Source: an optimization exercise on an open RTL-to-GDS flow (aim: small area, a short achievable clock period and few clock cycles per item). Production flows keep margins and buffers that such runs may drop. RTL that was checked went through simulation tests only; none was proved equivalent to the original. Some runs may be left out. An edit can pass the tests and still lose a function that they never use. Only the layout flow was run in runs 2 to 7, 18 to 21 and 24 to 26; the RTL was not checked for function there.

Figure 1. Register map, names as in the netlist (run 1).
Scale bar: 100 µm. Other sequential cells in the stronger gray, the rest of the logic in the fainter gray.
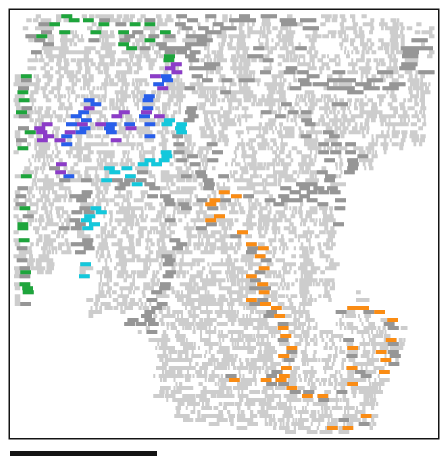
Figure 2. Signal metal coverage by tile (run 1).
Scale bar: 100 µm. 29 x 29 tiles, from black (low) to pale yellow (high), scaled to the fullest tile. Values are wire area over tile area, all layers added.
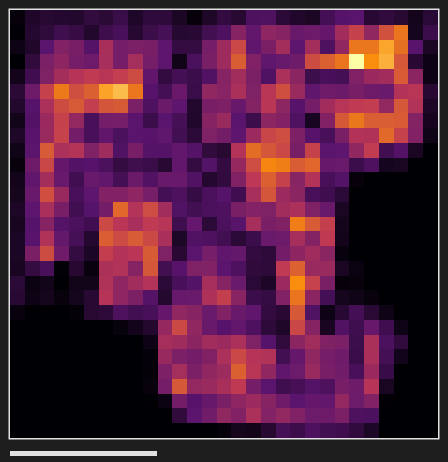
Figure 3. Congestion heat map (run 1).
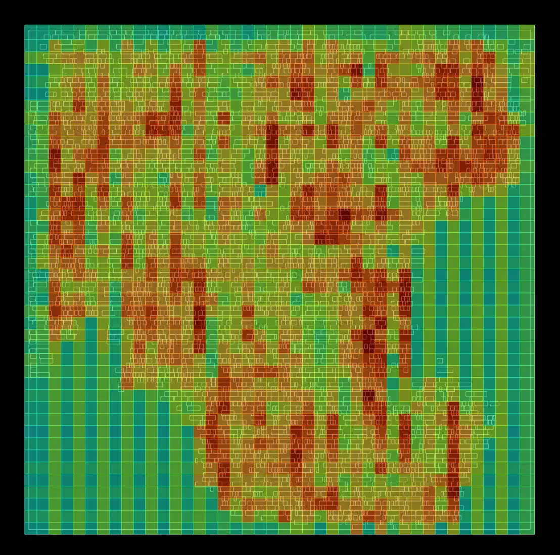
### flow/design.v
module sse_acc (
	input  logic        clk,
	input  logic        rst,
	input  logic [31:0] p1,
	input  logic        v5,
	input  logic        l5,
	output logic        out_valid,
	output logic [31:0] Y
);
	localparam logic [31:0] NAN = 32'h7f800001;
	logic [31:0] acc;
	logic        ps;
	logic [7:0]  pe;
	logic        pNaN, pInf;   
	logic        v6, l6, fresh;
	logic [23:0] yp;
	logic [3:0]  shH;    
	logic [7:0]  shL;    
	logic        selP;
	logic        as;
	logic [7:0]  ae;
	logic [22:0] af;
	assign {as, ae, af} = acc;
	logic aNaN, aInf, aZ, pZ;
	assign aNaN = (&ae) & (|af);
	assign aInf = (&ae) & ~(|af);
	assign aZ = fresh | ~(|ae);
	assign pZ = ~(|pe);
	logic normal;
	assign normal = ~aZ & ~aNaN & ~aInf & ~pNaN & ~pInf & ~pZ;
	logic [23:0] ya;
	logic [24:0] S, S1;
	logic        ovf;
	logic [7:0]  E, E1;
	logic [23:0] ma, yh;
	assign ma = {1'b1, af};
	always_comb begin
		for (int i = 0; i < 24; i++) begin
			yh[i] = (shH[0] & ma[i]) | (shH[1] & (i + 8 < 24 ? ma[(i + 8) % 24] : 1'b0))
				| (shH[2] & (i + 16 < 24 ? ma[(i + 16) % 24] : 1'b0));
			ya[i] = 0;
			for (int j = 0; j < 8; j++)
				if (i + j < 24) ya[i] = ya[i] | (shL[j] & yh[i + j]);
		end
	end
	sse_cadd #(.W(24)) add (.a(ya), .b(yp), .s0(S), .s1(S1));
	assign ovf = S[24];
	assign E = selP ? pe : ae;
	assign E1 = E + 8'd1;
	logic [31:0] nres, sres;
	assign nres = ovf ? {as, E1, S1[23:1]} : {as, E, S[22:0]};
	always_comb begin
		if (~v6) sres = acc;
		else if (aZ) sres = pNaN ? NAN : pZ ? 32'd0 : {ps, pe, yp[22:0]};
		else if (aNaN | pNaN) sres = NAN;
		else if (aInf & pInf) sres = (as == ps) ? acc : NAN;
		else if (aInf) sres = acc;
		else if (pInf) sres = {ps, 8'hff, 23'd0};
		else sres = acc;
	end
	logic [7:0]  e1n;
	logic [23:0] m1n, yp0, yp1;
	logic [8:0]  dP0, dA0;
	logic [4:0]  shA0, shA1, shA;
	logic        sel0, sel1, inc;
	assign e1n = p1[30:23];
	assign m1n = {1'b1, p1[22:0]};
	assign inc = v6 & ~aZ & ~pZ & ovf;
	logic       ebP;
	logic [8:0] dPa, dPp, dAa, dAp;
	assign ebP = v6 & (aZ | selP);
	assign dPa = {1'b0, ae} - {1'b0, e1n};
	assign dPp = {1'b0, pe} - {1'b0, e1n};
	assign dAa = {1'b0, e1n} - {1'b0, ae};
	assign dAp = {1'b0, e1n} - {1'b0, pe};
	assign dP0 = ebP ? dPp : dPa;
	assign dA0 = ebP ? dAp : dAa;
	assign sel0 = dP0[8];
	assign sel1 = sel0 & (dA0 != 9'd1);
	assign yp0 = sel0 ? m1n : (dP0[7:0] > 8'd23) ? 24'd0 : (m1n >> dP0[4:0]);
	assign yp1 = sel0 ? m1n : {1'b0, yp0[23:1]};
	assign shA0 = ~sel0 ? 5'd0 : (dA0[7:0] > 8'd23) ? 5'd24 : dA0[4:0];
	assign shA1 = ~sel1 ? 5'd0 : (dA0[7:0] > 8'd24) ? 5'd24 : (dA0[4:0] - 5'd1);
	assign shA = inc ? shA1 : shA0;
	logic azn;
	assign azn = v6 ? (l6 | (aZ & pZ)) : aZ;
	always_ff @(posedge clk) begin
		ps <= p1[31];
		pe <= p1[30:23];
		pNaN <= (&p1[30:23]) & (|p1[22:0]);
		pInf <= (&p1[30:23]) & ~(|p1[22:0]);
		l6 <= l5;
		acc <= (v6 & normal) ? nres : sres;
		selP <= inc ? sel1 : sel0;
		shH <= {1'b0, shA[4:3] == 2'd2, shA[4:3] == 2'd1, shA[4:3] == 2'd0};
		for (int j = 0; j < 8; j++) shL[j] <= (shA[2:0] == j);
		yp <= azn ? m1n : inc ? yp1 : yp0;
		if (rst) begin
			v6 <= 0;
			fresh <= 1;
			out_valid <= 0;
		end
		else begin
			v6 <= v5;
			if (v6) fresh <= l6;
			out_valid <= v6 & l6;
		end
	end
	assign Y = acc;
endmodule
module sse_cadd #(parameter int W = 24, parameter int L = 5) (
	input  logic [W-1:0] a,
	input  logic [W-1:0] b,
	output logic [W:0]   s0,
	output logic [W:0]   s1
);
	logic [W-1:0] g [0:L];
	logic [W-1:0] p [0:L];
	assign g[0] = a & b;
	assign p[0] = a ^ b;
	genvar l, i;
	generate
		for (l = 0; l < L; l++) begin : g_lvl
			for (i = 0; i < W; i++) begin : g_bit
				if (i >= (1 << l)) begin : g_op
					assign g[l + 1][i] = g[l][i] | (p[l][i] & g[l][i - (1 << l)]);
					assign p[l + 1][i] = p[l][i] & p[l][i - (1 << l)];
				end
				else begin : g_pass
					assign g[l + 1][i] = g[l][i];
					assign p[l + 1][i] = p[l][i];
				end
			end
		end
	endgenerate
	assign s0 = {g[L][W-1], p[0] ^ {g[L][W-2:0], 1'b0}};
	assign s1 = {g[L][W-1] | p[L][W-1], p[0] ^ {g[L][W-2:0] | p[L][W-2:0], 1'b1}};
endmodule
module sse_sq_tree (
	input  logic [22:0] f,
	output logic [47:0] r0,
	output logic [47:0] r1
);
	wire t1 = (f[0] & f[17]) ^ (f[1] & f[16]);
	wire t2 = (f[0] & f[17]) & (f[1] & f[16]);
	wire t3 = (f[0] & f[18]) ^ (f[1] & f[17]);
	wire t4 = (f[0] & f[18]) & (f[1] & f[17]);
	wire t5 = (f[0] & f[19]) ^ (f[1] & f[18]) ^ (f[2] & f[17]);
	wire t6 = ((f[0] & f[19]) & (f[1] & f[18])) | ((f[0] & f[19]) & (f[2] & f[17])) | ((f[1] & f[18]) & (f[2] & f[17]));
	wire t7 = (f[3] & f[16]) ^ (f[4] & f[15]);
	wire t8 = (f[3] & f[16]) & (f[4] & f[15]);
	wire t9 = (f[0] & f[20]) ^ (f[1] & f[19]) ^ (f[2] & f[18]);
	wire t10 = ((f[0] & f[20]) & (f[1] & f[19])) | ((f[0] & f[20]) & (f[2] & f[18])) | ((f[1] & f[19]) & (f[2] & f[18]));
	wire t11 = (f[3] & f[17]) ^ (f[4] & f[16]);
	wire t12 = (f[3] & f[17]) & (f[4] & f[16]);
	wire t13 = (f[0] & f[21]) ^ (f[1] & f[20]) ^ (f[2] & f[19]);
	wire t14 = ((f[0] & f[21]) & (f[1] & f[20])) | ((f[0] & f[21]) & (f[2] & f[19])) | ((f[1] & f[20]) & (f[2] & f[19]));
	wire t15 = (f[3] & f[18]) ^ (f[4] & f[17]) ^ (f[5] & f[16]);
	wire t16 = ((f[3] & f[18]) & (f[4] & f[17])) | ((f[3] & f[18]) & (f[5] & f[16])) | ((f[4] & f[17]) & (f[5] & f[16]));
	wire t17 = (f[6] & f[15]) ^ (f[7] & f[14]);
	wire t18 = (f[6] & f[15]) & (f[7] & f[14]);
	wire t19 = (f[0] & f[22]) ^ (f[1] & f[21]) ^ (f[2] & f[20]);
	wire t20 = ((f[0] & f[22]) & (f[1] & f[21])) | ((f[0] & f[22]) & (f[2] & f[20])) | ((f[1] & f[21]) & (f[2] & f[20]));
	wire t21 = (f[3] & f[19]) ^ (f[4] & f[18]) ^ (f[5] & f[17]);
	wire t22 = ((f[3] & f[19]) & (f[4] & f[18])) | ((f[3] & f[19]) & (f[5] & f[17])) | ((f[4] & f[18]) & (f[5] & f[17]));
	wire t23 = (f[6] & f[16]) ^ (f[7] & f[15]);
	wire t24 = (f[6] & f[16]) & (f[7] & f[15]);
	wire t25 = f[0] ^ (f[1] & f[22]) ^ (f[2] & f[21]);
	wire t26 = (f[0] & (f[1] & f[22])) | (f[0] & (f[2] & f[21])) | ((f[1] & f[22]) & (f[2] & f[21]));
	wire t27 = (f[3] & f[20]) ^ (f[4] & f[19]) ^ (f[5] & f[18]);
	wire t28 = ((f[3] & f[20]) & (f[4] & f[19])) | ((f[3] & f[20]) & (f[5] & f[18])) | ((f[4] & f[19]) & (f[5] & f[18]));
	wire t29 = (f[6] & f[17]) ^ (f[7] & f[16]) ^ (f[8] & f[15]);
	wire t30 = ((f[6] & f[17]) & (f[7] & f[16])) | ((f[6] & f[17]) & (f[8] & f[15])) | ((f[7] & f[16]) & (f[8] & f[15]));
	wire t31 = (f[9] & f[14]) ^ (f[10] & f[13]);
	wire t32 = (f[9] & f[14]) & (f[10] & f[13]);
	wire t33 = f[1] ^ (f[2] & f[22]) ^ (f[3] & f[21]);
	wire t34 = (f[1] & (f[2] & f[22])) | (f[1] & (f[3] & f[21])) | ((f[2] & f[22]) & (f[3] & f[21]));
	wire t35 = (f[4] & f[20]) ^ (f[5] & f[19]) ^ (f[6] & f[18]);
	wire t36 = ((f[4] & f[20]) & (f[5] & f[19])) | ((f[4] & f[20]) & (f[6] & f[18])) | ((f[5] & f[19]) & (f[6] & f[18]));
	wire t37 = (f[7] & f[17]) ^ (f[8] & f[16]) ^ (f[9] & f[15]);
	wire t38 = ((f[7] & f[17]) & (f[8] & f[16])) | ((f[7] & f[17]) & (f[9] & f[15])) | ((f[8] & f[16]) & (f[9] & f[15]));
	wire t39 = f[2] ^ (f[3] & f[22]) ^ (f[4] & f[21]);
	wire t40 = (f[2] & (f[3] & f[22])) | (f[2] & (f[4] & f[21])) | ((f[3] & f[22]) & (f[4] & f[21]));
	wire t41 = (f[5] & f[20]) ^ (f[6] & f[19]) ^ (f[7] & f[18]);
	wire t42 = ((f[5] & f[20]) & (f[6] & f[19])) | ((f[5] & f[20]) & (f[7] & f[18])) | ((f[6] & f[19]) & (f[7] & f[18]));
	wire t43 = (f[8] & f[17]) ^ (f[9] & f[16]) ^ (f[10] & f[15]);
	wire t44 = ((f[8] & f[17]) & (f[9] & f[16])) | ((f[8] & f[17]) & (f[10] & f[15])) | ((f[9] & f[16]) & (f[10] & f[15]));
	wire t45 = f[3] ^ (f[4] & f[22]) ^ (f[5] & f[21]);
	wire t46 = (f[3] & (f[4] & f[22])) | (f[3] & (f[5] & f[21])) | ((f[4] & f[22]) & (f[5] & f[21]));
	wire t47 = (f[6] & f[20]) ^ (f[7] & f[19]) ^ (f[8] & f[18]);
	wire t48 = ((f[6] & f[20]) & (f[7] & f[19])) | ((f[6] & f[20]) & (f[8] & f[18])) | ((f[7] & f[19]) & (f[8] & f[18]));
	wire t49 = f[4] ^ (f[5] & f[22]) ^ (f[6] & f[21]);
	wire t50 = (f[4] & (f[5] & f[22])) | (f[4] & (f[6] & f[21])) | ((f[5] & f[22]) & (f[6] & f[21]));
	wire t51 = (f[7] & f[20]) ^ (f[8] & f[19]) ^ (f[9] & f[18]);
	wire t52 = ((f[7] & f[20]) & (f[8] & f[19])) | ((f[7] & f[20]) & (f[9] & f[18])) | ((f[8] & f[19]) & (f[9] & f[18]));
	wire t53 = f[5] ^ (f[6] & f[22]) ^ (f[7] & f[21]);
	wire t54 = (f[5] & (f[6] & f[22])) | (f[5] & (f[7] & f[21])) | ((f[6] & f[22]) & (f[7] & f[21]));
	wire t55 = f[6] ^ (f[7] & f[22]) ^ (f[8] & f[21]);
	wire t56 = (f[6] & (f[7] & f[22])) | (f[6] & (f[8] & f[21])) | ((f[7] & f[22]) & (f[8] & f[21]));
	wire t57 = (f[0] & f[11]) ^ (f[1] & f[10]);
	wire t58 = (f[0] & f[11]) & (f[1] & f[10]);
	wire t59 = (f[0] & f[12]) ^ (f[1] & f[11]);
	wire t60 = (f[0] & f[12]) & (f[1] & f[11]);
	wire t61 = (f[0] & f[13]) ^ (f[1] & f[12]) ^ (f[2] & f[11]);
	wire t62 = ((f[0] & f[13]) & (f[1] & f[12])) | ((f[0] & f[13]) & (f[2] & f[11])) | ((f[1] & f[12]) & (f[2] & f[11]));
	wire t63 = (f[3] & f[10]) ^ (f[4] & f[9]);
	wire t64 = (f[3] & f[10]) & (f[4] & f[9]);
	wire t65 = (f[0] & f[14]) ^ (f[1] & f[13]) ^ (f[2] & f[12]);
	wire t66 = ((f[0] & f[14]) & (f[1] & f[13])) | ((f[0] & f[14]) & (f[2] & f[12])) | ((f[1] & f[13]) & (f[2] & f[12]));
	wire t67 = (f[3] & f[11]) ^ (f[4] & f[10]);
	wire t68 = (f[3] & f[11]) & (f[4] & f[10]);
	wire t69 = (f[0] & f[15]) ^ (f[1] & f[14]) ^ (f[2] & f[13]);
	wire t70 = ((f[0] & f[15]) & (f[1] & f[14])) | ((f[0] & f[15]) & (f[2] & f[13])) | ((f[1] & f[14]) & (f[2] & f[13]));
	wire t71 = (f[3] & f[12]) ^ (f[4] & f[11]) ^ (f[5] & f[10]);
	wire t72 = ((f[3] & f[12]) & (f[4] & f[11])) | ((f[3] & f[12]) & (f[5] & f[10])) | ((f[4] & f[11]) & (f[5] & f[10]));
	wire t73 = (f[6] & f[9]) ^ (f[7] & f[8]);
	wire t74 = (f[6] & f[9]) & (f[7] & f[8]);
	wire t75 = (f[0] & f[16]) ^ (f[1] & f[15]) ^ (f[2] & f[14]);
	wire t76 = ((f[0] & f[16]) & (f[1] & f[15])) | ((f[0] & f[16]) & (f[2] & f[14])) | ((f[1] & f[15]) & (f[2] & f[14]));
	wire t77 = (f[3] & f[13]) ^ (f[4] & f[12]) ^ (f[5] & f[11]);
	wire t78 = ((f[3] & f[13]) & (f[4] & f[12])) | ((f[3] & f[13]) & (f[5] & f[11])) | ((f[4] & f[12]) & (f[5] & f[11]));
	wire t79 = (f[6] & f[10]) ^ (f[7] & f[9]);
	wire t80 = (f[6] & f[10]) & (f[7] & f[9]);
	wire t81 = t1 ^ (f[2] & f[15]) ^ (f[3] & f[14]);
	wire t82 = (t1 & (f[2] & f[15])) | (t1 & (f[3] & f[14])) | ((f[2] & f[15]) & (f[3] & f[14]));
	wire t83 = (f[4] & f[13]) ^ (f[5] & f[12]) ^ (f[6] & f[11]);
	wire t84 = ((f[4] & f[13]) & (f[5] & f[12])) | ((f[4] & f[13]) & (f[6] & f[11])) | ((f[5] & f[12]) & (f[6] & f[11]));
	wire t85 = (f[7] & f[10]) ^ (f[8] & f[9]) ^ f[9];
	wire t86 = ((f[7] & f[10]) & (f[8] & f[9])) | ((f[7] & f[10]) & f[9]) | ((f[8] & f[9]) & f[9]);
	wire t87 = t2 ^ t3 ^ (f[2] & f[16]);
	wire t88 = (t2 & t3) | (t2 & (f[2] & f[16])) | (t3 & (f[2] & f[16]));
	wire t89 = (f[3] & f[15]) ^ (f[4] & f[14]) ^ (f[5] & f[13]);
	wire t90 = ((f[3] & f[15]) & (f[4] & f[14])) | ((f[3] & f[15]) & (f[5] & f[13])) | ((f[4] & f[14]) & (f[5] & f[13]));
	wire t91 = (f[6] & f[12]) ^ (f[7] & f[11]) ^ (f[8] & f[10]);
	wire t92 = ((f[6] & f[12]) & (f[7] & f[11])) | ((f[6] & f[12]) & (f[8] & f[10])) | ((f[7] & f[11]) & (f[8] & f[10]));
	wire t93 = t4 ^ t5 ^ t7;
	wire t94 = (t4 & t5) | (t4 & t7) | (t5 & t7);
	wire t95 = (f[5] & f[14]) ^ (f[6] & f[13]) ^ (f[7] & f[12]);
	wire t96 = ((f[5] & f[14]) & (f[6] & f[13])) | ((f[5] & f[14]) & (f[7] & f[12])) | ((f[6] & f[13]) & (f[7] & f[12]));
	wire t97 = (f[8] & f[11]) ^ (f[9] & f[10]) ^ f[10];
	wire t98 = ((f[8] & f[11]) & (f[9] & f[10])) | ((f[8] & f[11]) & f[10]) | ((f[9] & f[10]) & f[10]);
	wire t99 = t6 ^ t8 ^ t9;
	wire t100 = (t6 & t8) | (t6 & t9) | (t8 & t9);
	wire t101 = t11 ^ (f[5] & f[15]) ^ (f[6] & f[14]);
	wire t102 = (t11 & (f[5] & f[15])) | (t11 & (f[6] & f[14])) | ((f[5] & f[15]) & (f[6] & f[14]));
	wire t103 = (f[7] & f[13]) ^ (f[8] & f[12]) ^ (f[9] & f[11]);
	wire t104 = ((f[7] & f[13]) & (f[8] & f[12])) | ((f[7] & f[13]) & (f[9] & f[11])) | ((f[8] & f[12]) & (f[9] & f[11]));
	wire t105 = t10 ^ t12 ^ t13;
	wire t106 = (t10 & t12) | (t10 & t13) | (t12 & t13);
	wire t107 = t15 ^ t17 ^ (f[8] & f[13]);
	wire t108 = (t15 & t17) | (t15 & (f[8] & f[13])) | (t17 & (f[8] & f[13]));
	wire t109 = (f[9] & f[12]) ^ (f[10] & f[11]) ^ f[11];
	wire t110 = ((f[9] & f[12]) & (f[10] & f[11])) | ((f[9] & f[12]) & f[11]) | ((f[10] & f[11]) & f[11]);
	wire t111 = t14 ^ t16 ^ t18;
	wire t112 = (t14 & t16) | (t14 & t18) | (t16 & t18);
	wire t113 = t19 ^ t21 ^ t23;
	wire t114 = (t19 & t21) | (t19 & t23) | (t21 & t23);
	wire t115 = (f[8] & f[14]) ^ (f[9] & f[13]) ^ (f[10] & f[12]);
	wire t116 = ((f[8] & f[14]) & (f[9] & f[13])) | ((f[8] & f[14]) & (f[10] & f[12])) | ((f[9] & f[13]) & (f[10] & f[12]));
	wire t117 = t20 ^ t22 ^ t24;
	wire t118 = (t20 & t22) | (t20 & t24) | (t22 & t24);
	wire t119 = t25 ^ t27 ^ t29;
	wire t120 = (t25 & t27) | (t25 & t29) | (t27 & t29);
	wire t121 = t31 ^ (f[11] & f[12]) ^ f[12];
	wire t122 = (t31 & (f[11] & f[12])) | (t31 & f[12]) | ((f[11] & f[12]) & f[12]);
	wire t123 = t26 ^ t28 ^ t30;
	wire t124 = (t26 & t28) | (t26 & t30) | (t28 & t30);
	wire t125 = t32 ^ t33 ^ t35;
	wire t126 = (t32 & t33) | (t32 & t35) | (t33 & t35);
	wire t127 = t37 ^ (f[10] & f[14]) ^ (f[11] & f[13]);
	wire t128 = (t37 & (f[10] & f[14])) | (t37 & (f[11] & f[13])) | ((f[10] & f[14]) & (f[11] & f[13]));
	wire t129 = t34 ^ t36 ^ t38;
	wire t130 = (t34 & t36) | (t34 & t38) | (t36 & t38);
	wire t131 = t39 ^ t41 ^ t43;
	wire t132 = (t39 & t41) | (t39 & t43) | (t41 & t43);
	wire t133 = (f[11] & f[14]) ^ (f[12] & f[13]) ^ f[13];
	wire t134 = ((f[11] & f[14]) & (f[12] & f[13])) | ((f[11] & f[14]) & f[13]) | ((f[12] & f[13]) & f[13]);
	wire t135 = t40 ^ t42 ^ t44;
	wire t136 = (t40 & t42) | (t40 & t44) | (t42 & t44);
	wire t137 = t45 ^ t47 ^ (f[9] & f[17]);
	wire t138 = (t45 & t47) | (t45 & (f[9] & f[17])) | (t47 & (f[9] & f[17]));
	wire t139 = (f[10] & f[16]) ^ (f[11] & f[15]) ^ (f[12] & f[14]);
	wire t140 = ((f[10] & f[16]) & (f[11] & f[15])) | ((f[10] & f[16]) & (f[12] & f[14])) | ((f[11] & f[15]) & (f[12] & f[14]));
	wire t141 = t46 ^ t48 ^ t49;
	wire t142 = (t46 & t48) | (t46 & t49) | (t48 & t49);
	wire t143 = t51 ^ (f[10] & f[17]) ^ (f[11] & f[16]);
	wire t144 = (t51 & (f[10] & f[17])) | (t51 & (f[11] & f[16])) | ((f[10] & f[17]) & (f[11] & f[16]));
	wire t145 = (f[12] & f[15]) ^ (f[13] & f[14]) ^ f[14];
	wire t146 = ((f[12] & f[15]) & (f[13] & f[14])) | ((f[12] & f[15]) & f[14]) | ((f[13] & f[14]) & f[14]);
	wire t147 = t50 ^ t52 ^ t53;
	wire t148 = (t50 & t52) | (t50 & t53) | (t52 & t53);
	wire t149 = (f[8] & f[20]) ^ (f[9] & f[19]) ^ (f[10] & f[18]);
	wire t150 = ((f[8] & f[20]) & (f[9] & f[19])) | ((f[8] & f[20]) & (f[10] & f[18])) | ((f[9] & f[19]) & (f[10] & f[18]));
	wire t151 = (f[11] & f[17]) ^ (f[12] & f[16]) ^ (f[13] & f[15]);
	wire t152 = ((f[11] & f[17]) & (f[12] & f[16])) | ((f[11] & f[17]) & (f[13] & f[15])) | ((f[12] & f[16]) & (f[13] & f[15]));
	wire t153 = t54 ^ t55 ^ (f[9] & f[20]);
	wire t154 = (t54 & t55) | (t54 & (f[9] & f[20])) | (t55 & (f[9] & f[20]));
	wire t155 = (f[10] & f[19]) ^ (f[11] & f[18]) ^ (f[12] & f[17]);
	wire t156 = ((f[10] & f[19]) & (f[11] & f[18])) | ((f[10] & f[19]) & (f[12] & f[17])) | ((f[11] & f[18]) & (f[12] & f[17]));
	wire t157 = (f[13] & f[16]) ^ (f[14] & f[15]) ^ f[15];
	wire t158 = ((f[13] & f[16]) & (f[14] & f[15])) | ((f[13] & f[16]) & f[15]) | ((f[14] & f[15]) & f[15]);
	wire t159 = t56 ^ f[7] ^ (f[8] & f[22]);
	wire t160 = (t56 & f[7]) | (t56 & (f[8] & f[22])) | (f[7] & (f[8] & f[22]));
	wire t161 = (f[9] & f[21]) ^ (f[10] & f[20]) ^ (f[11] & f[19]);
	wire t162 = ((f[9] & f[21]) & (f[10] & f[20])) | ((f[9] & f[21]) & (f[11] & f[19])) | ((f[10] & f[20]) & (f[11] & f[19]));
	wire t163 = (f[12] & f[18]) ^ (f[13] & f[17]) ^ (f[14] & f[16]);
	wire t164 = ((f[12] & f[18]) & (f[13] & f[17])) | ((f[12] & f[18]) & (f[14] & f[16])) | ((f[13] & f[17]) & (f[14] & f[16]));
	wire t165 = f[8] ^ (f[9] & f[22]) ^ (f[10] & f[21]);
	wire t166 = (f[8] & (f[9] & f[22])) | (f[8] & (f[10] & f[21])) | ((f[9] & f[22]) & (f[10] & f[21]));
	wire t167 = (f[11] & f[20]) ^ (f[12] & f[19]) ^ (f[13] & f[18]);
	wire t168 = ((f[11] & f[20]) & (f[12] & f[19])) | ((f[11] & f[20]) & (f[13] & f[18])) | ((f[12] & f[19]) & (f[13] & f[18]));
	wire t169 = (f[14] & f[17]) ^ (f[15] & f[16]) ^ f[16];
	wire t170 = ((f[14] & f[17]) & (f[15] & f[16])) | ((f[14] & f[17]) & f[16]) | ((f[15] & f[16]) & f[16]);
	wire t171 = f[9] ^ (f[10] & f[22]) ^ (f[11] & f[21]);
	wire t172 = (f[9] & (f[10] & f[22])) | (f[9] & (f[11] & f[21])) | ((f[10] & f[22]) & (f[11] & f[21]));
	wire t173 = (f[12] & f[20]) ^ (f[13] & f[19]) ^ (f[14] & f[18]);
	wire t174 = ((f[12] & f[20]) & (f[13] & f[19])) | ((f[12] & f[20]) & (f[14] & f[18])) | ((f[13] & f[19]) & (f[14] & f[18]));
	wire t175 = f[10] ^ (f[11] & f[22]) ^ (f[12] & f[21]);
	wire t176 = (f[10] & (f[11] & f[22])) | (f[10] & (f[12] & f[21])) | ((f[11] & f[22]) & (f[12] & f[21]));
	wire t177 = (f[13] & f[20]) ^ (f[14] & f[19]) ^ (f[15] & f[18]);
	wire t178 = ((f[13] & f[20]) & (f[14] & f[19])) | ((f[13] & f[20]) & (f[15] & f[18])) | ((f[14] & f[19]) & (f[15] & f[18]));
	wire t179 = f[11] ^ (f[12] & f[22]) ^ (f[13] & f[21]);
	wire t180 = (f[11] & (f[12] & f[22])) | (f[11] & (f[13] & f[21])) | ((f[12] & f[22]) & (f[13] & f[21]));
	wire t181 = f[12] ^ (f[13] & f[22]) ^ (f[14] & f[21]);
	wire t182 = (f[12] & (f[13] & f[22])) | (f[12] & (f[14] & f[21])) | ((f[13] & f[22]) & (f[14] & f[21]));
	wire t183 = (f[0] & f[7]) ^ (f[1] & f[6]);
	wire t184 = (f[0] & f[7]) & (f[1] & f[6]);
	wire t185 = (f[0] & f[8]) ^ (f[1] & f[7]);
	wire t186 = (f[0] & f[8]) & (f[1] & f[7]);
	wire t187 = (f[0] & f[9]) ^ (f[1] & f[8]) ^ (f[2] & f[7]);
	wire t188 = ((f[0] & f[9]) & (f[1] & f[8])) | ((f[0] & f[9]) & (f[2] & f[7])) | ((f[1] & f[8]) & (f[2] & f[7]));
	wire t189 = (f[3] & f[6]) ^ (f[4] & f[5]);
	wire t190 = (f[3] & f[6]) & (f[4] & f[5]);
	wire t191 = (f[0] & f[10]) ^ (f[1] & f[9]) ^ (f[2] & f[8]);
	wire t192 = ((f[0] & f[10]) & (f[1] & f[9])) | ((f[0] & f[10]) & (f[2] & f[8])) | ((f[1] & f[9]) & (f[2] & f[8]));
	wire t193 = (f[3] & f[7]) ^ (f[4] & f[6]);
	wire t194 = (f[3] & f[7]) & (f[4] & f[6]);
	wire t195 = t57 ^ (f[2] & f[9]) ^ (f[3] & f[8]);
	wire t196 = (t57 & (f[2] & f[9])) | (t57 & (f[3] & f[8])) | ((f[2] & f[9]) & (f[3] & f[8]));
	wire t197 = (f[4] & f[7]) ^ (f[5] & f[6]) ^ f[6];
	wire t198 = ((f[4] & f[7]) & (f[5] & f[6])) | ((f[4] & f[7]) & f[6]) | ((f[5] & f[6]) & f[6]);
	wire t199 = t58 ^ t59 ^ (f[2] & f[10]);
	wire t200 = (t58 & t59) | (t58 & (f[2] & f[10])) | (t59 & (f[2] & f[10]));
	wire t201 = (f[3] & f[9]) ^ (f[4] & f[8]) ^ (f[5] & f[7]);
	wire t202 = ((f[3] & f[9]) & (f[4] & f[8])) | ((f[3] & f[9]) & (f[5] & f[7])) | ((f[4] & f[8]) & (f[5] & f[7]));
	wire t203 = t60 ^ t61 ^ t63;
	wire t204 = (t60 & t61) | (t60 & t63) | (t61 & t63);
	wire t205 = (f[5] & f[8]) ^ (f[6] & f[7]) ^ f[7];
	wire t206 = ((f[5] & f[8]) & (f[6] & f[7])) | ((f[5] & f[8]) & f[7]) | ((f[6] & f[7]) & f[7]);
	wire t207 = t62 ^ t64 ^ t65;
	wire t208 = (t62 & t64) | (t62 & t65) | (t64 & t65);
	wire t209 = t67 ^ (f[5] & f[9]) ^ (f[6] & f[8]);
	wire t210 = (t67 & (f[5] & f[9])) | (t67 & (f[6] & f[8])) | ((f[5] & f[9]) & (f[6] & f[8]));
	wire t211 = t66 ^ t68 ^ t69;
	wire t212 = (t66 & t68) | (t66 & t69) | (t68 & t69);
	wire t213 = t71 ^ t73 ^ f[8];
	wire t214 = (t71 & t73) | (t71 & f[8]) | (t73 & f[8]);
	wire t215 = t70 ^ t72 ^ t74;
	wire t216 = (t70 & t72) | (t70 & t74) | (t72 & t74);
	wire t217 = t75 ^ t77 ^ t79;
	wire t218 = (t75 & t77) | (t75 & t79) | (t77 & t79);
	wire t219 = t76 ^ t78 ^ t80;
	wire t220 = (t76 & t78) | (t76 & t80) | (t78 & t80);
	wire t221 = t81 ^ t83 ^ t85;
	wire t222 = (t81 & t83) | (t81 & t85) | (t83 & t85);
	wire t223 = t82 ^ t84 ^ t86;
	wire t224 = (t82 & t84) | (t82 & t86) | (t84 & t86);
	wire t225 = t87 ^ t89 ^ t91;
	wire t226 = (t87 & t89) | (t87 & t91) | (t89 & t91);
	wire t227 = t88 ^ t90 ^ t92;
	wire t228 = (t88 & t90) | (t88 & t92) | (t90 & t92);
	wire t229 = t93 ^ t95 ^ t97;
	wire t230 = (t93 & t95) | (t93 & t97) | (t95 & t97);
	wire t231 = t94 ^ t96 ^ t98;
	wire t232 = (t94 & t96) | (t94 & t98) | (t96 & t98);
	wire t233 = t99 ^ t101 ^ t103;
	wire t234 = (t99 & t101) | (t99 & t103) | (t101 & t103);
	wire t235 = t100 ^ t102 ^ t104;
	wire t236 = (t100 & t102) | (t100 & t104) | (t102 & t104);
	wire t237 = t105 ^ t107 ^ t109;
	wire t238 = (t105 & t107) | (t105 & t109) | (t107 & t109);
	wire t239 = t106 ^ t108 ^ t110;
	wire t240 = (t106 & t108) | (t106 & t110) | (t108 & t110);
	wire t241 = t111 ^ t113 ^ t115;
	wire t242 = (t111 & t113) | (t111 & t115) | (t113 & t115);
	wire t243 = t112 ^ t114 ^ t116;
	wire t244 = (t112 & t114) | (t112 & t116) | (t114 & t116);
	wire t245 = t117 ^ t119 ^ t121;
	wire t246 = (t117 & t119) | (t117 & t121) | (t119 & t121);
	wire t247 = t118 ^ t120 ^ t122;
	wire t248 = (t118 & t120) | (t118 & t122) | (t120 & t122);
	wire t249 = t123 ^ t125 ^ t127;
	wire t250 = (t123 & t125) | (t123 & t127) | (t125 & t127);
	wire t251 = t124 ^ t126 ^ t128;
	wire t252 = (t124 & t126) | (t124 & t128) | (t126 & t128);
	wire t253 = t129 ^ t131 ^ t133;
	wire t254 = (t129 & t131) | (t129 & t133) | (t131 & t133);
	wire t255 = t130 ^ t132 ^ t134;
	wire t256 = (t130 & t132) | (t130 & t134) | (t132 & t134);
	wire t257 = t135 ^ t137 ^ t139;
	wire t258 = (t135 & t137) | (t135 & t139) | (t137 & t139);
	wire t259 = t136 ^ t138 ^ t140;
	wire t260 = (t136 & t138) | (t136 & t140) | (t138 & t140);
	wire t261 = t141 ^ t143 ^ t145;
	wire t262 = (t141 & t143) | (t141 & t145) | (t143 & t145);
	wire t263 = t142 ^ t144 ^ t146;
	wire t264 = (t142 & t144) | (t142 & t146) | (t144 & t146);
	wire t265 = t147 ^ t149 ^ t151;
	wire t266 = (t147 & t149) | (t147 & t151) | (t149 & t151);
	wire t267 = t148 ^ t150 ^ t152;
	wire t268 = (t148 & t150) | (t148 & t152) | (t150 & t152);
	wire t269 = t153 ^ t155 ^ t157;
	wire t270 = (t153 & t155) | (t153 & t157) | (t155 & t157);
	wire t271 = t154 ^ t156 ^ t158;
	wire t272 = (t154 & t156) | (t154 & t158) | (t156 & t158);
	wire t273 = t159 ^ t161 ^ t163;
	wire t274 = (t159 & t161) | (t159 & t163) | (t161 & t163);
	wire t275 = t160 ^ t162 ^ t164;
	wire t276 = (t160 & t162) | (t160 & t164) | (t162 & t164);
	wire t277 = t165 ^ t167 ^ t169;
	wire t278 = (t165 & t167) | (t165 & t169) | (t167 & t169);
	wire t279 = t166 ^ t168 ^ t170;
	wire t280 = (t166 & t168) | (t166 & t170) | (t168 & t170);
	wire t281 = t171 ^ t173 ^ (f[15] & f[17]);
	wire t282 = (t171 & t173) | (t171 & (f[15] & f[17])) | (t173 & (f[15] & f[17]));
	wire t283 = t172 ^ t174 ^ t175;
	wire t284 = (t172 & t174) | (t172 & t175) | (t174 & t175);
	wire t285 = t177 ^ (f[16] & f[17]) ^ f[17];
	wire t286 = (t177 & (f[16] & f[17])) | (t177 & f[17]) | ((f[16] & f[17]) & f[17]);
	wire t287 = t176 ^ t178 ^ t179;
	wire t288 = (t176 & t178) | (t176 & t179) | (t178 & t179);
	wire t289 = (f[14] & f[20]) ^ (f[15] & f[19]) ^ (f[16] & f[18]);
	wire t290 = ((f[14] & f[20]) & (f[15] & f[19])) | ((f[14] & f[20]) & (f[16] & f[18])) | ((f[15] & f[19]) & (f[16] & f[18]));
	wire t291 = t180 ^ t181 ^ (f[15] & f[20]);
	wire t292 = (t180 & t181) | (t180 & (f[15] & f[20])) | (t181 & (f[15] & f[20]));
	wire t293 = (f[16] & f[19]) ^ (f[17] & f[18]) ^ f[18];
	wire t294 = ((f[16] & f[19]) & (f[17] & f[18])) | ((f[16] & f[19]) & f[18]) | ((f[17] & f[18]) & f[18]);
	wire t295 = t182 ^ f[13] ^ (f[14] & f[22]);
	wire t296 = (t182 & f[13]) | (t182 & (f[14] & f[22])) | (f[13] & (f[14] & f[22]));
	wire t297 = (f[15] & f[21]) ^ (f[16] & f[20]) ^ (f[17] & f[19]);
	wire t298 = ((f[15] & f[21]) & (f[16] & f[20])) | ((f[15] & f[21]) & (f[17] & f[19])) | ((f[16] & f[20]) & (f[17] & f[19]));
	wire t299 = f[14] ^ (f[15] & f[22]) ^ (f[16] & f[21]);
	wire t300 = (f[14] & (f[15] & f[22])) | (f[14] & (f[16] & f[21])) | ((f[15] & f[22]) & (f[16] & f[21]));
	wire t301 = (f[17] & f[20]) ^ (f[18] & f[19]) ^ f[19];
	wire t302 = ((f[17] & f[20]) & (f[18] & f[19])) | ((f[17] & f[20]) & f[19]) | ((f[18] & f[19]) & f[19]);
	wire t303 = f[15] ^ (f[16] & f[22]) ^ (f[17] & f[21]);
	wire t304 = (f[15] & (f[16] & f[22])) | (f[15] & (f[17] & f[21])) | ((f[16] & f[22]) & (f[17] & f[21]));
	wire t305 = f[16] ^ (f[17] & f[22]) ^ (f[18] & f[21]);
	wire t306 = (f[16] & (f[17] & f[22])) | (f[16] & (f[18] & f[21])) | ((f[17] & f[22]) & (f[18] & f[21]));
	wire t307 = (f[0] & f[5]) ^ (f[1] & f[4]);
	wire t308 = (f[0] & f[5]) & (f[1] & f[4]);
	wire t309 = (f[0] & f[6]) ^ (f[1] & f[5]);
	wire t310 = (f[0] & f[6]) & (f[1] & f[5]);
	wire t311 = t183 ^ (f[2] & f[5]) ^ (f[3] & f[4]);
	wire t312 = (t183 & (f[2] & f[5])) | (t183 & (f[3] & f[4])) | ((f[2] & f[5]) & (f[3] & f[4]));
	wire t313 = t184 ^ t185 ^ (f[2] & f[6]);
	wire t314 = (t184 & t185) | (t184 & (f[2] & f[6])) | (t185 & (f[2] & f[6]));
	wire t315 = t186 ^ t187 ^ t189;
	wire t316 = (t186 & t187) | (t186 & t189) | (t187 & t189);
	wire t317 = t188 ^ t190 ^ t191;
	wire t318 = (t188 & t190) | (t188 & t191) | (t190 & t191);
	wire t319 = t192 ^ t194 ^ t195;
	wire t320 = (t192 & t194) | (t192 & t195) | (t194 & t195);
	wire t321 = t196 ^ t198 ^ t199;
	wire t322 = (t196 & t198) | (t196 & t199) | (t198 & t199);
	wire t323 = t200 ^ t202 ^ t203;
	wire t324 = (t200 & t202) | (t200 & t203) | (t202 & t203);
	wire t325 = t204 ^ t206 ^ t207;
	wire t326 = (t204 & t206) | (t204 & t207) | (t206 & t207);
	wire t327 = t208 ^ t210 ^ t211;
	wire t328 = (t208 & t210) | (t208 & t211) | (t210 & t211);
	wire t329 = t212 ^ t214 ^ t215;
	wire t330 = (t212 & t214) | (t212 & t215) | (t214 & t215);
	wire t331 = t216 ^ t218 ^ t219;
	wire t332 = (t216 & t218) | (t216 & t219) | (t218 & t219);
	wire t333 = t220 ^ t222 ^ t223;
	wire t334 = (t220 & t222) | (t220 & t223) | (t222 & t223);
	wire t335 = t224 ^ t226 ^ t227;
	wire t336 = (t224 & t226) | (t224 & t227) | (t226 & t227);
	wire t337 = t228 ^ t230 ^ t231;
	wire t338 = (t228 & t230) | (t228 & t231) | (t230 & t231);
	wire t339 = t232 ^ t234 ^ t235;
	wire t340 = (t232 & t234) | (t232 & t235) | (t234 & t235);
	wire t341 = t236 ^ t238 ^ t239;
	wire t342 = (t236 & t238) | (t236 & t239) | (t238 & t239);
	wire t343 = t240 ^ t242 ^ t243;
	wire t344 = (t240 & t242) | (t240 & t243) | (t242 & t243);
	wire t345 = t244 ^ t246 ^ t247;
	wire t346 = (t244 & t246) | (t244 & t247) | (t246 & t247);
	wire t347 = t248 ^ t250 ^ t251;
	wire t348 = (t248 & t250) | (t248 & t251) | (t250 & t251);
	wire t349 = t252 ^ t254 ^ t255;
	wire t350 = (t252 & t254) | (t252 & t255) | (t254 & t255);
	wire t351 = t256 ^ t258 ^ t259;
	wire t352 = (t256 & t258) | (t256 & t259) | (t258 & t259);
	wire t353 = t260 ^ t262 ^ t263;
	wire t354 = (t260 & t262) | (t260 & t263) | (t262 & t263);
	wire t355 = t264 ^ t266 ^ t267;
	wire t356 = (t264 & t266) | (t264 & t267) | (t266 & t267);
	wire t357 = t268 ^ t270 ^ t271;
	wire t358 = (t268 & t270) | (t268 & t271) | (t270 & t271);
	wire t359 = t272 ^ t274 ^ t275;
	wire t360 = (t272 & t274) | (t272 & t275) | (t274 & t275);
	wire t361 = t276 ^ t278 ^ t279;
	wire t362 = (t276 & t278) | (t276 & t279) | (t278 & t279);
	wire t363 = t280 ^ t282 ^ t283;
	wire t364 = (t280 & t282) | (t280 & t283) | (t282 & t283);
	wire t365 = t284 ^ t286 ^ t287;
	wire t366 = (t284 & t286) | (t284 & t287) | (t286 & t287);
	wire t367 = t288 ^ t290 ^ t291;
	wire t368 = (t288 & t290) | (t288 & t291) | (t290 & t291);
	wire t369 = t292 ^ t294 ^ t295;
	wire t370 = (t292 & t294) | (t292 & t295) | (t294 & t295);
	wire t371 = t296 ^ t298 ^ t299;
	wire t372 = (t296 & t298) | (t296 & t299) | (t298 & t299);
	wire t373 = t300 ^ t302 ^ t303;
	wire t374 = (t300 & t302) | (t300 & t303) | (t302 & t303);
	wire t375 = t304 ^ t305 ^ (f[19] & f[20]);
	wire t376 = (t304 & t305) | (t304 & (f[19] & f[20])) | (t305 & (f[19] & f[20]));
	wire t377 = t306 ^ f[17] ^ (f[18] & f[22]);
	wire t378 = (t306 & f[17]) | (t306 & (f[18] & f[22])) | (f[17] & (f[18] & f[22]));
	wire t379 = f[18] ^ (f[19] & f[22]) ^ (f[20] & f[21]);
	wire t380 = (f[18] & (f[19] & f[22])) | (f[18] & (f[20] & f[21])) | ((f[19] & f[22]) & (f[20] & f[21]));
	wire t381 = (f[0] & f[3]) ^ (f[1] & f[2]);
	wire t382 = (f[0] & f[3]) & (f[1] & f[2]);
	wire t383 = (f[0] & f[4]) ^ (f[1] & f[3]);
	wire t384 = (f[0] & f[4]) & (f[1] & f[3]);
	wire t385 = t307 ^ (f[2] & f[3]) ^ f[3];
	wire t386 = (t307 & (f[2] & f[3])) | (t307 & f[3]) | ((f[2] & f[3]) & f[3]);
	wire t387 = t308 ^ t309 ^ (f[2] & f[4]);
	wire t388 = (t308 & t309) | (t308 & (f[2] & f[4])) | (t309 & (f[2] & f[4]));
	wire t389 = t310 ^ t311 ^ f[4];
	wire t390 = (t310 & t311) | (t310 & f[4]) | (t311 & f[4]);
	wire t391 = t312 ^ t313 ^ (f[3] & f[5]);
	wire t392 = (t312 & t313) | (t312 & (f[3] & f[5])) | (t313 & (f[3] & f[5]));
	wire t393 = t314 ^ t315 ^ f[5];
	wire t394 = (t314 & t315) | (t314 & f[5]) | (t315 & f[5]);
	wire t395 = t316 ^ t317 ^ t193;
	wire t396 = (t316 & t317) | (t316 & t193) | (t317 & t193);
	wire t397 = t318 ^ t319 ^ t197;
	wire t398 = (t318 & t319) | (t318 & t197) | (t319 & t197);
	wire t399 = t320 ^ t321 ^ t201;
	wire t400 = (t320 & t321) | (t320 & t201) | (t321 & t201);
	wire t401 = t322 ^ t323 ^ t205;
	wire t402 = (t322 & t323) | (t322 & t205) | (t323 & t205);
	wire t403 = t324 ^ t325 ^ t209;
	wire t404 = (t324 & t325) | (t324 & t209) | (t325 & t209);
	wire t405 = t326 ^ t327 ^ t213;
	wire t406 = (t326 & t327) | (t326 & t213) | (t327 & t213);
	wire t407 = t328 ^ t329 ^ t217;
	wire t408 = (t328 & t329) | (t328 & t217) | (t329 & t217);
	wire t409 = t330 ^ t331 ^ t221;
	wire t410 = (t330 & t331) | (t330 & t221) | (t331 & t221);
	wire t411 = t332 ^ t333 ^ t225;
	wire t412 = (t332 & t333) | (t332 & t225) | (t333 & t225);
	wire t413 = t334 ^ t335 ^ t229;
	wire t414 = (t334 & t335) | (t334 & t229) | (t335 & t229);
	wire t415 = t336 ^ t337 ^ t233;
	wire t416 = (t336 & t337) | (t336 & t233) | (t337 & t233);
	wire t417 = t338 ^ t339 ^ t237;
	wire t418 = (t338 & t339) | (t338 & t237) | (t339 & t237);
	wire t419 = t340 ^ t341 ^ t241;
	wire t420 = (t340 & t341) | (t340 & t241) | (t341 & t241);
	wire t421 = t342 ^ t343 ^ t245;
	wire t422 = (t342 & t343) | (t342 & t245) | (t343 & t245);
	wire t423 = t344 ^ t345 ^ t249;
	wire t424 = (t344 & t345) | (t344 & t249) | (t345 & t249);
	wire t425 = t346 ^ t347 ^ t253;
	wire t426 = (t346 & t347) | (t346 & t253) | (t347 & t253);
	wire t427 = t348 ^ t349 ^ t257;
	wire t428 = (t348 & t349) | (t348 & t257) | (t349 & t257);
	wire t429 = t350 ^ t351 ^ t261;
	wire t430 = (t350 & t351) | (t350 & t261) | (t351 & t261);
	wire t431 = t352 ^ t353 ^ t265;
	wire t432 = (t352 & t353) | (t352 & t265) | (t353 & t265);
	wire t433 = t354 ^ t355 ^ t269;
	wire t434 = (t354 & t355) | (t354 & t269) | (t355 & t269);
	wire t435 = t356 ^ t357 ^ t273;
	wire t436 = (t356 & t357) | (t356 & t273) | (t357 & t273);
	wire t437 = t358 ^ t359 ^ t277;
	wire t438 = (t358 & t359) | (t358 & t277) | (t359 & t277);
	wire t439 = t360 ^ t361 ^ t281;
	wire t440 = (t360 & t361) | (t360 & t281) | (t361 & t281);
	wire t441 = t362 ^ t363 ^ t285;
	wire t442 = (t362 & t363) | (t362 & t285) | (t363 & t285);
	wire t443 = t364 ^ t365 ^ t289;
	wire t444 = (t364 & t365) | (t364 & t289) | (t365 & t289);
	wire t445 = t366 ^ t367 ^ t293;
	wire t446 = (t366 & t367) | (t366 & t293) | (t367 & t293);
	wire t447 = t368 ^ t369 ^ t297;
	wire t448 = (t368 & t369) | (t368 & t297) | (t369 & t297);
	wire t449 = t370 ^ t371 ^ t301;
	wire t450 = (t370 & t371) | (t370 & t301) | (t371 & t301);
	wire t451 = t372 ^ t373 ^ (f[18] & f[20]);
	wire t452 = (t372 & t373) | (t372 & (f[18] & f[20])) | (t373 & (f[18] & f[20]));
	wire t453 = t374 ^ t375 ^ f[20];
	wire t454 = (t374 & t375) | (t374 & f[20]) | (t375 & f[20]);
	wire t455 = t376 ^ t377 ^ (f[19] & f[21]);
	wire t456 = (t376 & t377) | (t376 & (f[19] & f[21])) | (t377 & (f[19] & f[21]));
	wire t457 = t378 ^ t379 ^ f[21];
	wire t458 = (t378 & t379) | (t378 & f[21]) | (t379 & f[21]);
	wire t459 = t380 ^ f[19] ^ (f[20] & f[22]);
	wire t460 = (t380 & f[19]) | (t380 & (f[20] & f[22])) | (f[19] & (f[20] & f[22]));
	wire t461 = f[20] ^ (f[21] & f[22]) ^ f[22];
	wire t462 = (f[20] & (f[21] & f[22])) | (f[20] & f[22]) | ((f[21] & f[22]) & f[22]);
	assign r0[0] = f[0];
	assign r1[0] = 1'b0;
	assign r0[1] = 1'b0;
	assign r1[1] = 1'b0;
	assign r0[2] = (f[0] & f[1]);
	assign r1[2] = f[1];
	assign r0[3] = (f[0] & f[2]);
	assign r1[3] = 1'b0;
	assign r0[4] = t381;
	assign r1[4] = f[2];
	assign r0[5] = t382;
	assign r1[5] = t383;
	assign r0[6] = t384;
	assign r1[6] = t385;
	assign r0[7] = t386;
	assign r1[7] = t387;
	assign r0[8] = t388;
	assign r1[8] = t389;
	assign r0[9] = t390;
	assign r1[9] = t391;
	assign r0[10] = t392;
	assign r1[10] = t393;
	assign r0[11] = t394;
	assign r1[11] = t395;
	assign r0[12] = t396;
	assign r1[12] = t397;
	assign r0[13] = t398;
	assign r1[13] = t399;
	assign r0[14] = t400;
	assign r1[14] = t401;
	assign r0[15] = t402;
	assign r1[15] = t403;
	assign r0[16] = t404;
	assign r1[16] = t405;
	assign r0[17] = t406;
	assign r1[17] = t407;
	assign r0[18] = t408;
	assign r1[18] = t409;
	assign r0[19] = t410;
	assign r1[19] = t411;
	assign r0[20] = t412;
	assign r1[20] = t413;
	assign r0[21] = t414;
	assign r1[21] = t415;
	assign r0[22] = t416;
	assign r1[22] = t417;
	assign r0[23] = t418;
	assign r1[23] = t419;
	assign r0[24] = t420;
	assign r1[24] = t421;
	assign r0[25] = t422;
	assign r1[25] = t423;
	assign r0[26] = t424;
	assign r1[26] = t425;
	assign r0[27] = t426;
	assign r1[27] = t427;
	assign r0[28] = t428;
	assign r1[28] = t429;
	assign r0[29] = t430;
	assign r1[29] = t431;
	assign r0[30] = t432;
	assign r1[30] = t433;
	assign r0[31] = t434;
	assign r1[31] = t435;
	assign r0[32] = t436;
	assign r1[32] = t437;
	assign r0[33] = t438;
	assign r1[33] = t439;
	assign r0[34] = t440;
	assign r1[34] = t441;
	assign r0[35] = t442;
	assign r1[35] = t443;
	assign r0[36] = t444;
	assign r1[36] = t445;
	assign r0[37] = t446;
	assign r1[37] = t447;
	assign r0[38] = t448;
	assign r1[38] = t449;
	assign r0[39] = t450;
	assign r1[39] = t451;
	assign r0[40] = t452;
	assign r1[40] = t453;
	assign r0[41] = t454;
	assign r1[41] = t455;
	assign r0[42] = t456;
	assign r1[42] = t457;
	assign r0[43] = t458;
	assign r1[43] = t459;
	assign r0[44] = t460;
	assign r1[44] = t461;
	assign r0[45] = t462;
	assign r1[45] = f[21];
	assign r0[46] = 1'b1;
	assign r1[46] = f[22];
	assign r0[47] = 1'b0;
	assign r1[47] = 1'b0;
endmodule
module SSE (
	input  logic        clk,
	input  logic        rst,
	input  logic        in_valid,
	input  logic        in_last,
	input  logic [31:0] A,
	input  logic [31:0] B,
	output logic        in_ready,
	output logic        out_valid,
	output logic [31:0] Y
);
	localparam logic [31:0] NAN = 32'h7f800001;
	logic v0, v1, v2, v3, v4, v5;
	logic l0, l1, l2, l3, l4, l5;
	always_ff @(posedge clk) begin
		if (rst) begin
			in_ready <= 0;
			{v0, v1, v2, v3, v4, v5} <= 0;
		end
		else begin
			in_ready <= 1;
			v0 <= in_valid & in_ready;
			{v1, v2, v3, v4, v5} <= {v0, v1, v2, v3, v4};
		end
		{l0, l1, l2, l3, l4, l5} <= {in_last, l0, l1, l2, l3, l4};
	end
	logic [31:0] a0, b0;
	always_ff @(posedge clk) begin
		a0 <= A;
		b0 <= B;
	end
	logic        sA, sB;
	logic [7:0]  eA, eB;
	logic [22:0] fA, fB;
	assign {sA, eA, fA} = a0;
	assign {sB, eB, fB} = b0;
	logic nanA, nanB, infA, infB, zA, zB;
	assign nanA = (&eA) & (|fA);
	assign nanB = (&eB) & (|fB);
	assign infA = (&eA) & ~(|fA);
	assign infB = (&eB) & ~(|fB);
	assign zA = ~(|eA);
	assign zB = ~(|eB);
	logic        spec1;
	logic [31:0] sval1;
	always_comb begin
		spec1 = 1;
		if (nanA | nanB) sval1 = NAN;
		else if (infA & infB) sval1 = (sA == sB) ? a0 : NAN;
		else if (infA) sval1 = a0;
		else if (infB) sval1 = b0;
		else if (zA & zB) sval1 = 0;
		else if (zA) sval1 = {~sB, b0[30:0]};
		else if (zB) sval1 = a0;
		else begin
			spec1 = 0;
			sval1 = a0;
		end
	end
	logic [8:0]  dAB;
	logic [7:0]  dBA;
	logic        aLess, eEq, fLess, swp;
	logic [7:0]  k;
	logic [23:0] ysrc, ysh;
	assign dAB = {1'b0, eA} - {1'b0, eB};
	assign dBA = eB - eA;
	assign aLess = dAB[8];
	assign eEq = (eA == eB);
	assign fLess = fA < fB;
	assign swp = aLess | (eEq & fLess);
	assign k = aLess ? dBA : dAB[7:0];
	assign ysrc = aLess ? {1'b1, fA} : {1'b1, fB};
	assign ysh = (k > 8'd23) ? 24'd0 : (ysrc >> k[4:0]);
	logic [22:0] x1;
	logic [23:0] y1;
	logic [7:0]  e1;
	logic        s1, sub1;
	always_ff @(posedge clk) begin
		if (spec1) begin
			x1 <= sval1[22:0];
			y1 <= 0;
			e1 <= sval1[30:23];
			s1 <= sval1[31];
			sub1 <= 0;
		end
		else begin
			x1 <= swp ? fB : fA;
			y1 <= (eEq & fLess) ? {1'b1, fA} : ysh;
			e1 <= aLess ? eB : eA;
			s1 <= (sA == sB) ? (swp ^ sA) : sA;
			sub1 <= (sA == sB);
		end
	end
	logic [24:0] sum2;
	assign sum2 = {1'b0, 1'b1, x1} + {1'b0, sub1 ? ~y1 : y1} + {24'd0, sub1};
	logic [24:0] r2;
	logic [7:0]  e2;
	logic        s2, sub2;
	always_ff @(posedge clk) begin
		r2 <= {sum2[24] & ~sub1, sum2[23:0]};
		e2 <= e1;
		s2 <= s1;
		sub2 <= sub1;
	end
	logic [24:0] inc3;
	assign inc3 = r2 + 25'd1;
	logic [31:0] zx;
	logic [7:0]  nz1;
	logic [15:0] nc1;
	logic [3:0]  nz2;
	logic [11:0] nc2;
	logic [1:0]  nz3;
	logic [7:0]  nc3;
	logic [4:0]  lz;
	assign zx = {r2[23:0], 8'hff};
	genvar gi;
	generate
		for (gi = 0; gi < 8; gi++) begin : g_l1
			logic [3:0] q;
			assign q = zx[4 * gi +: 4];
			assign nz1[gi] = |q;
			assign nc1[2 * gi +: 2] = q[3] ? 2'd0 : q[2] ? 2'd1 : q[1] ? 2'd2 : 2'd3;
		end
		for (gi = 0; gi < 4; gi++) begin : g_l2
			assign nz2[gi] = nz1[2 * gi + 1] | nz1[2 * gi];
			assign nc2[3 * gi +: 3] = nz1[2 * gi + 1] ? {1'b0, nc1[4 * gi + 2 +: 2]} : {1'b1, nc1[4 * gi +: 2]};
		end
		for (gi = 0; gi < 2; gi++) begin : g_l3
			assign nz3[gi] = nz2[2 * gi + 1] | nz2[2 * gi];
			assign nc3[4 * gi +: 4] = nz2[2 * gi + 1] ? {1'b0, nc2[6 * gi + 3 +: 3]} : {1'b1, nc2[6 * gi +: 3]};
		end
	endgenerate
	assign lz = nz3[1] ? {1'b0, nc3[7:4]} : {1'b1, nc3[3:0]};
	logic [23:0] n1;
	assign n1 = r2[23:0] << lz;
	logic        s3;
	logic [7:0]  e3;
	logic [4:0]  lz3;
	logic [22:0] f3;
	always_ff @(posedge clk) begin
		if (sub2) begin
			if (r2[23:0] == 0) begin
				s3 <= 0;
				e3 <= 0;
				lz3 <= 0;
			end
			else begin
				s3 <= s2;
				e3 <= e2;
				lz3 <= lz;
			end
			f3 <= n1[22:0];
		end
		else begin
			s3 <= s2;
			e3 <= r2[24] ? e2 + 8'd1 : e2;
			lz3 <= 0;
			f3 <= r2[24] ? inc3[23:1] : r2[22:0];
		end
	end
	logic        sd;
	logic [7:0]  ed;
	logic [22:0] fd;
	assign sd = s3;
	assign ed = e3 - {3'd0, lz3};
	assign fd = f3;
	logic [9:0] ex4;
	assign ex4 = {1'b0, ed, 1'b0} - 10'd127;
	logic [47:0] q0, q1;
	sse_sq_tree sq (.f(fd), .r0(q0), .r1(q1));
	logic spec4, ssp4, esp4, nsp4;
	always_comb begin
		spec4 = 1;
		ssp4 = 0;
		esp4 = 1;
		nsp4 = 0;
		if ((&ed) & (|fd)) nsp4 = 1;
		else if (&ed) ssp4 = sd;
		else if (~(|ed)) esp4 = 0;
		else if (~ex4[9] & (ex4[8:0] > 9'd254)) ;
		else if (ex4[9] | (ex4 == 0)) esp4 = 0;
		else spec4 = 0;
	end
	logic [47:0] r40, r41;
	logic [7:0]  e4;
	logic        spec5i, ssp5i, esp5i, nsp5i;
	always_ff @(posedge clk) begin
		r40 <= q0;
		r41 <= q1;
		e4 <= ex4[7:0];
		spec5i <= spec4;
		ssp5i <= ssp4;
		esp5i <= esp4;
		nsp5i <= nsp4;
	end
	logic [47:0] P;
	logic [24:0] U;
	logic [25:0] R;
	assign P = r40 + r41;
	assign U = P[47:23];
	assign R = {1'b0, U} + 26'd1;
	logic [31:0] p5;
	always_comb begin
		if (spec5i) p5 = {ssp5i, {8{esp5i}}, 22'd0, nsp5i};
		else if (U[24]) begin
			if (R[25]) p5 = {1'b0, e4 + 8'd2, 23'd0};
			else p5 = {1'b0, e4 + 8'd1, R[23:1]};
		end
		else p5 = {1'b0, e4, U[22:0]};
	end
	logic [31:0] p1;
	always_ff @(posedge clk) p1 <= p5;
	sse_acc acc (
		.clk(clk), .rst(rst),
		.p1(p1), .v5(v5), .l5(l5),
		.out_valid(out_valid), .Y(Y)
	);
endmodule
### flow/run.sh
#!/bin/bash
# synth_recipe.tcl (not shown) runs the flow's synth.tcl, then flattens the netlist and writes it again
# the make line also repeats each setting of config.mk as NAME=value (left out here)
make -C /OpenROAD-flow-scripts/flow DESIGN_CONFIG=/design/flow/config.mk WORK_HOME=/design/flow/orfs CLKGATE_MAP_FILE= SYNTH_SCRIPT=/design/flow/synth_recipe.tcl finish
### flow/config.mk
export PLATFORM = sky130hd
export DESIGN_NAME = SSE
export DESIGN_NICKNAME = SSE
export VERILOG_FILES = /design/flow/design.v
export SDC_FILE = /design/flow/constraint.sdc
export NUM_CORES = 4
export LEC_CHECK = 0
export CAP_MARGIN = 20
export CORE_MARGIN = 2
export CORE_UTILIZATION = 40
export PLACE_DENSITY = 0.6
export SETUP_SLACK_MARGIN = 5
export SLEW_MARGIN = 20
### flow/constraint.sdc
create_clock -name core_clock -period 10.0 [get_ports {clk}]
set_input_delay 2.0000 -clock core_clock [delete_from_list [all_inputs] [get_ports {clk}]]
set_output_delay 2.0000 -clock core_clock [all_outputs]
set_load 0.01 [all_outputs]
==> results.txt, run 1 <==
status -> no timing/DRC/antenna violations
Detailed Routing Iterations Pass 1 -> 6
Final setup viols -> 0
Antenna Nets Post-Route -> 0
Clock Skews -> 0.0314 ns
most common cell after layout, fill and taps aside -> dfxtp_1
post-route setup TNS -> 0 ns
xor/xnor share of the synthesized area -> 0.0411
CTS buffer count -> 50
Post-Synth Adder-Cell Area -> 0.198
fraction of area in multi-input gates -> 0.599
Syn. warnings -> 5
nets -> 4,369
hold depth -> 0
CP endpoint kind -> flop
layout cell share with drive strength beyond 1 -> 0.0693
final hold violation count -> 0
IO Port Bufs -> 101
vias in the first global route -> 27,878
setup ws final -> 5.23 ns
Setup Fix Bufs, Post-CTS -> 8
largest area contributor in the netlist -> dfxtp_1
CTS H-tree lvls -> 2
Pins Over Slew Limit -> 0
die height -> 291 µm
Synth Area in Simple Gates -> 0.171
Seq/total area -> 0.236
post-synthesis cell count -> 3,888
Placed Area -> 34,900 µm²
reg2reg end -> acc.acc[21]
Post-synth top cells -> 388 x dfxtp_1, 372 x inv_1, 336 x nand2_1
Testbench counts for the RTL of run 1, summed over its fixed seeds: cycles 8,154, items 8,082.
-- Figure 1 (at the start) --
Orange stands for r41, flops 44. Blue stands for y1, flops 24, where upper left. Purple stands for x1, flops 23, where upper left. Cyan stands for r2, flops 25. Green stands for a0, flops 32.
Another 272 sequential cells are not colored.
utilization after layout: 0.453

-- Figure 2 (at the start) --
The mean over all tiles is 0.18. 21% of the tiles are nearly empty. The emptiest ninth of the die: lower left. The densest ninth of the die: upper right.
gr usage total: 0.220
DR WL/cell: 18.9 µm

-- Figure 3 (at the start) --
Top Usage Layer GRT: met2
grt met2 use: 0.371
GRT met3 Usage: 0.0279
routing usage on met1: 0.292

Figure 4. Met4 routing (run 1).
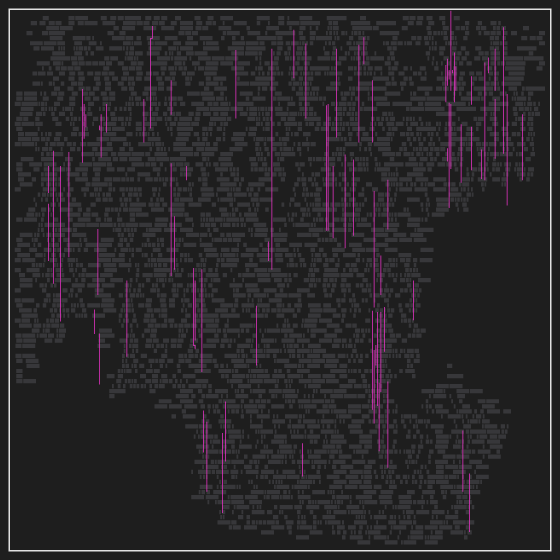

## Run 2: what changed since run 1
--- a/flow/design.v
+++ b/flow/design.v
@@ -108,12 +108,13 @@
 	end
 	assign Y = acc;
 endmodule
-module sse_cadd #(parameter int W = 24, parameter int L = 5) (
+module sse_cadd #(parameter int W = 24) (
 	input  logic [W-1:0] a,
 	input  logic [W-1:0] b,
 	output logic [W:0]   s0,
 	output logic [W:0]   s1
 );
+	localparam int L = $clog2(W);
 	logic [W-1:0] g [0:L];
 	logic [W-1:0] p [0:L];
 	assign g[0] = a & b;
--- a/flow/config.mk
+++ b/flow/config.mk
@@ -5,6 +5,7 @@
 export SDC_FILE = /design/flow/constraint.sdc
 export NUM_CORES = 4
 export LEC_CHECK = 0
+export ABC_AREA = 1
 export CAP_MARGIN = 20
 export CORE_MARGIN = 2
 export CORE_UTILIZATION = 40
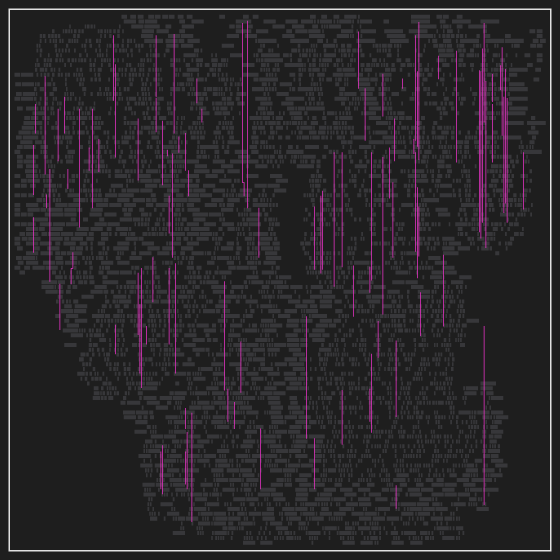
Figure 5: run 2, met4 routing.
The layer holds 3.6% of the routed length. The wires run mostly vertical. The longest straight run is 105 µm. 78 nets have wire on it. The layer carries 3,990 µm of wire.
via count: 34,355
Post-Route WL: 112 mm

==> results.txt, run 2 <==
largest area contributor in the netlist -> dfxtp_1
Placed Area -> 38,000 µm² (+8.6%)
die height -> 304 µm (+4.5%)
reg2reg end -> acc.acc[19]
Top Usage Layer GRT -> met2
Clock Skews -> 0.0302 ns (-0.00121 ns)
Final setup viols -> 0 (unchanged)
CP endpoint kind -> flop
status -> no timing/DRC/antenna violations
post-route setup TNS -> 0 ns (unchanged)
CTS buffer count -> 48 (-4.0%)
setup ws final -> 5.24 ns (+0.00550 ns)
Antenna Nets Post-Route -> 0 (unchanged)
DR WL/cell -> 17.1 µm (-9.3%)
nets -> 5,822 (+33%)
Synth Area in Simple Gates -> 0.265 (+0.0942)
post-synthesis cell count -> 5,337 (+37%)
layout cell share with drive strength beyond 1 -> 0.0491 (-0.0201)
Setup Fix Bufs, Post-CTS -> 8 (unchanged)
Crit-path slowest cell -> o221ai_1
fraction of area in multi-input gates -> 0.572 (-0.0278)
CTS H-tree lvls -> 2 (unchanged)
Pins Over Slew Limit -> 0 (unchanged)
mux cell area share after synthesis -> 0.00139
vias in the first global route -> 33,304 (+19%)
Seq/total area -> 0.218 (-0.0177)
most common cell after layout, fill and taps aside -> nand2_1
Rows -> 110
hold depth -> 0 (unchanged)
routing usage on met1 -> 0.316 (+0.0248)
GRT met3 Usage -> 0.0249 (-0.00301)
Post-Synth Adder-Cell Area -> 0.181 (-0.0168)
xor/xnor share of the synthesized area -> 0.0375 (-0.00357)
IO Port Bufs -> 101 (unchanged)
Syn. warnings -> 5 (unchanged)
Detailed Routing Iterations Pass 1 -> 8 (+2)
register area -> 8730 µm²
GR Overflow Total -> 0
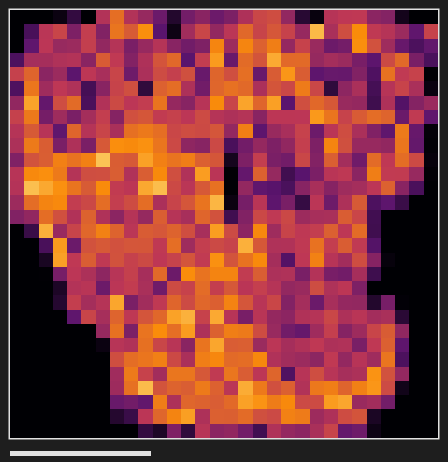
Figure 6: run 2, local utilization.
Scale bar: 100 µm. 30 x 30 tiles, from black (low) to pale yellow (high), 0 to 100% covered.
5.0% of the tiles are over 75% full. The fullest tile reaches 87%. The emptiest ninth of the die: lower left. 16% of the tiles are nearly empty.
core footprint: 89,700 µm²
utilization after layout: 0.446
Initial Utilization: 0.402

Figure 7. Clock tree branches (run 2).
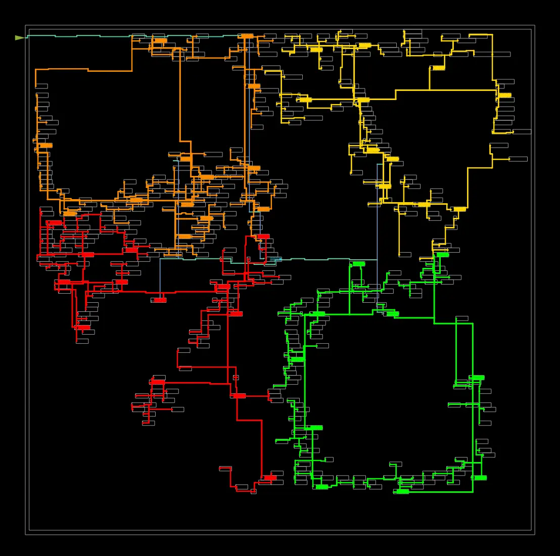

## Run 3: what changed since run 2
--- a/flow/config.mk
+++ b/flow/config.mk
@@ -5,7 +5,6 @@
 export SDC_FILE = /design/flow/constraint.sdc
 export NUM_CORES = 4
 export LEC_CHECK = 0
-export ABC_AREA = 1
 export CAP_MARGIN = 20
 export CORE_MARGIN = 2
 export CORE_UTILIZATION = 40
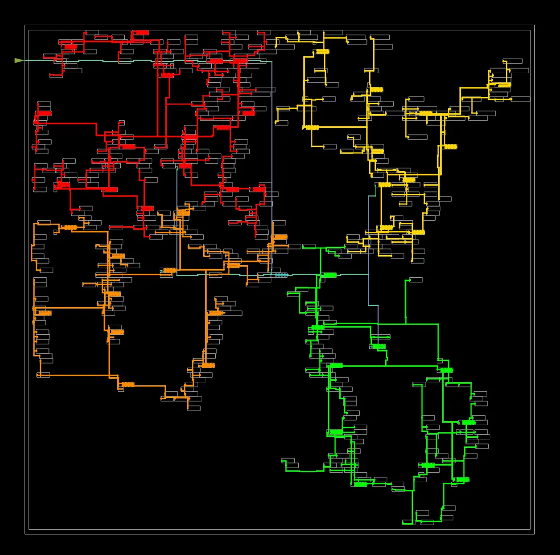
Figure 8: run 3, clock tree branches.
TritonCTS Sinks: 420
CTS H-tree lvls: 2
count of flip-flops and latches: 420
CTS buffer count: 50
Clock Tree Root: clkbuf_16

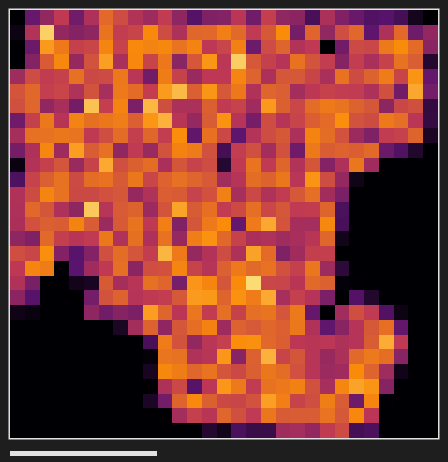
Figure 9: run 3, local utilization.
Scale bar: 100 µm. 29 x 29 tiles, from black (low) to pale yellow (high), 0 to 100% covered.
The mean over all tiles is 42%. 21% of the tiles are nearly empty. The emptiest ninth of the die: lower left. 5.2% of the tiles are over 75% full. The fullest tile reaches 92%.
Initial Utilization: 0.403
core footprint: 81,800 µm²
utilization after layout: 0.453

==> results.txt, run 3 <==
status -> no timing/DRC/antenna violations
GRT met3 Usage -> 0.0279 (+0.00301)
CP endpoint kind -> flop
die height -> 291 µm (-4.3%)
setup ws final -> 5.23 ns (-0.00550 ns)
IO Port Bufs -> 101 (unchanged)
hold depth -> 0 (unchanged)
post-synthesis cell count -> 3,888 (-27%)
routing usage on met1 -> 0.292 (-0.0248)
Crit-path slowest cell -> or4_1
Syn. warnings -> 5 (unchanged)
register area -> 8750 µm² (+0.20%)
EDFF count, synth -> 32
Clock Skews -> 0.0314 ns (+0.00121 ns)
mux cell area share after synthesis -> 0.0750 (+0.0736)
Rows -> 105 (-4.5%)
Antenna Nets Post-Route -> 0 (unchanged)
Seq/total area -> 0.236 (+0.0177)
Detailed Routing Iterations Pass 1 -> 6 (-2)
Pins Over Slew Limit -> 0 (unchanged)
Top Usage Layer GRT -> met2
DR WL/cell -> 18.9 µm (+10%)
reg2reg end -> acc.acc[21]
Yosys cell types -> 88
#FFs+latches synth -> 420
Final setup viols -> 0 (unchanged)
nets -> 4,369 (-25%)
Post-Route WL -> 94.6 mm (-16%)
most common cell after layout, fill and taps aside -> dfxtp_1
xor/xnor share of the synthesized area -> 0.0411 (+0.00357)
post-route setup TNS -> 0 ns (unchanged)
layout cell share with drive strength beyond 1 -> 0.0693 (+0.0201)
Post-Synth Adder-Cell Area -> 0.198 (+0.0168)
largest area contributor in the netlist -> dfxtp_1
GR Overflow Total -> 0 (unchanged)
fraction of area in multi-input gates -> 0.599 (+0.0278)
Synth Area in Simple Gates -> 0.171 (-0.0942)
Placed Area -> 34,900 µm² (-7.9%)
via count -> 28,151 (-18%)
## Run 4: what changed since run 3
--- a/flow/design.v
+++ b/flow/design.v
@@ -8,23 +8,23 @@
 	output logic [31:0] Y
 );
 	localparam logic [31:0] NAN = 32'h7f800001;
-	logic [31:0] acc;
-	logic        ps;
-	logic [7:0]  pe;
-	logic        pNaN, pInf;   
+	logic [31:0] p2, acc;
 	logic        v6, l6, fresh;
 	logic [23:0] yp;
 	logic [3:0]  shH;    
 	logic [7:0]  shL;    
 	logic        selP;
-	logic        as;
-	logic [7:0]  ae;
-	logic [22:0] af;
+	logic        as, ps;
+	logic [7:0]  ae, pe;
+	logic [22:0] af, pf;
 	assign {as, ae, af} = acc;
-	logic aNaN, aInf, aZ, pZ;
+	assign {ps, pe, pf} = p2;
+	logic aNaN, aInf, aZ, pNaN, pInf, pZ;
 	assign aNaN = (&ae) & (|af);
 	assign aInf = (&ae) & ~(|af);
 	assign aZ = fresh | ~(|ae);
+	assign pNaN = (&pe) & (|pf);
+	assign pInf = (&pe) & ~(|pf);
 	assign pZ = ~(|pe);
 	logic normal;
 	assign normal = ~aZ & ~aNaN & ~aInf & ~pNaN & ~pInf & ~pZ;
@@ -51,11 +51,11 @@
 	assign nres = ovf ? {as, E1, S1[23:1]} : {as, E, S[22:0]};
 	always_comb begin
 		if (~v6) sres = acc;
-		else if (aZ) sres = pNaN ? NAN : pZ ? 32'd0 : {ps, pe, yp[22:0]};
+		else if (aZ) sres = pNaN ? NAN : pZ ? 32'd0 : p2;
 		else if (aNaN | pNaN) sres = NAN;
 		else if (aInf & pInf) sres = (as == ps) ? acc : NAN;
 		else if (aInf) sres = acc;
-		else if (pInf) sres = {ps, 8'hff, 23'd0};
+		else if (pInf) sres = p2;
 		else sres = acc;
 	end
 	logic [7:0]  e1n;
@@ -82,19 +82,14 @@
 	assign shA0 = ~sel0 ? 5'd0 : (dA0[7:0] > 8'd23) ? 5'd24 : dA0[4:0];
 	assign shA1 = ~sel1 ? 5'd0 : (dA0[7:0] > 8'd24) ? 5'd24 : (dA0[4:0] - 5'd1);
 	assign shA = inc ? shA1 : shA0;
-	logic azn;
-	assign azn = v6 ? (l6 | (aZ & pZ)) : aZ;
 	always_ff @(posedge clk) begin
-		ps <= p1[31];
-		pe <= p1[30:23];
-		pNaN <= (&p1[30:23]) & (|p1[22:0]);
-		pInf <= (&p1[30:23]) & ~(|p1[22:0]);
+		p2 <= p1;
 		l6 <= l5;
 		acc <= (v6 & normal) ? nres : sres;
 		selP <= inc ? sel1 : sel0;
 		shH <= {1'b0, shA[4:3] == 2'd2, shA[4:3] == 2'd1, shA[4:3] == 2'd0};
 		for (int j = 0; j < 8; j++) shL[j] <= (shA[2:0] == j);
-		yp <= azn ? m1n : inc ? yp1 : yp0;
+		yp <= inc ? yp1 : yp0;
 		if (rst) begin
 			v6 <= 0;
 			fresh <= 1;
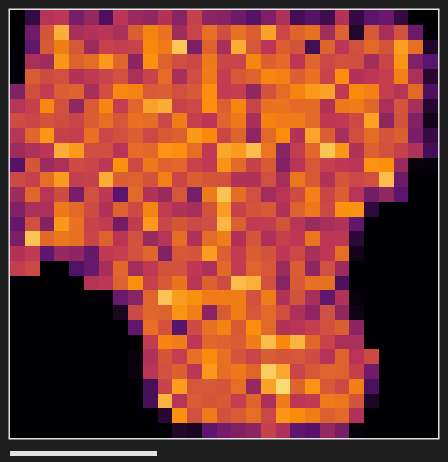
Figure 10: run 4, local utilization.
Scale bar: 100 µm. 29 x 29 tiles, from black (low) to pale yellow (high), 0 to 100% covered.
22% of the tiles are nearly empty. The emptiest ninth of the die: lower left. The mean over all tiles is 43%. 7.8% of the tiles are over 75% full. The fullest tile reaches 92%.
core footprint: 82,100 µm²
Initial Utilization: 0.404
utilization after layout: 0.461

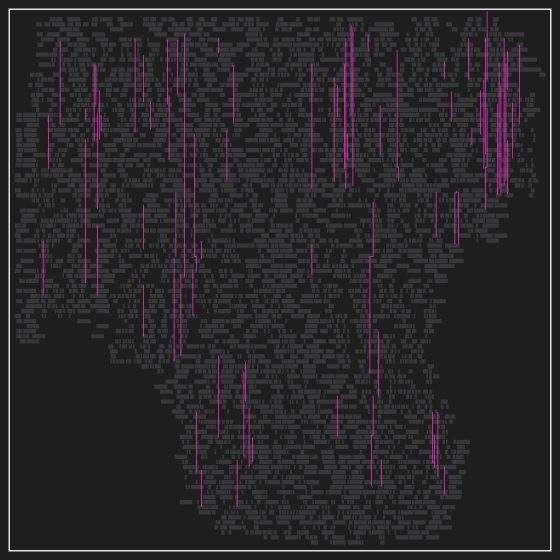
Figure 11: run 4, met4 routing.
The wires run mostly vertical. The layer holds 3.0% of the routed length. The longest straight run is 131 µm. 61 nets have wire on it. The layer carries 2,950 µm of wire.
Post-Route WL: 97.0 mm
via count: 28,353

==> results.txt, run 4 <==
1st-iter DRT viols -> 2,414
Antenna Nets Post-Route -> 0 (unchanged)
die height -> 292 µm (+0.25%)
largest area contributor in the netlist -> dfxtp_1
hold depth -> 0 (unchanged)
Syn. warnings -> 5 (unchanged)
EDFF count, synth -> 32 (unchanged)
Post-Synth Adder-Cell Area -> 0.197 (-0.00101)
TritonCTS Sinks -> 441 (+5.0%)
Crit-path slowest cell -> edfxtp_1
reg2reg end -> acc.acc[28]
CTS buffer count -> 51 (+2.0%)
DR WL/cell -> 19.3 µm (+2.4%)
GRT met3 Usage -> 0.0257 (-0.00222)
count of flip-flops and latches -> 441 (+5.0%)
most common cell after layout, fill and taps aside -> dfxtp_1
Seq/total area -> 0.242 (+0.00592)
met2 WL post-DR -> 45.6 mm
mux cell area share after synthesis -> 0.0633 (-0.0117)
CTS H-tree lvls -> 2 (unchanged)
post-synthesis cell count -> 3,873 (-0.39%)
fraction of area in multi-input gates -> 0.586 (-0.0135)
register area -> 9160 µm² (+4.7%)
Pins Over Slew Limit -> 0 (unchanged)
Rows -> 105 (unchanged)
Yosys cell types -> 89 (+1.1%)
post-route setup TNS -> 0 ns (unchanged)
#FFs+latches synth -> 441 (+5.0%)
layout cell share with drive strength beyond 1 -> 0.0813 (+0.0120)
Detailed Routing Iterations Pass 1 -> 6 (unchanged)
Clock Tree Root -> clkbuf_16
GR Overflow Total -> 0 (unchanged)
IO Port Bufs -> 101 (unchanged)
Top Usage Layer GRT -> met2
status -> no timing/DRC/antenna violations
xor/xnor share of the synthesized area -> 0.0435 (+0.00243)
Clock Skews -> 0.0567 ns (+0.0253 ns)
CP endpoint kind -> flop
CP top delay family -> compound AO/OA/AOI/OAI gates
Final setup viols -> 0 (unchanged)
Figure 12. Signal metal coverage by tile (run 4).
Scale bar: 100 µm. 29 x 29 tiles, from black (low) to pale yellow (high), scaled to the fullest tile. Values are wire area over tile area, all layers added.
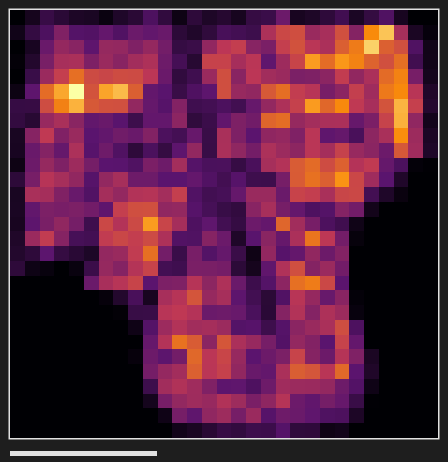

## Run 5: what changed since run 4
==> flow/flow/run.sh (new file) <==
#!/bin/bash
set -euo pipefail
bash standard.sh SETUP_SLACK_MARGIN=6.5 finish > standard.log 2>&1
==> flow/standard.sh (new file) <==
#!/bin/bash
# synth_recipe.tcl (not shown) runs the flow's synth.tcl, then flattens the netlist and writes it again
# the make line also repeats each setting of config.mk as NAME=value (left out here)
make -C /OpenROAD-flow-scripts/flow DESIGN_CONFIG=/design/flow/config.mk WORK_HOME=/design/flow/orfs CLKGATE_MAP_FILE= SYNTH_SCRIPT=/design/flow/synth_recipe.tcl "${@:-finish}"
removed: flow/run.sh
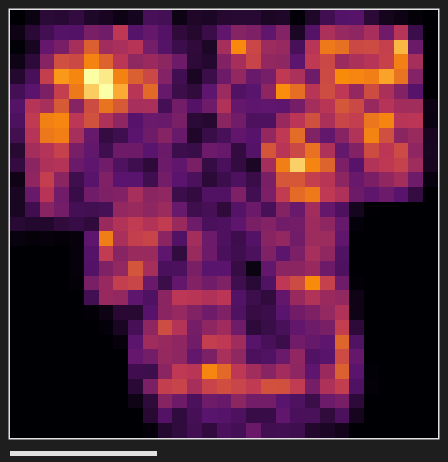
Figure 13: run 5, signal metal coverage by tile.
Scale bar: 100 µm. 29 x 29 tiles, from black (low) to pale yellow (high), scaled to the fullest tile. Values are wire area over tile area, all layers added.
14% of the tiles are over half the peak. The mean over all tiles is 0.20. The fullest tile reaches 0.76. 23% of the tiles are nearly empty. The emptiest ninth of the die: lower left.
Post-Route WL: 104 mm
DR WL/cell: 20.1 µm

==> results.txt, run 5 <==
CTS H-tree lvls -> 2 (unchanged)
Final setup viols -> 0 (unchanged)
most common cell after layout, fill and taps aside -> dfxtp_1
Clock Tree Root -> clkbuf_16
Rows -> 105 (unchanged)
post-route setup TNS -> 0 ns (unchanged)
core footprint -> 82,100 µm² (unchanged)
TritonCTS Sinks -> 441 (unchanged)
Crit-path slowest cell -> or4_4
IO Port Bufs -> 101 (unchanged)
Seq/total area -> 0.222 (-0.0198)
#FFs+latches synth -> 441 (unchanged)
Top Usage Layer GRT -> met2
CP top delay family -> compound AO/OA/AOI/OAI gates
largest area contributor in the netlist -> dfxtp_1
GR Overflow Total -> 0 (unchanged)
CP endpoint kind -> flop
fin crit period -> 4.75 ns
Detailed Routing Iterations Pass 1 -> 9 (+3)
xor/xnor share of the synthesized area -> 0.0435 (unchanged)
post-synthesis cell count -> 3,873 (unchanged)
fraction of area in multi-input gates -> 0.577 (-0.00894)
reg2reg end -> acc.acc[29]
design area -> 41,400 µm²
Syn. warnings -> 5 (unchanged)
Pins Over Slew Limit -> 0 (unchanged)
met2 WL post-DR -> 49.4 mm (+8.3%)
EDFF count, synth -> 32 (unchanged)
hold depth -> 0 (unchanged)
status -> no timing/DRC/antenna violations
1st-iter DRT viols -> 2,333 (-3.4%)
CTS buffer count -> 50 (-2.0%)
mux cell area share after synthesis -> 0.0633 (unchanged)
register area -> 9190 µm² (+0.36%)
count of flip-flops and latches -> 441 (unchanged)
routability congestion estimate from global placement -> 0.988
Initial Utilization -> 0.404 (unchanged)
layout cell share with drive strength beyond 1 -> 0.195 (+0.114)
Yosys cell types -> 89 (unchanged)
GRT met3 Usage -> 0.0328 (+0.00715)
Post-Synth Adder-Cell Area -> 0.197 (unchanged)
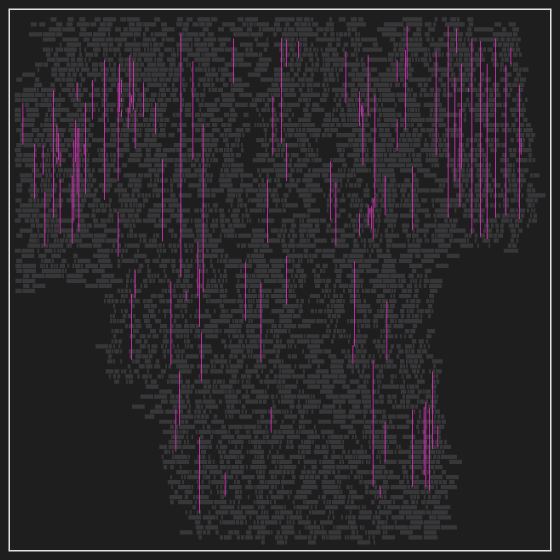
Figure 14: run 5, met4 routing.
The layer carries 3,510 µm of wire. The layer holds 3.4% of the routed length. The wires run mostly vertical. 87 nets have wire on it. The longest straight run is 131 µm.
via count: 29,532

Figure 15. Register map, names as in the netlist (run 5).
Scale bar: 100 µm. Other sequential cells in the stronger gray, the rest of the logic in the fainter gray.
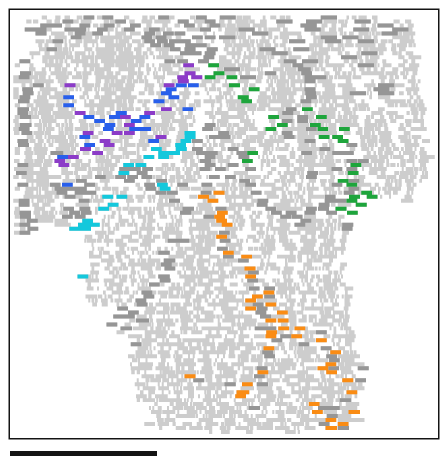

## Run 6: what changed since run 5
--- a/flow/design.v
+++ b/flow/design.v
@@ -8,23 +8,23 @@
 	output logic [31:0] Y
 );
 	localparam logic [31:0] NAN = 32'h7f800001;
-	logic [31:0] p2, acc;
+	logic [31:0] acc;
+	logic        ps;
+	logic [7:0]  pe;
+	logic        pNaN, pInf;   
 	logic        v6, l6, fresh;
 	logic [23:0] yp;
 	logic [3:0]  shH;    
 	logic [7:0]  shL;    
 	logic        selP;
-	logic        as, ps;
-	logic [7:0]  ae, pe;
-	logic [22:0] af, pf;
+	logic        as;
+	logic [7:0]  ae;
+	logic [22:0] af;
 	assign {as, ae, af} = acc;
-	assign {ps, pe, pf} = p2;
-	logic aNaN, aInf, aZ, pNaN, pInf, pZ;
+	logic aNaN, aInf, aZ, pZ;
 	assign aNaN = (&ae) & (|af);
 	assign aInf = (&ae) & ~(|af);
 	assign aZ = fresh | ~(|ae);
-	assign pNaN = (&pe) & (|pf);
-	assign pInf = (&pe) & ~(|pf);
 	assign pZ = ~(|pe);
 	logic normal;
 	assign normal = ~aZ & ~aNaN & ~aInf & ~pNaN & ~pInf & ~pZ;
@@ -47,17 +47,15 @@
 	assign ovf = S[24];
 	assign E = selP ? pe : ae;
 	assign E1 = E + 8'd1;
-	logic [31:0] nres, sres;
+	logic [31:0] nres, pval, res;
+	logic        selN, selA, selP2, selNaN;
 	assign nres = ovf ? {as, E1, S1[23:1]} : {as, E, S[22:0]};
-	always_comb begin
-		if (~v6) sres = acc;
-		else if (aZ) sres = pNaN ? NAN : pZ ? 32'd0 : p2;
-		else if (aNaN | pNaN) sres = NAN;
-		else if (aInf & pInf) sres = (as == ps) ? acc : NAN;
-		else if (aInf) sres = acc;
-		else if (pInf) sres = p2;
-		else sres = acc;
-	end
+	assign pval = {ps, pe, aZ ? yp[22:0] : 23'd0};
+	assign selN = v6 & normal;
+	assign selNaN = v6 & (aZ ? pNaN : (aNaN | pNaN | (aInf & pInf & (as != ps))));
+	assign selA = ~v6 | (~aZ & ~aNaN & ~pNaN & (aInf ? (~pInf | (as == ps)) : (~pInf & pZ)));
+	assign selP2 = v6 & (aZ ? (~pNaN & ~pZ) : (~aNaN & ~pNaN & ~aInf & pInf));
+	assign res = ({32{selN}} & nres) | ({32{selA}} & acc) | ({32{selP2}} & pval) | ({32{selNaN}} & NAN);
 	logic [7:0]  e1n;
 	logic [23:0] m1n, yp0, yp1;
 	logic [8:0]  dP0, dA0;
@@ -82,14 +80,19 @@
 	assign shA0 = ~sel0 ? 5'd0 : (dA0[7:0] > 8'd23) ? 5'd24 : dA0[4:0];
 	assign shA1 = ~sel1 ? 5'd0 : (dA0[7:0] > 8'd24) ? 5'd24 : (dA0[4:0] - 5'd1);
 	assign shA = inc ? shA1 : shA0;
+	logic azn;
+	assign azn = v6 ? (l6 | (aZ & pZ)) : aZ;
 	always_ff @(posedge clk) begin
-		p2 <= p1;
+		ps <= p1[31];
+		pe <= p1[30:23];
+		pNaN <= (&p1[30:23]) & (|p1[22:0]);
+		pInf <= (&p1[30:23]) & ~(|p1[22:0]);
 		l6 <= l5;
-		acc <= (v6 & normal) ? nres : sres;
+		acc <= res;
 		selP <= inc ? sel1 : sel0;
 		shH <= {1'b0, shA[4:3] == 2'd2, shA[4:3] == 2'd1, shA[4:3] == 2'd0};
 		for (int j = 0; j < 8; j++) shL[j] <= (shA[2:0] == j);
-		yp <= inc ? yp1 : yp0;
+		yp <= azn ? m1n : inc ? yp1 : yp0;
 		if (rst) begin
 			v6 <= 0;
 			fresh <= 1;
==> flow/run.sh (new file) <==
#!/bin/bash
# synth_recipe.tcl (not shown) runs the flow's synth.tcl, then flattens the netlist and writes it again
# the make line also repeats each setting of config.mk as NAME=value (left out here)
make -C /OpenROAD-flow-scripts/flow DESIGN_CONFIG=/design/flow/config.mk WORK_HOME=/design/flow/orfs CLKGATE_MAP_FILE= SYNTH_SCRIPT=/design/flow/synth_recipe.tcl finish
removed: flow/flow/run.sh
removed: flow/standard.sh
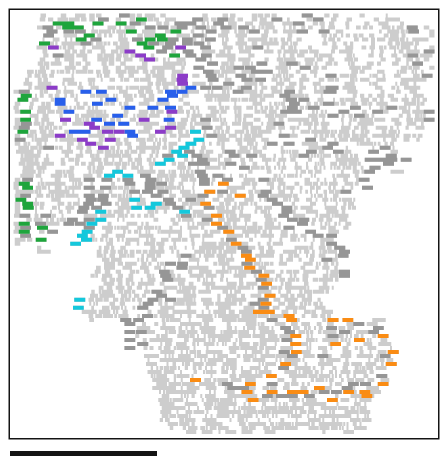
Figure 16: run 6, register map, names as in the netlist.
Scale bar: 100 µm. Other sequential cells in the stronger gray, the rest of the logic in the fainter gray.
Green stands for a0, flops 32. Purple stands for x1, flops 23, where upper left. Orange stands for r41, flops 44. Blue stands for y1, flops 24, where upper left. Cyan stands for r2, flops 25.
Another 272 sequential cells are not colored.
utilization after layout: 0.450
Seq/total area: 0.229
register area: 8420 µm²

==> results.txt, run 6 <==
status -> no timing/DRC/antenna violations
1st-iter DRT viols -> 2,083 (-11%)
most common cell after layout, fill and taps aside -> dfxtp_1
reg2reg end -> acc.shL[3]
Detailed Routing Iterations Pass 1 -> 6 (-3)
Die ar. -> 84,500 µm²
EDFF count, synth -> 0 (-100%)
Crit-path slowest cell -> or3b_4
count of flip-flops and latches -> 420 (-4.8%)
#FFs+latches synth -> 420 (-4.8%)
post-synthesis cell count -> 3,903 (+0.77%)
design area -> 36,800 µm² (-11%)
Top Usage Layer GRT -> met2
mux cell area share after synthesis -> 0.0672 (+0.00392)
DR WL/cell -> 18.7 µm (-7.2%)
GRT met3 Usage -> 0.0235 (-0.00933)
via count -> 28,045 (-5.0%)
GR Overflow Total -> 0 (unchanged)
Post-Synth Adder-Cell Area -> 0.198 (+0.00176)
Syn. warnings -> 5 (unchanged)
TritonCTS Sinks -> 420 (-4.8%)
core footprint -> 81,700 µm² (-0.48%)
Rows -> 105 (unchanged)
Initial Utilization -> 0.402 (-0.00166)
fin crit period -> 4.79 ns (+0.0351 ns)
CP endpoint kind -> flop
Yosys cell types -> 97 (+9.0%)
largest area contributor in the netlist -> dfxtp_1
Clock Tree Root -> clkbuf_16
post-route setup TNS -> 0 ns (unchanged)
Pins Over Slew Limit -> 0 (unchanged)
Final setup viols -> 0 (unchanged)
layout cell share with drive strength beyond 1 -> 0.0671 (-0.128)
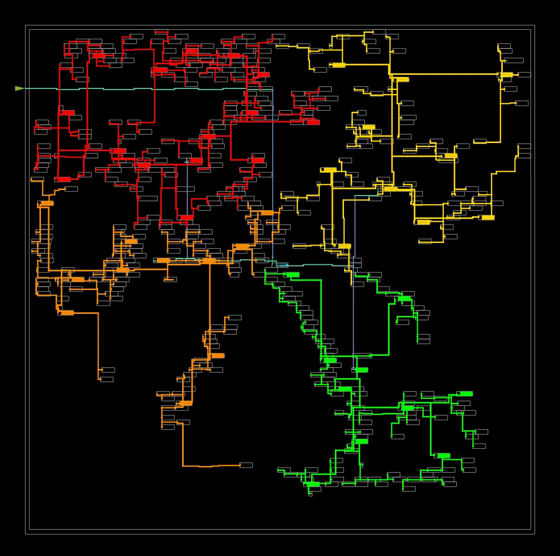
Figure 17: run 6, clock tree branches.
CTS buffer count: 47

Figure 18. Signal metal coverage by tile (run 6).
Scale bar: 100 µm. 29 x 29 tiles, from black (low) to pale yellow (high), scaled to the fullest tile. Values are wire area over tile area, all layers added.
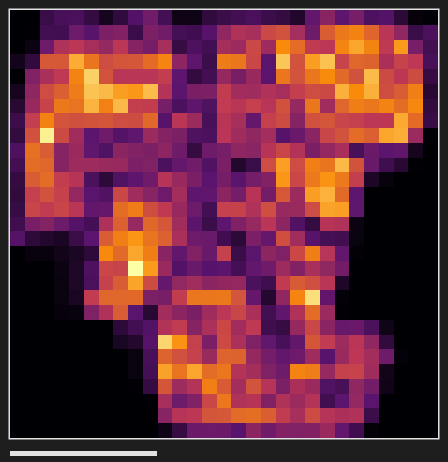

## Run 7: what changed since run 6
--- a/flow/design.v
+++ b/flow/design.v
@@ -106,13 +106,12 @@
 	end
 	assign Y = acc;
 endmodule
-module sse_cadd #(parameter int W = 24) (
+module sse_cadd #(parameter int W = 24, parameter int L = 5) (
 	input  logic [W-1:0] a,
 	input  logic [W-1:0] b,
 	output logic [W:0]   s0,
 	output logic [W:0]   s1
 );
-	localparam int L = $clog2(W);
 	logic [W-1:0] g [0:L];
 	logic [W-1:0] p [0:L];
 	assign g[0] = a & b;
@@ -135,6 +134,54 @@
 	assign s0 = {g[L][W-1], p[0] ^ {g[L][W-2:0], 1'b0}};
 	assign s1 = {g[L][W-1] | p[L][W-1], p[0] ^ {g[L][W-2:0] | p[L][W-2:0], 1'b1}};
 endmodule
+module sse_add #(parameter int W = 24, parameter int L = 5) (
+	input  logic [W-1:0] a,
+	input  logic [W-1:0] b,
+	input  logic         ci,
+	output logic [W:0]   s
+);
+	logic [W:0] g [0:L];
+	logic [W:0] p [0:L];
+	assign g[0] = {a & b, ci};
+	assign p[0] = {a ^ b, 1'b0};
+	genvar l, i;
+	generate
+		for (l = 0; l < L; l++) begin : g_lvl
+			for (i = 0; i <= W; i++) begin : g_bit
+				if ((i >> l) & 1) begin : g_op
+					assign g[l + 1][i] = g[l][i] | (p[l][i] & g[l][((i >> l) << l) - 1]);
+					assign p[l + 1][i] = p[l][i] & p[l][((i >> l) << l) - 1];
+				end
+				else begin : g_pass
+					assign g[l + 1][i] = g[l][i];
+					assign p[l + 1][i] = p[l][i];
+				end
+			end
+		end
+	endgenerate
+	assign s = {g[L][W], p[0][W:1] ^ g[L][W-1:0]};
+endmodule
+module sse_inc #(parameter int W = 24, parameter int L = 5) (
+	input  logic [W-1:0] a,
+	output logic [W:0]   s
+);
+	logic [W-1:0] p [0:L];
+	assign p[0] = a;
+	genvar l, i;
+	generate
+		for (l = 0; l < L; l++) begin : g_lvl
+			for (i = 0; i < W; i++) begin : g_bit
+				if ((i >> l) & 1) begin : g_op
+					assign p[l + 1][i] = p[l][i] & p[l][((i >> l) << l) - 1];
+				end
+				else begin : g_pass
+					assign p[l + 1][i] = p[l][i];
+				end
+			end
+		end
+	endgenerate
+	assign s = {p[L][W-1], a ^ {p[L][W-2:0], 1'b1}};
+endmodule
 module sse_sq_tree (
 	input  logic [22:0] f,
 	output logic [47:0] r0,
@@ -793,7 +840,7 @@
 		end
 	end
 	logic [24:0] sum2;
-	assign sum2 = {1'b0, 1'b1, x1} + {1'b0, sub1 ? ~y1 : y1} + {24'd0, sub1};
+	sse_add #(.W(24), .L(5)) add1 (.a({1'b1, x1}), .b(sub1 ? ~y1 : y1), .ci(sub1), .s(sum2));
 	logic [24:0] r2;
 	logic [7:0]  e2;
 	logic        s2, sub2;
@@ -804,7 +851,9 @@
 		sub2 <= sub1;
 	end
 	logic [24:0] inc3;
-	assign inc3 = r2 + 25'd1;
+	logic [25:0] inc3x;
+	assign inc3 = inc3x[24:0];
+	sse_inc #(.W(25), .L(5)) inc1 (.a(r2), .s(inc3x));
 	logic [31:0] zx;
 	logic [7:0]  nz1;
 	logic [15:0] nc1;
@@ -897,9 +946,11 @@
 	logic [47:0] P;
 	logic [24:0] U;
 	logic [25:0] R;
-	assign P = r40 + r41;
+	logic [48:0] Px;
+	sse_add #(.W(48), .L(6)) add2 (.a(r40), .b(r41), .ci(1'b0), .s(Px));
+	assign P = Px[47:0];
 	assign U = P[47:23];
-	assign R = {1'b0, U} + 26'd1;
+	sse_inc #(.W(25), .L(5)) inc2 (.a(U), .s(R));
 	logic [31:0] p5;
 	always_comb begin
 		if (spec5i) p5 = {ssp5i, {8{esp5i}}, 22'd0, nsp5i};
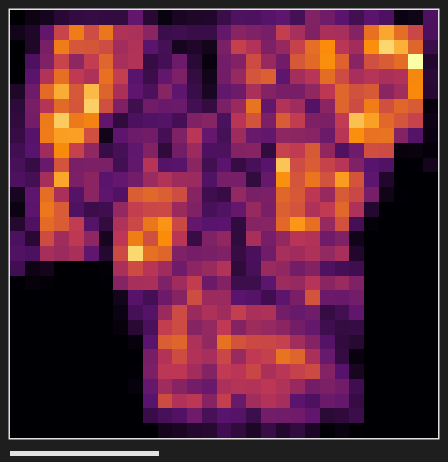
Figure 19: run 7, signal metal coverage by tile.
Scale bar: 100 µm. 29 x 29 tiles, from black (low) to pale yellow (high), scaled to the fullest tile. Values are wire area over tile area, all layers added.
The densest ninth of the die: upper right. The fullest tile reaches 0.61. 20% of the tiles are over half the peak. The mean over all tiles is 0.18. The emptiest ninth of the die: lower left. 23% of the tiles are nearly empty.
Post-Route WL: 90.7 mm
via count: 27,171
DR WL/cell: 18.5 µm
gr usage total: 0.217

==> results.txt, run 7 <==
Detailed Routing Iterations Pass 1 -> 8 (+2)
count of flip-flops and latches -> 420 (unchanged)
Die ar. -> 82,900 µm² (-1.9%)
M1 wire length -> 40.6 mm
1st-iter DRT viols -> 2,195 (+5.4%)
reg2reg end -> acc.acc[21]
setup ws final -> 5.17 ns
area grow syn2layout -> 12.5%
core footprint -> 80,200 µm² (-1.9%)
hold slack -> 0.323 ns
largest area contributor in the netlist -> dfxtp_1
GR Overflow Total -> 0 (unchanged)
post-synthesis cell count -> 3,806 (-2.5%)
Pins Over Slew Limit -> 0 (unchanged)
Syn. warnings -> 13 (+8)
Clock Tree Root -> clkbuf_16
Crit-path slowest cell -> or4_4
NonClk Buf Share -> 0.0440
fmax -> 207 MHz
CP cell instances -> a221o_2, a22o_1, or4_4, ha_2, fa_2, a21o_1, a211oi_2, o21ai_2, a221o_1, a2111o_1, a31oi_4, nor2b_1, o21a_1, o41ai_2, xnor2_1, o221ai_1
Final setup viols -> 0 (unchanged)
CP endpoint kind -> flop
Initial Utilization -> 0.402 (about the same)
post-route setup TNS -> 0 ns (unchanged)
Yosys cell types -> 82 (-15%)
status -> no timing/DRC/antenna violations
layout cell share with drive strength beyond 1 -> 0.0697 (+0.00264)
Post-Synth Adder-Cell Area -> 0.208 (+0.00948)
Top Usage Layer GRT -> met2
R2R Setup Slk -> 5.17 ns
design area -> 36,300 µm² (-1.4%)
Logic inverters -> 392
fin crit period -> 4.83 ns (+0.0430 ns)
WL met3 -> 5.21 mm
Worst Path Arrival -> 5.30 ns
most common cell after layout, fill and taps aside -> dfxtp_1
DP Worst Slack -> 4.23 ns
TritonCTS Sinks -> 420 (unchanged)
#FFs+latches synth -> 420 (unchanged)
GRT met3 Usage -> 0.0258 (+0.00227)
Rows -> 104 (-0.95%)
EDFF count, synth -> 0 (unchanged)
clock buffers -> 65
mux cell area share after synthesis -> 0.0665 (-0.000660)
CTS buffer count -> 49 (+4.3%)
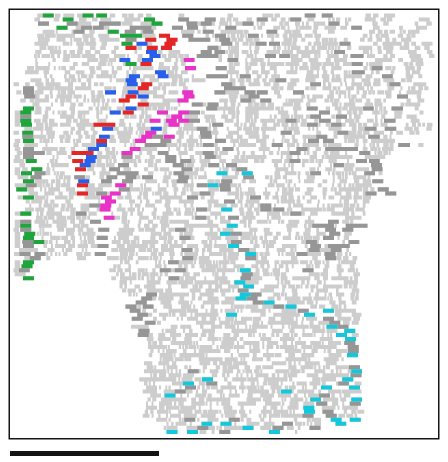
Figure 20: run 7, register map, names as in the netlist.
Scale bar: 100 µm. Other sequential cells in the stronger gray, the rest of the logic in the fainter gray.
Cyan stands for add2.a, flops 44. Red stands for x1, flops 23, where upper left. Green stands for a0, flops 32. Blue stands for y1, flops 24, where upper left. Magenta stands for r2, flops 25.
Another 272 sequential cells are not colored.
register area: 8420 µm²
Seq/total area: 0.232
utilization after layout: 0.453

Figure 21. Clock tree branches (run 7).
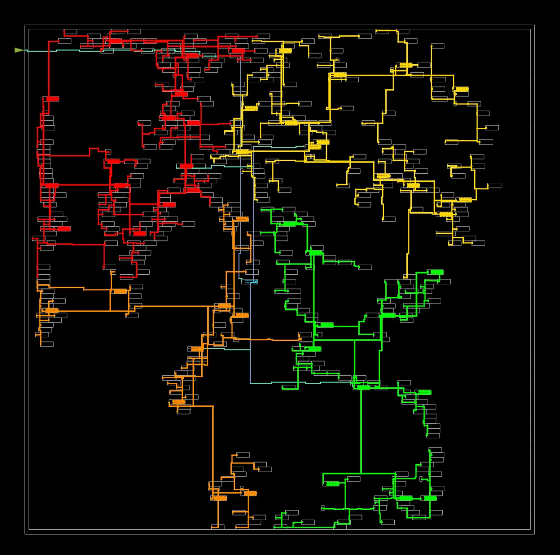

## Run 8: what changed since run 7
--- a/flow/design.v
+++ b/flow/design.v
@@ -1,7 +1,9 @@
 module sse_acc (
 	input  logic        clk,
 	input  logic        rst,
-	input  logic [31:0] p1,
+	input  logic        ps1,
+	input  logic [7:0]  pe1,
+	input  logic [24:0] pu1,
 	input  logic        v5,
 	input  logic        l5,
 	output logic        out_valid,
@@ -9,10 +11,10 @@
 );
 	localparam logic [31:0] NAN = 32'h7f800001;
 	logic [31:0] acc;
+	logic        v6, l6, fresh;
 	logic        ps;
 	logic [7:0]  pe;
 	logic        pNaN, pInf;   
-	logic        v6, l6, fresh;
 	logic [23:0] yp;
 	logic [3:0]  shH;    
 	logic [7:0]  shL;    
@@ -43,7 +45,7 @@
 				if (i + j < 24) ya[i] = ya[i] | (shL[j] & yh[i + j]);
 		end
 	end
-	sse_cadd #(.W(24)) add (.a(ya), .b(yp), .s0(S), .s1(S1));
+	sse_cadd #(.W(24), .L(5)) add (.a(ya), .b(yp), .s0(S), .s1(S1));
 	assign ovf = S[24];
 	assign E = selP ? pe : ae;
 	assign E1 = E + 8'd1;
@@ -56,14 +58,18 @@
 	assign selA = ~v6 | (~aZ & ~aNaN & ~pNaN & (aInf ? (~pInf | (as == ps)) : (~pInf & pZ)));
 	assign selP2 = v6 & (aZ ? (~pNaN & ~pZ) : (~aNaN & ~pNaN & ~aInf & pInf));
 	assign res = ({32{selN}} & nres) | ({32{selA}} & acc) | ({32{selP2}} & pval) | ({32{selNaN}} & NAN);
+	logic [25:0] pinc;
+	logic [22:0] f1n;
+	logic [23:0] m1n;
 	logic [7:0]  e1n;
-	logic [23:0] m1n, yp0, yp1;
+	sse_inc #(.W(25), .L(5)) inc1 (.a(pu1), .s(pinc));
+	assign f1n = pu1[24] ? pinc[23:1] : pu1[22:0];
+	assign m1n = {1'b1, f1n};
+	assign e1n = pe1;
+	logic [23:0] yp0, yp1;
 	logic [8:0]  dP0, dA0;
-	logic [4:0]  shA0, shA1, shA;
+	logic [4:0]  shA0, shA1;
 	logic        sel0, sel1, inc;
-	assign e1n = p1[30:23];
-	assign m1n = {1'b1, p1[22:0]};
-	assign inc = v6 & ~aZ & ~pZ & ovf;
 	logic       ebP;
 	logic [8:0] dPa, dPp, dAa, dAp;
 	assign ebP = v6 & (aZ | selP);
@@ -73,26 +79,38 @@
 	assign dAp = {1'b0, e1n} - {1'b0, pe};
 	assign dP0 = ebP ? dPp : dPa;
 	assign dA0 = ebP ? dAp : dAa;
+	assign inc = v6 & ~aZ & ~pZ & ovf;
 	assign sel0 = dP0[8];
 	assign sel1 = sel0 & (dA0 != 9'd1);
 	assign yp0 = sel0 ? m1n : (dP0[7:0] > 8'd23) ? 24'd0 : (m1n >> dP0[4:0]);
 	assign yp1 = sel0 ? m1n : {1'b0, yp0[23:1]};
 	assign shA0 = ~sel0 ? 5'd0 : (dA0[7:0] > 8'd23) ? 5'd24 : dA0[4:0];
 	assign shA1 = ~sel1 ? 5'd0 : (dA0[7:0] > 8'd24) ? 5'd24 : (dA0[4:0] - 5'd1);
-	assign shA = inc ? shA1 : shA0;
 	logic azn;
 	assign azn = v6 ? (l6 | (aZ & pZ)) : aZ;
+	logic [23:0] ypc0, ypc1;
+	logic [3:0]  shH0, shH1;
+	logic [7:0]  shL0, shL1;
+	assign ypc0 = azn ? m1n : yp0;
+	assign ypc1 = azn ? m1n : yp1;
+	assign shH0 = {1'b0, shA0[4:3] == 2'd2, shA0[4:3] == 2'd1, shA0[4:3] == 2'd0};
+	assign shH1 = {1'b0, shA1[4:3] == 2'd2, shA1[4:3] == 2'd1, shA1[4:3] == 2'd0};
+	always_comb
+		for (int j = 0; j < 8; j++) begin
+			shL0[j] = (shA0[2:0] == j);
+			shL1[j] = (shA1[2:0] == j);
+		end
 	always_ff @(posedge clk) begin
-		ps <= p1[31];
-		pe <= p1[30:23];
-		pNaN <= (&p1[30:23]) & (|p1[22:0]);
-		pInf <= (&p1[30:23]) & ~(|p1[22:0]);
+		ps <= ps1;
+		pe <= e1n;
+		pNaN <= (&e1n) & (|f1n);
+		pInf <= (&e1n) & ~(|f1n);
 		l6 <= l5;
 		acc <= res;
 		selP <= inc ? sel1 : sel0;
-		shH <= {1'b0, shA[4:3] == 2'd2, shA[4:3] == 2'd1, shA[4:3] == 2'd0};
-		for (int j = 0; j < 8; j++) shL[j] <= (shA[2:0] == j);
-		yp <= azn ? m1n : inc ? yp1 : yp0;
+		shH <= inc ? shH1 : shH0;
+		shL <= inc ? shL1 : shL0;
+		yp <= inc ? ypc1 : ypc0;
 		if (rst) begin
 			v6 <= 0;
 			fresh <= 1;
@@ -113,26 +131,28 @@
 	output logic [W:0]   s1
 );
 	logic [W-1:0] g [0:L];
-	logic [W-1:0] p [0:L];
+	logic [W-1:0] t [0:L];
+	logic [W-1:0] h;
 	assign g[0] = a & b;
-	assign p[0] = a ^ b;
+	assign t[0] = a | b;
+	assign h = a ^ b;
 	genvar l, i;
 	generate
 		for (l = 0; l < L; l++) begin : g_lvl
 			for (i = 0; i < W; i++) begin : g_bit
 				if (i >= (1 << l)) begin : g_op
-					assign g[l + 1][i] = g[l][i] | (p[l][i] & g[l][i - (1 << l)]);
-					assign p[l + 1][i] = p[l][i] & p[l][i - (1 << l)];
+					assign g[l + 1][i] = g[l][i] | (t[l][i] & g[l][i - (1 << l)]);
+					assign t[l + 1][i] = t[l][i] & t[l][i - (1 << l)];
 				end
 				else begin : g_pass
 					assign g[l + 1][i] = g[l][i];
-					assign p[l + 1][i] = p[l][i];
+					assign t[l + 1][i] = t[l][i];
 				end
 			end
 		end
 	endgenerate
-	assign s0 = {g[L][W-1], p[0] ^ {g[L][W-2:0], 1'b0}};
-	assign s1 = {g[L][W-1] | p[L][W-1], p[0] ^ {g[L][W-2:0] | p[L][W-2:0], 1'b1}};
+	assign s0 = {g[L][W-1], h ^ {g[L][W-2:0], 1'b0}};
+	assign s1 = {g[L][W-1] | t[L][W-1], h ^ {g[L][W-2:0] | t[L][W-2:0], 1'b1}};
 endmodule
 module sse_add #(parameter int W = 24, parameter int L = 5) (
 	input  logic [W-1:0] a,
@@ -758,30 +778,25 @@
 	output logic [31:0] Y
 );
 	localparam logic [31:0] NAN = 32'h7f800001;
-	logic v0, v1, v2, v3, v4, v5;
-	logic l0, l1, l2, l3, l4, l5;
+	logic v0, v2, v3, v4, v5;
+	logic l0, l2, l3, l4, l5;
 	always_ff @(posedge clk) begin
 		if (rst) begin
 			in_ready <= 0;
-			{v0, v1, v2, v3, v4, v5} <= 0;
+			{v0, v2, v3, v4, v5} <= 0;
 		end
 		else begin
 			in_ready <= 1;
 			v0 <= in_valid & in_ready;
-			{v1, v2, v3, v4, v5} <= {v0, v1, v2, v3, v4};
+			{v2, v3, v4, v5} <= {v0, v2, v3, v4};
 		end
-		{l0, l1, l2, l3, l4, l5} <= {in_last, l0, l1, l2, l3, l4};
-	end
-	logic [31:0] a0, b0;
-	always_ff @(posedge clk) begin
-		a0 <= A;
-		b0 <= B;
+		{l0, l2, l3, l4, l5} <= {in_last, l0, l2, l3, l4};
 	end
 	logic        sA, sB;
 	logic [7:0]  eA, eB;
 	logic [22:0] fA, fB;
-	assign {sA, eA, fA} = a0;
-	assign {sB, eB, fB} = b0;
+	assign {sA, eA, fA} = A;
+	assign {sB, eB, fB} = B;
 	logic nanA, nanB, infA, infB, zA, zB;
 	assign nanA = (&eA) & (|fA);
 	assign nanB = (&eB) & (|fB);
@@ -789,27 +804,26 @@
 	assign infB = (&eB) & ~(|fB);
 	assign zA = ~(|eA);
 	assign zB = ~(|eB);
-	logic        spec1;
-	logic [31:0] sval1;
+	logic        spec;
+	logic [31:0] sval;
 	always_comb begin
-		spec1 = 1;
-		if (nanA | nanB) sval1 = NAN;
-		else if (infA & infB) sval1 = (sA == sB) ? a0 : NAN;
-		else if (infA) sval1 = a0;
-		else if (infB) sval1 = b0;
-		else if (zA & zB) sval1 = 0;
-		else if (zA) sval1 = {~sB, b0[30:0]};
-		else if (zB) sval1 = a0;
+		spec = 1;
+		if (nanA | nanB) sval = NAN;
+		else if (infA & infB) sval = (sA == sB) ? A : NAN;
+		else if (infA) sval = A;
+		else if (infB) sval = B;
+		else if (zA & zB) sval = 0;
+		else if (zA) sval = {~sB, B[30:0]};
+		else if (zB) sval = A;
 		else begin
-			spec1 = 0;
-			sval1 = a0;
+			spec = 0;
+			sval = A;
 		end
 	end
 	logic [8:0]  dAB;
 	logic [7:0]  dBA;
 	logic        aLess, eEq, fLess, swp;
 	logic [7:0]  k;
-	logic [23:0] ysrc, ysh;
 	assign dAB = {1'b0, eA} - {1'b0, eB};
 	assign dBA = eB - eA;
 	assign aLess = dAB[8];
@@ -817,38 +831,39 @@
 	assign fLess = fA < fB;
 	assign swp = aLess | (eEq & fLess);
 	assign k = aLess ? dBA : dAB[7:0];
-	assign ysrc = aLess ? {1'b1, fA} : {1'b1, fB};
-	assign ysh = (k > 8'd23) ? 24'd0 : (ysrc >> k[4:0]);
-	logic [22:0] x1;
-	logic [23:0] y1;
-	logic [7:0]  e1;
-	logic        s1, sub1;
+	logic [22:0] x0, y0;
+	logic [4:0]  k0;
+	logic [7:0]  e0;
+	logic        s0, sub0;
 	always_ff @(posedge clk) begin
-		if (spec1) begin
-			x1 <= sval1[22:0];
-			y1 <= 0;
-			e1 <= sval1[30:23];
-			s1 <= sval1[31];
-			sub1 <= 0;
+		y0 <= swp ? fA : fB;
+		if (spec) begin
+			x0 <= sval[22:0];
+			k0 <= 5'd24;
+			e0 <= sval[30:23];
+			s0 <= sval[31];
+			sub0 <= 0;
 		end
 		else begin
-			x1 <= swp ? fB : fA;
-			y1 <= (eEq & fLess) ? {1'b1, fA} : ysh;
-			e1 <= aLess ? eB : eA;
-			s1 <= (sA == sB) ? (swp ^ sA) : sA;
-			sub1 <= (sA == sB);
+			x0 <= swp ? fB : fA;
+			k0 <= (k > 8'd23) ? 5'd24 : k[4:0];
+			e0 <= aLess ? eB : eA;
+			s0 <= (sA == sB) ? (swp ^ sA) : sA;
+			sub0 <= (sA == sB);
 		end
 	end
+	logic [23:0] y1;
+	assign y1 = {1'b1, y0} >> k0;
 	logic [24:0] sum2;
-	sse_add #(.W(24), .L(5)) add1 (.a({1'b1, x1}), .b(sub1 ? ~y1 : y1), .ci(sub1), .s(sum2));
+	sse_add #(.W(24), .L(5)) add1 (.a({1'b1, x0}), .b(sub0 ? ~y1 : y1), .ci(sub0), .s(sum2));
 	logic [24:0] r2;
 	logic [7:0]  e2;
 	logic        s2, sub2;
 	always_ff @(posedge clk) begin
-		r2 <= {sum2[24] & ~sub1, sum2[23:0]};
-		e2 <= e1;
-		s2 <= s1;
-		sub2 <= sub1;
+		r2 <= {sum2[24] & ~sub0, sum2[23:0]};
+		e2 <= e0;
+		s2 <= s0;
+		sub2 <= sub0;
 	end
 	logic [24:0] inc3;
 	logic [25:0] inc3x;
@@ -944,27 +959,37 @@
 		nsp5i <= nsp4;
 	end
 	logic [47:0] P;
-	logic [24:0] U;
-	logic [25:0] R;
 	logic [48:0] Px;
+	logic [24:0] U;
 	sse_add #(.W(48), .L(6)) add2 (.a(r40), .b(r41), .ci(1'b0), .s(Px));
 	assign P = Px[47:0];
 	assign U = P[47:23];
-	sse_inc #(.W(25), .L(5)) inc2 (.a(U), .s(R));
-	logic [31:0] p5;
+	logic        ps5;
+	logic [7:0]  pe5;
+	logic [24:0] pu5;
 	always_comb begin
-		if (spec5i) p5 = {ssp5i, {8{esp5i}}, 22'd0, nsp5i};
-		else if (U[24]) begin
-			if (R[25]) p5 = {1'b0, e4 + 8'd2, 23'd0};
-			else p5 = {1'b0, e4 + 8'd1, R[23:1]};
+		if (spec5i) begin
+			ps5 = ssp5i;
+			pe5 = {8{esp5i}};
+			pu5 = {24'd0, nsp5i};
 		end
-		else p5 = {1'b0, e4, U[22:0]};
+		else begin
+			ps5 = 0;
+			pe5 = U[24] ? ((&U) ? e4 + 8'd2 : e4 + 8'd1) : e4;
+			pu5 = U;
+		end
+	end
+	logic        ps1;
+	logic [7:0]  pe1;
+	logic [24:0] pu1;
+	always_ff @(posedge clk) begin
+		ps1 <= ps5;
+		pe1 <= pe5;
+		pu1 <= pu5;
 	end
-	logic [31:0] p1;
-	always_ff @(posedge clk) p1 <= p5;
 	sse_acc acc (
 		.clk(clk), .rst(rst),
-		.p1(p1), .v5(v5), .l5(l5),
+		.ps1(ps1), .pe1(pe1), .pu1(pu1), .v5(v5), .l5(l5),
 		.out_valid(out_valid), .Y(Y)
 	);
 endmodule
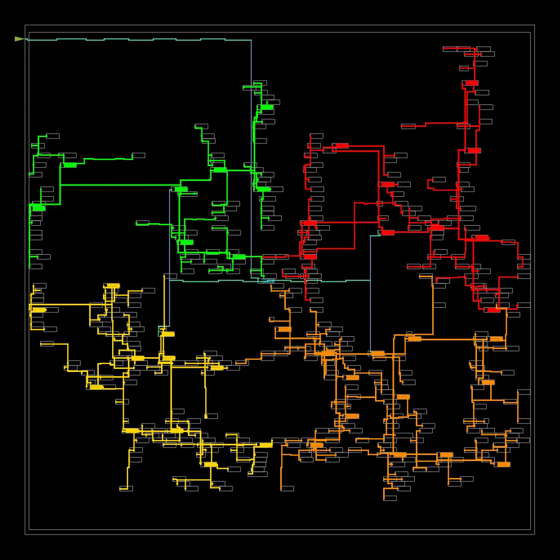
Figure 22: run 8, clock tree branches.
CTS buffer count: 43
TritonCTS Sinks: 360
count of flip-flops and latches: 360

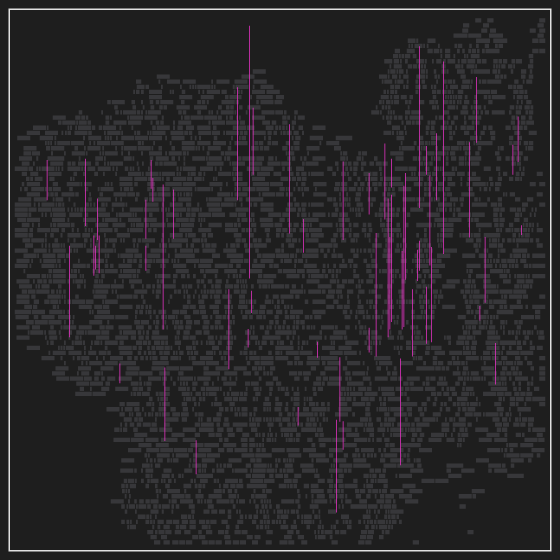
Figure 23: run 8, met4 routing.
46 nets have wire on it. The longest straight run is 134 µm.
via count: 27,650
Post-Route WL: 92.4 mm

==> results.txt, run 8 <==
layout cell share with drive strength beyond 1 -> 0.0715 (+0.00180)
CP endpoint kind -> flop
GRT met3 Usage -> 0.0248 (-0.000991)
#FFs+latches synth -> 360 (-14%)
design area -> 35,800 µm² (-1.3%)
area grow syn2layout -> 11.8%
post-route setup TNS -> 0 ns (unchanged)
Final setup viols -> 0 (unchanged)
Top Usage Layer GRT -> met2
clock buffers -> 55 (-15%)
DP Worst Slack -> 3.99 ns (-0.240 ns)
Worst Path Arrival -> 5.31 ns (about the same)
CP cell instances -> a22oi_1, nand2_1, or3_1, inv_1, ha_1, or3_1, or3_1, a221oi_2, o2111ai_1, nand3_1, a31o_2, buf_8, or4b_4, o22ai_2, a22oi_2, nor2b_1
status -> no timing/DRC/antenna violations
setup ws final -> 5.16 ns (-0.0114 ns)
Initial Utilization -> 0.405 (+0.00242)
mux cell area share after synthesis -> 0.0587 (-0.00786)
Detailed Routing Iterations Pass 1 -> 6 (-2)
WL met3 -> 4.84 mm (-7.1%)
M1 wire length -> 41.3 mm (+1.9%)
Yosys cell types -> 100 (+22%)
top_reg_cell synth -> dfxtp_1
register area -> 7230 µm² (-14%)
Pins Over Slew Limit -> 0 (unchanged)
largest family of logic cells by synthesized area -> adder cells
Post-Synth Adder-Cell Area -> 0.218 (+0.0104)
post-synthesis cell count -> 3,901 (+2.5%)
Clock Tree Root -> clkbuf_16
Crit-path slowest cell -> dfxtp_1
core footprint -> 79,100 µm² (-1.3%)
utilization after layout -> 0.453 (about the same)
gr usage total -> 0.221 (+0.00386)
1st-iter DRT viols -> 2,103 (-4.2%)
Logic inverters -> 449 (+15%)
reg2reg end -> acc.shL[2]
Syn. warnings -> 13 (unchanged)
EDFF count, synth -> 0 (unchanged)
DR WL/cell -> 18.6 µm (+0.62%)
Seq/total area -> 0.202 (-0.0304)
Rows -> 103 (-0.96%)
Testbench counts for the RTL of run 8, summed over its fixed seeds: cycles 8,146, items 8,082.
Figure 24. Register map, names as in the netlist (run 8).
Scale bar: 100 µm. Other sequential cells in the stronger gray, the rest of the logic in the fainter gray.
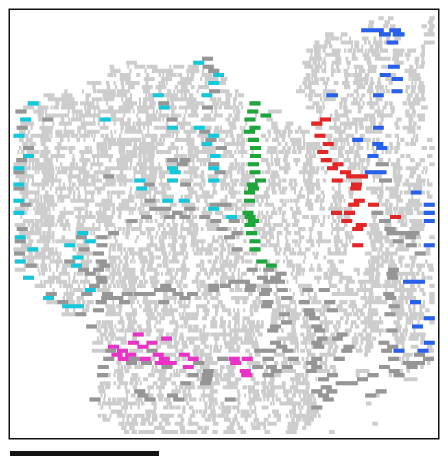

## Run 9: what changed since run 8
==> flow/flow/run.sh (new file) <==
#!/bin/bash
set -euo pipefail
bash standard.sh SETUP_SLACK_MARGIN=6.0 finish > standard.log 2>&1
==> flow/standard.sh (new file) <==
#!/bin/bash
# synth_recipe.tcl (not shown) runs the flow's synth.tcl, then flattens the netlist and writes it again
# the make line also repeats each setting of config.mk as NAME=value (left out here)
make -C /OpenROAD-flow-scripts/flow DESIGN_CONFIG=/design/flow/config.mk WORK_HOME=/design/flow/orfs CLKGATE_MAP_FILE= SYNTH_SCRIPT=/design/flow/synth_recipe.tcl "${@:-finish}"
removed: flow/run.sh
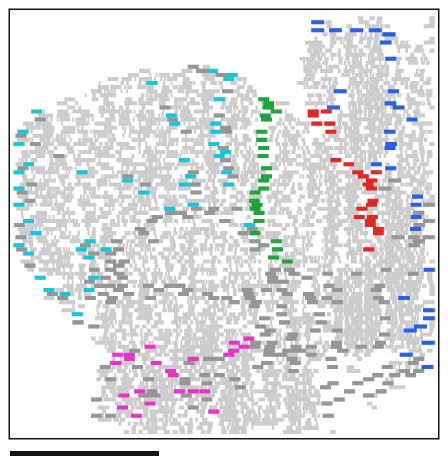
Figure 25: run 9, register map, names as in the netlist.
Scale bar: 100 µm. Other sequential cells in the stronger gray, the rest of the logic in the fainter gray.
Green stands for pu1, flops 25. Magenta stands for y0, flops 23. Red stands for acc.yp, flops 24, where middle right. Cyan stands for add2.a, flops 44. Blue stands for acc.acc, flops 32, where a column on the right.
utilization after layout: 0.505
Seq/total area: 0.183
register area: 7300 µm²

==> results.txt, run 9 <==
status -> no timing/DRC/antenna violations
Clock Tree Root -> clkbuf_16
post-synthesis cell count -> 3,901 (unchanged)
DP Worst Slack -> 3.58 ns (-0.410 ns)
#FFs+latches synth -> 360 (unchanged)
die width -> 287 µm
DR WL/cell -> 19.3 µm (+3.9%)
Top Usage Layer GRT -> met2
Worst Path Arrival -> 4.96 ns (-0.35 ns)
CP cell instances -> ha_1, a41o_1, a211o_1, a221o_1, a22oi_2, a211oi_2, buf_4, o21ai_4, inv_2, fa_1, xnor2_2, nor4_2, nand3_1, a2111oi_2, nand4b_1, nor4_2, nand4_1, nand2_1
largest family of logic cells by synthesized area -> adder cells
GRT met3 Usage -> 0.0267 (+0.00190)
reg2reg end -> pe1[0]
design area -> 39,900 µm² (+11%)
CTS buffer count -> 45 (+4.7%)
Yosys cell types -> 100 (unchanged)
TritonCTS Sinks -> 360 (unchanged)
WL met3 -> 5.40 mm (+12%)
post-route setup TNS -> 0 ns (unchanged)
top_reg_cell synth -> dfxtp_1
count of flip-flops and latches -> 360 (unchanged)
1st-iter DRT viols -> 1,835 (-13%)
core footprint -> 79,100 µm² (unchanged)
tap cells -> 1,050
Final setup viols -> 0 (unchanged)
xor/xnor share of the synthesized area -> 0.0459
Crit-path slowest cell -> a221o_1
nonclk buf count -> 337
Pins Over Slew Limit -> 0 (unchanged)
CP endpoint kind -> flop
mux cell area share after synthesis -> 0.0587 (unchanged)
setup ws final -> 5.57 ns (+0.411 ns)
Detailed Routing Iterations Pass 1 -> 7 (+1)
clock buffers -> 59 (+7.3%)
Logic inverters -> 449 (unchanged)
area grow syn2layout -> 24.7%
EDFF count, synth -> 0 (unchanged)
M1 wire length -> 43.2 mm (+4.6%)
gr usage total -> 0.232 (+0.0112)
Post-Synth Adder-Cell Area -> 0.218 (unchanged)
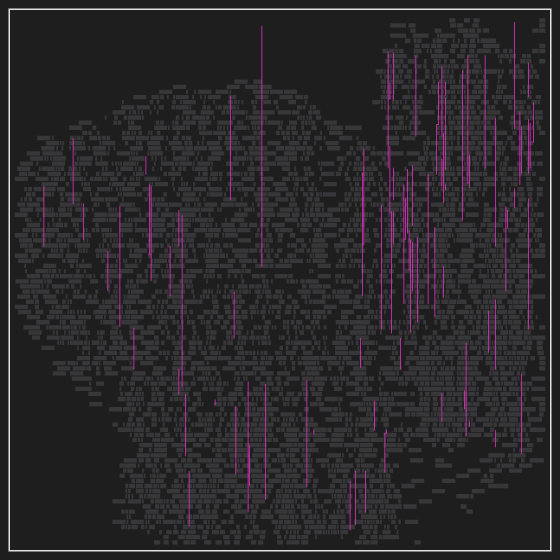
Figure 26: run 9, met4 routing.
66 nets have wire on it. The layer carries 2,990 µm of wire. The layer holds 3.0% of the routed length.
Post-Route WL: 99.6 mm
via count: 28,941

Figure 27. Congestion heat map (run 9).
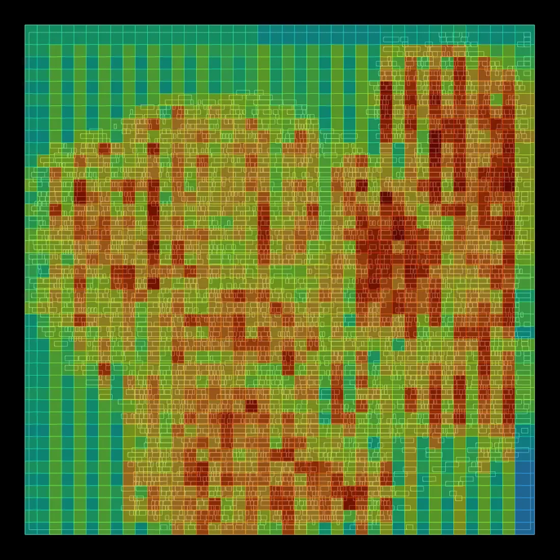

## Run 10: what changed since run 9
==> flow/flow/run.sh (replaced) <==
#!/bin/bash
set -euo pipefail
bash standard.sh SETUP_SLACK_MARGIN=6.3 finish > standard.log 2>&1
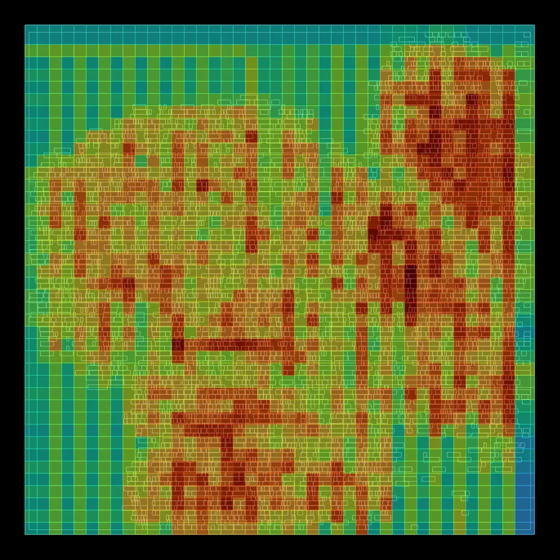
Figure 28: run 10, congestion heat map.
utilization after layout: 0.514
grt met2 use: 0.402
GRT met3 Usage: 0.0337
gr usage total: 0.240
DR WL/cell: 19.7 µm

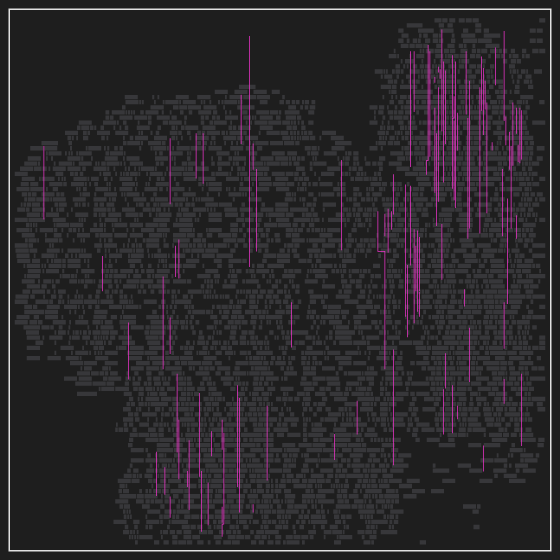
Figure 29: run 10, met4 routing.
The layer holds 3.3% of the routed length. The layer carries 3,370 µm of wire. 82 nets have wire on it.
Post-Route WL: 102 mm
via count: 29,582

==> results.txt, run 10 <==
relative slew slack -> 0.212
Final setup viols -> 0 (unchanged)
nonclk buf count -> 378 (+12%)
xor/xnor share of the synthesized area -> 0.0459 (unchanged)
#FFs+latches synth -> 360 (unchanged)
register area -> 7320 µm² (+0.19%)
Synth Area in Compound Gates -> 0.191
Antenna Nets Post-Route -> 0
design area -> 40,700 µm² (+1.8%)
Yosys cell types -> 100 (unchanged)
Logic inverters -> 450 (+0.22%)
Seq/total area -> 0.180 (-0.00287)
CTS buffer count -> 45 (unchanged)
Clock Tree Root -> clkbuf_16
tap cells -> 1,050 (unchanged)
Placed Area -> 34,300 µm²
clock-cell share of area -> 0.0373
Crit-path slowest cell -> fa_2
top_reg_cell synth -> dfxtp_1
Crit path top cell by count -> nor4_2
core footprint -> 79,100 µm² (unchanged)
Die ar. -> 82,400 µm²
Post-Synth Adder-Cell Area -> 0.218 (unchanged)
CP cell instances -> ha_1, a41o_1, a211o_1, a221o_1, a22oi_2, a211oi_2, buf_4, o21ai_4, inv_2, fa_2, nand3_2, nor4_2, nand3_1, a2111oi_4, nand4b_1, nor4_2, nand4_1, nand2_1
largest family of logic cells by synthesized area -> adder cells
count of flip-flops and latches -> 360 (unchanged)
setup ws final -> 5.66 ns (+0.0919 ns)
share of the synthesized area in the top cell type -> 0.225
Detailed Routing Iterations Pass 1 -> 7 (unchanged)
CP endpoint kind -> flop
area grow syn2layout -> 26.9%
Pins Over Slew Limit -> 0 (unchanged)
WL met3 -> 6.91 mm (+28%)
post-synthesis cell count -> 3,901 (unchanged)
1st-iter DRT viols -> 2,224 (+21%)
status -> no timing/DRC/antenna violations
DP Worst Slack -> 4.01 ns (+0.433 ns)
Worst Path Arrival -> 4.87 ns (-0.09 ns)
EDFF count, synth -> 0 (unchanged)
path depth of the worst reg2reg path -> 18
Top Usage Layer GRT -> met2
M1 wire length -> 43.4 mm (+0.46%)
TritonCTS Sinks -> 360 (unchanged)
Clock Skews -> 0.0238 ns
reg2reg end -> pe1[0]
mux cell area share after synthesis -> 0.0587 (unchanged)
post-route setup TNS -> 0 ns (unchanged)
clock buffers -> 57 (-3.4%)
Worst Hold End -> l4
routability congestion estimate from global placement -> 0.959
die width -> 287 µm (unchanged)
Figure 30. Register map, names as in the netlist (run 10).
Scale bar: 100 µm. Other sequential cells in the stronger gray, the rest of the logic in the fainter gray.
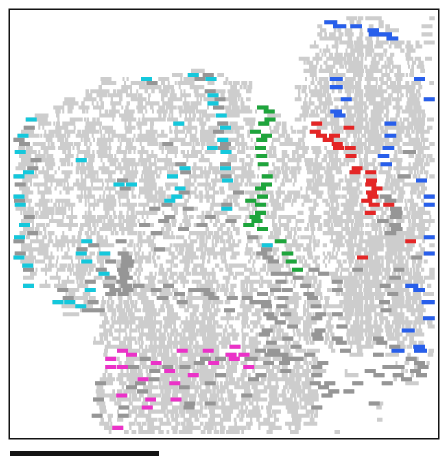

## Run 11: what changed since run 10
==> flow/flow/run.sh (replaced) <==
#!/bin/bash
set -euo pipefail
bash standard.sh SETUP_SLACK_MARGIN=5.6 finish > standard.log 2>&1
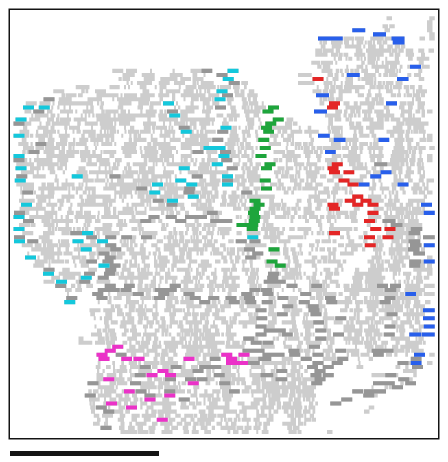
Figure 31: run 11, register map, names as in the netlist.
Scale bar: 100 µm. Other sequential cells in the stronger gray, the rest of the logic in the fainter gray.
Cyan stands for add2.a, flops 44. Blue stands for acc.acc, flops 32, where a column on the right. Magenta stands for y0, flops 23. Green stands for pu1, flops 25, where center. Red stands for acc.yp, flops 24, where middle right.
Another 212 sequential cells are not colored.
register area: 7280 µm²
utilization after layout: 0.473

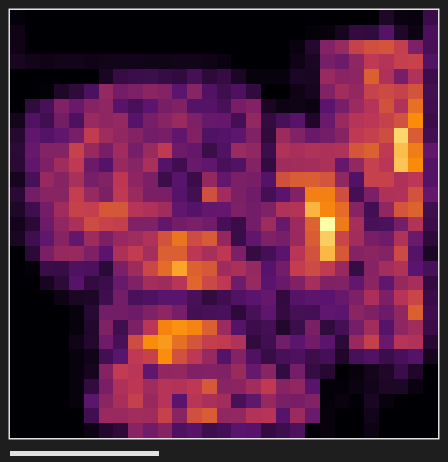
Figure 32: run 11, signal metal coverage by tile.
Scale bar: 100 µm. 29 x 29 tiles, from black (low) to pale yellow (high), scaled to the fullest tile. Values are wire area over tile area, all layers added.
13% of the tiles are over half the peak. The densest ninth of the die: middle right. 18% of the tiles are nearly empty.
gr usage total: 0.227
Post-Route WL: 95.7 mm
via count: 28,377
DR WL/cell: 19.0 µm

==> results.txt, run 11 <==
grt met2 use -> 0.382 (-0.0199)
clock-cell share of area -> 0.0435 (+0.00625)
Worst Hold End -> acc.l6
Worst Path Arrival -> 4.91 ns (+0.04 ns)
reg2reg end -> pe1[0]
routability congestion estimate from global placement -> 0.958 (about the same)
xor/xnor share of the synthesized area -> 0.0459 (unchanged)
#FFs+latches synth -> 360 (unchanged)
CP cell instances -> ha_4, a41o_1, a211o_1, a221o_1, a22oi_2, a211oi_2, buf_4, o21ai_4, inv_2, fa_2, xnor2_2, nor4_4, nand3_1, a2111oi_2, nand4b_1, nor4_4, nand4_1, nand2_1
count of flip-flops and latches -> 360 (unchanged)
Post-Synth Adder-Cell Area -> 0.218 (unchanged)
TritonCTS Sinks -> 360 (unchanged)
Synth Area in Compound Gates -> 0.191 (unchanged)
clock buffers -> 58 (+1.8%)
WL met3 -> 5.25 mm (-24%)
Yosys cell types -> 100 (unchanged)
Pins Over Slew Limit -> 0 (unchanged)
Crit path top cell by count -> nor4_4
M1 wire length -> 42.3 mm (-2.6%)
Clock Tree Root -> clkbuf_16
nonclk buf count -> 222 (-41%)
Clock Skews -> 0.0243 ns (+0.000503 ns)
status -> no timing/DRC/antenna violations
area grow syn2layout -> 16.7%
mux cell area share after synthesis -> 0.0587 (unchanged)
post-route setup TNS -> 0 ns (unchanged)
Logic inverters -> 449 (-0.22%)
1st-iter DRT viols -> 2,222 (-0.090%)
core footprint -> 79,100 µm² (unchanged)
relative slew slack -> 0.201 (-0.0113)
path depth of the worst reg2reg path -> 18 (unchanged)
GRT met3 Usage -> 0.0255 (-0.00817)
top_reg_cell synth -> dfxtp_1
CP endpoint kind -> flop
Detailed Routing Iterations Pass 1 -> 6 (-1)
Figure 33. Local utilization (run 11).
Scale bar: 100 µm. 29 x 29 tiles, from black (low) to pale yellow (high), 0 to 100% covered.
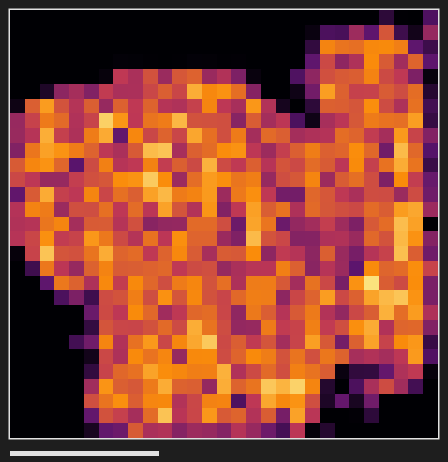

## Run 12: what changed since run 11
--- a/flow/config.mk
+++ b/flow/config.mk
@@ -8,6 +8,7 @@
 export CAP_MARGIN = 20
 export CORE_MARGIN = 2
 export CORE_UTILIZATION = 40
+export CTS_BUF_LIST = sky130_fd_sc_hd__clkbuf_4 sky130_fd_sc_hd__clkbuf_8
 export PLACE_DENSITY = 0.6
 export SETUP_SLACK_MARGIN = 5
 export SLEW_MARGIN = 20
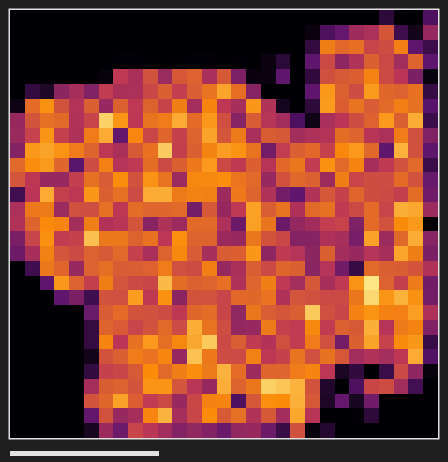
Figure 34: run 12, local utilization.
Scale bar: 100 µm. 29 x 29 tiles, from black (low) to pale yellow (high), 0 to 100% covered.
The mean over all tiles is 44%. The fullest tile reaches 94%. 21% of the tiles are nearly empty.
core footprint: 79,100 µm²
utilization after layout: 0.471
Initial Utilization: 0.405

==> results.txt, run 12 <==
status -> no timing/DRC/antenna violations
#FFs+latches synth -> 360 (unchanged)
routability congestion estimate from global placement -> 0.958 (unchanged)
Pins Over Slew Limit -> 0 (unchanged)
xor/xnor share of the synthesized area -> 0.0459 (unchanged)
Detailed Routing Iterations Pass 1 -> 8 (+2)
top_reg_cell synth -> dfxtp_1
register area -> 7280 µm² (about the same)
Worst Hold End -> e2[6]
Crit path top cell by count -> nor4_4
grt met2 use -> 0.382 (+0.000542)
CP cell instances -> ha_4, a41o_1, a211o_1, a221o_1, a22oi_2, a211oi_2, buf_4, o21ai_4, inv_2, fa_2, xnor2_2, nor4_4, nand3_1, a2111oi_2, nand4b_1, nor4_4, nand4_1, nand2_1
Worst Path Arrival -> 4.97 ns (+0.06 ns)
CP endpoint kind -> flop
relative slew slack -> 0.187 (-0.0135)
path depth of the worst reg2reg path -> 18 (unchanged)
count of flip-flops and latches -> 360 (unchanged)
gr usage total -> 0.229 (+0.00141)
Synth Area in Compound Gates -> 0.191 (unchanged)
M1 wire length -> 42.3 mm (about the same)
clock-cell share of area -> 0.0420 (-0.00157)
Clock Tree Root -> clkbuf_8
nonclk buf count -> 215 (-3.2%)
reg2reg end -> pe1[0]
Clock Skews -> 0.0324 ns (+0.00811 ns)
TritonCTS Sinks -> 360 (unchanged)
post-route setup TNS -> 0 ns (unchanged)
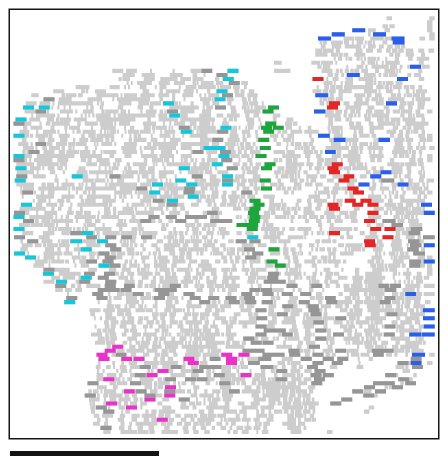
Figure 35: run 12, register map, names as in the netlist.
Scale bar: 100 µm. Other sequential cells in the stronger gray, the rest of the logic in the fainter gray.
Red stands for acc.yp, flops 24, where middle right. Green stands for pu1, flops 25, where center. Blue stands for acc.acc, flops 32, where a column on the right. Cyan stands for add2.a, flops 44. Magenta stands for y0, flops 23.
Another 212 sequential cells are not colored.
Seq/total area: 0.196

Figure 36. Congestion heat map (run 12).
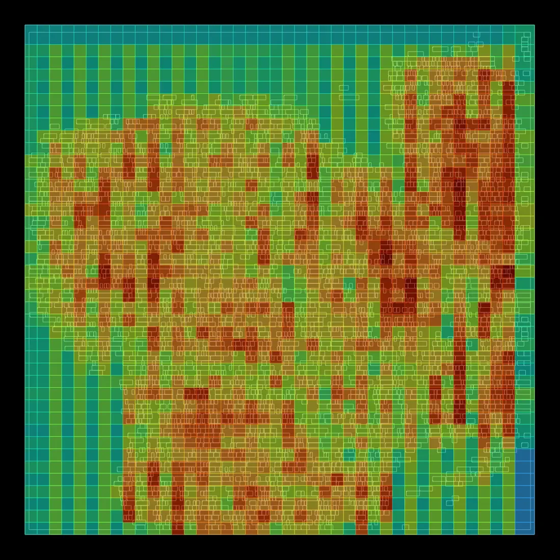

## Run 13: what changed since run 12
--- a/flow/design.v
+++ b/flow/design.v
@@ -823,14 +823,12 @@
 	logic [8:0]  dAB;
 	logic [7:0]  dBA;
 	logic        aLess, eEq, fLess, swp;
-	logic [7:0]  k;
 	assign dAB = {1'b0, eA} - {1'b0, eB};
 	assign dBA = eB - eA;
 	assign aLess = dAB[8];
 	assign eEq = (eA == eB);
 	assign fLess = fA < fB;
-	assign swp = aLess | (eEq & fLess);
-	assign k = aLess ? dBA : dAB[7:0];
+	assign swp = A[30:0] < B[30:0];    
 	logic [22:0] x0, y0;
 	logic [4:0]  k0;
 	logic [7:0]  e0;
@@ -846,7 +844,7 @@
 		end
 		else begin
 			x0 <= swp ? fB : fA;
-			k0 <= (k > 8'd23) ? 5'd24 : k[4:0];
+			k0 <= aLess ? ((dBA > 8'd23) ? 5'd24 : dBA[4:0]) : ((dAB[7:0] > 8'd23) ? 5'd24 : dAB[4:0]);
 			e0 <= aLess ? eB : eA;
 			s0 <= (sA == sB) ? (swp ^ sA) : sA;
 			sub0 <= (sA == sB);
@@ -975,7 +973,7 @@
 		end
 		else begin
 			ps5 = 0;
-			pe5 = U[24] ? ((&U) ? e4 + 8'd2 : e4 + 8'd1) : e4;
+			pe5 = U[24] ? e4 + 8'd1 : e4;
 			pu5 = U;
 		end
 	end
--- a/flow/config.mk
+++ b/flow/config.mk
@@ -8,7 +8,6 @@
 export CAP_MARGIN = 20
 export CORE_MARGIN = 2
 export CORE_UTILIZATION = 40
-export CTS_BUF_LIST = sky130_fd_sc_hd__clkbuf_4 sky130_fd_sc_hd__clkbuf_8
 export PLACE_DENSITY = 0.6
 export SETUP_SLACK_MARGIN = 5
 export SLEW_MARGIN = 20
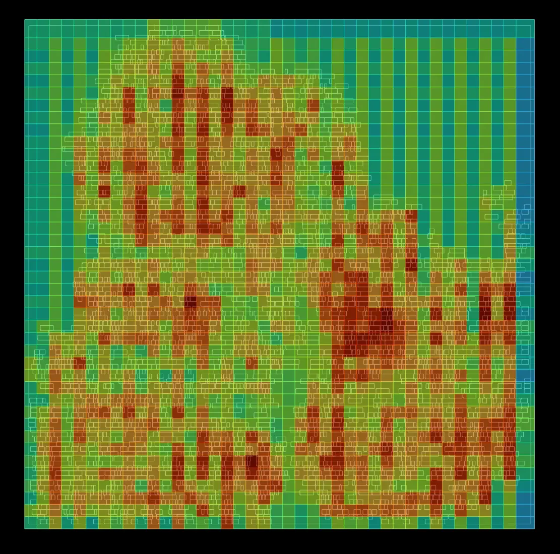
Figure 37: run 13, congestion heat map.
DR WL/cell: 18.2 µm
routing usage on met1: 0.293
gr usage total: 0.216
grt met2 use: 0.361
GRT met3 Usage: 0.0248

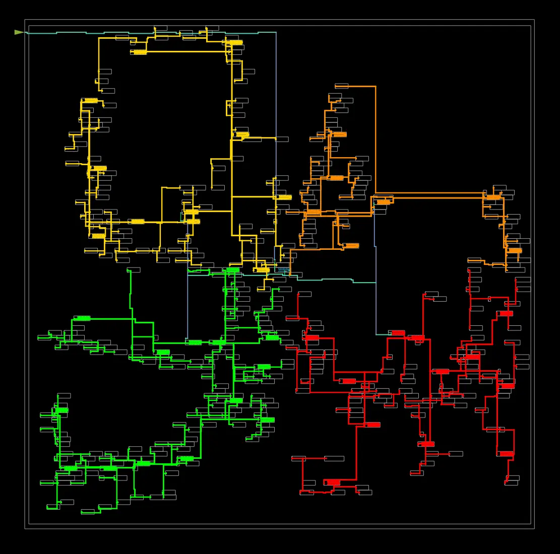
Figure 38: run 13, clock tree branches.
CTS buffer count: 45

==> results.txt, run 13 <==
Top Usage Layer GRT -> met2
relative slew slack -> 0.162 (-0.0249)
path depth of the worst reg2reg path -> 16 (-2)
Clock Latency Late Sink -> 0.61 ns
Pins Over Slew Limit -> 0 (unchanged)
clock buffers -> 53
top-count cell post-synth -> inv_1
largest cell class by area -> multi-input gates
Detailed Routing Iterations Pass 1 -> 6 (-2)
status -> no timing/DRC/antenna violations
synth top area cells -> dfxtp_1 23%, fa_1 13%, ha_1 9.0%, inv_1 5.2%, mux2i_1 4.2%
TritonCTS Sinks -> 360 (unchanged)
utilization after layout -> 0.468 (-0.00280)
Initial Utilization -> 0.404 (-0.00129)
Syn. warnings -> 13
register area -> 7250 µm² (-0.46%)
count of flip-flops and latches -> 360 (unchanged)
fmax -> 232 MHz
Synth Area in Compound Gates -> 0.186 (-0.00473)
Largest stage delay, worst path -> 0.57 ns
Yosys cell types -> 95
Seq/total area -> 0.196 (+0.000575)
fin crit period -> 4.32 ns
top_reg_cell synth -> dfxtp_1
clock slew at reported path FFs -> 0.06 ns
nonclk buf count -> 216 (+0.47%)
Rows -> 103
xor/xnor share of the synthesized area -> 0.0420 (-0.00390)
Clock Tree Root -> clkbuf_16
clock-cell share of area -> 0.0439 (+0.00191)
M1 wire length -> 40.5 mm (-4.1%)
post-cts resize count -> 98
post-route setup TNS -> 0 ns (unchanged)
reg2reg end -> acc.shL[2]
CP endpoint kind -> flop
Worst Hold End -> e2[7]
CP top delay family -> compound AO/OA/AOI/OAI gates
tap cells -> 1,050
final period utilization -> 0.432
Clock Skews -> 0.0602 ns (+0.0278 ns)
Post-Synth Adder-Cell Area -> 0.219
core footprint -> 79,000 µm² (-0.16%)
Worst Path Arrival -> 4.81 ns (-0.16 ns)
#FFs+latches synth -> 360 (unchanged)
CP cell instances -> a22oi_2, nand2_2, a22o_1, or4_4, ha_4, fa_2, nand2b_1, a21oi_1, o21ai_2, a21oi_4, o21ai_2, a21oi_4, a21o_4, or3_4, mux2_4, and3_1
routability congestion estimate from global placement -> 0.946 (-1.2%)
Testbench counts for the RTL of run 13, summed over its fixed seeds: cycles 8,146, items 8,082.
Figure 39. Signal metal coverage by tile (run 13).
Scale bar: 100 µm. 29 x 29 tiles, from black (low) to pale yellow (high), scaled to the fullest tile. Values are wire area over tile area, all layers added.
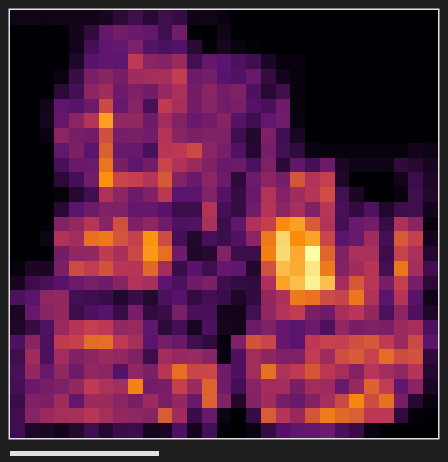

## Run 14: what changed since run 13
==> flow/flow/run.sh (replaced) <==
#!/bin/bash
set -euo pipefail
bash standard.sh SETUP_SLACK_MARGIN=5.8 finish > standard.log 2>&1
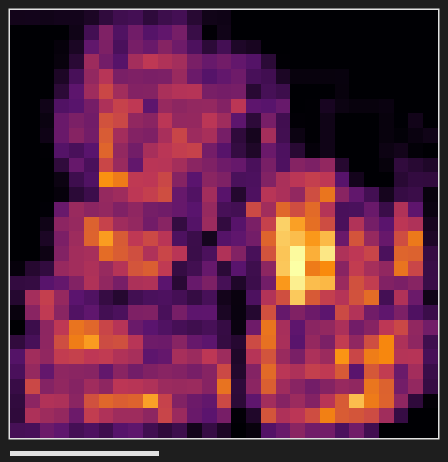
Figure 40: run 14, signal metal coverage by tile.
Scale bar: 100 µm. 29 x 29 tiles, from black (low) to pale yellow (high), scaled to the fullest tile. Values are wire area over tile area, all layers added.
The mean over all tiles is 0.18. 18% of the tiles are nearly empty. The emptiest ninth of the die: upper right. The fullest tile reaches 0.63. 17% of the tiles are over half the peak.
via count: 28,142
DR WL/cell: 18.5 µm
gr usage total: 0.220

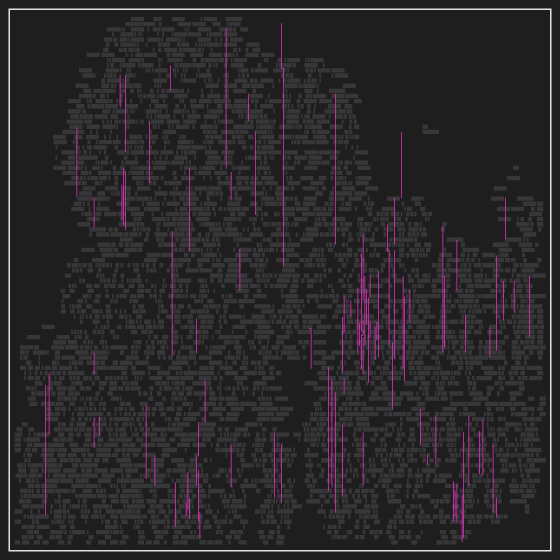
Figure 41: run 14, met4 routing.
The wires run mostly vertical. 68 nets have wire on it. The longest straight run is 105 µm. The layer holds 3.0% of the routed length. The layer carries 2,820 µm of wire.
Post-Route WL: 92.9 mm

==> results.txt, run 14 <==
status -> no timing/DRC/antenna violations
grt met2 use -> 0.371 (+0.00975)
EDFF count, synth -> 0
CP endpoint kind -> flop
largest area contributor in the netlist -> dfxtp_1
fin crit period -> 4.29 ns (-0.0230 ns)
routing usage on met1 -> 0.295 (+0.00181)
Seq/total area -> 0.193 (-0.00346)
Pins Over Slew Limit -> 0 (unchanged)
Rows -> 103 (unchanged)
Yosys cell types -> 95 (unchanged)
fmax -> 233 MHz (+0.54%)
IO Port Bufs -> 101
Logic inverters -> 449
Clock Latency Late Sink -> 0.60 ns (about the same)
top-count cell post-synth -> inv_1
Crit-path slowest cell -> or4_4
CP top delay family -> simple AND/OR/NAND/NOR gates
relative slew slack -> 0.244 (+0.0814)
top_reg_cell synth -> dfxtp_1
reg2reg end -> acc.yp[13]
path depth of the worst reg2reg path -> 18 (+2)
largest cell class by area -> multi-input gates
Clock Skews -> 0.0261 ns (-0.0341 ns)
clock slew at reported path FFs -> 0.06 ns (about the same)
Detailed Routing Iterations Pass 1 -> 7 (+1)
xor/xnor share of the synthesized area -> 0.0420 (unchanged)
Largest stage delay, worst path -> 0.45 ns (-0.12 ns)
nonclk buf count -> 250 (+16%)
post-cts resize count -> 174 (+78%)
Worst Hold End -> e2[5]
hold depth -> 0
Clock Tree Root -> clkbuf_16
count of flip-flops and latches -> 360 (unchanged)
post-route setup TNS -> 0 ns (unchanged)
routability congestion estimate from global placement -> 0.955 (+0.92%)
CTS buffer count -> 46 (+2.2%)
register area -> 7270 µm² (+0.35%)
Syn. warnings -> 13 (unchanged)
#FFs+latches synth -> 360 (unchanged)
M1 wire length -> 41.2 mm (+1.6%)
synth top area cells -> dfxtp_1 23%, fa_1 13%, ha_1 9.0%, inv_1 5.2%, mux2i_1 4.2%
Synth Area in Compound Gates -> 0.186 (unchanged)
CP cell instances -> nor4_4, a21oi_4, a21boi_4, mux2_4, inv_4, ha_4, inv_2, fa_2, a21o_1, a21oi_4, o21ai_2, or2_1, and2_4, or2_4, or3_4, or4_4, o21ai_4, a221o_1
Worst Path Arrival -> 4.84 ns (+0.03 ns)
Figure 42. Clock tree branches (run 14).
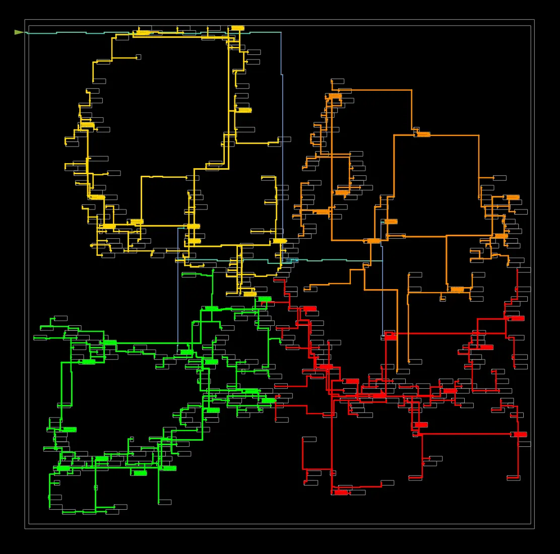

## Run 15: what changed since run 14
==> flow/flow/run.sh (replaced) <==
#!/bin/bash
set -euo pipefail
bash standard.sh SETUP_SLACK_MARGIN=5.6 "BUFFER_PORTS_ARGS=-buffer_cell sky130_fd_sc_hd__buf_1" finish > standard.log 2>&1
--- a/flow/config.mk
+++ b/flow/config.mk
@@ -8,6 +8,8 @@
 export CAP_MARGIN = 20
 export CORE_MARGIN = 2
 export CORE_UTILIZATION = 40
+export CTS_CLUSTER_DIAMETER = 100
+export CTS_CLUSTER_SIZE = 30
 export PLACE_DENSITY = 0.6
 export SETUP_SLACK_MARGIN = 5
 export SLEW_MARGIN = 20
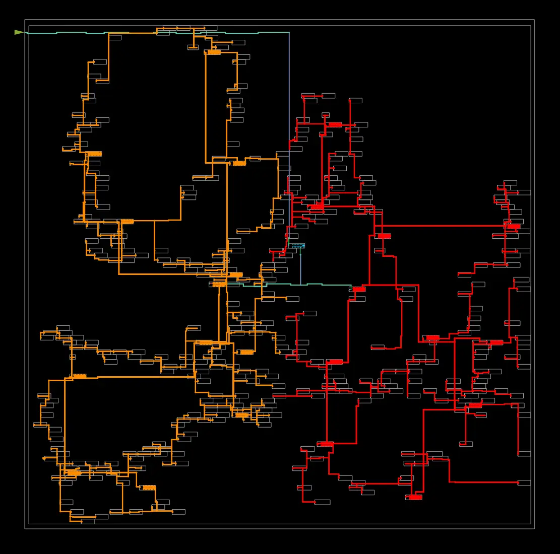
Figure 43: run 15, clock tree branches.
CTS buffer count: 24
CTS H-tree lvls: 1

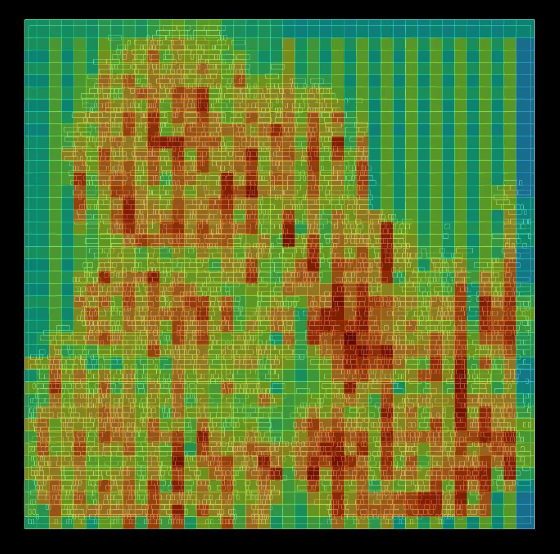
Figure 44: run 15, congestion heat map.
GRT met3 Usage: 0.0242
utilization after layout: 0.445

==> results.txt, run 15 <==
Post-Synth Adder-Cell Area -> 0.219
Yosys cell types -> 95 (unchanged)
hold depth -> 0 (unchanged)
Worst Setup SP -> acc.acc[30]
nonclk buf count -> 195 (-22%)
Clock Tree Root -> clkbuf_16
gr usage total -> 0.212 (-0.00733)
M1 wire length -> 40.3 mm (-2.3%)
Clock Latency Late Sink -> 0.60 ns (about the same)
via count -> 27,571 (-2.0%)
sequential-to-total area share from yosys stat -> 0.226
Clock Skews -> 0.0242 ns (-0.00186 ns)
IO Port Bufs -> 101 (unchanged)
Pins Over Slew Limit -> 0 (unchanged)
routing usage on met1 -> 0.287 (-0.00854)
register area -> 7260 µm² (-0.17%)
CP cell instances -> nor4_4, a21oi_4, a21boi_4, mux2_4, inv_4, ha_4, inv_2, fa_2, a21o_1, a21oi_2, o21ai_2, or2_1, and2_4, or2_4, or3_4, or4_4, o21ai_4, a221o_1
Worst Path Arrival -> 4.82 ns (-0.02 ns)
initial antenna violation count -> 2
post-cts resize count -> 77 (-56%)
Logic inverters -> 449 (unchanged)
routability congestion estimate from global placement -> 0.962 (+0.69%)
Post-Route WL -> 89.0 mm (-4.1%)
post-route setup TNS -> 0 ns (unchanged)
top-count cell post-synth -> inv_1
DR WL/cell -> 18.1 µm (-2.3%)
Placed Area -> 33,200 µm²
status -> no timing/DRC/antenna violations
Rows -> 103 (unchanged)
clock slew at reported path FFs -> 0.11 ns (+0.05 ns)
reg2reg end -> acc.yp[13]
synth top area cells -> dfxtp_1 23%, fa_1 13%, ha_1 9.0%, inv_1 5.2%, mux2i_1 4.2%
top_reg_cell synth -> dfxtp_1
fmax -> 233 MHz (+0.11%)
EDFF count, synth -> 0 (unchanged)
Largest stage delay, worst path -> 0.45 ns (about the same)
largest area contributor in the netlist -> dfxtp_1
CP top delay family -> simple AND/OR/NAND/NOR gates
count of flip-flops and latches -> 360 (unchanged)
Seq/total area -> 0.207 (+0.0141)
relative slew slack -> 0.221 (-0.0231)
path depth of the worst reg2reg path -> 18 (unchanged)
xor/xnor share of the synthesized area -> 0.0420 (unchanged)
largest cell class by area -> multi-input gates
Detailed Routing Iterations Pass 1 -> 6 (-1)
post-detail-place hpwl -> 66.0 mm
CP endpoint kind -> flop
Worst Hold End -> e2[2]
Synth Area in Compound Gates -> 0.186 (unchanged)
fin crit period -> 4.29 ns (-0.00489 ns)
Crit-path slowest cell -> or4_4
1st-iter DRT viols -> 2,224
grt met2 use -> 0.361 (-0.00944)
Figure 45. Met4 routing (run 15).
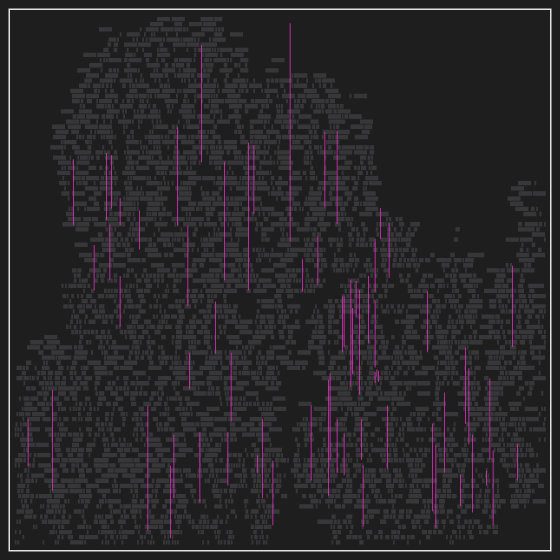

## Run 16: what changed since run 15
--- a/flow/config.mk
+++ b/flow/config.mk
@@ -9,7 +9,7 @@
 export CORE_MARGIN = 2
 export CORE_UTILIZATION = 40
 export CTS_CLUSTER_DIAMETER = 100
-export CTS_CLUSTER_SIZE = 30
+export CTS_CLUSTER_SIZE = 40
 export PLACE_DENSITY = 0.6
 export SETUP_SLACK_MARGIN = 5
 export SLEW_MARGIN = 20
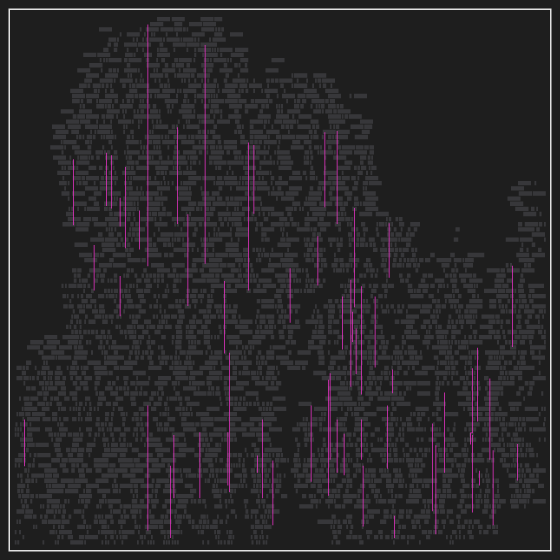
Figure 46: run 16, met4 routing.
The longest straight run is 128 µm. The layer holds 2.5% of the routed length.
via count: 27,557
Post-Route WL: 89.2 mm

==> results.txt, run 16 <==
status -> no timing/DRC/antenna violations
routability congestion estimate from global placement -> 0.962 (unchanged)
synth top area cells -> dfxtp_1 23%, fa_1 13%, ha_1 9.0%, inv_1 5.2%, mux2i_1 4.2%
post-cts resize count -> 78 (+1.3%)
Pins Over Slew Limit -> 0 (unchanged)
sequential-to-total area share from yosys stat -> 0.226 (unchanged)
Placed Area -> 33,200 µm² (unchanged)
count of flip-flops and latches -> 360 (unchanged)
Clock Tree Root -> clkbuf_16
Rows -> 103 (unchanged)
xor/xnor share of the synthesized area -> 0.0420 (unchanged)
CTS buffer count -> 24 (unchanged)
GRT met3 Usage -> 0.0246 (+0.000318)
Largest stage delay, worst path -> 0.52 ns (+0.07 ns)
post-route setup TNS -> 0 ns (unchanged)
Seq/total area -> 0.207 (about the same)
IO Port Bufs -> 101 (unchanged)
clock slew at reported path FFs -> 0.11 ns (about the same)
EDFF count, synth -> 0 (unchanged)
path depth of the worst reg2reg path -> 18 (unchanged)
Yosys cell types -> 95 (unchanged)
Detailed Routing Iterations Pass 1 -> 6 (unchanged)
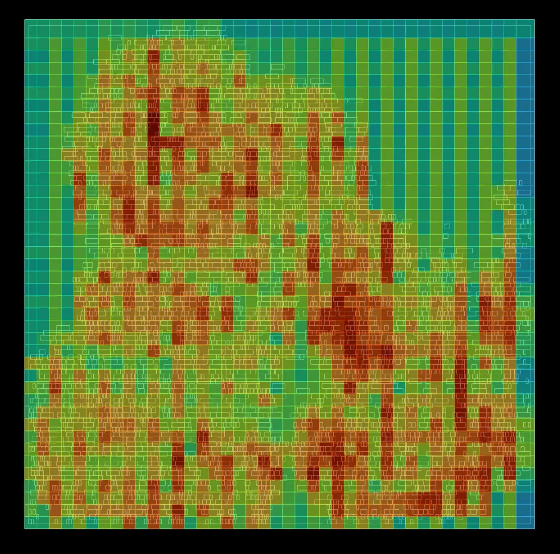
Figure 47: run 16, congestion heat map.
utilization after layout: 0.445
grt met2 use: 0.362
DR WL/cell: 18.1 µm

Figure 48. Clock tree branches (run 16).
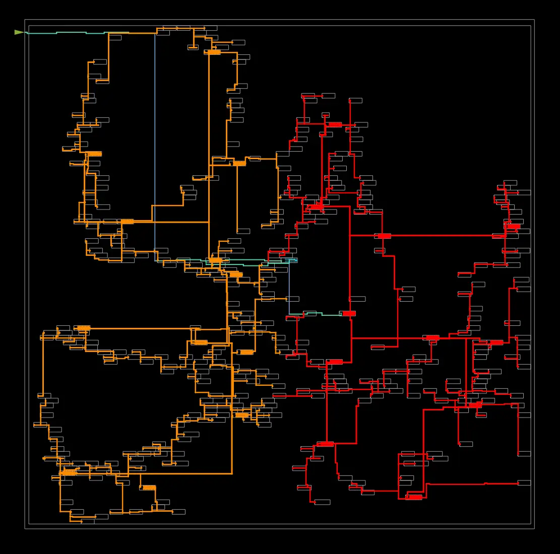

## Run 17: what changed since run 16
--- a/flow/config.mk
+++ b/flow/config.mk
@@ -8,8 +8,6 @@
 export CAP_MARGIN = 20
 export CORE_MARGIN = 2
 export CORE_UTILIZATION = 40
-export CTS_CLUSTER_DIAMETER = 100
-export CTS_CLUSTER_SIZE = 40
 export PLACE_DENSITY = 0.6
 export SETUP_SLACK_MARGIN = 5
 export SLEW_MARGIN = 20
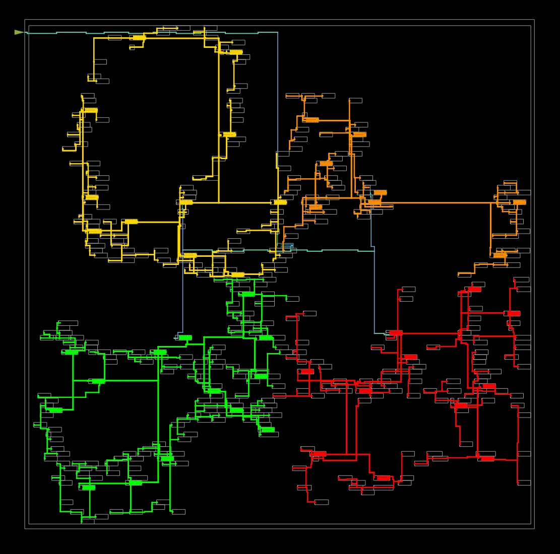
Figure 49: run 17, clock tree branches.
CTS H-tree lvls: 2
CTS buffer count: 45

==> results.txt, run 17 <==
status -> no timing/DRC/antenna violations
IO Port Bufs -> 101 (unchanged)
synth top area cells -> dfxtp_1 23%, fa_1 13%, ha_1 9.0%, inv_1 5.2%, mux2i_1 4.2%
MaxCap Viol Count -> 0
ys async rst share -> 0
num ports -> 102
Yosys cell types -> 95 (unchanged)
Post-synth top cells -> 443 x inv_1, 360 x dfxtp_1, 310 x nand2_1
Antenna Nets Post-Route -> 0
unrepaired setup endpoints after global routing -> yes
fraction of area in multi-input gates -> 0.634
Rows -> 103 (unchanged)
Pins Over Slew Limit -> 0 (unchanged)
clock slew at reported path FFs -> 0.06 ns (-0.05 ns)
nets -> 4,373
Placed Area -> 33,200 µm² (unchanged)
count of flip-flops and latches -> 360 (unchanged)
TritonCTS Sinks -> 360
post-route setup TNS -> 0 ns (unchanged)
share of the synthesized area in the top cell type -> 0.226
clk buf depth -> 3
Clock Tree Root -> clkbuf_16
sequential-to-total area share from yosys stat -> 0.226 (unchanged)
routability congestion estimate from global placement -> 0.962 (unchanged)
reg2reg end -> acc.yp[13]
path depth of the worst reg2reg path -> 18 (unchanged)
Clock Skews -> 0.0462 ns
Detailed Routing Iterations Pass 1 -> 6 (unchanged)
Seq/total area -> 0.201 (-0.00533)
Largest stage delay, worst path -> 0.51 ns (about the same)
via count -> 27,744 (+0.68%)
EDFF count, synth -> 0 (unchanged)
xor/xnor share of the synthesized area -> 0.0420 (unchanged)
met2 WL post-DR -> 42.0 mm
Post-Route WL -> 89.9 mm (+0.80%)
vias in the first global route -> 26,722
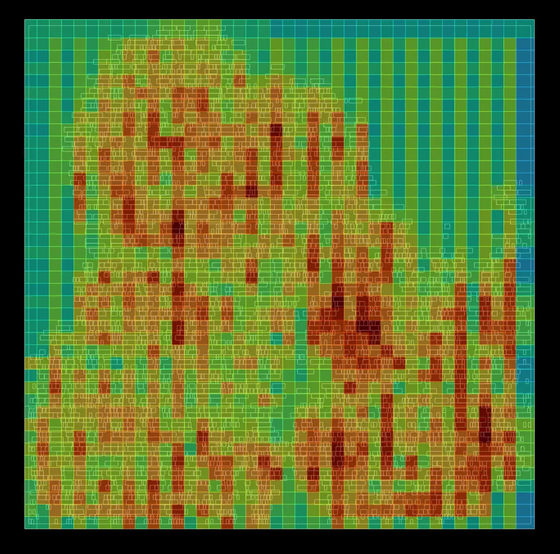
Figure 50: run 17, congestion heat map.
DR WL/cell: 18.1 µm
routing usage on met1: 0.286
grt met2 use: 0.361
GRT met3 Usage: 0.0304
utilization after layout: 0.456

Figure 51. Register map, names as in the netlist (run 17).
Scale bar: 100 µm. Other sequential cells in the stronger gray, the rest of the logic in the fainter gray.
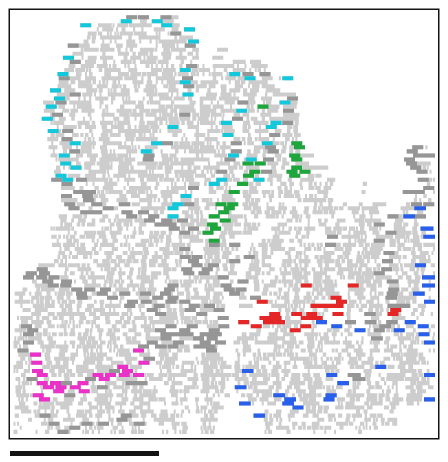

## Run 18: what changed since run 17
--- a/flow/design.v
+++ b/flow/design.v
@@ -66,40 +66,51 @@
 	assign f1n = pu1[24] ? pinc[23:1] : pu1[22:0];
 	assign m1n = {1'b1, f1n};
 	assign e1n = pe1;
-	logic [23:0] yp0, yp1;
-	logic [8:0]  dP0, dA0;
-	logic [4:0]  shA0, shA1;
-	logic        sel0, sel1, inc;
-	logic       ebP;
-	logic [8:0] dPa, dPp, dAa, dAp;
+	logic       ebP, inc;
 	assign ebP = v6 & (aZ | selP);
+	assign inc = v6 & ~aZ & ~pZ & ovf;
+	logic [8:0]  dPa, dPp, dP0;
+	logic        sel0;
+	logic [23:0] yp0, yp1;
 	assign dPa = {1'b0, ae} - {1'b0, e1n};
 	assign dPp = {1'b0, pe} - {1'b0, e1n};
-	assign dAa = {1'b0, e1n} - {1'b0, ae};
-	assign dAp = {1'b0, e1n} - {1'b0, pe};
 	assign dP0 = ebP ? dPp : dPa;
-	assign dA0 = ebP ? dAp : dAa;
-	assign inc = v6 & ~aZ & ~pZ & ovf;
 	assign sel0 = dP0[8];
-	assign sel1 = sel0 & (dA0 != 9'd1);
 	assign yp0 = sel0 ? m1n : (dP0[7:0] > 8'd23) ? 24'd0 : (m1n >> dP0[4:0]);
 	assign yp1 = sel0 ? m1n : {1'b0, yp0[23:1]};
-	assign shA0 = ~sel0 ? 5'd0 : (dA0[7:0] > 8'd23) ? 5'd24 : dA0[4:0];
-	assign shA1 = ~sel1 ? 5'd0 : (dA0[7:0] > 8'd24) ? 5'd24 : (dA0[4:0] - 5'd1);
+	logic [8:0]  dA [0:3];     
+	logic [3:0]  shHc [0:3];
+	logic [7:0]  shLc [0:3];
+	logic [3:0]  selc;
+	assign dA[0] = {1'b0, e1n} - {1'b0, ae};
+	assign dA[1] = {1'b0, e1n} + {1'b1, ~ae};
+	assign dA[2] = {1'b0, e1n} - {1'b0, pe};
+	assign dA[3] = {1'b0, e1n} + {1'b1, ~pe};
+	always_comb
+		for (int c = 0; c < 4; c++) begin
+			selc[c] = ~dA[c][8] & (dA[c] != 0);
+			if (~selc[c]) begin
+				shHc[c] = 4'b0001;
+				shLc[c] = 8'b00000001;
+			end
+			else begin
+				shHc[c] = (dA[c][7:5] != 0) ? 4'b0000 : {1'b0, dA[c][4:3] == 2'd2, dA[c][4:3] == 2'd1, dA[c][4:3] == 2'd0};
+				for (int j = 0; j < 8; j++) shLc[c][j] = (dA[c][2:0] == j);
+			end
+		end
+	logic [3:0] shH0, shH1;
+	logic [7:0] shL0, shL1;
+	logic       sel1;
+	assign shH0 = ebP ? shHc[2] : shHc[0];
+	assign shH1 = ebP ? shHc[3] : shHc[1];
+	assign shL0 = ebP ? shLc[2] : shLc[0];
+	assign shL1 = ebP ? shLc[3] : shLc[1];
+	assign sel1 = ebP ? selc[3] : selc[1];
 	logic azn;
 	assign azn = v6 ? (l6 | (aZ & pZ)) : aZ;
 	logic [23:0] ypc0, ypc1;
-	logic [3:0]  shH0, shH1;
-	logic [7:0]  shL0, shL1;
 	assign ypc0 = azn ? m1n : yp0;
 	assign ypc1 = azn ? m1n : yp1;
-	assign shH0 = {1'b0, shA0[4:3] == 2'd2, shA0[4:3] == 2'd1, shA0[4:3] == 2'd0};
-	assign shH1 = {1'b0, shA1[4:3] == 2'd2, shA1[4:3] == 2'd1, shA1[4:3] == 2'd0};
-	always_comb
-		for (int j = 0; j < 8; j++) begin
-			shL0[j] = (shA0[2:0] == j);
-			shL1[j] = (shA1[2:0] == j);
-		end
 	always_ff @(posedge clk) begin
 		ps <= ps1;
 		pe <= e1n;
@@ -823,18 +834,20 @@
 	logic [8:0]  dAB;
 	logic [7:0]  dBA;
 	logic        aLess, eEq, fLess, swp;
+	logic [7:0]  k;
 	assign dAB = {1'b0, eA} - {1'b0, eB};
 	assign dBA = eB - eA;
 	assign aLess = dAB[8];
 	assign eEq = (eA == eB);
 	assign fLess = fA < fB;
-	assign swp = A[30:0] < B[30:0];    
+	assign swp = aLess | (eEq & fLess);
+	assign k = aLess ? dBA : dAB[7:0];
 	logic [22:0] x0, y0;
 	logic [4:0]  k0;
 	logic [7:0]  e0;
 	logic        s0, sub0;
 	always_ff @(posedge clk) begin
-		y0 <= swp ? fA : fB;
+		y0 <= (swp ? fA : fB) ^ {23{sA == sB}};
 		if (spec) begin
 			x0 <= sval[22:0];
 			k0 <= 5'd24;
@@ -844,16 +857,16 @@
 		end
 		else begin
 			x0 <= swp ? fB : fA;
-			k0 <= aLess ? ((dBA > 8'd23) ? 5'd24 : dBA[4:0]) : ((dAB[7:0] > 8'd23) ? 5'd24 : dAB[4:0]);
+			k0 <= (k > 8'd23) ? 5'd24 : k[4:0];
 			e0 <= aLess ? eB : eA;
 			s0 <= (sA == sB) ? (swp ^ sA) : sA;
 			sub0 <= (sA == sB);
 		end
 	end
 	logic [23:0] y1;
-	assign y1 = {1'b1, y0} >> k0;
+	assign y1 = ({~sub0, y0} >> k0) | ({24{sub0}} & ~(24'hffffff >> k0));
 	logic [24:0] sum2;
-	sse_add #(.W(24), .L(5)) add1 (.a({1'b1, x0}), .b(sub0 ? ~y1 : y1), .ci(sub0), .s(sum2));
+	sse_add #(.W(24), .L(5)) add1 (.a({1'b1, x0}), .b(y1), .ci(sub0), .s(sum2));
 	logic [24:0] r2;
 	logic [7:0]  e2;
 	logic        s2, sub2;
@@ -973,7 +986,7 @@
 		end
 		else begin
 			ps5 = 0;
-			pe5 = U[24] ? e4 + 8'd1 : e4;
+			pe5 = U[24] ? ((&U) ? e4 + 8'd2 : e4 + 8'd1) : e4;
 			pu5 = U;
 		end
 	end
==> flow/run.sh (new file) <==
#!/bin/bash
# synth_recipe.tcl (not shown) runs the flow's synth.tcl, then flattens the netlist and writes it again
# the make line also repeats each setting of config.mk as NAME=value (left out here)
make -C /OpenROAD-flow-scripts/flow DESIGN_CONFIG=/design/flow/config.mk WORK_HOME=/design/flow/orfs CLKGATE_MAP_FILE= SYNTH_SCRIPT=/design/flow/synth_recipe.tcl finish
removed: flow/flow/run.sh
removed: flow/standard.sh
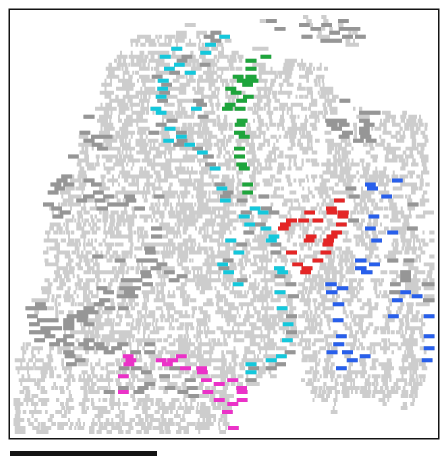
Figure 52: run 18, register map, names as in the netlist.
Scale bar: 100 µm. Other sequential cells in the stronger gray, the rest of the logic in the fainter gray.
Magenta stands for y0, flops 23, where bottom center. Blue stands for acc.acc, flops 32. Green stands for pu1, flops 25, where top center. Red stands for acc.yp, flops 24, where middle right. Cyan stands for add2.a, flops 44.
utilization after layout: 0.449
register area: 7230 µm²
Seq/total area: 0.196

==> results.txt, run 18 <==
met2 WL post-DR -> 47.6 mm (+13%)
fraction of area in multi-input gates -> 0.637 (+0.00313)
Post-synth top cells -> 459 x inv_1, 360 x dfxtp_1, 328 x nand2_1
clock slew at reported path FFs -> 0.07 ns (about the same)
routing usage on met1 -> 0.296 (+0.0104)
Yosys cell types -> 98 (+3.2%)
Pins Over Slew Limit -> 0 (unchanged)
post-route setup TNS -> 0 ns (unchanged)
GRT met3 Usage -> 0.0288 (-0.00167)
status -> no timing/DRC/antenna violations
DR WL/cell -> 19.4 µm (+7.1%)
nets -> 4,530 (+3.6%)
share of the synthesized area in the top cell type -> 0.218 (-0.00833)
unrepaired setup endpoints after global routing -> no
Placed Area -> 34,900 µm² (+5.0%)
Rows -> 105 (+1.9%)
Clock Skews -> 0.0277 ns (-0.0185 ns)
MaxCap Viol Count -> 0 (unchanged)
sequential-to-total area share from yosys stat -> 0.218 (-0.00833)
xor/xnor share of the synthesized area -> 0.0492 (+0.00718)
num ports -> 102 (unchanged)
vias in the first global route -> 28,155 (+5.4%)
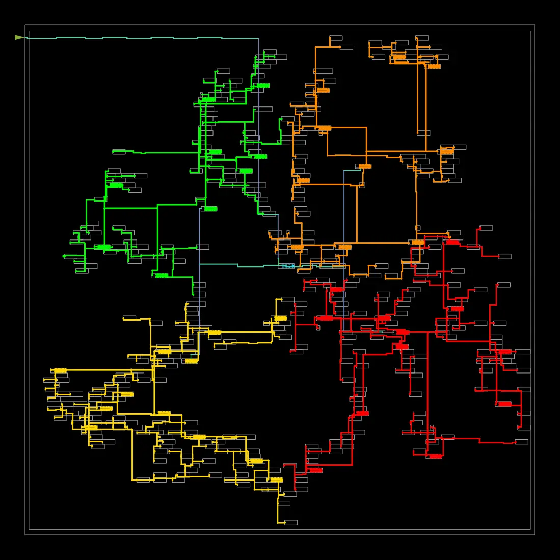
Figure 53: run 18, clock tree branches.
CTS buffer count: 44

Figure 54. Met4 routing (run 18).
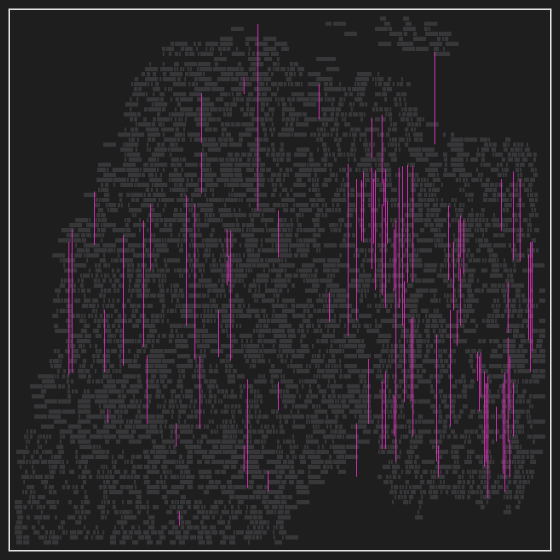

## Run 19: what changed since run 18
--- a/flow/design.v
+++ b/flow/design.v
@@ -1,127 +1,75 @@
 module sse_acc (
 	input  logic        clk,
 	input  logic        rst,
-	input  logic        ps1,
-	input  logic [7:0]  pe1,
-	input  logic [24:0] pu1,
+	input  logic [31:0] p1,
 	input  logic        v5,
 	input  logic        l5,
 	output logic        out_valid,
 	output logic [31:0] Y
 );
 	localparam logic [31:0] NAN = 32'h7f800001;
-	logic [31:0] acc;
+	logic [31:0] p2, acc;
 	logic        v6, l6, fresh;
-	logic        ps;
-	logic [7:0]  pe;
-	logic        pNaN, pInf;   
-	logic [23:0] yp;
-	logic [3:0]  shH;    
-	logic [7:0]  shL;    
+	logic [4:0]  shA, shP;
 	logic        selP;
-	logic        as;
-	logic [7:0]  ae;
-	logic [22:0] af;
+	logic        as, ps;
+	logic [7:0]  ae, pe;
+	logic [22:0] af, pf;
 	assign {as, ae, af} = acc;
-	logic aNaN, aInf, aZ, pZ;
+	assign {ps, pe, pf} = p2;
+	logic aNaN, aInf, aZ, pNaN, pInf, pZ;
 	assign aNaN = (&ae) & (|af);
 	assign aInf = (&ae) & ~(|af);
 	assign aZ = fresh | ~(|ae);
+	assign pNaN = (&pe) & (|pf);
+	assign pInf = (&pe) & ~(|pf);
 	assign pZ = ~(|pe);
 	logic normal;
 	assign normal = ~aZ & ~aNaN & ~aInf & ~pNaN & ~pInf & ~pZ;
-	logic [23:0] ya;
+	logic [23:0] ya, yp;
 	logic [24:0] S, S1;
 	logic        ovf;
-	logic [7:0]  E, E1;
-	logic [23:0] ma, yh;
-	assign ma = {1'b1, af};
-	always_comb begin
-		for (int i = 0; i < 24; i++) begin
-			yh[i] = (shH[0] & ma[i]) | (shH[1] & (i + 8 < 24 ? ma[(i + 8) % 24] : 1'b0))
-				| (shH[2] & (i + 16 < 24 ? ma[(i + 16) % 24] : 1'b0));
-			ya[i] = 0;
-			for (int j = 0; j < 8; j++)
-				if (i + j < 24) ya[i] = ya[i] | (shL[j] & yh[i + j]);
-		end
-	end
-	sse_cadd #(.W(24), .L(5)) add (.a(ya), .b(yp), .s0(S), .s1(S1));
+	logic [7:0]  E;
+	assign ya = {1'b1, af} >> shA;
+	assign yp = {1'b1, pf} >> shP;
+	assign S = {1'b0, ya} + {1'b0, yp};
+	assign S1 = {1'b0, ya} + {1'b0, yp} + 25'd1;
 	assign ovf = S[24];
 	assign E = selP ? pe : ae;
-	assign E1 = E + 8'd1;
-	logic [31:0] nres, pval, res;
-	logic        selN, selA, selP2, selNaN;
-	assign nres = ovf ? {as, E1, S1[23:1]} : {as, E, S[22:0]};
-	assign pval = {ps, pe, aZ ? yp[22:0] : 23'd0};
-	assign selN = v6 & normal;
-	assign selNaN = v6 & (aZ ? pNaN : (aNaN | pNaN | (aInf & pInf & (as != ps))));
-	assign selA = ~v6 | (~aZ & ~aNaN & ~pNaN & (aInf ? (~pInf | (as == ps)) : (~pInf & pZ)));
-	assign selP2 = v6 & (aZ ? (~pNaN & ~pZ) : (~aNaN & ~pNaN & ~aInf & pInf));
-	assign res = ({32{selN}} & nres) | ({32{selA}} & acc) | ({32{selP2}} & pval) | ({32{selNaN}} & NAN);
-	logic [25:0] pinc;
-	logic [22:0] f1n;
-	logic [23:0] m1n;
-	logic [7:0]  e1n;
-	sse_inc #(.W(25), .L(5)) inc1 (.a(pu1), .s(pinc));
-	assign f1n = pu1[24] ? pinc[23:1] : pu1[22:0];
-	assign m1n = {1'b1, f1n};
-	assign e1n = pe1;
-	logic       ebP, inc;
-	assign ebP = v6 & (aZ | selP);
-	assign inc = v6 & ~aZ & ~pZ & ovf;
-	logic [8:0]  dPa, dPp, dP0;
-	logic        sel0;
-	logic [23:0] yp0, yp1;
-	assign dPa = {1'b0, ae} - {1'b0, e1n};
-	assign dPp = {1'b0, pe} - {1'b0, e1n};
-	assign dP0 = ebP ? dPp : dPa;
+	logic [31:0] res;
+	always_comb begin
+		if (aZ) res = pNaN ? NAN : pZ ? 32'd0 : p2;
+		else if (aNaN | pNaN) res = NAN;
+		else if (aInf & pInf) res = (as == ps) ? acc : NAN;
+		else if (aInf) res = acc;
+		else if (pInf) res = p2;
+		else if (pZ) res = acc;
+		else res = {as, E + {7'd0, ovf}, ovf ? S1[23:1] : S[22:0]};
+	end
+	logic [7:0]  eb, e1n;
+	logic [8:0]  dP0, dP1, dA0, dA1;
+	logic [4:0]  shA0, shP0, shA1, shP1;
+	logic        sel0, sel1, inc;
+	assign e1n = p1[30:23];
+	assign eb = (v6 & (aZ | (normal & selP))) ? pe : ae;
+	assign inc = v6 & normal & ovf;
+	assign dP0 = {1'b0, eb} - {1'b0, e1n};
+	assign dP1 = {1'b0, eb} + 9'd1 - {1'b0, e1n};
+	assign dA0 = {1'b0, e1n} - {1'b0, eb};
+	assign dA1 = {1'b0, e1n} - {1'b0, eb} - 9'd1;
 	assign sel0 = dP0[8];
-	assign yp0 = sel0 ? m1n : (dP0[7:0] > 8'd23) ? 24'd0 : (m1n >> dP0[4:0]);
-	assign yp1 = sel0 ? m1n : {1'b0, yp0[23:1]};
-	logic [8:0]  dA [0:3];     
-	logic [3:0]  shHc [0:3];
-	logic [7:0]  shLc [0:3];
-	logic [3:0]  selc;
-	assign dA[0] = {1'b0, e1n} - {1'b0, ae};
-	assign dA[1] = {1'b0, e1n} + {1'b1, ~ae};
-	assign dA[2] = {1'b0, e1n} - {1'b0, pe};
-	assign dA[3] = {1'b0, e1n} + {1'b1, ~pe};
-	always_comb
-		for (int c = 0; c < 4; c++) begin
-			selc[c] = ~dA[c][8] & (dA[c] != 0);
-			if (~selc[c]) begin
-				shHc[c] = 4'b0001;
-				shLc[c] = 8'b00000001;
-			end
-			else begin
-				shHc[c] = (dA[c][7:5] != 0) ? 4'b0000 : {1'b0, dA[c][4:3] == 2'd2, dA[c][4:3] == 2'd1, dA[c][4:3] == 2'd0};
-				for (int j = 0; j < 8; j++) shLc[c][j] = (dA[c][2:0] == j);
-			end
-		end
-	logic [3:0] shH0, shH1;
-	logic [7:0] shL0, shL1;
-	logic       sel1;
-	assign shH0 = ebP ? shHc[2] : shHc[0];
-	assign shH1 = ebP ? shHc[3] : shHc[1];
-	assign shL0 = ebP ? shLc[2] : shLc[0];
-	assign shL1 = ebP ? shLc[3] : shLc[1];
-	assign sel1 = ebP ? selc[3] : selc[1];
-	logic azn;
-	assign azn = v6 ? (l6 | (aZ & pZ)) : aZ;
-	logic [23:0] ypc0, ypc1;
-	assign ypc0 = azn ? m1n : yp0;
-	assign ypc1 = azn ? m1n : yp1;
+	assign sel1 = dP1[8];
+	assign shP0 = sel0 ? 5'd0 : (dP0[7:0] > 8'd23) ? 5'd31 : dP0[4:0];
+	assign shA0 = ~sel0 ? 5'd0 : (dA0[7:0] > 8'd23) ? 5'd31 : dA0[4:0];
+	assign shP1 = sel1 ? 5'd0 : (dP1[7:0] > 8'd23) ? 5'd31 : dP1[4:0];
+	assign shA1 = ~sel1 ? 5'd0 : (dA1[7:0] > 8'd23) ? 5'd31 : dA1[4:0];
 	always_ff @(posedge clk) begin
-		ps <= ps1;
-		pe <= e1n;
-		pNaN <= (&e1n) & (|f1n);
-		pInf <= (&e1n) & ~(|f1n);
+		p2 <= p1;
 		l6 <= l5;
-		acc <= res;
+		if (v6) acc <= res;
 		selP <= inc ? sel1 : sel0;
-		shH <= inc ? shH1 : shH0;
-		shL <= inc ? shL1 : shL0;
-		yp <= inc ? ypc1 : ypc0;
+		shA <= inc ? shA1 : shA0;
+		shP <= inc ? shP1 : shP0;
 		if (rst) begin
 			v6 <= 0;
 			fresh <= 1;
@@ -135,84 +83,6 @@
 	end
 	assign Y = acc;
 endmodule
-module sse_cadd #(parameter int W = 24, parameter int L = 5) (
-	input  logic [W-1:0] a,
-	input  logic [W-1:0] b,
-	output logic [W:0]   s0,
-	output logic [W:0]   s1
-);
-	logic [W-1:0] g [0:L];
-	logic [W-1:0] t [0:L];
-	logic [W-1:0] h;
-	assign g[0] = a & b;
-	assign t[0] = a | b;
-	assign h = a ^ b;
-	genvar l, i;
-	generate
-		for (l = 0; l < L; l++) begin : g_lvl
-			for (i = 0; i < W; i++) begin : g_bit
-				if (i >= (1 << l)) begin : g_op
-					assign g[l + 1][i] = g[l][i] | (t[l][i] & g[l][i - (1 << l)]);
-					assign t[l + 1][i] = t[l][i] & t[l][i - (1 << l)];
-				end
-				else begin : g_pass
-					assign g[l + 1][i] = g[l][i];
-					assign t[l + 1][i] = t[l][i];
-				end
-			end
-		end
-	endgenerate
-	assign s0 = {g[L][W-1], h ^ {g[L][W-2:0], 1'b0}};
-	assign s1 = {g[L][W-1] | t[L][W-1], h ^ {g[L][W-2:0] | t[L][W-2:0], 1'b1}};
-endmodule
-module sse_add #(parameter int W = 24, parameter int L = 5) (
-	input  logic [W-1:0] a,
-	input  logic [W-1:0] b,
-	input  logic         ci,
-	output logic [W:0]   s
-);
-	logic [W:0] g [0:L];
-	logic [W:0] p [0:L];
-	assign g[0] = {a & b, ci};
-	assign p[0] = {a ^ b, 1'b0};
-	genvar l, i;
-	generate
-		for (l = 0; l < L; l++) begin : g_lvl
-			for (i = 0; i <= W; i++) begin : g_bit
-				if ((i >> l) & 1) begin : g_op
-					assign g[l + 1][i] = g[l][i] | (p[l][i] & g[l][((i >> l) << l) - 1]);
-					assign p[l + 1][i] = p[l][i] & p[l][((i >> l) << l) - 1];
-				end
-				else begin : g_pass
-					assign g[l + 1][i] = g[l][i];
-					assign p[l + 1][i] = p[l][i];
-				end
-			end
-		end
-	endgenerate
-	assign s = {g[L][W], p[0][W:1] ^ g[L][W-1:0]};
-endmodule
-module sse_inc #(parameter int W = 24, parameter int L = 5) (
-	input  logic [W-1:0] a,
-	output logic [W:0]   s
-);
-	logic [W-1:0] p [0:L];
-	assign p[0] = a;
-	genvar l, i;
-	generate
-		for (l = 0; l < L; l++) begin : g_lvl
-			for (i = 0; i < W; i++) begin : g_bit
-				if ((i >> l) & 1) begin : g_op
-					assign p[l + 1][i] = p[l][i] & p[l][((i >> l) << l) - 1];
-				end
-				else begin : g_pass
-					assign p[l + 1][i] = p[l][i];
-				end
-			end
-		end
-	endgenerate
-	assign s = {p[L][W-1], a ^ {p[L][W-2:0], 1'b1}};
-endmodule
 module sse_sq_tree (
 	input  logic [22:0] f,
 	output logic [47:0] r0,
@@ -789,25 +659,30 @@
 	output logic [31:0] Y
 );
 	localparam logic [31:0] NAN = 32'h7f800001;
-	logic v0, v2, v3, v4, v5;
-	logic l0, l2, l3, l4, l5;
+	logic v0, v1, v2, v3, v4, v5;
+	logic l0, l1, l2, l3, l4, l5;
 	always_ff @(posedge clk) begin
 		if (rst) begin
 			in_ready <= 0;
-			{v0, v2, v3, v4, v5} <= 0;
+			{v0, v1, v2, v3, v4, v5} <= 0;
 		end
 		else begin
 			in_ready <= 1;
 			v0 <= in_valid & in_ready;
-			{v2, v3, v4, v5} <= {v0, v2, v3, v4};
+			{v1, v2, v3, v4, v5} <= {v0, v1, v2, v3, v4};
 		end
-		{l0, l2, l3, l4, l5} <= {in_last, l0, l2, l3, l4};
+		{l0, l1, l2, l3, l4, l5} <= {in_last, l0, l1, l2, l3, l4};
+	end
+	logic [31:0] a0, b0;
+	always_ff @(posedge clk) begin
+		a0 <= A;
+		b0 <= B;
 	end
 	logic        sA, sB;
 	logic [7:0]  eA, eB;
 	logic [22:0] fA, fB;
-	assign {sA, eA, fA} = A;
-	assign {sB, eB, fB} = B;
+	assign {sA, eA, fA} = a0;
+	assign {sB, eB, fB} = b0;
 	logic nanA, nanB, infA, infB, zA, zB;
 	assign nanA = (&eA) & (|fA);
 	assign nanB = (&eB) & (|fB);
@@ -815,26 +690,27 @@
 	assign infB = (&eB) & ~(|fB);
 	assign zA = ~(|eA);
 	assign zB = ~(|eB);
-	logic        spec;
-	logic [31:0] sval;
+	logic        spec1;
+	logic [31:0] sval1;
 	always_comb begin
-		spec = 1;
-		if (nanA | nanB) sval = NAN;
-		else if (infA & infB) sval = (sA == sB) ? A : NAN;
-		else if (infA) sval = A;
-		else if (infB) sval = B;
-		else if (zA & zB) sval = 0;
-		else if (zA) sval = {~sB, B[30:0]};
-		else if (zB) sval = A;
+		spec1 = 1;
+		if (nanA | nanB) sval1 = NAN;
+		else if (infA & infB) sval1 = (sA == sB) ? a0 : NAN;
+		else if (infA) sval1 = a0;
+		else if (infB) sval1 = b0;
+		else if (zA & zB) sval1 = 0;
+		else if (zA) sval1 = {~sB, b0[30:0]};
+		else if (zB) sval1 = a0;
 		else begin
-			spec = 0;
-			sval = A;
+			spec1 = 0;
+			sval1 = a0;
 		end
 	end
 	logic [8:0]  dAB;
 	logic [7:0]  dBA;
 	logic        aLess, eEq, fLess, swp;
 	logic [7:0]  k;
+	logic [23:0] ysrc, ysh;
 	assign dAB = {1'b0, eA} - {1'b0, eB};
 	assign dBA = eB - eA;
 	assign aLess = dAB[8];
@@ -842,104 +718,63 @@
 	assign fLess = fA < fB;
 	assign swp = aLess | (eEq & fLess);
 	assign k = aLess ? dBA : dAB[7:0];
-	logic [22:0] x0, y0;
-	logic [4:0]  k0;
-	logic [7:0]  e0;
-	logic        s0, sub0;
+	assign ysrc = aLess ? {1'b1, fA} : {1'b1, fB};
+	assign ysh = (k > 8'd23) ? 24'd0 : (ysrc >> k[4:0]);
+	logic [22:0] x1;
+	logic [23:0] y1;
+	logic [7:0]  e1;
+	logic        s1, sub1;
 	always_ff @(posedge clk) begin
-		y0 <= (swp ? fA : fB) ^ {23{sA == sB}};
-		if (spec) begin
-			x0 <= sval[22:0];
-			k0 <= 5'd24;
-			e0 <= sval[30:23];
-			s0 <= sval[31];
-			sub0 <= 0;
+		if (spec1) begin
+			x1 <= sval1[22:0];
+			y1 <= 0;
+			e1 <= sval1[30:23];
+			s1 <= sval1[31];
+			sub1 <= 0;
 		end
 		else begin
-			x0 <= swp ? fB : fA;
-			k0 <= (k > 8'd23) ? 5'd24 : k[4:0];
-			e0 <= aLess ? eB : eA;
-			s0 <= (sA == sB) ? (swp ^ sA) : sA;
-			sub0 <= (sA == sB);
+			x1 <= swp ? fB : fA;
+			y1 <= (eEq & fLess) ? {1'b1, fA} : ysh;
+			e1 <= aLess ? eB : eA;
+			s1 <= (sA == sB) ? (swp ^ sA) : sA;
+			sub1 <= (sA == sB);
 		end
 	end
-	logic [23:0] y1;
-	assign y1 = ({~sub0, y0} >> k0) | ({24{sub0}} & ~(24'hffffff >> k0));
 	logic [24:0] sum2;
-	sse_add #(.W(24), .L(5)) add1 (.a({1'b1, x0}), .b(y1), .ci(sub0), .s(sum2));
+	assign sum2 = {1'b0, 1'b1, x1} + {1'b0, sub1 ? ~y1 : y1} + {24'd0, sub1};
 	logic [24:0] r2;
 	logic [7:0]  e2;
 	logic        s2, sub2;
 	always_ff @(posedge clk) begin
-		r2 <= {sum2[24] & ~sub0, sum2[23:0]};
-		e2 <= e0;
-		s2 <= s0;
-		sub2 <= sub0;
+		r2 <= {sum2[24] & ~sub1, sum2[23:0]};
+		e2 <= e1;
+		s2 <= s1;
+		sub2 <= sub1;
 	end
 	logic [24:0] inc3;
-	logic [25:0] inc3x;
-	assign inc3 = inc3x[24:0];
-	sse_inc #(.W(25), .L(5)) inc1 (.a(r2), .s(inc3x));
-	logic [31:0] zx;
-	logic [7:0]  nz1;
-	logic [15:0] nc1;
-	logic [3:0]  nz2;
-	logic [11:0] nc2;
-	logic [1:0]  nz3;
-	logic [7:0]  nc3;
+	logic [31:0] addres3;
+	assign inc3 = r2 + 25'd1;
+	assign addres3 = r2[24] ? {s2, e2 + 8'd1, inc3[23:1]} : {s2, e2, r2[22:0]};
+	logic [23:0] n16, n8, n4, n2, n1;
 	logic [4:0]  lz;
-	assign zx = {r2[23:0], 8'hff};
-	genvar gi;
-	generate
-		for (gi = 0; gi < 8; gi++) begin : g_l1
-			logic [3:0] q;
-			assign q = zx[4 * gi +: 4];
-			assign nz1[gi] = |q;
-			assign nc1[2 * gi +: 2] = q[3] ? 2'd0 : q[2] ? 2'd1 : q[1] ? 2'd2 : 2'd3;
-		end
-		for (gi = 0; gi < 4; gi++) begin : g_l2
-			assign nz2[gi] = nz1[2 * gi + 1] | nz1[2 * gi];
-			assign nc2[3 * gi +: 3] = nz1[2 * gi + 1] ? {1'b0, nc1[4 * gi + 2 +: 2]} : {1'b1, nc1[4 * gi +: 2]};
-		end
-		for (gi = 0; gi < 2; gi++) begin : g_l3
-			assign nz3[gi] = nz2[2 * gi + 1] | nz2[2 * gi];
-			assign nc3[4 * gi +: 4] = nz2[2 * gi + 1] ? {1'b0, nc2[6 * gi + 3 +: 3]} : {1'b1, nc2[6 * gi +: 3]};
-		end
-	endgenerate
-	assign lz = nz3[1] ? {1'b0, nc3[7:4]} : {1'b1, nc3[3:0]};
-	logic [23:0] n1;
-	assign n1 = r2[23:0] << lz;
-	logic        s3;
-	logic [7:0]  e3;
-	logic [4:0]  lz3;
-	logic [22:0] f3;
-	always_ff @(posedge clk) begin
-		if (sub2) begin
-			if (r2[23:0] == 0) begin
-				s3 <= 0;
-				e3 <= 0;
-				lz3 <= 0;
-			end
-			else begin
-				s3 <= s2;
-				e3 <= e2;
-				lz3 <= lz;
-			end
-			f3 <= n1[22:0];
-		end
-		else begin
-			s3 <= s2;
-			e3 <= r2[24] ? e2 + 8'd1 : e2;
-			lz3 <= 0;
-			f3 <= r2[24] ? inc3[23:1] : r2[22:0];
-		end
-	end
+	assign lz[4] = ~(|r2[23:8]);
+	assign n16 = lz[4] ? {r2[7:0], 16'd0} : r2[23:0];
+	assign lz[3] = ~(|n16[23:16]);
+	assign n8 = lz[3] ? {n16[15:0], 8'd0} : n16;
+	assign lz[2] = ~(|n8[23:20]);
+	assign n4 = lz[2] ? {n8[19:0], 4'd0} : n8;
+	assign lz[1] = ~(|n4[23:22]);
+	assign n2 = lz[1] ? {n4[21:0], 2'd0} : n4;
+	assign lz[0] = ~n2[23];
+	assign n1 = lz[0] ? {n2[22:0], 1'd0} : n2;
+	logic [31:0] subres3;
+	assign subres3 = (r2[23:0] == 0) ? 32'd0 : {s2, e2 - {3'd0, lz}, n1[22:0]};
+	logic [31:0] d3;
+	always_ff @(posedge clk) d3 <= sub2 ? subres3 : addres3;
 	logic        sd;
 	logic [7:0]  ed;
 	logic [22:0] fd;
-	assign sd = s3;
-	assign ed = e3 - {3'd0, lz3};
-	assign fd = f3;
+	assign {sd, ed, fd} = d3;
 	logic [9:0] ex4;
 	assign ex4 = {1'b0, ed, 1'b0} - 10'd127;
 	logic [47:0] q0, q1;
@@ -970,37 +805,25 @@
 		nsp5i <= nsp4;
 	end
 	logic [47:0] P;
-	logic [48:0] Px;
 	logic [24:0] U;
-	sse_add #(.W(48), .L(6)) add2 (.a(r40), .b(r41), .ci(1'b0), .s(Px));
-	assign P = Px[47:0];
+	logic [25:0] R;
+	assign P = r40 + r41;
 	assign U = P[47:23];
-	logic        ps5;
-	logic [7:0]  pe5;
-	logic [24:0] pu5;
+	assign R = {1'b0, U} + 26'd1;
+	logic [31:0] p5;
 	always_comb begin
-		if (spec5i) begin
-			ps5 = ssp5i;
-			pe5 = {8{esp5i}};
-			pu5 = {24'd0, nsp5i};
+		if (spec5i) p5 = {ssp5i, {8{esp5i}}, 22'd0, nsp5i};
+		else if (U[24]) begin
+			if (R[25]) p5 = {1'b0, e4 + 8'd2, 23'd0};
+			else p5 = {1'b0, e4 + 8'd1, R[23:1]};
 		end
-		else begin
-			ps5 = 0;
-			pe5 = U[24] ? ((&U) ? e4 + 8'd2 : e4 + 8'd1) : e4;
-			pu5 = U;
-		end
-	end
-	logic        ps1;
-	logic [7:0]  pe1;
-	logic [24:0] pu1;
-	always_ff @(posedge clk) begin
-		ps1 <= ps5;
-		pe1 <= pe5;
-		pu1 <= pu5;
+		else p5 = {1'b0, e4, U[22:0]};
 	end
+	logic [31:0] p1;
+	always_ff @(posedge clk) p1 <= p5;
 	sse_acc acc (
 		.clk(clk), .rst(rst),
-		.ps1(ps1), .pe1(pe1), .pu1(pu1), .v5(v5), .l5(l5),
+		.p1(p1), .v5(v5), .l5(l5),
 		.out_valid(out_valid), .Y(Y)
 	);
 endmodule
--- a/flow/config.mk
+++ b/flow/config.mk
@@ -9,5 +9,4 @@
 export CORE_MARGIN = 2
 export CORE_UTILIZATION = 40
 export PLACE_DENSITY = 0.6
-export SETUP_SLACK_MARGIN = 5
 export SLEW_MARGIN = 20
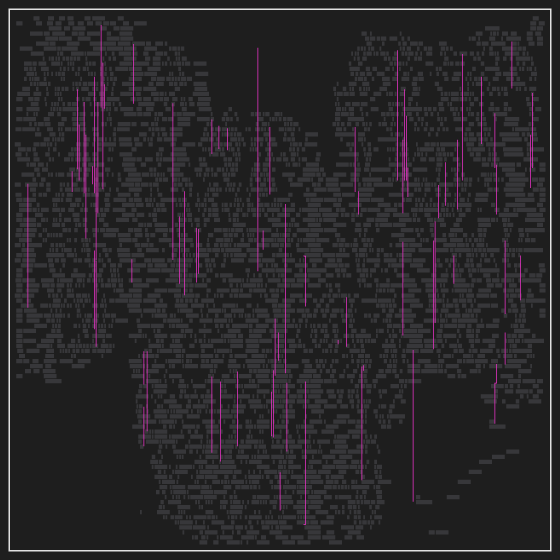
Figure 55: run 19, met4 routing.
58 nets have wire on it. The longest straight run is 120 µm. The layer holds 3.0% of the routed length.
via count: 27,826
Post-Route WL: 92.6 mm

==> results.txt, run 19 <==
ys async rst share -> 0
DR WL/cell -> 18.6 µm (-4.4%)
synth top area cells -> dfxtp_1 23%, fa_1 13%, ha_1 7.7%, inv_1 4.1%, a21oi_1 4.1%
Initial Utilization -> 0.403
register area -> 8550 µm² (+18%)
Pins Over Slew Limit -> 0 (unchanged)
xor/xnor share of the synthesized area -> 0.0407 (-0.00849)
CTS buffer count -> 47 (+6.8%)
Seq/total area -> 0.233 (+0.0370)
Clock Skews -> 0.0216 ns (-0.00610 ns)
clock slew at reported path FFs -> 0.06 ns (about the same)
Detailed Routing Iterations Pass 1 -> 6
R2R Setup Slk -> 3.12 ns
WL met3 -> 4.77 mm
met2 WL post-DR -> 44.1 mm (-7.3%)
area grow syn2layout -> 10.9%
MaxCap Viol Count -> 0 (unchanged)
vias in the first global route -> 27,439 (-2.5%)
GRT met3 Usage -> 0.0267 (-0.00205)
largest area contributor in the netlist -> dfxtp_1
fraction of area in multi-input gates -> 0.611 (-0.0265)
most common cell after layout, fill and taps aside -> dfxtp_1
detailed-route DRC error count -> 0
sequential-to-total area share from yosys stat -> 0.259 (+0.0408)
clk buf depth -> 3
GR Overflow Total -> 0
post-route setup TNS -> 0 ns (unchanged)
share of the synthesized area in the top cell type -> 0.229 (+0.0118)
num ports -> 102 (unchanged)
core footprint -> 82,000 µm²
Post-synth top cells -> 379 x dfxtp_1, 360 x inv_1, 339 x nand2_1
Placed Area -> 35,000 µm² (+0.35%)
layout cell share with drive strength beyond 1 -> 0.0679
status -> no timing/DRC/antenna violations
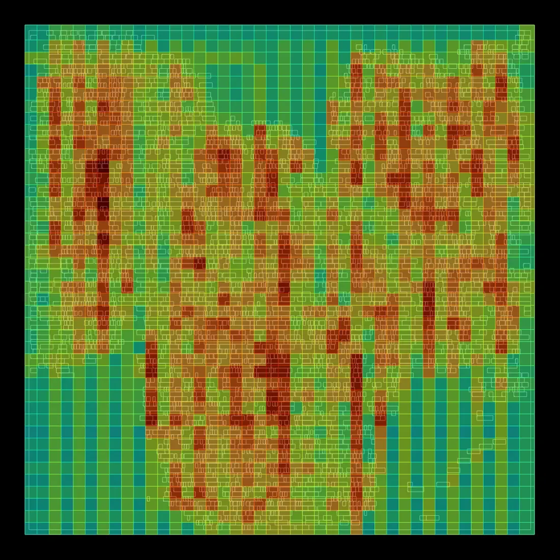
Figure 56: run 19, congestion heat map.
routing usage on met1: 0.283
utilization after layout: 0.447
grt met2 use: 0.371

Figure 57. Signal metal coverage by tile (run 19).
Scale bar: 100 µm. 29 x 29 tiles, from black (low) to pale yellow (high), scaled to the fullest tile. Values are wire area over tile area, all layers added.
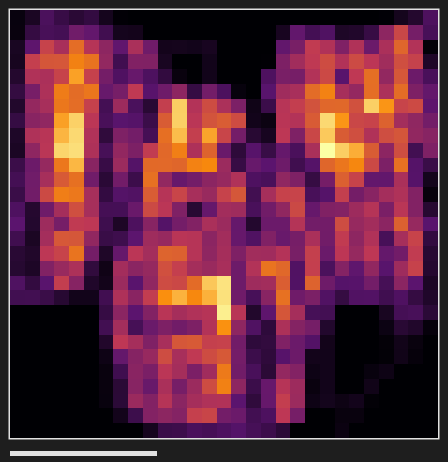

## Run 20: what changed since run 19
--- a/flow/config.mk
+++ b/flow/config.mk
@@ -9,4 +9,5 @@
 export CORE_MARGIN = 2
 export CORE_UTILIZATION = 40
 export PLACE_DENSITY = 0.6
+export SETUP_SLACK_MARGIN = 5
 export SLEW_MARGIN = 20
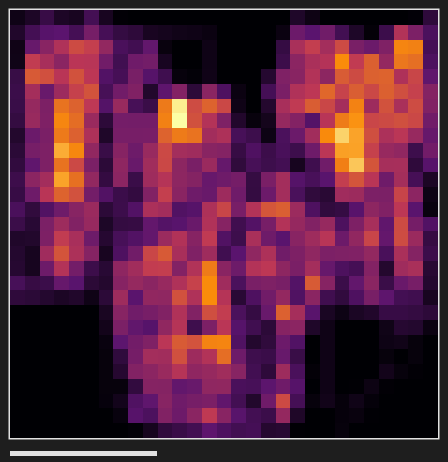
Figure 58: run 20, signal metal coverage by tile.
Scale bar: 100 µm. 29 x 29 tiles, from black (low) to pale yellow (high), scaled to the fullest tile. Values are wire area over tile area, all layers added.
The mean over all tiles is 0.18. The emptiest ninth of the die: lower right. The fullest tile reaches 0.70. The densest ninth of the die: upper right. 19% of the tiles are nearly empty. 13% of the tiles are over half the peak.
Post-Route WL: 97.0 mm
via count: 28,630

==> results.txt, run 20 <==
status -> no timing/DRC/antenna violations
die height -> 291 µm
num ports -> 102 (unchanged)
Pins Over Slew Limit -> 0 (unchanged)
WL met3 -> 5.46 mm (+15%)
Clock Skews -> 0.0464 ns (+0.0248 ns)
met2 WL post-DR -> 46.7 mm (+5.9%)
layout cell share with drive strength beyond 1 -> 0.125 (+0.0566)
core footprint -> 82,000 µm² (unchanged)
detailed-route DRC error count -> 0 (unchanged)
Die ar. -> 85,000 µm²
synth top area cells -> dfxtp_1 23%, fa_1 13%, ha_1 7.7%, inv_1 4.1%, a21oi_1 4.1%
Detailed Routing Iterations Pass 1 -> 6 (unchanged)
Placed Area -> 35,000 µm² (about the same)
final period utilization -> 0.508
share of the synthesized area in the top cell type -> 0.229 (unchanged)
routing usage on met1 -> 0.285 (+0.00171)
NonClk Buf Share -> 0.0607
ys async rst share -> 0 (unchanged)
CTS buffer count -> 48 (+2.1%)
post-route setup TNS -> 0 ns (unchanged)
largest area contributor in the netlist -> dfxtp_1
Post-synth top cells -> 379 x dfxtp_1, 360 x inv_1, 339 x nand2_1
clk buf depth -> 3 (unchanged)
MaxCap Viol Count -> 0 (unchanged)
vias in the first global route -> 28,038 (+2.2%)
Fillers -> 7,900
GRT met3 Usage -> 0.0246 (-0.00214)
area grow syn2layout -> 17.0%
sequential-to-total area share from yosys stat -> 0.259 (unchanged)
fraction of area in multi-input gates -> 0.603 (-0.00824)
Initial Utilization -> 0.403 (unchanged)
R2R Setup Slk -> 4.92 ns (+1.80 ns)
grt met2 use -> 0.388 (+0.0170)
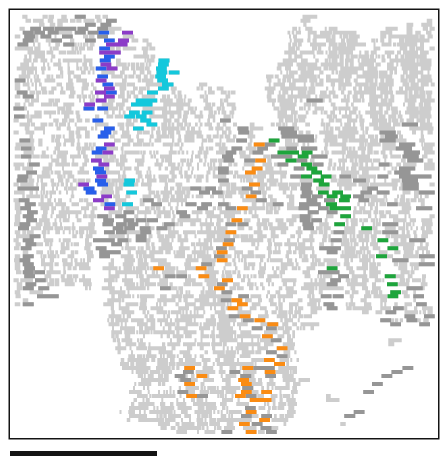
Figure 59: run 20, register map, names as in the netlist.
Scale bar: 100 µm. Other sequential cells in the stronger gray, the rest of the logic in the fainter gray.
Orange stands for r41, flops 44. Purple stands for x1, flops 23, where upper left. Green stands for acc.p2, flops 32, where middle right. Cyan stands for r2, flops 25. Blue stands for y1, flops 24.
Seq/total area: 0.221
utilization after layout: 0.472
register area: 8560 µm²

Figure 60. Met4 routing (run 20).
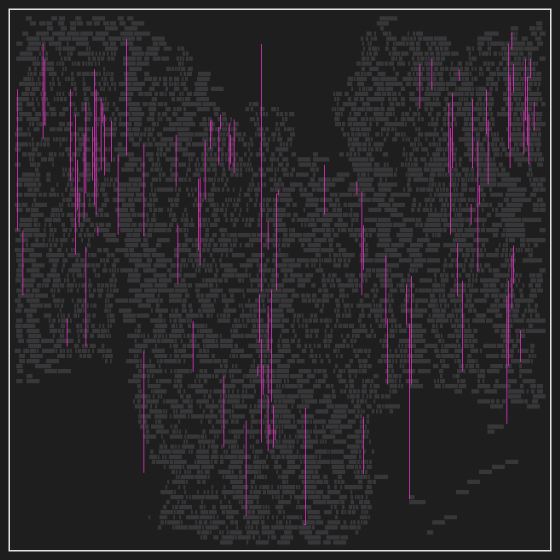

## Run 21: files that changed since run 20, shown whole
==> flow/design.v <==
module adder_fp(
	input logic clk, rst, start, op,
	input logic [31:0] A, B,
	output logic ready, busy,
	output logic [31:0] Y	
);
	logic [3:0] state;
	parameter idle = 4'd0, checks = 4'd1, operation = 4'd2, addition = 4'd3, subtraction = 4'd4, leadingZero = 4'd5, 
		finished = 4'd6;
	logic A_sign, B_sign, isSet, group2;
	logic [23:0] A_mantissa, B_mantissa, final_mantissa;
	logic [7:0] A_exponent, B_exponent, final_exponent;
	logic [24:0] output_mantissa;
	always_ff @(posedge clk) begin
		if (rst) begin
			state <= idle;
			ready <= 0;
			busy <= 0;
		end
		else case(state)
			idle: begin
				ready <= 0;
				busy <= 0;
				if (start) begin
					state <= checks;
					A_sign <= A[31];
					A_exponent <= A[30:23];
					A_mantissa <= {1'b1, A[22:0]};
					B_sign <= B[31];
					B_exponent <= B[30:23];
					B_mantissa <= {1'b1, B[22:0]};
					isSet <= 0;
					group2 <= 0;
				end
			end
			checks: begin
				busy <= 1;
				if(((A_exponent == 8'b11111111) && (A_mantissa[22:0] > 0)) || ((B_exponent == 8'b11111111) && (B_mantissa[22:0] > 0))) begin
					Y <= {1'b0,8'b11111111,22'b0,1'b1};
					isSet <= 1;
					state <= finished;
				end
				else if ((A_exponent == 8'b11111111 && A_mantissa[22:0] == 0) && (B_exponent == 8'b11111111 && B_mantissa[22:0] == 0)) begin
					if (A_sign == B_sign) begin
						Y <= {A_sign, A_exponent, A_mantissa[22:0]};
						isSet <= 1;
						state <= finished;
					end
					else begin
						Y <= {1'b0,8'b11111111,22'b0,1'b1};
						isSet <= 1;
						state <= finished;
					end
				end
				else if (A_exponent == 8'b11111111 && A_mantissa[22:0] == 0) begin
					Y <= {A_sign, A_exponent, A_mantissa[22:0]};
					isSet <= 1;
					state <= finished;
				end
				else if (B_exponent == 8'b11111111 && B_mantissa[22:0] == 0) begin
					Y <= {B_sign, B_exponent, B_mantissa[22:0]};
					isSet <= 1;
					state <= finished;
				end
				else if (A_exponent == 0 && B_exponent == 0) begin
					Y <= 0;
					isSet <= 1;
					state <= finished;
				end
				else if (A_exponent == 0) begin
					Y <= {B_sign ^ op, B_exponent, B_mantissa[22:0]};
					isSet <= 1;
					state <= finished;
				end
				else if (B_exponent == 0) begin
					Y <= {A_sign, A_exponent, A_mantissa[22:0]};
					isSet <= 1;
					state <= finished;
				end
				else begin
					if (A_exponent < B_exponent) begin
						A_mantissa <= A_mantissa >> (B_exponent - A_exponent);
						final_exponent <= B_exponent;
					end
					else begin 
						B_mantissa <= B_mantissa >> (A_exponent - B_exponent);
						final_exponent <= A_exponent;
					end
					state <= operation;
				end
			end
			operation: begin
					if ((!op && !A_sign && !B_sign) || (!op && A_sign && B_sign) || (op && !A_sign && B_sign) || (op && A_sign && !B_sign)) begin
						output_mantissa <= A_mantissa + B_mantissa;
						state <= addition;
					end
					else begin
						group2 <= 1;
						state <= subtraction;
					end
			end
			addition: begin
				if (output_mantissa[24] == 1) begin
					final_exponent <= final_exponent + 1;
					if (output_mantissa[0] == 1) begin
						final_mantissa <= output_mantissa[24:1] + 1;
					end
					else begin
						final_mantissa <= output_mantissa[24:1];
					end
					if (final_exponent == 255) begin
						final_mantissa <= 0;
					end
				end
				else begin
					final_mantissa <= output_mantissa[23:0];
				end
				state <= finished;
			end
			subtraction: begin
				if (A_mantissa < B_mantissa) begin 
					output_mantissa <= B_mantissa - A_mantissa;
					state <= leadingZero;
				end
				else if (B_mantissa < A_mantissa) begin
					output_mantissa <= A_mantissa - B_mantissa;
					state <= leadingZero;
				end
				else begin
						Y <= 0;
						isSet <= 1;
						state <= finished;
				end
			end
			leadingZero: begin
				if (output_mantissa[23] != 0) begin
					final_mantissa <= output_mantissa[23:0];
					state <= finished;
				end
				else begin
					output_mantissa <= output_mantissa << 1;
					final_exponent <= final_exponent - 1;
					state <= leadingZero;
				end
			end
			finished: begin
				if (isSet) begin
				end
				else if ((A_mantissa < B_mantissa) && group2 ) begin
					Y <= {!A_sign, final_exponent, final_mantissa[22:0]};
				end
				else begin
					Y <= {A_sign, final_exponent, final_mantissa[22:0]};
				end
				ready <= 1;
				state <= idle; 
			end
		endcase
	end
endmodule
module multiplier_fp(
	input logic clk, rst, start,
	input logic [31:0] A, B,
	output logic ready, busy,
	output logic [31:0] Y
);
	logic [3:0] state;
	parameter idle = 4'd0, checks = 4'd1, normalize = 4'd2, round = 4'd3, stillnormalized = 4'd4, finished = 4'd5;
	logic A_sign, B_sign, isSet;
	logic [23:0] A_mantissa, B_mantissa;
	logic [24:0] final_mantissa;
	logic [7:0] A_exponent, B_exponent;
	logic signed [9:0] final_exponent;
	logic [47:0] output_mantissa;
	always_ff @(posedge clk) begin
		if (rst) begin
			state <= idle;
			ready <= 0;
			busy <= 0;
		end
		else case(state)
			idle: begin
				ready <= 0;
				busy <= 0;
				if (start) begin
					state <= checks;
					A_sign <= A[31];
					A_exponent <= A[30:23];
					A_mantissa <= {1'b1, A[22:0]};
					B_sign <= B[31];
					B_exponent <= B[30:23];
					B_mantissa <= {1'b1, B[22:0]};
					isSet <= 0;
				end
			end
			checks: begin
				busy <= 1;
				if(((A_exponent == 8'b11111111) && (A_mantissa[22:0] > 0)) || ((B_exponent == 8'b11111111) && (B_mantissa[22:0] > 0))) begin
					Y <= {1'b0,8'b11111111,22'b0,1'b1};
					isSet <= 1;
					state <= finished;
				end
				else if ((A_exponent == 8'b11111111 && A_mantissa[22:0] == 0) && (B_exponent == 8'b11111111 && B_mantissa[22:0] == 0)) begin
					if (A_sign == B_sign) begin
						Y <= {A_sign, A_exponent, A_mantissa[22:0]};
						isSet <= 1;
						state <= finished;
					end
					else begin
						Y <= {1'b0,8'b11111111,22'b0,1'b1};
						isSet <= 1;
						state <= finished;
					end
				end
				else if (A_exponent == 8'b11111111 && A_mantissa[22:0] == 0) begin
					Y <= {A_sign, A_exponent, A_mantissa[22:0]};
					isSet <= 1;
					state <= finished;
				end
				else if (B_exponent == 8'b11111111 && B_mantissa[22:0] == 0) begin
					Y <= {B_sign, B_exponent, B_mantissa[22:0]};
					isSet <= 1;
					state <= finished;
				end
				else if (A_exponent == 0 || B_exponent == 0) begin
					Y <= {A_sign ^ B_sign, 31'b0};
					isSet <= 1;
					state <= finished;
				end
				else begin
					final_exponent <= (A_exponent + B_exponent) - 127;
					output_mantissa <= A_mantissa * B_mantissa;
					state <= normalize;
				end
			end
			normalize: begin
				if(final_exponent > 254) begin
					Y <= {A_sign ^ B_sign, 8'b11111111, 23'b0};
					state <= finished;
					isSet <= 1;
				end
				else if(final_exponent < 1) begin
					Y <= {A_sign ^ B_sign, 31'b0};
					state <= finished;
					isSet <= 1;
				end
				else if (output_mantissa[47] == 1) begin
					final_exponent <= final_exponent + 1;
					output_mantissa <= output_mantissa >> 23;
					state <= round;
				end
				else begin
					final_mantissa <= output_mantissa[46:23];
					state <= finished;
				end
			end
			round: begin
				if(final_exponent[8] == 1) begin
					Y <= {1'b0,8'b11111111,22'b0,1'b1};
					state <= finished;
					isSet <= 1;
				end
				else begin
					if (output_mantissa[0] == 1) begin
						final_mantissa <= output_mantissa[24:1] + 1;
					end
					else begin
						final_mantissa <= output_mantissa[24:1];
					end
				end
				state <= stillnormalized;
			end
			stillnormalized: begin
				if(final_exponent[8] == 1) begin
					Y <= {1'b0,8'b11111111,22'b0,1'b1};
					state <= finished;
					isSet <= 1;
				end
				else if(final_mantissa[24] == 1) begin
					if (final_mantissa[0] == 0) begin
						final_mantissa <= final_mantissa >> 1;
						final_exponent <= final_exponent + 1;
						state <= finished;
					end
					else begin
						final_mantissa <= final_mantissa[24:1] + 1;
						final_exponent <= final_exponent + 1;
						state <= stillnormalized;
					end
				end
				else begin
					state <= finished;
				end
			end
			finished: begin
				if (isSet) begin
				end
				else if( A_sign == B_sign ) begin
					Y <= {1'b0, final_exponent[7:0], final_mantissa[22:0]};
				end
				else begin
					Y <= {1'b1, final_exponent[7:0], final_mantissa[22:0]};
				end
				ready <= 1;
				state <= idle;
			end
		endcase
	end
endmodule
module SSE (
	input  logic        clk,
	input  logic        rst,
	input  logic        in_valid,
	input  logic        in_last,
	input  logic [31:0] A,
	input  logic [31:0] B,
	output logic        in_ready,
	output logic        out_valid,
	output logic [31:0] Y
);
	logic [31:0] difference, product, sum, acc, acc_in;
	logic start1, ready1, busy1, start2, ready2, busy2, start3, ready3, busy3;
	logic run1, full1, last1;
	logic run2, full2, last2;
	logic run3, last3;
	logic have1, free1, have2, free2, free3;
	adder_fp adder1 (
		.clk(clk), .rst(rst), .start(start1), .op(1'b1),
		.A(A), .B(B),
		.ready(ready1), .busy(busy1),
		.Y(difference)
	);
	multiplier_fp multiplier1 (
		.clk(clk), .rst(rst), .start(start2),
		.A(difference), .B(difference),
		.ready(ready2), .busy(busy2),
		.Y(product)
	);
	adder_fp adder2 (
		.clk(clk), .rst(rst), .start(start3), .op(1'b0),
		.A(acc_in), .B(product),
		.ready(ready3), .busy(busy3),
		.Y(sum)
	);
	assign have1 = full1 | ready1;
	assign free1 = ~run1 | ready1;
	assign have2 = full2 | ready2;
	assign free2 = ~run2 | ready2;
	assign free3 = ~run3 | ready3;
	assign start3 = have2 & free3;
	assign start2 = have1 & free2 & (~have2 | start3);
	assign in_ready = ~rst & free1 & (~have1 | start2);
	assign start1 = in_valid & in_ready;
	assign acc_in = ready3 ? (last3 ? 32'd0 : sum) : acc;
	always_ff @(posedge clk) begin
		if (rst) begin
			run1 <= 0;
			full1 <= 0;
			last1 <= 0;
			run2 <= 0;
			full2 <= 0;
			last2 <= 0;
			run3 <= 0;
			last3 <= 0;
			acc <= 0;
			out_valid <= 0;
			Y <= 0;
		end
		else begin
			run1 <= start1 | (run1 & ~ready1);
			full1 <= have1 & ~start2;
			if (start1) last1 <= in_last;
			run2 <= start2 | (run2 & ~ready2);
			full2 <= have2 & ~start3;
			if (start2) last2 <= last1;
			run3 <= start3 | (run3 & ~ready3);
			if (start3) last3 <= last2;
			acc <= acc_in;
			out_valid <= ready3 & last3;
			if (ready3 & last3) Y <= sum;
		end
	end
endmodule
==> flow/config.mk <==
export PLATFORM = sky130hd
export DESIGN_NAME = SSE
export DESIGN_NICKNAME = SSE
export VERILOG_FILES = /design/flow/design.v
export SDC_FILE = /design/flow/constraint.sdc
export NUM_CORES = 4
export LEC_CHECK = 0
export CAP_MARGIN = 20
export CORE_MARGIN = 2
export CORE_UTILIZATION = 40
export PLACE_DENSITY = 0.6
export SLEW_MARGIN = 20
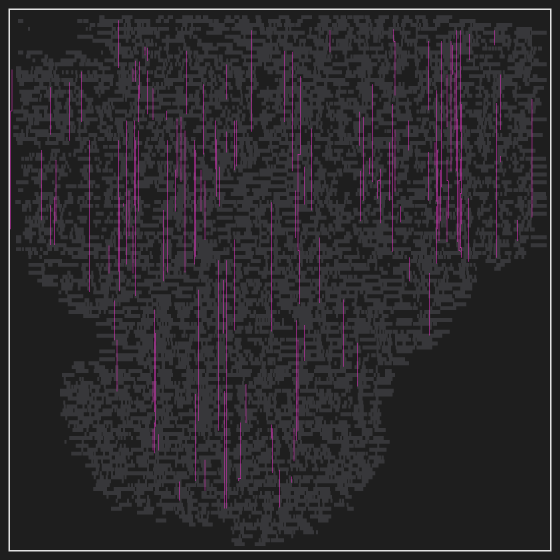
Figure 61: run 21, met4 routing.
The layer carries 6,050 µm of wire. The longest straight run is 171 µm. The layer holds 3.6% of the routed length. 110 nets have wire on it.
Post-Route WL: 170 mm
via count: 45,026

==> results.txt, run 21 <==
MaxCap Viol Count -> 0 (unchanged)
layout cell share with drive strength beyond 1 -> 0.0547 (-0.0699)
routing usage on met1 -> 0.326 (+0.0416)
Fillers -> 13,180 (+67%)
detailed-route DRC error count -> 0 (unchanged)
area grow syn2layout -> 9.80%
num ports -> 102 (unchanged)
met2 WL post-DR -> 79.0 mm (+69%)
largest cell class by area -> multi-input gates
WL met3 -> 11.5 mm (+110%)
fraction of area in multi-input gates -> 0.581 (-0.0216)
share of the synthesized area in the top cell type -> 0.253 (+0.0235)
Detailed Routing Iterations Pass 1 -> 6 (unchanged)
Post-synth top cells -> 847 x inv_1, 773 x nand2_1, 473 x nor2_1
die height -> 373 µm (+28%)
Syn. warnings -> 3
NonClk Buf Share -> 0.0310 (-0.0297)
largest area contributor in the netlist -> edfxtp_1
post-cts resize count -> 0
Setup Fix Bufs, Post-CTS -> 0
Seq/total area -> 0.259 (+0.0374)
clk buf depth -> 3 (unchanged)
final period utilization -> 0.808 (+0.300)
vias in the first global route -> 43,926 (+57%)
register area -> 15,500 µm² (+81%)
Clock Skews -> 0.0371 ns (-0.00933 ns)
ys async rst share -> 0 (unchanged)
post-route setup TNS -> 0 ns (unchanged)
R2R Setup Slk -> 1.92 ns (-3.00 ns)
Placed Area -> 57,600 µm² (+65%)
TritonCTS Sinks -> 545
grt met2 use -> 0.388 (about the same)
CTS buffer count -> 67 (+40%)
status -> no timing/DRC/antenna violations
Die ar. -> 139,000 µm² (+64%)
Pins Over Slew Limit -> 0 (unchanged)
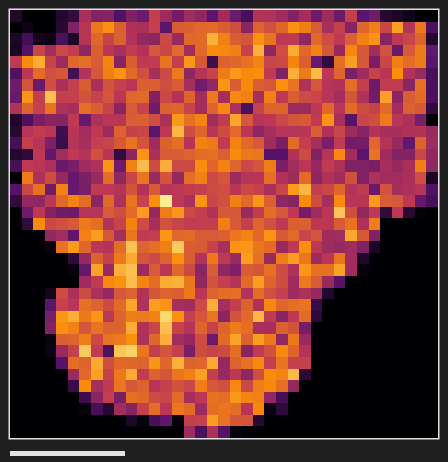
Figure 62: run 21, local utilization.
Scale bar: 100 µm. 37 x 37 tiles, from black (low) to pale yellow (high), 0 to 100% covered.
22% of the tiles are nearly empty. 6.9% of the tiles are over 75% full. The emptiest ninth of the die: lower right. The mean over all tiles is 41%.
Initial Utilization: 0.403
core footprint: 135,000 µm²
utilization after layout: 0.443

Figure 63. Signal metal coverage by tile (run 21).
Scale bar: 100 µm. 37 x 37 tiles, from black (low) to pale yellow (high), scaled to the fullest tile. Values are wire area over tile area, all layers added.
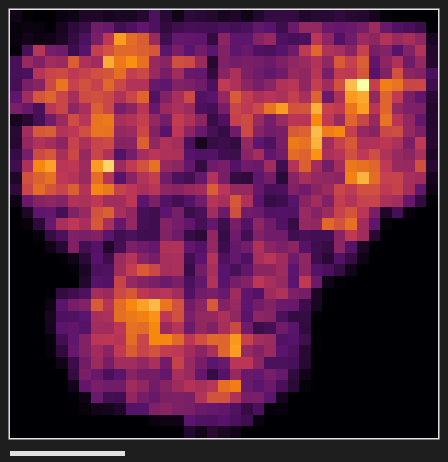

--- run 22: outline of the changes from run 21 ---
flow/design.v: 383 -> 1000 lines; modules unchanged: 0
  sse_acc: new, 126 lines
  sse_cadd: new, 30 lines
  sse_add: new, 27 lines
  sse_inc: new, 21 lines
  sse_sq_tree: new, 564 lines
  sse_fa: new, 7 lines
  SSE: edited, 74 -> 225 lines
  removed: adder_fp, multiplier_fp
==> module sse_fa as of run 22 <==
module sse_fa (
	input  logic a, b, c,
	output logic s, co
);
	assign s = a ^ b ^ c;
	assign co = (a & b) | (a & c) | (b & c);
endmodule
==> module sse_acc as of run 22 <==
module sse_acc (
	input  logic        clk,
	input  logic        rst,
	input  logic        ps1,
	input  logic [7:0]  pe1,
	input  logic [24:0] pu1,
	input  logic        v5,
	input  logic        l5,
	output logic        out_valid,
	output logic [31:0] Y
);
	localparam logic [31:0] NAN = 32'h7f800001;
	logic [31:0] acc;
	logic        v6, l6, fresh;
	logic        ps;
	logic [7:0]  pe;
	logic        pNaN, pInf;   
	logic [23:0] yp;
	logic [3:0]  shH;    
	logic [7:0]  shL;    
	logic        selP;
	logic        as;
	logic [7:0]  ae;
	logic [22:0] af;
	assign {as, ae, af} = acc;
	logic aNaN, aInf, aZ, pZ;
	assign aNaN = (&ae) & (|af);
	assign aInf = (&ae) & ~(|af);
	assign aZ = fresh | ~(|ae);
	assign pZ = ~(|pe);
	logic normal;
	assign normal = ~aZ & ~aNaN & ~aInf & ~pNaN & ~pInf & ~pZ;
	logic [23:0] ya;
	logic [24:0] S, S1;
	logic        ovf;
	logic [7:0]  E, E1;
	logic [23:0] ma, yh;
	assign ma = {1'b1, af};
	always_comb begin
		for (int i = 0; i < 24; i++) begin
			yh[i] = (shH[0] & ma[i]) | (shH[1] & (i + 8 < 24 ? ma[(i + 8) % 24] : 1'b0))
				| (shH[2] & (i + 16 < 24 ? ma[(i + 16) % 24] : 1'b0));
			ya[i] = 0;
			for (int j = 0; j < 8; j++)
				if (i + j < 24) ya[i] = ya[i] | (shL[j] & yh[i + j]);
		end
	end
	sse_cadd #(.W(24), .L(5)) add (.a(ya), .b(yp), .s0(S), .s1(S1));
	assign ovf = S[24];
	assign E = selP ? pe : ae;
	assign E1 = E + 8'd1;
	logic [31:0] nres, pval, res;
	logic        selN, selA, selP2, selNaN;
	assign nres = ovf ? {as, E1, S1[23:1]} : {as, E, S[22:0]};
	assign pval = {ps, pe, aZ ? yp[22:0] : 23'd0};
	assign selN = v6 & normal;
	assign selNaN = v6 & (aZ ? pNaN : (aNaN | pNaN | (aInf & pInf & (as != ps))));
	assign selA = ~v6 | (~aZ & ~aNaN & ~pNaN & (aInf ? (~pInf | (as == ps)) : (~pInf & pZ)));
	assign selP2 = v6 & (aZ ? (~pNaN & ~pZ) : (~aNaN & ~pNaN & ~aInf & pInf));
	assign res = ({32{selN}} & nres) | ({32{selA}} & acc) | ({32{selP2}} & pval) | ({32{selNaN}} & NAN);
	logic [25:0] pinc;
	logic [22:0] f1n;
	logic [23:0] m1n;
	logic [7:0]  e1n;
	sse_inc #(.W(25), .L(5)) inc1 (.a(pu1), .s(pinc));
	assign f1n = pu1[24] ? pinc[23:1] : pu1[22:0];
	assign m1n = {1'b1, f1n};
	assign e1n = pe1;
	logic [23:0] yp0, yp1;
	logic [8:0]  dP0, dA0;
	logic [4:0]  shA0, shA1;
	logic        sel0, sel1, inc;
	logic       ebP;
	logic [8:0] dPa, dPp, dAa, dAp;
	assign ebP = v6 & (aZ | selP);
	assign dPa = {1'b0, ae} - {1'b0, e1n};
	assign dPp = {1'b0, pe} - {1'b0, e1n};
	assign dAa = {1'b0, e1n} - {1'b0, ae};
	assign dAp = {1'b0, e1n} - {1'b0, pe};
	assign dP0 = ebP ? dPp : dPa;
	assign dA0 = ebP ? dAp : dAa;
	assign inc = v6 & ~aZ & ~pZ & ovf;
	assign sel0 = dP0[8];
	assign sel1 = sel0 & (dA0 != 9'd1);
	assign yp0 = sel0 ? m1n : (dP0[7:0] > 8'd23) ? 24'd0 : (m1n >> dP0[4:0]);
	assign yp1 = sel0 ? m1n : {1'b0, yp0[23:1]};
	assign shA0 = ~sel0 ? 5'd0 : (dA0[7:0] > 8'd23) ? 5'd24 : dA0[4:0];
	assign shA1 = ~sel1 ? 5'd0 : (dA0[7:0] > 8'd24) ? 5'd24 : (dA0[4:0] - 5'd1);
	logic azn;
	assign azn = v6 ? (l6 | (aZ & pZ)) : aZ;
	logic [23:0] ypc0, ypc1;
	logic [3:0]  shH0, shH1;
	logic [7:0]  shL0, shL1;
	assign ypc0 = azn ? m1n : yp0;
	assign ypc1 = azn ? m1n : yp1;
	assign shH0 = {1'b0, shA0[4:3] == 2'd2, shA0[4:3] == 2'd1, shA0[4:3] == 2'd0};
	assign shH1 = {1'b0, shA1[4:3] == 2'd2, shA1[4:3] == 2'd1, shA1[4:3] == 2'd0};
	always_comb
		for (int j = 0; j < 8; j++) begin
			shL0[j] = (shA0[2:0] == j);
			shL1[j] = (shA1[2:0] == j);
		end
	always_ff @(posedge clk) begin
		ps <= ps1;
		pe <= e1n;
		pNaN <= (&e1n) & (|f1n);
		pInf <= (&e1n) & ~(|f1n);
		l6 <= l5;
		acc <= res;
		selP <= inc ? sel1 : sel0;
		shH <= inc ? shH1 : shH0;
		shL <= inc ? shL1 : shL0;
		yp <= inc ? ypc1 : ypc0;
		if (rst) begin
			v6 <= 0;
			fresh <= 1;
			out_valid <= 0;
		end
		else begin
			v6 <= v5;
			if (v6) fresh <= l6;
			out_valid <= v6 & l6;
		end
	end
	assign Y = acc;
endmodule
==> module sse_add as of run 22 <==
module sse_add #(parameter int W = 24, parameter int L = 5) (
	input  logic [W-1:0] a,
	input  logic [W-1:0] b,
	input  logic         ci,
	output logic [W:0]   s
);
	logic [W:0] g [0:L];
	logic [W:0] p [0:L];
	assign g[0] = {a & b, ci};
	assign p[0] = {a ^ b, 1'b0};
	genvar l, i;
	generate
		for (l = 0; l < L; l++) begin : g_lvl
			for (i = 0; i <= W; i++) begin : g_bit
				if ((i >> l) & 1) begin : g_op
					assign g[l + 1][i] = g[l][i] | (p[l][i] & g[l][((i >> l) << l) - 1]);
					assign p[l + 1][i] = p[l][i] & p[l][((i >> l) << l) - 1];
				end
				else begin : g_pass
					assign g[l + 1][i] = g[l][i];
					assign p[l + 1][i] = p[l][i];
				end
			end
		end
	endgenerate
	assign s = {g[L][W], p[0][W:1] ^ g[L][W-1:0]};
endmodule
==> module sse_inc as of run 22 <==
module sse_inc #(parameter int W = 24, parameter int L = 5) (
	input  logic [W-1:0] a,
	output logic [W:0]   s
);
	logic [W-1:0] p [0:L];
	assign p[0] = a;
	genvar l, i;
	generate
		for (l = 0; l < L; l++) begin : g_lvl
			for (i = 0; i < W; i++) begin : g_bit
				if ((i >> l) & 1) begin : g_op
					assign p[l + 1][i] = p[l][i] & p[l][((i >> l) << l) - 1];
				end
				else begin : g_pass
					assign p[l + 1][i] = p[l][i];
				end
			end
		end
	endgenerate
	assign s = {p[L][W-1], a ^ {p[L][W-2:0], 1'b1}};
endmodule
==> module sse_cadd as of run 22 <==
module sse_cadd #(parameter int W = 24, parameter int L = 5) (
	input  logic [W-1:0] a,
	input  logic [W-1:0] b,
	output logic [W:0]   s0,
	output logic [W:0]   s1
);
	logic [W-1:0] g [0:L];
	logic [W-1:0] t [0:L];
	logic [W-1:0] h;
	assign g[0] = a & b;
	assign t[0] = a | b;
	assign h = a ^ b;
	genvar l, i;
	generate
		for (l = 0; l < L; l++) begin : g_lvl
			for (i = 0; i < W; i++) begin : g_bit
				if (i >= (1 << l)) begin : g_op
					assign g[l + 1][i] = g[l][i] | (t[l][i] & g[l][i - (1 << l)]);
					assign t[l + 1][i] = t[l][i] & t[l][i - (1 << l)];
				end
				else begin : g_pass
					assign g[l + 1][i] = g[l][i];
					assign t[l + 1][i] = t[l][i];
				end
			end
		end
	endgenerate
	assign s0 = {g[L][W-1], h ^ {g[L][W-2:0], 1'b0}};
	assign s1 = {g[L][W-1] | t[L][W-1], h ^ {g[L][W-2:0] | t[L][W-2:0], 1'b1}};
endmodule
==> flow/flow/run.sh (new file) <==
#!/bin/bash
set -euo pipefail
bash standard.sh SETUP_SLACK_MARGIN=5.6 "BUFFER_PORTS_ARGS=-buffer_cell sky130_fd_sc_hd__buf_1" finish > standard.log 2>&1
==> flow/standard.sh (new file) <==
#!/bin/bash
# synth_recipe.tcl (not shown) runs the flow's synth.tcl, then flattens the netlist and writes it again
# the make line also repeats each setting of config.mk as NAME=value (left out here)
make -C /OpenROAD-flow-scripts/flow DESIGN_CONFIG=/design/flow/config.mk WORK_HOME=/design/flow/orfs CLKGATE_MAP_FILE= SYNTH_SCRIPT=/design/flow/synth_recipe.tcl "${@:-finish}"
--- a/flow/config.mk
+++ b/flow/config.mk
@@ -10,3 +10,6 @@
 export CORE_UTILIZATION = 40
 export PLACE_DENSITY = 0.6
+export SETUP_SLACK_MARGIN = 5
 export SLEW_MARGIN = 20
+export SYNTH_HIERARCHICAL = 1
+export SYNTH_MINIMUM_KEEP_SIZE = 0
removed: flow/run.sh
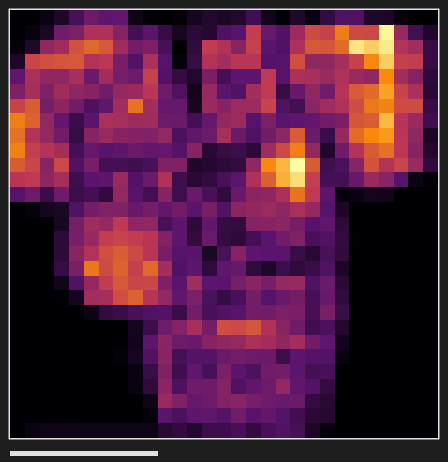
Figure 64: run 22, signal metal coverage by tile.
Scale bar: 100 µm. 29 x 29 tiles, from black (low) to pale yellow (high), scaled to the fullest tile. Values are wire area over tile area, all layers added.
The emptiest ninth of the die: lower left. 25% of the tiles are nearly empty. The mean over all tiles is 0.17. The fullest tile reaches 0.71. 12% of the tiles are over half the peak.
DR WL/cell: 19.7 µm
via count: 26,584
Post-Route WL: 91.4 mm
gr usage total: 0.212

==> results.txt, run 22 <==
R2R Setup Slk -> 5.72 ns (+3.80 ns)
worst hold path type -> flop to flop
routing usage on met1 -> 0.279 (-0.0476)
M1 wire length -> 39.9 mm
Clock Skews -> 0.0599 ns (+0.0228 ns)
final period utilization -> 0.431 (-0.377)
layout cell share with drive strength beyond 1 -> 0.0986 (+0.0440)
WL met3 -> 5.04 mm (-56%)
detailed-route DRC error count -> 0 (unchanged)
status -> no timing/DRC/antenna violations
largest cell class by area -> multi-input gates
clk buf depth -> 3 (unchanged)
vias in the first global route -> 26,439 (-40%)
Die ar. -> 84,200 µm² (-40%)
Placed Area -> 33,200 µm² (-42%)
die height -> 290 µm (-22%)
Crit-path slowest cell -> ha_1
Syn. warnings -> 19 (+16)
Seq/total area -> 0.210 (-0.0489)
register area -> 7420 µm² (-52%)
Detailed Routing Iterations Pass 1 -> 8 (+2)
fraction of area in multi-input gates -> 0.661 (+0.0795)
MaxCap Viol Count -> 0 (unchanged)
met2 WL post-DR -> 43.8 mm (-45%)
Fillers -> 7,881 (-40%)
TritonCTS Sinks -> 368 (-32%)
post-cts resize count -> 32 (+32)
post-route setup TNS -> 0 ns (unchanged)
CTS buffer count -> 44 (-34%)
grt met2 use -> 0.363 (-0.0253)
Testbench counts for the RTL of run 22, summed over its fixed seeds: cycles 8,146, items 8,082.
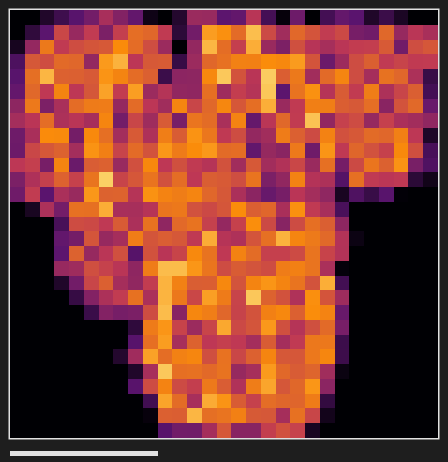
Figure 65: run 22, local utilization.
Scale bar: 100 µm. 29 x 29 tiles, from black (low) to pale yellow (high), 0 to 100% covered.
The emptiest ninth of the die: lower left. 25% of the tiles are nearly empty. The fullest tile reaches 90%. 6.9% of the tiles are over 75% full. The mean over all tiles is 40%.
utilization after layout: 0.437
Initial Utilization: 0.405
core footprint: 80,800 µm²

Figure 66. Register map, names as in the netlist (run 22).
Scale bar: 100 µm. Other sequential cells in the stronger gray, the rest of the logic in the fainter gray.
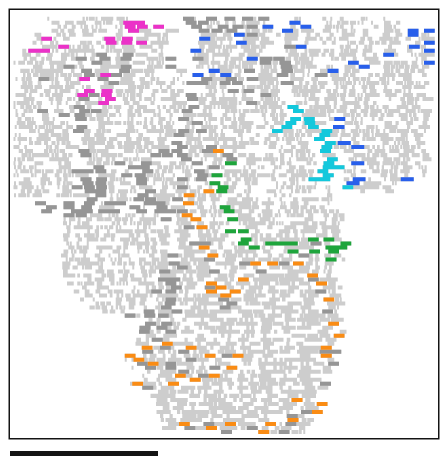

## Run 23: what changed since run 22
--- a/flow/config.mk
+++ b/flow/config.mk
@@ -8,6 +8,8 @@
 export CAP_MARGIN = 20
 export CORE_MARGIN = 2
 export CORE_UTILIZATION = 40
+export CTS_CLUSTER_DIAMETER = 100
+export CTS_CLUSTER_SIZE = 30
 export PLACE_DENSITY = 0.6
 export SETUP_SLACK_MARGIN = 5
 export SLEW_MARGIN = 20
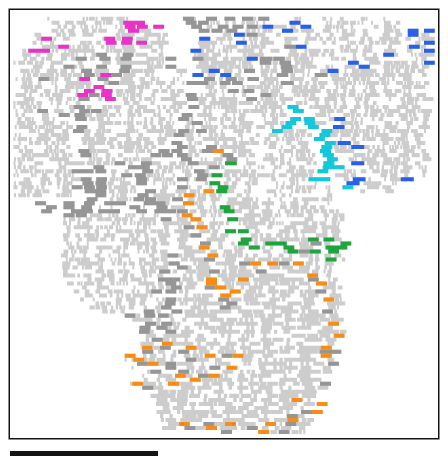
Figure 67: run 23, register map, names as in the netlist.
Scale bar: 100 µm. Other sequential cells in the stronger gray, the rest of the logic in the fainter gray.
Orange stands for r41, flops 48. Cyan stands for acc.yp, flops 24. Blue stands for acc.acc, flops 32. Green stands for pu1, flops 25, where center. Magenta stands for y0, flops 23, where upper left.
Another 216 sequential cells are not colored.
register area: 7420 µm²
utilization after layout: 0.428
Seq/total area: 0.214

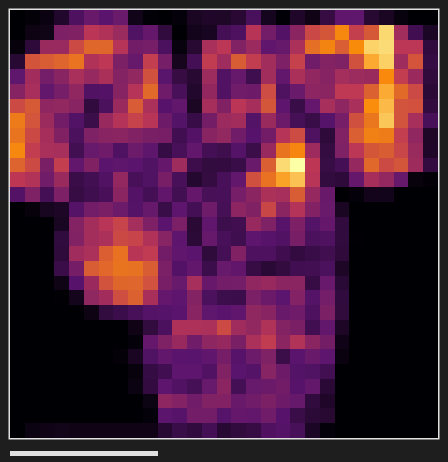
Figure 68: run 23, signal metal coverage by tile.
Scale bar: 100 µm. 29 x 29 tiles, from black (low) to pale yellow (high), scaled to the fullest tile. Values are wire area over tile area, all layers added.
The fullest tile reaches 0.69. 25% of the tiles are nearly empty. The mean over all tiles is 0.17. The densest ninth of the die: upper right.
DR WL/cell: 19.6 µm
via count: 26,463

==> results.txt, run 23 <==
status -> no timing/DRC/antenna violations
largest cell class by area -> multi-input gates
Initial Utilization -> 0.405 (unchanged)
WL met3 -> 4.84 mm (-3.9%)
CTS buffer count -> 22 (-50%)
post-route setup TNS -> 0 ns (unchanged)
vias in the first global route -> 26,219 (-0.83%)
gr usage total -> 0.210 (-0.00241)
core footprint -> 80,800 µm² (unchanged)
R2R Setup Slk -> 5.73 ns (about the same)
final period utilization -> 0.430 (-0.00110)
die height -> 290 µm (unchanged)
clk buf depth -> 3 (unchanged)
Post-Route WL -> 90.4 mm (-1.1%)
layout cell share with drive strength beyond 1 -> 0.0895 (-0.00908)
grt met2 use -> 0.360 (-0.00310)
Detailed Routing Iterations Pass 1 -> 9 (+1)
TritonCTS Sinks -> 368 (unchanged)
routing usage on met1 -> 0.281 (+0.00247)
detailed-route DRC error count -> 0 (unchanged)
Syn. warnings -> 19 (unchanged)
Die ar. -> 84,200 µm² (unchanged)
post-cts resize count -> 41 (+28%)
Placed Area -> 33,200 µm² (unchanged)
Crit-path slowest cell -> ha_1
Clock Skews -> 0.0574 ns (-0.00250 ns)
Figure 69. Met4 routing (run 23).
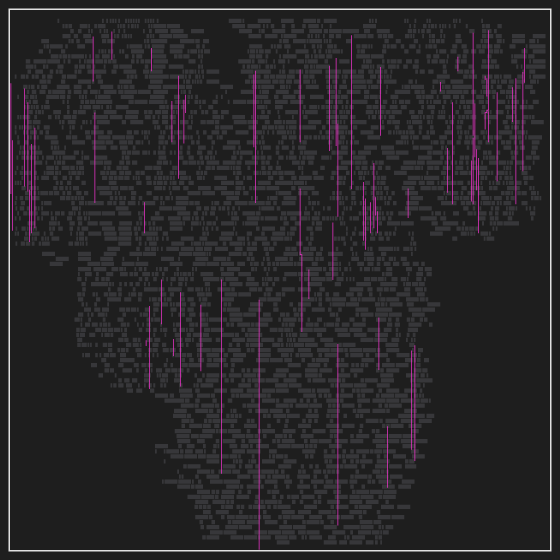

## Run 24: what changed since run 23
--- a/flow/design.v
+++ b/flow/design.v
@@ -11,7 +11,8 @@
 );
 	localparam logic [31:0] NAN = 32'h7f800001;
 	logic [31:0] acc;
-	logic        v6, l6, fresh;
+	logic        v6, l6;
+	logic        aZ;     
 	logic        ps;
 	logic [7:0]  pe;
 	logic        pNaN, pInf;   
@@ -23,10 +24,9 @@
 	logic [7:0]  ae;
 	logic [22:0] af;
 	assign {as, ae, af} = acc;
-	logic aNaN, aInf, aZ, pZ;
+	logic aNaN, aInf, pZ;
 	assign aNaN = (&ae) & (|af);
 	assign aInf = (&ae) & ~(|af);
-	assign aZ = fresh | ~(|ae);
 	assign pZ = ~(|pe);
 	logic normal;
 	assign normal = ~aZ & ~aNaN & ~aInf & ~pNaN & ~pInf & ~pZ;
@@ -113,12 +113,12 @@
 		yp <= inc ? ypc1 : ypc0;
 		if (rst) begin
 			v6 <= 0;
-			fresh <= 1;
+			aZ <= 1;
 			out_valid <= 0;
 		end
 		else begin
 			v6 <= v5;
-			if (v6) fresh <= l6;
+			aZ <= azn;
 			out_valid <= v6 & l6;
 		end
 	end
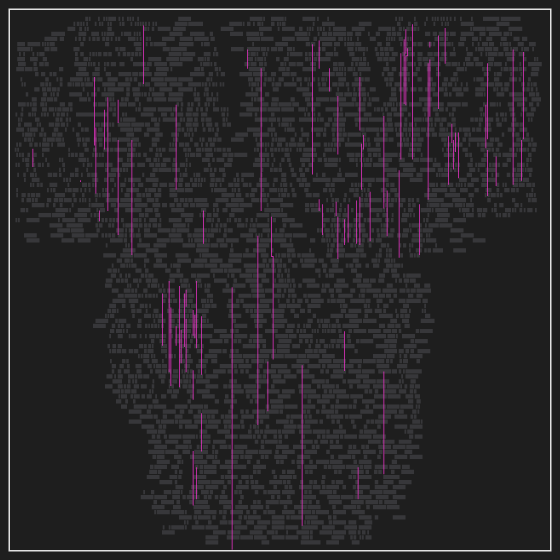
Figure 70: run 24, met4 routing.
The longest straight run is 141 µm. 65 nets have wire on it.
via count: 26,669
Post-Route WL: 91.1 mm

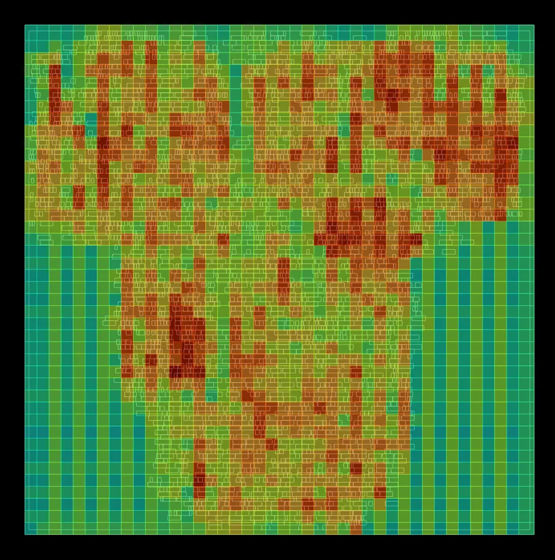
Figure 71: run 24, congestion heat map.
routing usage on met1: 0.280
gr usage total: 0.209
utilization after layout: 0.424
grt met2 use: 0.355

==> results.txt, run 24 <==
status -> no timing/DRC/antenna violations
relative slew slack -> 0.252
DR WL/cell -> 19.7 µm (+0.54%)
Initial Utilization -> 0.404 (-0.00132)
Detailed Routing Iterations Pass 1 -> 7 (-2)
WL met3 -> 5.26 mm (+8.7%)
detailed-route DRC error count -> 0 (unchanged)
die height -> 292 µm (+0.55%)
clk buf depth -> 3 (unchanged)
layout cell share with drive strength beyond 1 -> 0.0894 (-0.000101)
R2R Setup Slk -> 5.80 ns (+0.07 ns)
count of flip-flops and latches -> 368
num ports -> 102
largest cell class by area -> multi-input gates
Clock Tree Root -> clkbuf_16
Worst Hold End -> l5
register area -> 7410 µm² (about the same)
clock-cell share of area -> 0.0266
cts hold-fix bufs -> 0
Pins Over Slew Limit -> 0
hold slack -> 0.335 ns
TritonCTS Sinks -> 368 (unchanged)
vias in the first global route -> 26,135 (-0.32%)
Clock Skews -> 0.0618 ns (+0.00438 ns)
post-cts resize count -> 27 (-34%)
CP cell instances -> buf_1, inv_1, fa_1, a21o_1, a21oi_1, o21ai_1, buf_4, a221oi_1, o211ai_1, buf_4, buf_4, o32ai_1, o22ai_1
Placed Area -> 33,500 µm² (+1.0%)
Syn. warnings -> 19 (unchanged)
post-synthesis cell count -> 3,632
CTS buffer count -> 24 (+9.1%)
Seq/total area -> 0.213 (-0.00110)
Crit-path slowest cell -> fa_1
multi-input gates -> 2,781
Finished Layout Cells -> 4,614
most common cell after layout, fill and taps aside -> dfxtp_1
Die ar. -> 85,100 µm² (+1.1%)
reg2reg end -> acc.acc[27]
post-route setup TNS -> 0 ns (unchanged)
final period utilization -> 0.432 (+0.00237)
core footprint -> 82,000 µm² (+1.4%)
Figure 72. Signal metal coverage by tile (run 24).
Scale bar: 100 µm. 29 x 29 tiles, from black (low) to pale yellow (high), scaled to the fullest tile. Values are wire area over tile area, all layers added.
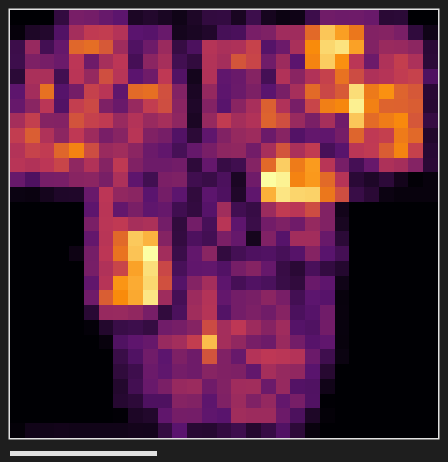

--- run 25: outline of the changes from run 24 ---
flow/design.v: 1000 -> 1007 lines; modules unchanged: 5
  sse_sq_tree: edited, 564 -> 564 lines
  sse_sq_sum: new, 9 lines
  SSE: edited, 225 -> 223 lines
==> module sse_sq_sum as of run 25 <==
module sse_sq_sum (
	input  logic [47:0] q0,
	input  logic [47:0] q1,
	output logic [47:0] P
);
	logic [48:0] s;
	sse_add #(.W(48), .L(6)) add (.a(q0), .b(q1), .ci(1'b1), .s(s));
	assign P = ~s[47:0];
endmodule
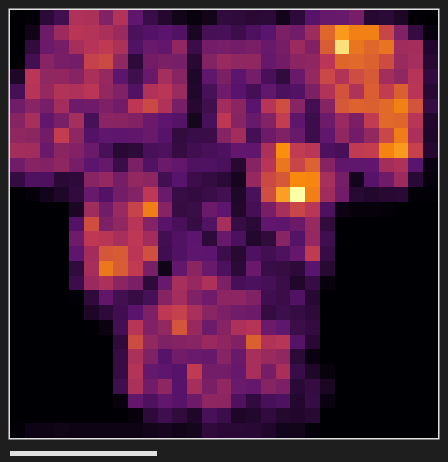
Figure 73: run 25, signal metal coverage by tile.
Scale bar: 100 µm. 29 x 29 tiles, from black (low) to pale yellow (high), scaled to the fullest tile. Values are wire area over tile area, all layers added.
The densest ninth of the die: upper right. The fullest tile reaches 0.76. 26% of the tiles are nearly empty. 9.0% of the tiles are over half the peak.
gr usage total: 0.212
via count: 26,971

==> results.txt, run 25 <==
WL met3 -> 5.38 mm (+2.2%)
most common cell after layout, fill and taps aside -> nand2_1
clock-cell share of area -> 0.0263 (-0.000278)
Pins Over Slew Limit -> 0 (unchanged)
CTS buffer count -> 23 (-4.2%)
detailed-route DRC error count -> 0 (unchanged)
Seq/total area -> 0.214 (+0.000557)
Detailed Routing Iterations Pass 1 -> 6 (-1)
clk buf depth -> 3 (unchanged)
Finished Layout Cells -> 4,692 (+1.7%)
relative slew slack -> 0.290 (+0.0377)
Post-Route WL -> 92.6 mm (+1.7%)
TritonCTS Sinks -> 368 (unchanged)
die height -> 291 µm (-0.12%)
R2R Setup Slk -> 5.83 ns (+0.03 ns)
largest cell class by area -> multi-input gates
layout cell share with drive strength beyond 1 -> 0.0950 (+0.00553)
status -> no timing/DRC/antenna violations
final period utilization -> 0.423 (-0.00932)
post-route setup TNS -> 0 ns (unchanged)
reg2reg end -> acc.shL[6]
multi-input gates -> 2,774 (-0.25%)
cts hold-fix bufs -> 0 (unchanged)
Die ar. -> 84,900 µm² (-0.23%)
post-cts resize count -> 30 (+11%)
post-synthesis cell count -> 3,708 (+2.1%)
Crit-path slowest cell -> ha_1
Syn. warnings -> 19 (unchanged)
hold slack -> 0.337 ns (+0.00160 ns)
Worst Hold End -> l3
Clock Tree Root -> clkbuf_16
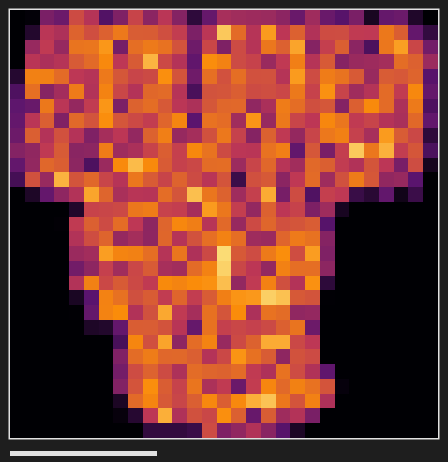
Figure 74: run 25, local utilization.
Scale bar: 100 µm. 29 x 29 tiles, from black (low) to pale yellow (high), 0 to 100% covered.
5.2% of the tiles are over 75% full. 26% of the tiles are nearly empty. The fullest tile reaches 92%. The mean over all tiles is 39%.
utilization after layout: 0.423
core footprint: 82,000 µm²
Initial Utilization: 0.403

Figure 75. Met4 routing (run 25).
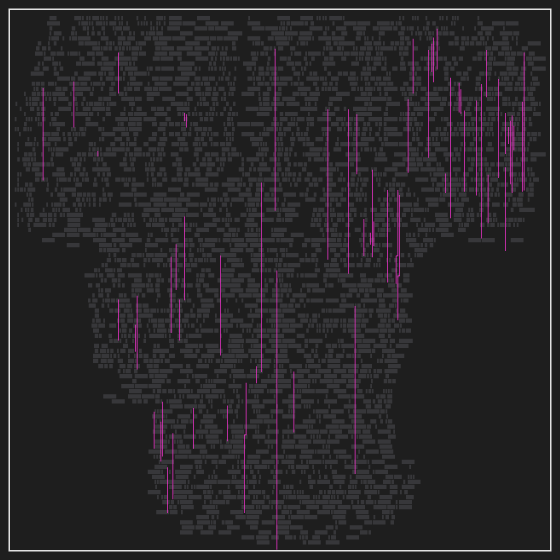

## Run 26: what changed since run 25
--- a/flow/design.v
+++ b/flow/design.v
@@ -11,8 +11,7 @@
 );
 	localparam logic [31:0] NAN = 32'h7f800001;
 	logic [31:0] acc;
-	logic        v6, l6;
-	logic        aZ;     
+	logic        v6, l6, fresh;
 	logic        ps;
 	logic [7:0]  pe;
 	logic        pNaN, pInf;   
@@ -24,9 +23,10 @@
 	logic [7:0]  ae;
 	logic [22:0] af;
 	assign {as, ae, af} = acc;
-	logic aNaN, aInf, pZ;
+	logic aNaN, aInf, aZ, pZ;
 	assign aNaN = (&ae) & (|af);
 	assign aInf = (&ae) & ~(|af);
+	assign aZ = fresh | ~(|ae);
 	assign pZ = ~(|pe);
 	logic normal;
 	assign normal = ~aZ & ~aNaN & ~aInf & ~pNaN & ~pInf & ~pZ;
@@ -113,12 +113,12 @@
 		yp <= inc ? ypc1 : ypc0;
 		if (rst) begin
 			v6 <= 0;
-			aZ <= 1;
+			fresh <= 1;
 			out_valid <= 0;
 		end
 		else begin
 			v6 <= v5;
-			aZ <= azn;
+			if (v6) fresh <= l6;
 			out_valid <= v6 & l6;
 		end
 	end
@@ -140,9 +140,9 @@
 	generate
 		for (l = 0; l < L; l++) begin : g_lvl
 			for (i = 0; i < W; i++) begin : g_bit
-				if (i >= (1 << l)) begin : g_op
-					assign g[l + 1][i] = g[l][i] | (t[l][i] & g[l][i - (1 << l)]);
-					assign t[l + 1][i] = t[l][i] & t[l][i - (1 << l)];
+				if ((i >> l) & 1) begin : g_op
+					assign g[l + 1][i] = g[l][i] | (t[l][i] & g[l][((i >> l) << l) - 1]);
+					assign t[l + 1][i] = t[l][i] & t[l][((i >> l) << l) - 1];
 				end
 				else begin : g_pass
 					assign g[l + 1][i] = g[l][i];
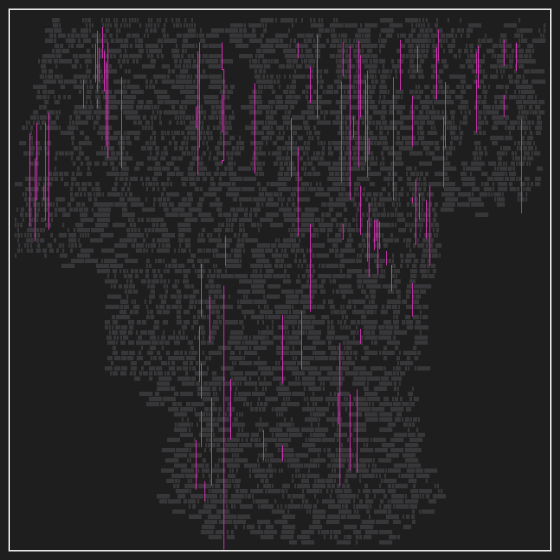
Figure 76: run 26, met4 routing.
The layer holds 3.1% of the routed length. The longest straight run is 140 µm. The layer carries 2,740 µm of wire. 74 nets have wire on it.
via count: 26,458
Post-Route WL: 87.5 mm

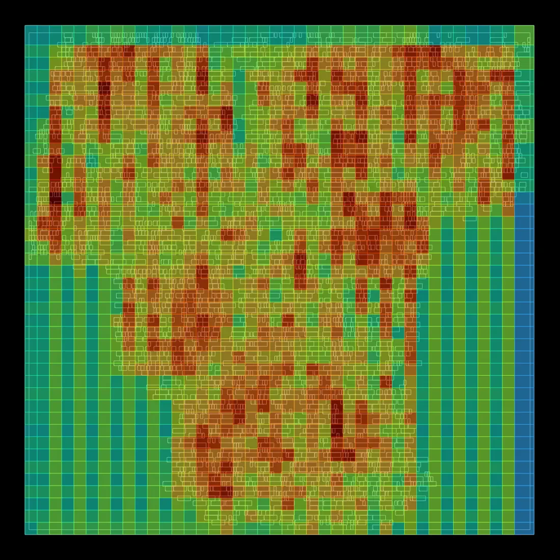
Figure 77: run 26, congestion heat map.
utilization after layout: 0.433
GRT met3 Usage: 0.0212
grt met2 use: 0.351

==> results.txt, run 26 <==
R2R Setup Slk -> 5.68 ns (-0.15 ns)
clock-cell share of area -> 0.0238 (-0.00251)
most common cell after layout, fill and taps aside -> nand2_1
WL met3 -> 4.82 mm (-10%)
Detailed Routing Iterations Pass 1 -> 8 (+2)
reg2reg end -> acc.shL[1]
Die ar. -> 82,400 µm² (-3.0%)
detailed-route DRC error count -> 0 (unchanged)
relative slew slack -> 0.325 (+0.0349)
post-synthesis cell count -> 3,619 (-2.4%)
post-cts resize count -> 61 (+100%)
die height -> 287 µm (-1.5%)
Clock Tree Root -> clkbuf_16
post-route setup TNS -> 0 ns (unchanged)
Syn. warnings -> 19 (unchanged)
Initial Utilization -> 0.405 (+0.00177)
status -> no timing/DRC/antenna violations
hold slack -> 0.316 ns (-0.0202 ns)
Crit-path slowest cell -> a221o_2
layout cell share with drive strength beyond 1 -> 0.107 (+0.0121)
Seq/total area -> 0.216 (+0.00206)
CTS buffer count -> 23 (unchanged)
clk buf depth -> 3 (unchanged)
cts hold-fix bufs -> 0 (unchanged)
Pins Over Slew Limit -> 0 (unchanged)
multi-input gates -> 2,680 (-3.4%)
core footprint -> 79,100 µm² (-3.5%)

==> notes/layouts.md <==
Pictures saved along the way, in no particular order.

Local utilization.
Scale bar: 100 µm. 29 x 29 tiles, from black (low) to pale yellow (high), 0 to 100% covered.
Plate I
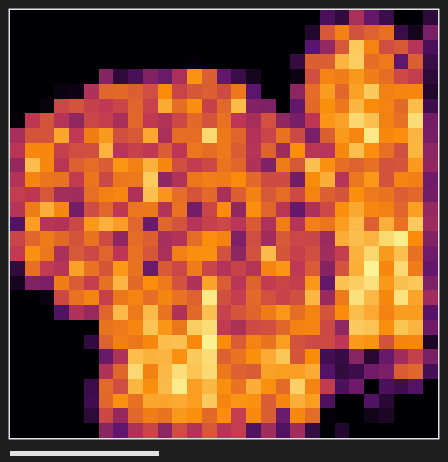
Plate II
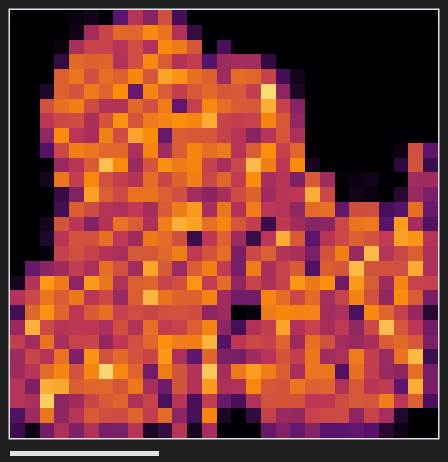
Plate III
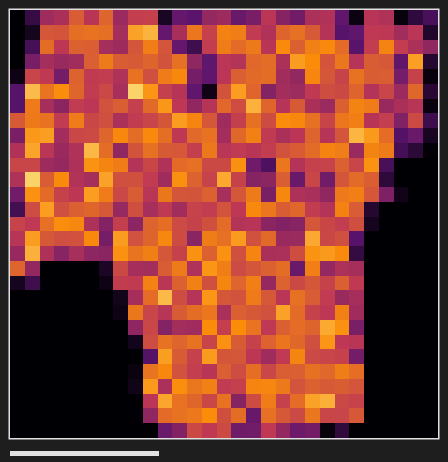
Plate IV
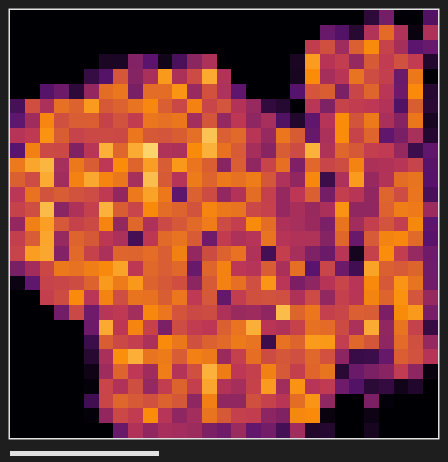
Plate V
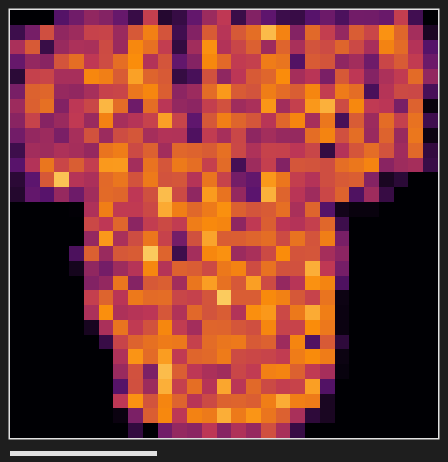
Plate VI
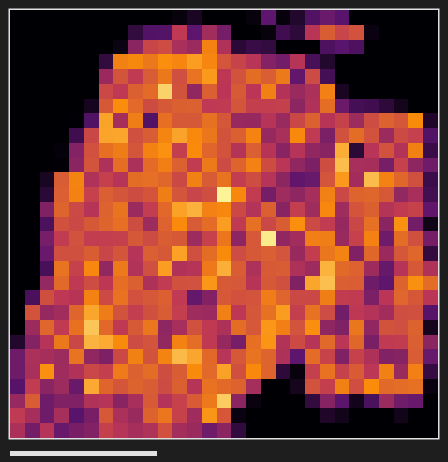
- run 8 = Plate IV
- run 24 = Plate V
- run 10 = Plate I
- run 15 = Plate II
- run 18 = Plate VI
- run 7 = Plate III


==> layout pictures side by side <==
Clock tree branches.
(a)
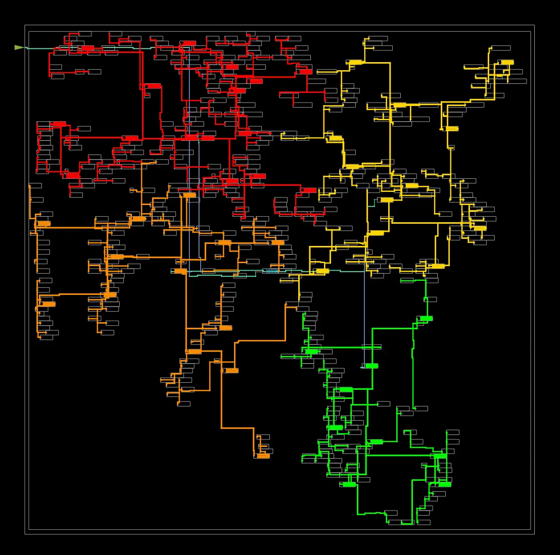
(b)
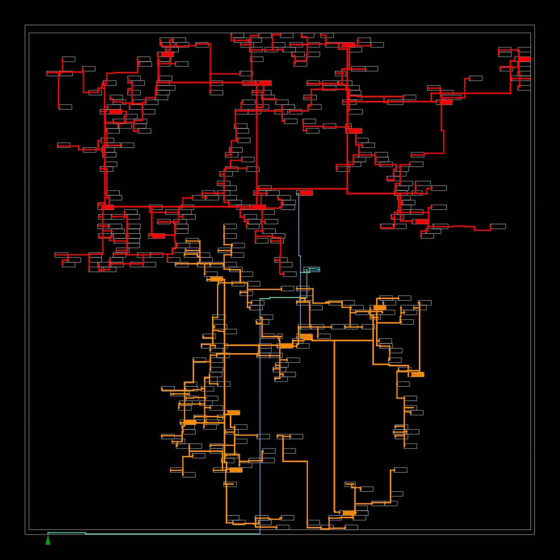
(c)
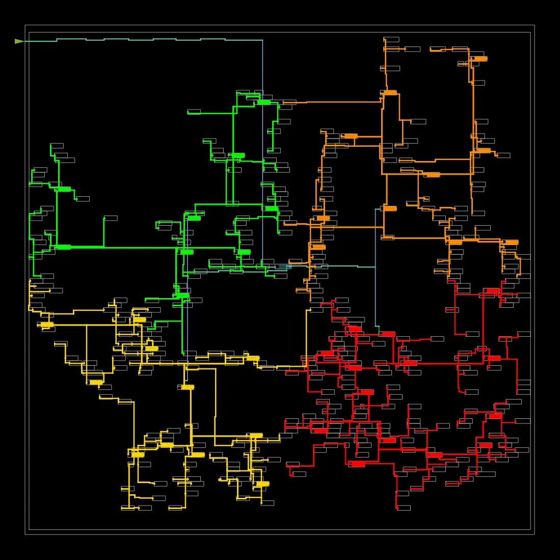
(d)
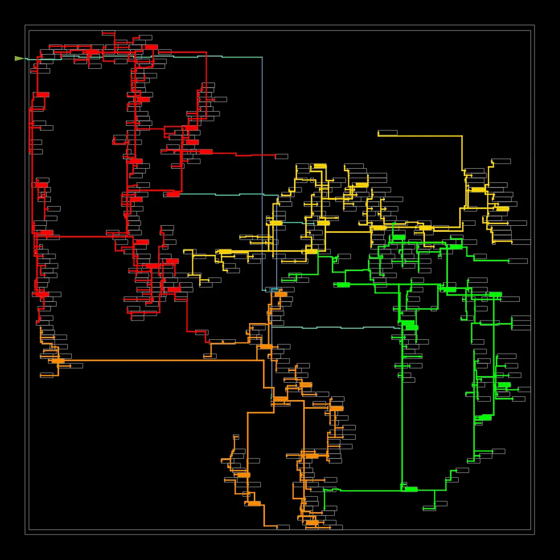
(e)
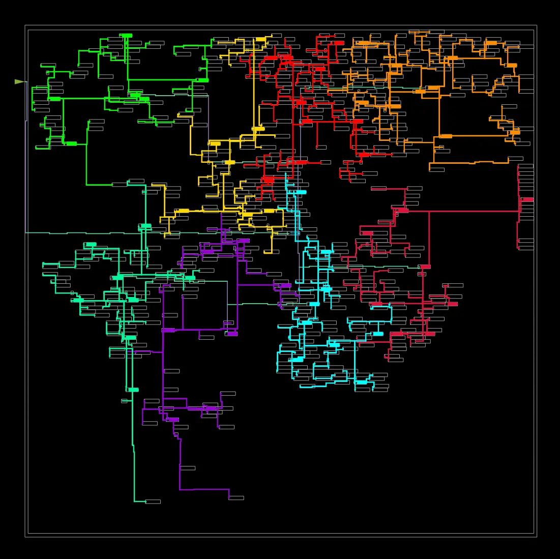
- (e) = run 21
- (b) = run 23
- (a) = run 4
- (c) = run 9
- (d) = run 20
The one with the most sequential cells is (e).

==> separate check: timing with driven ports <==
Ports are ideal in the flow. The routed layouts listed here were re-timed in OpenROAD.
Step 1 (the two cells are an assumption about what drives the block):
set clk [get_ports {clk}]
set_driving_cell -lib_cell sky130_fd_sc_hd__clkbuf_16 $clk
set_driving_cell -lib_cell sky130_fd_sc_hd__buf_2 [delete_from_list [all_inputs] $clk]
Step 2 also shifts input and output timing later by t, the mid clock arrival at the registers, as if the neighbouring blocks saw the same clock.
Three values: no drivers, after step 1, after step 2; two values: the first two.
run	t (ns)	slack for setup (ns)	clock arrival spread, ns	worst register clock-pin slew, ns	cell pins on the clock port's net
run 1	0.679	5.232 / 5.232 / 5.232	0.039 / 0.038	0.07 / 0.07	1
run 2	0.659	5.237 / 5.237 / 5.237	0.034 / 0.035	0.07 / 0.07	1
run 3	0.679	5.232 / 5.232 / 5.232	0.039 / 0.038	0.07 / 0.07	1
run 4	0.676	5.065 / 5.065 / 5.065	0.058 / 0.057	0.07 / 0.07	1
run 5	0.673	5.246 / 5.246 / 5.246	0.058 / 0.057	0.07 / 0.07	1
run 6	0.671	5.211 / 5.211 / 5.211	0.028 / 0.028	0.07 / 0.07	1
run 7	0.663	5.168 / 5.168 / 5.168	0.028 / 0.029	0.06 / 0.06	1
run 8	0.637	5.157 / 5.157 / 4.576	0.022 / 0.021	0.06 / 0.06	1
run 9	0.654	5.568 / 5.568 / 5.067	0.024 / 0.024	0.07 / 0.07	1
run 10	0.654	5.660 / 5.660 / 5.126	0.024 / 0.024	0.07 / 0.07	1
run 11	0.651	5.615 / 5.615 / 5.066	0.030 / 0.031	0.07 / 0.07	1
run 12	0.708	5.610 / 5.610 / 5.029	0.033 / 0.033	0.07 / 0.07	1
run 13	0.641	5.683 / 5.683 / 5.095	0.060 / 0.060	0.07 / 0.07	1
run 14	0.653	5.706 / 5.706 / 5.227	0.028 / 0.027	0.07 / 0.07	1
run 15	0.657	5.711 / 5.711 / 5.108	0.031 / 0.031	0.11 / 0.11	1
run 16	0.663	5.707 / 5.707 / 5.117	0.033 / 0.033	0.11 / 0.11	1
run 17	0.646	5.665 / 5.665 / 5.116	0.053 / 0.052	0.06 / 0.06	1
run 18	0.638	5.166 / 5.179 / 4.567	0.036 / 0.036	0.07 / 0.07	1
run 19	0.659	3.122 / 3.122 / 3.122	0.034 / 0.033	0.07 / 0.07	1
run 20	0.671	4.921 / 4.921 / 4.921	0.048 / 0.047	0.07 / 0.07	1
run 21	0.734	1.919 / 1.919 / 1.919	0.038 / 0.037	0.07 / 0.07	1
run 22	0.644	5.688 / 5.724 / 5.085	0.061 / 0.060	0.07 / 0.07	1
run 23	0.645	5.699 / 5.731 / 5.096	0.067 / 0.067	0.11 / 0.11	1
run 24	0.651	5.676 / 5.716 / 5.065	0.062 / 0.062	0.11 / 0.11	1
run 25	0.662	5.769 / 5.808 / 5.145	0.051 / 0.051	0.11 / 0.11	1
run 26	0.648	5.676 / 5.676 / 5.099	0.061 / 0.060	0.11 / 0.11	1
After both steps setup and hold are still met in every run listed. The setup slack of run 25, which loses most, moves by +0.039 ns with the drivers and by -0.624 ns with both steps.
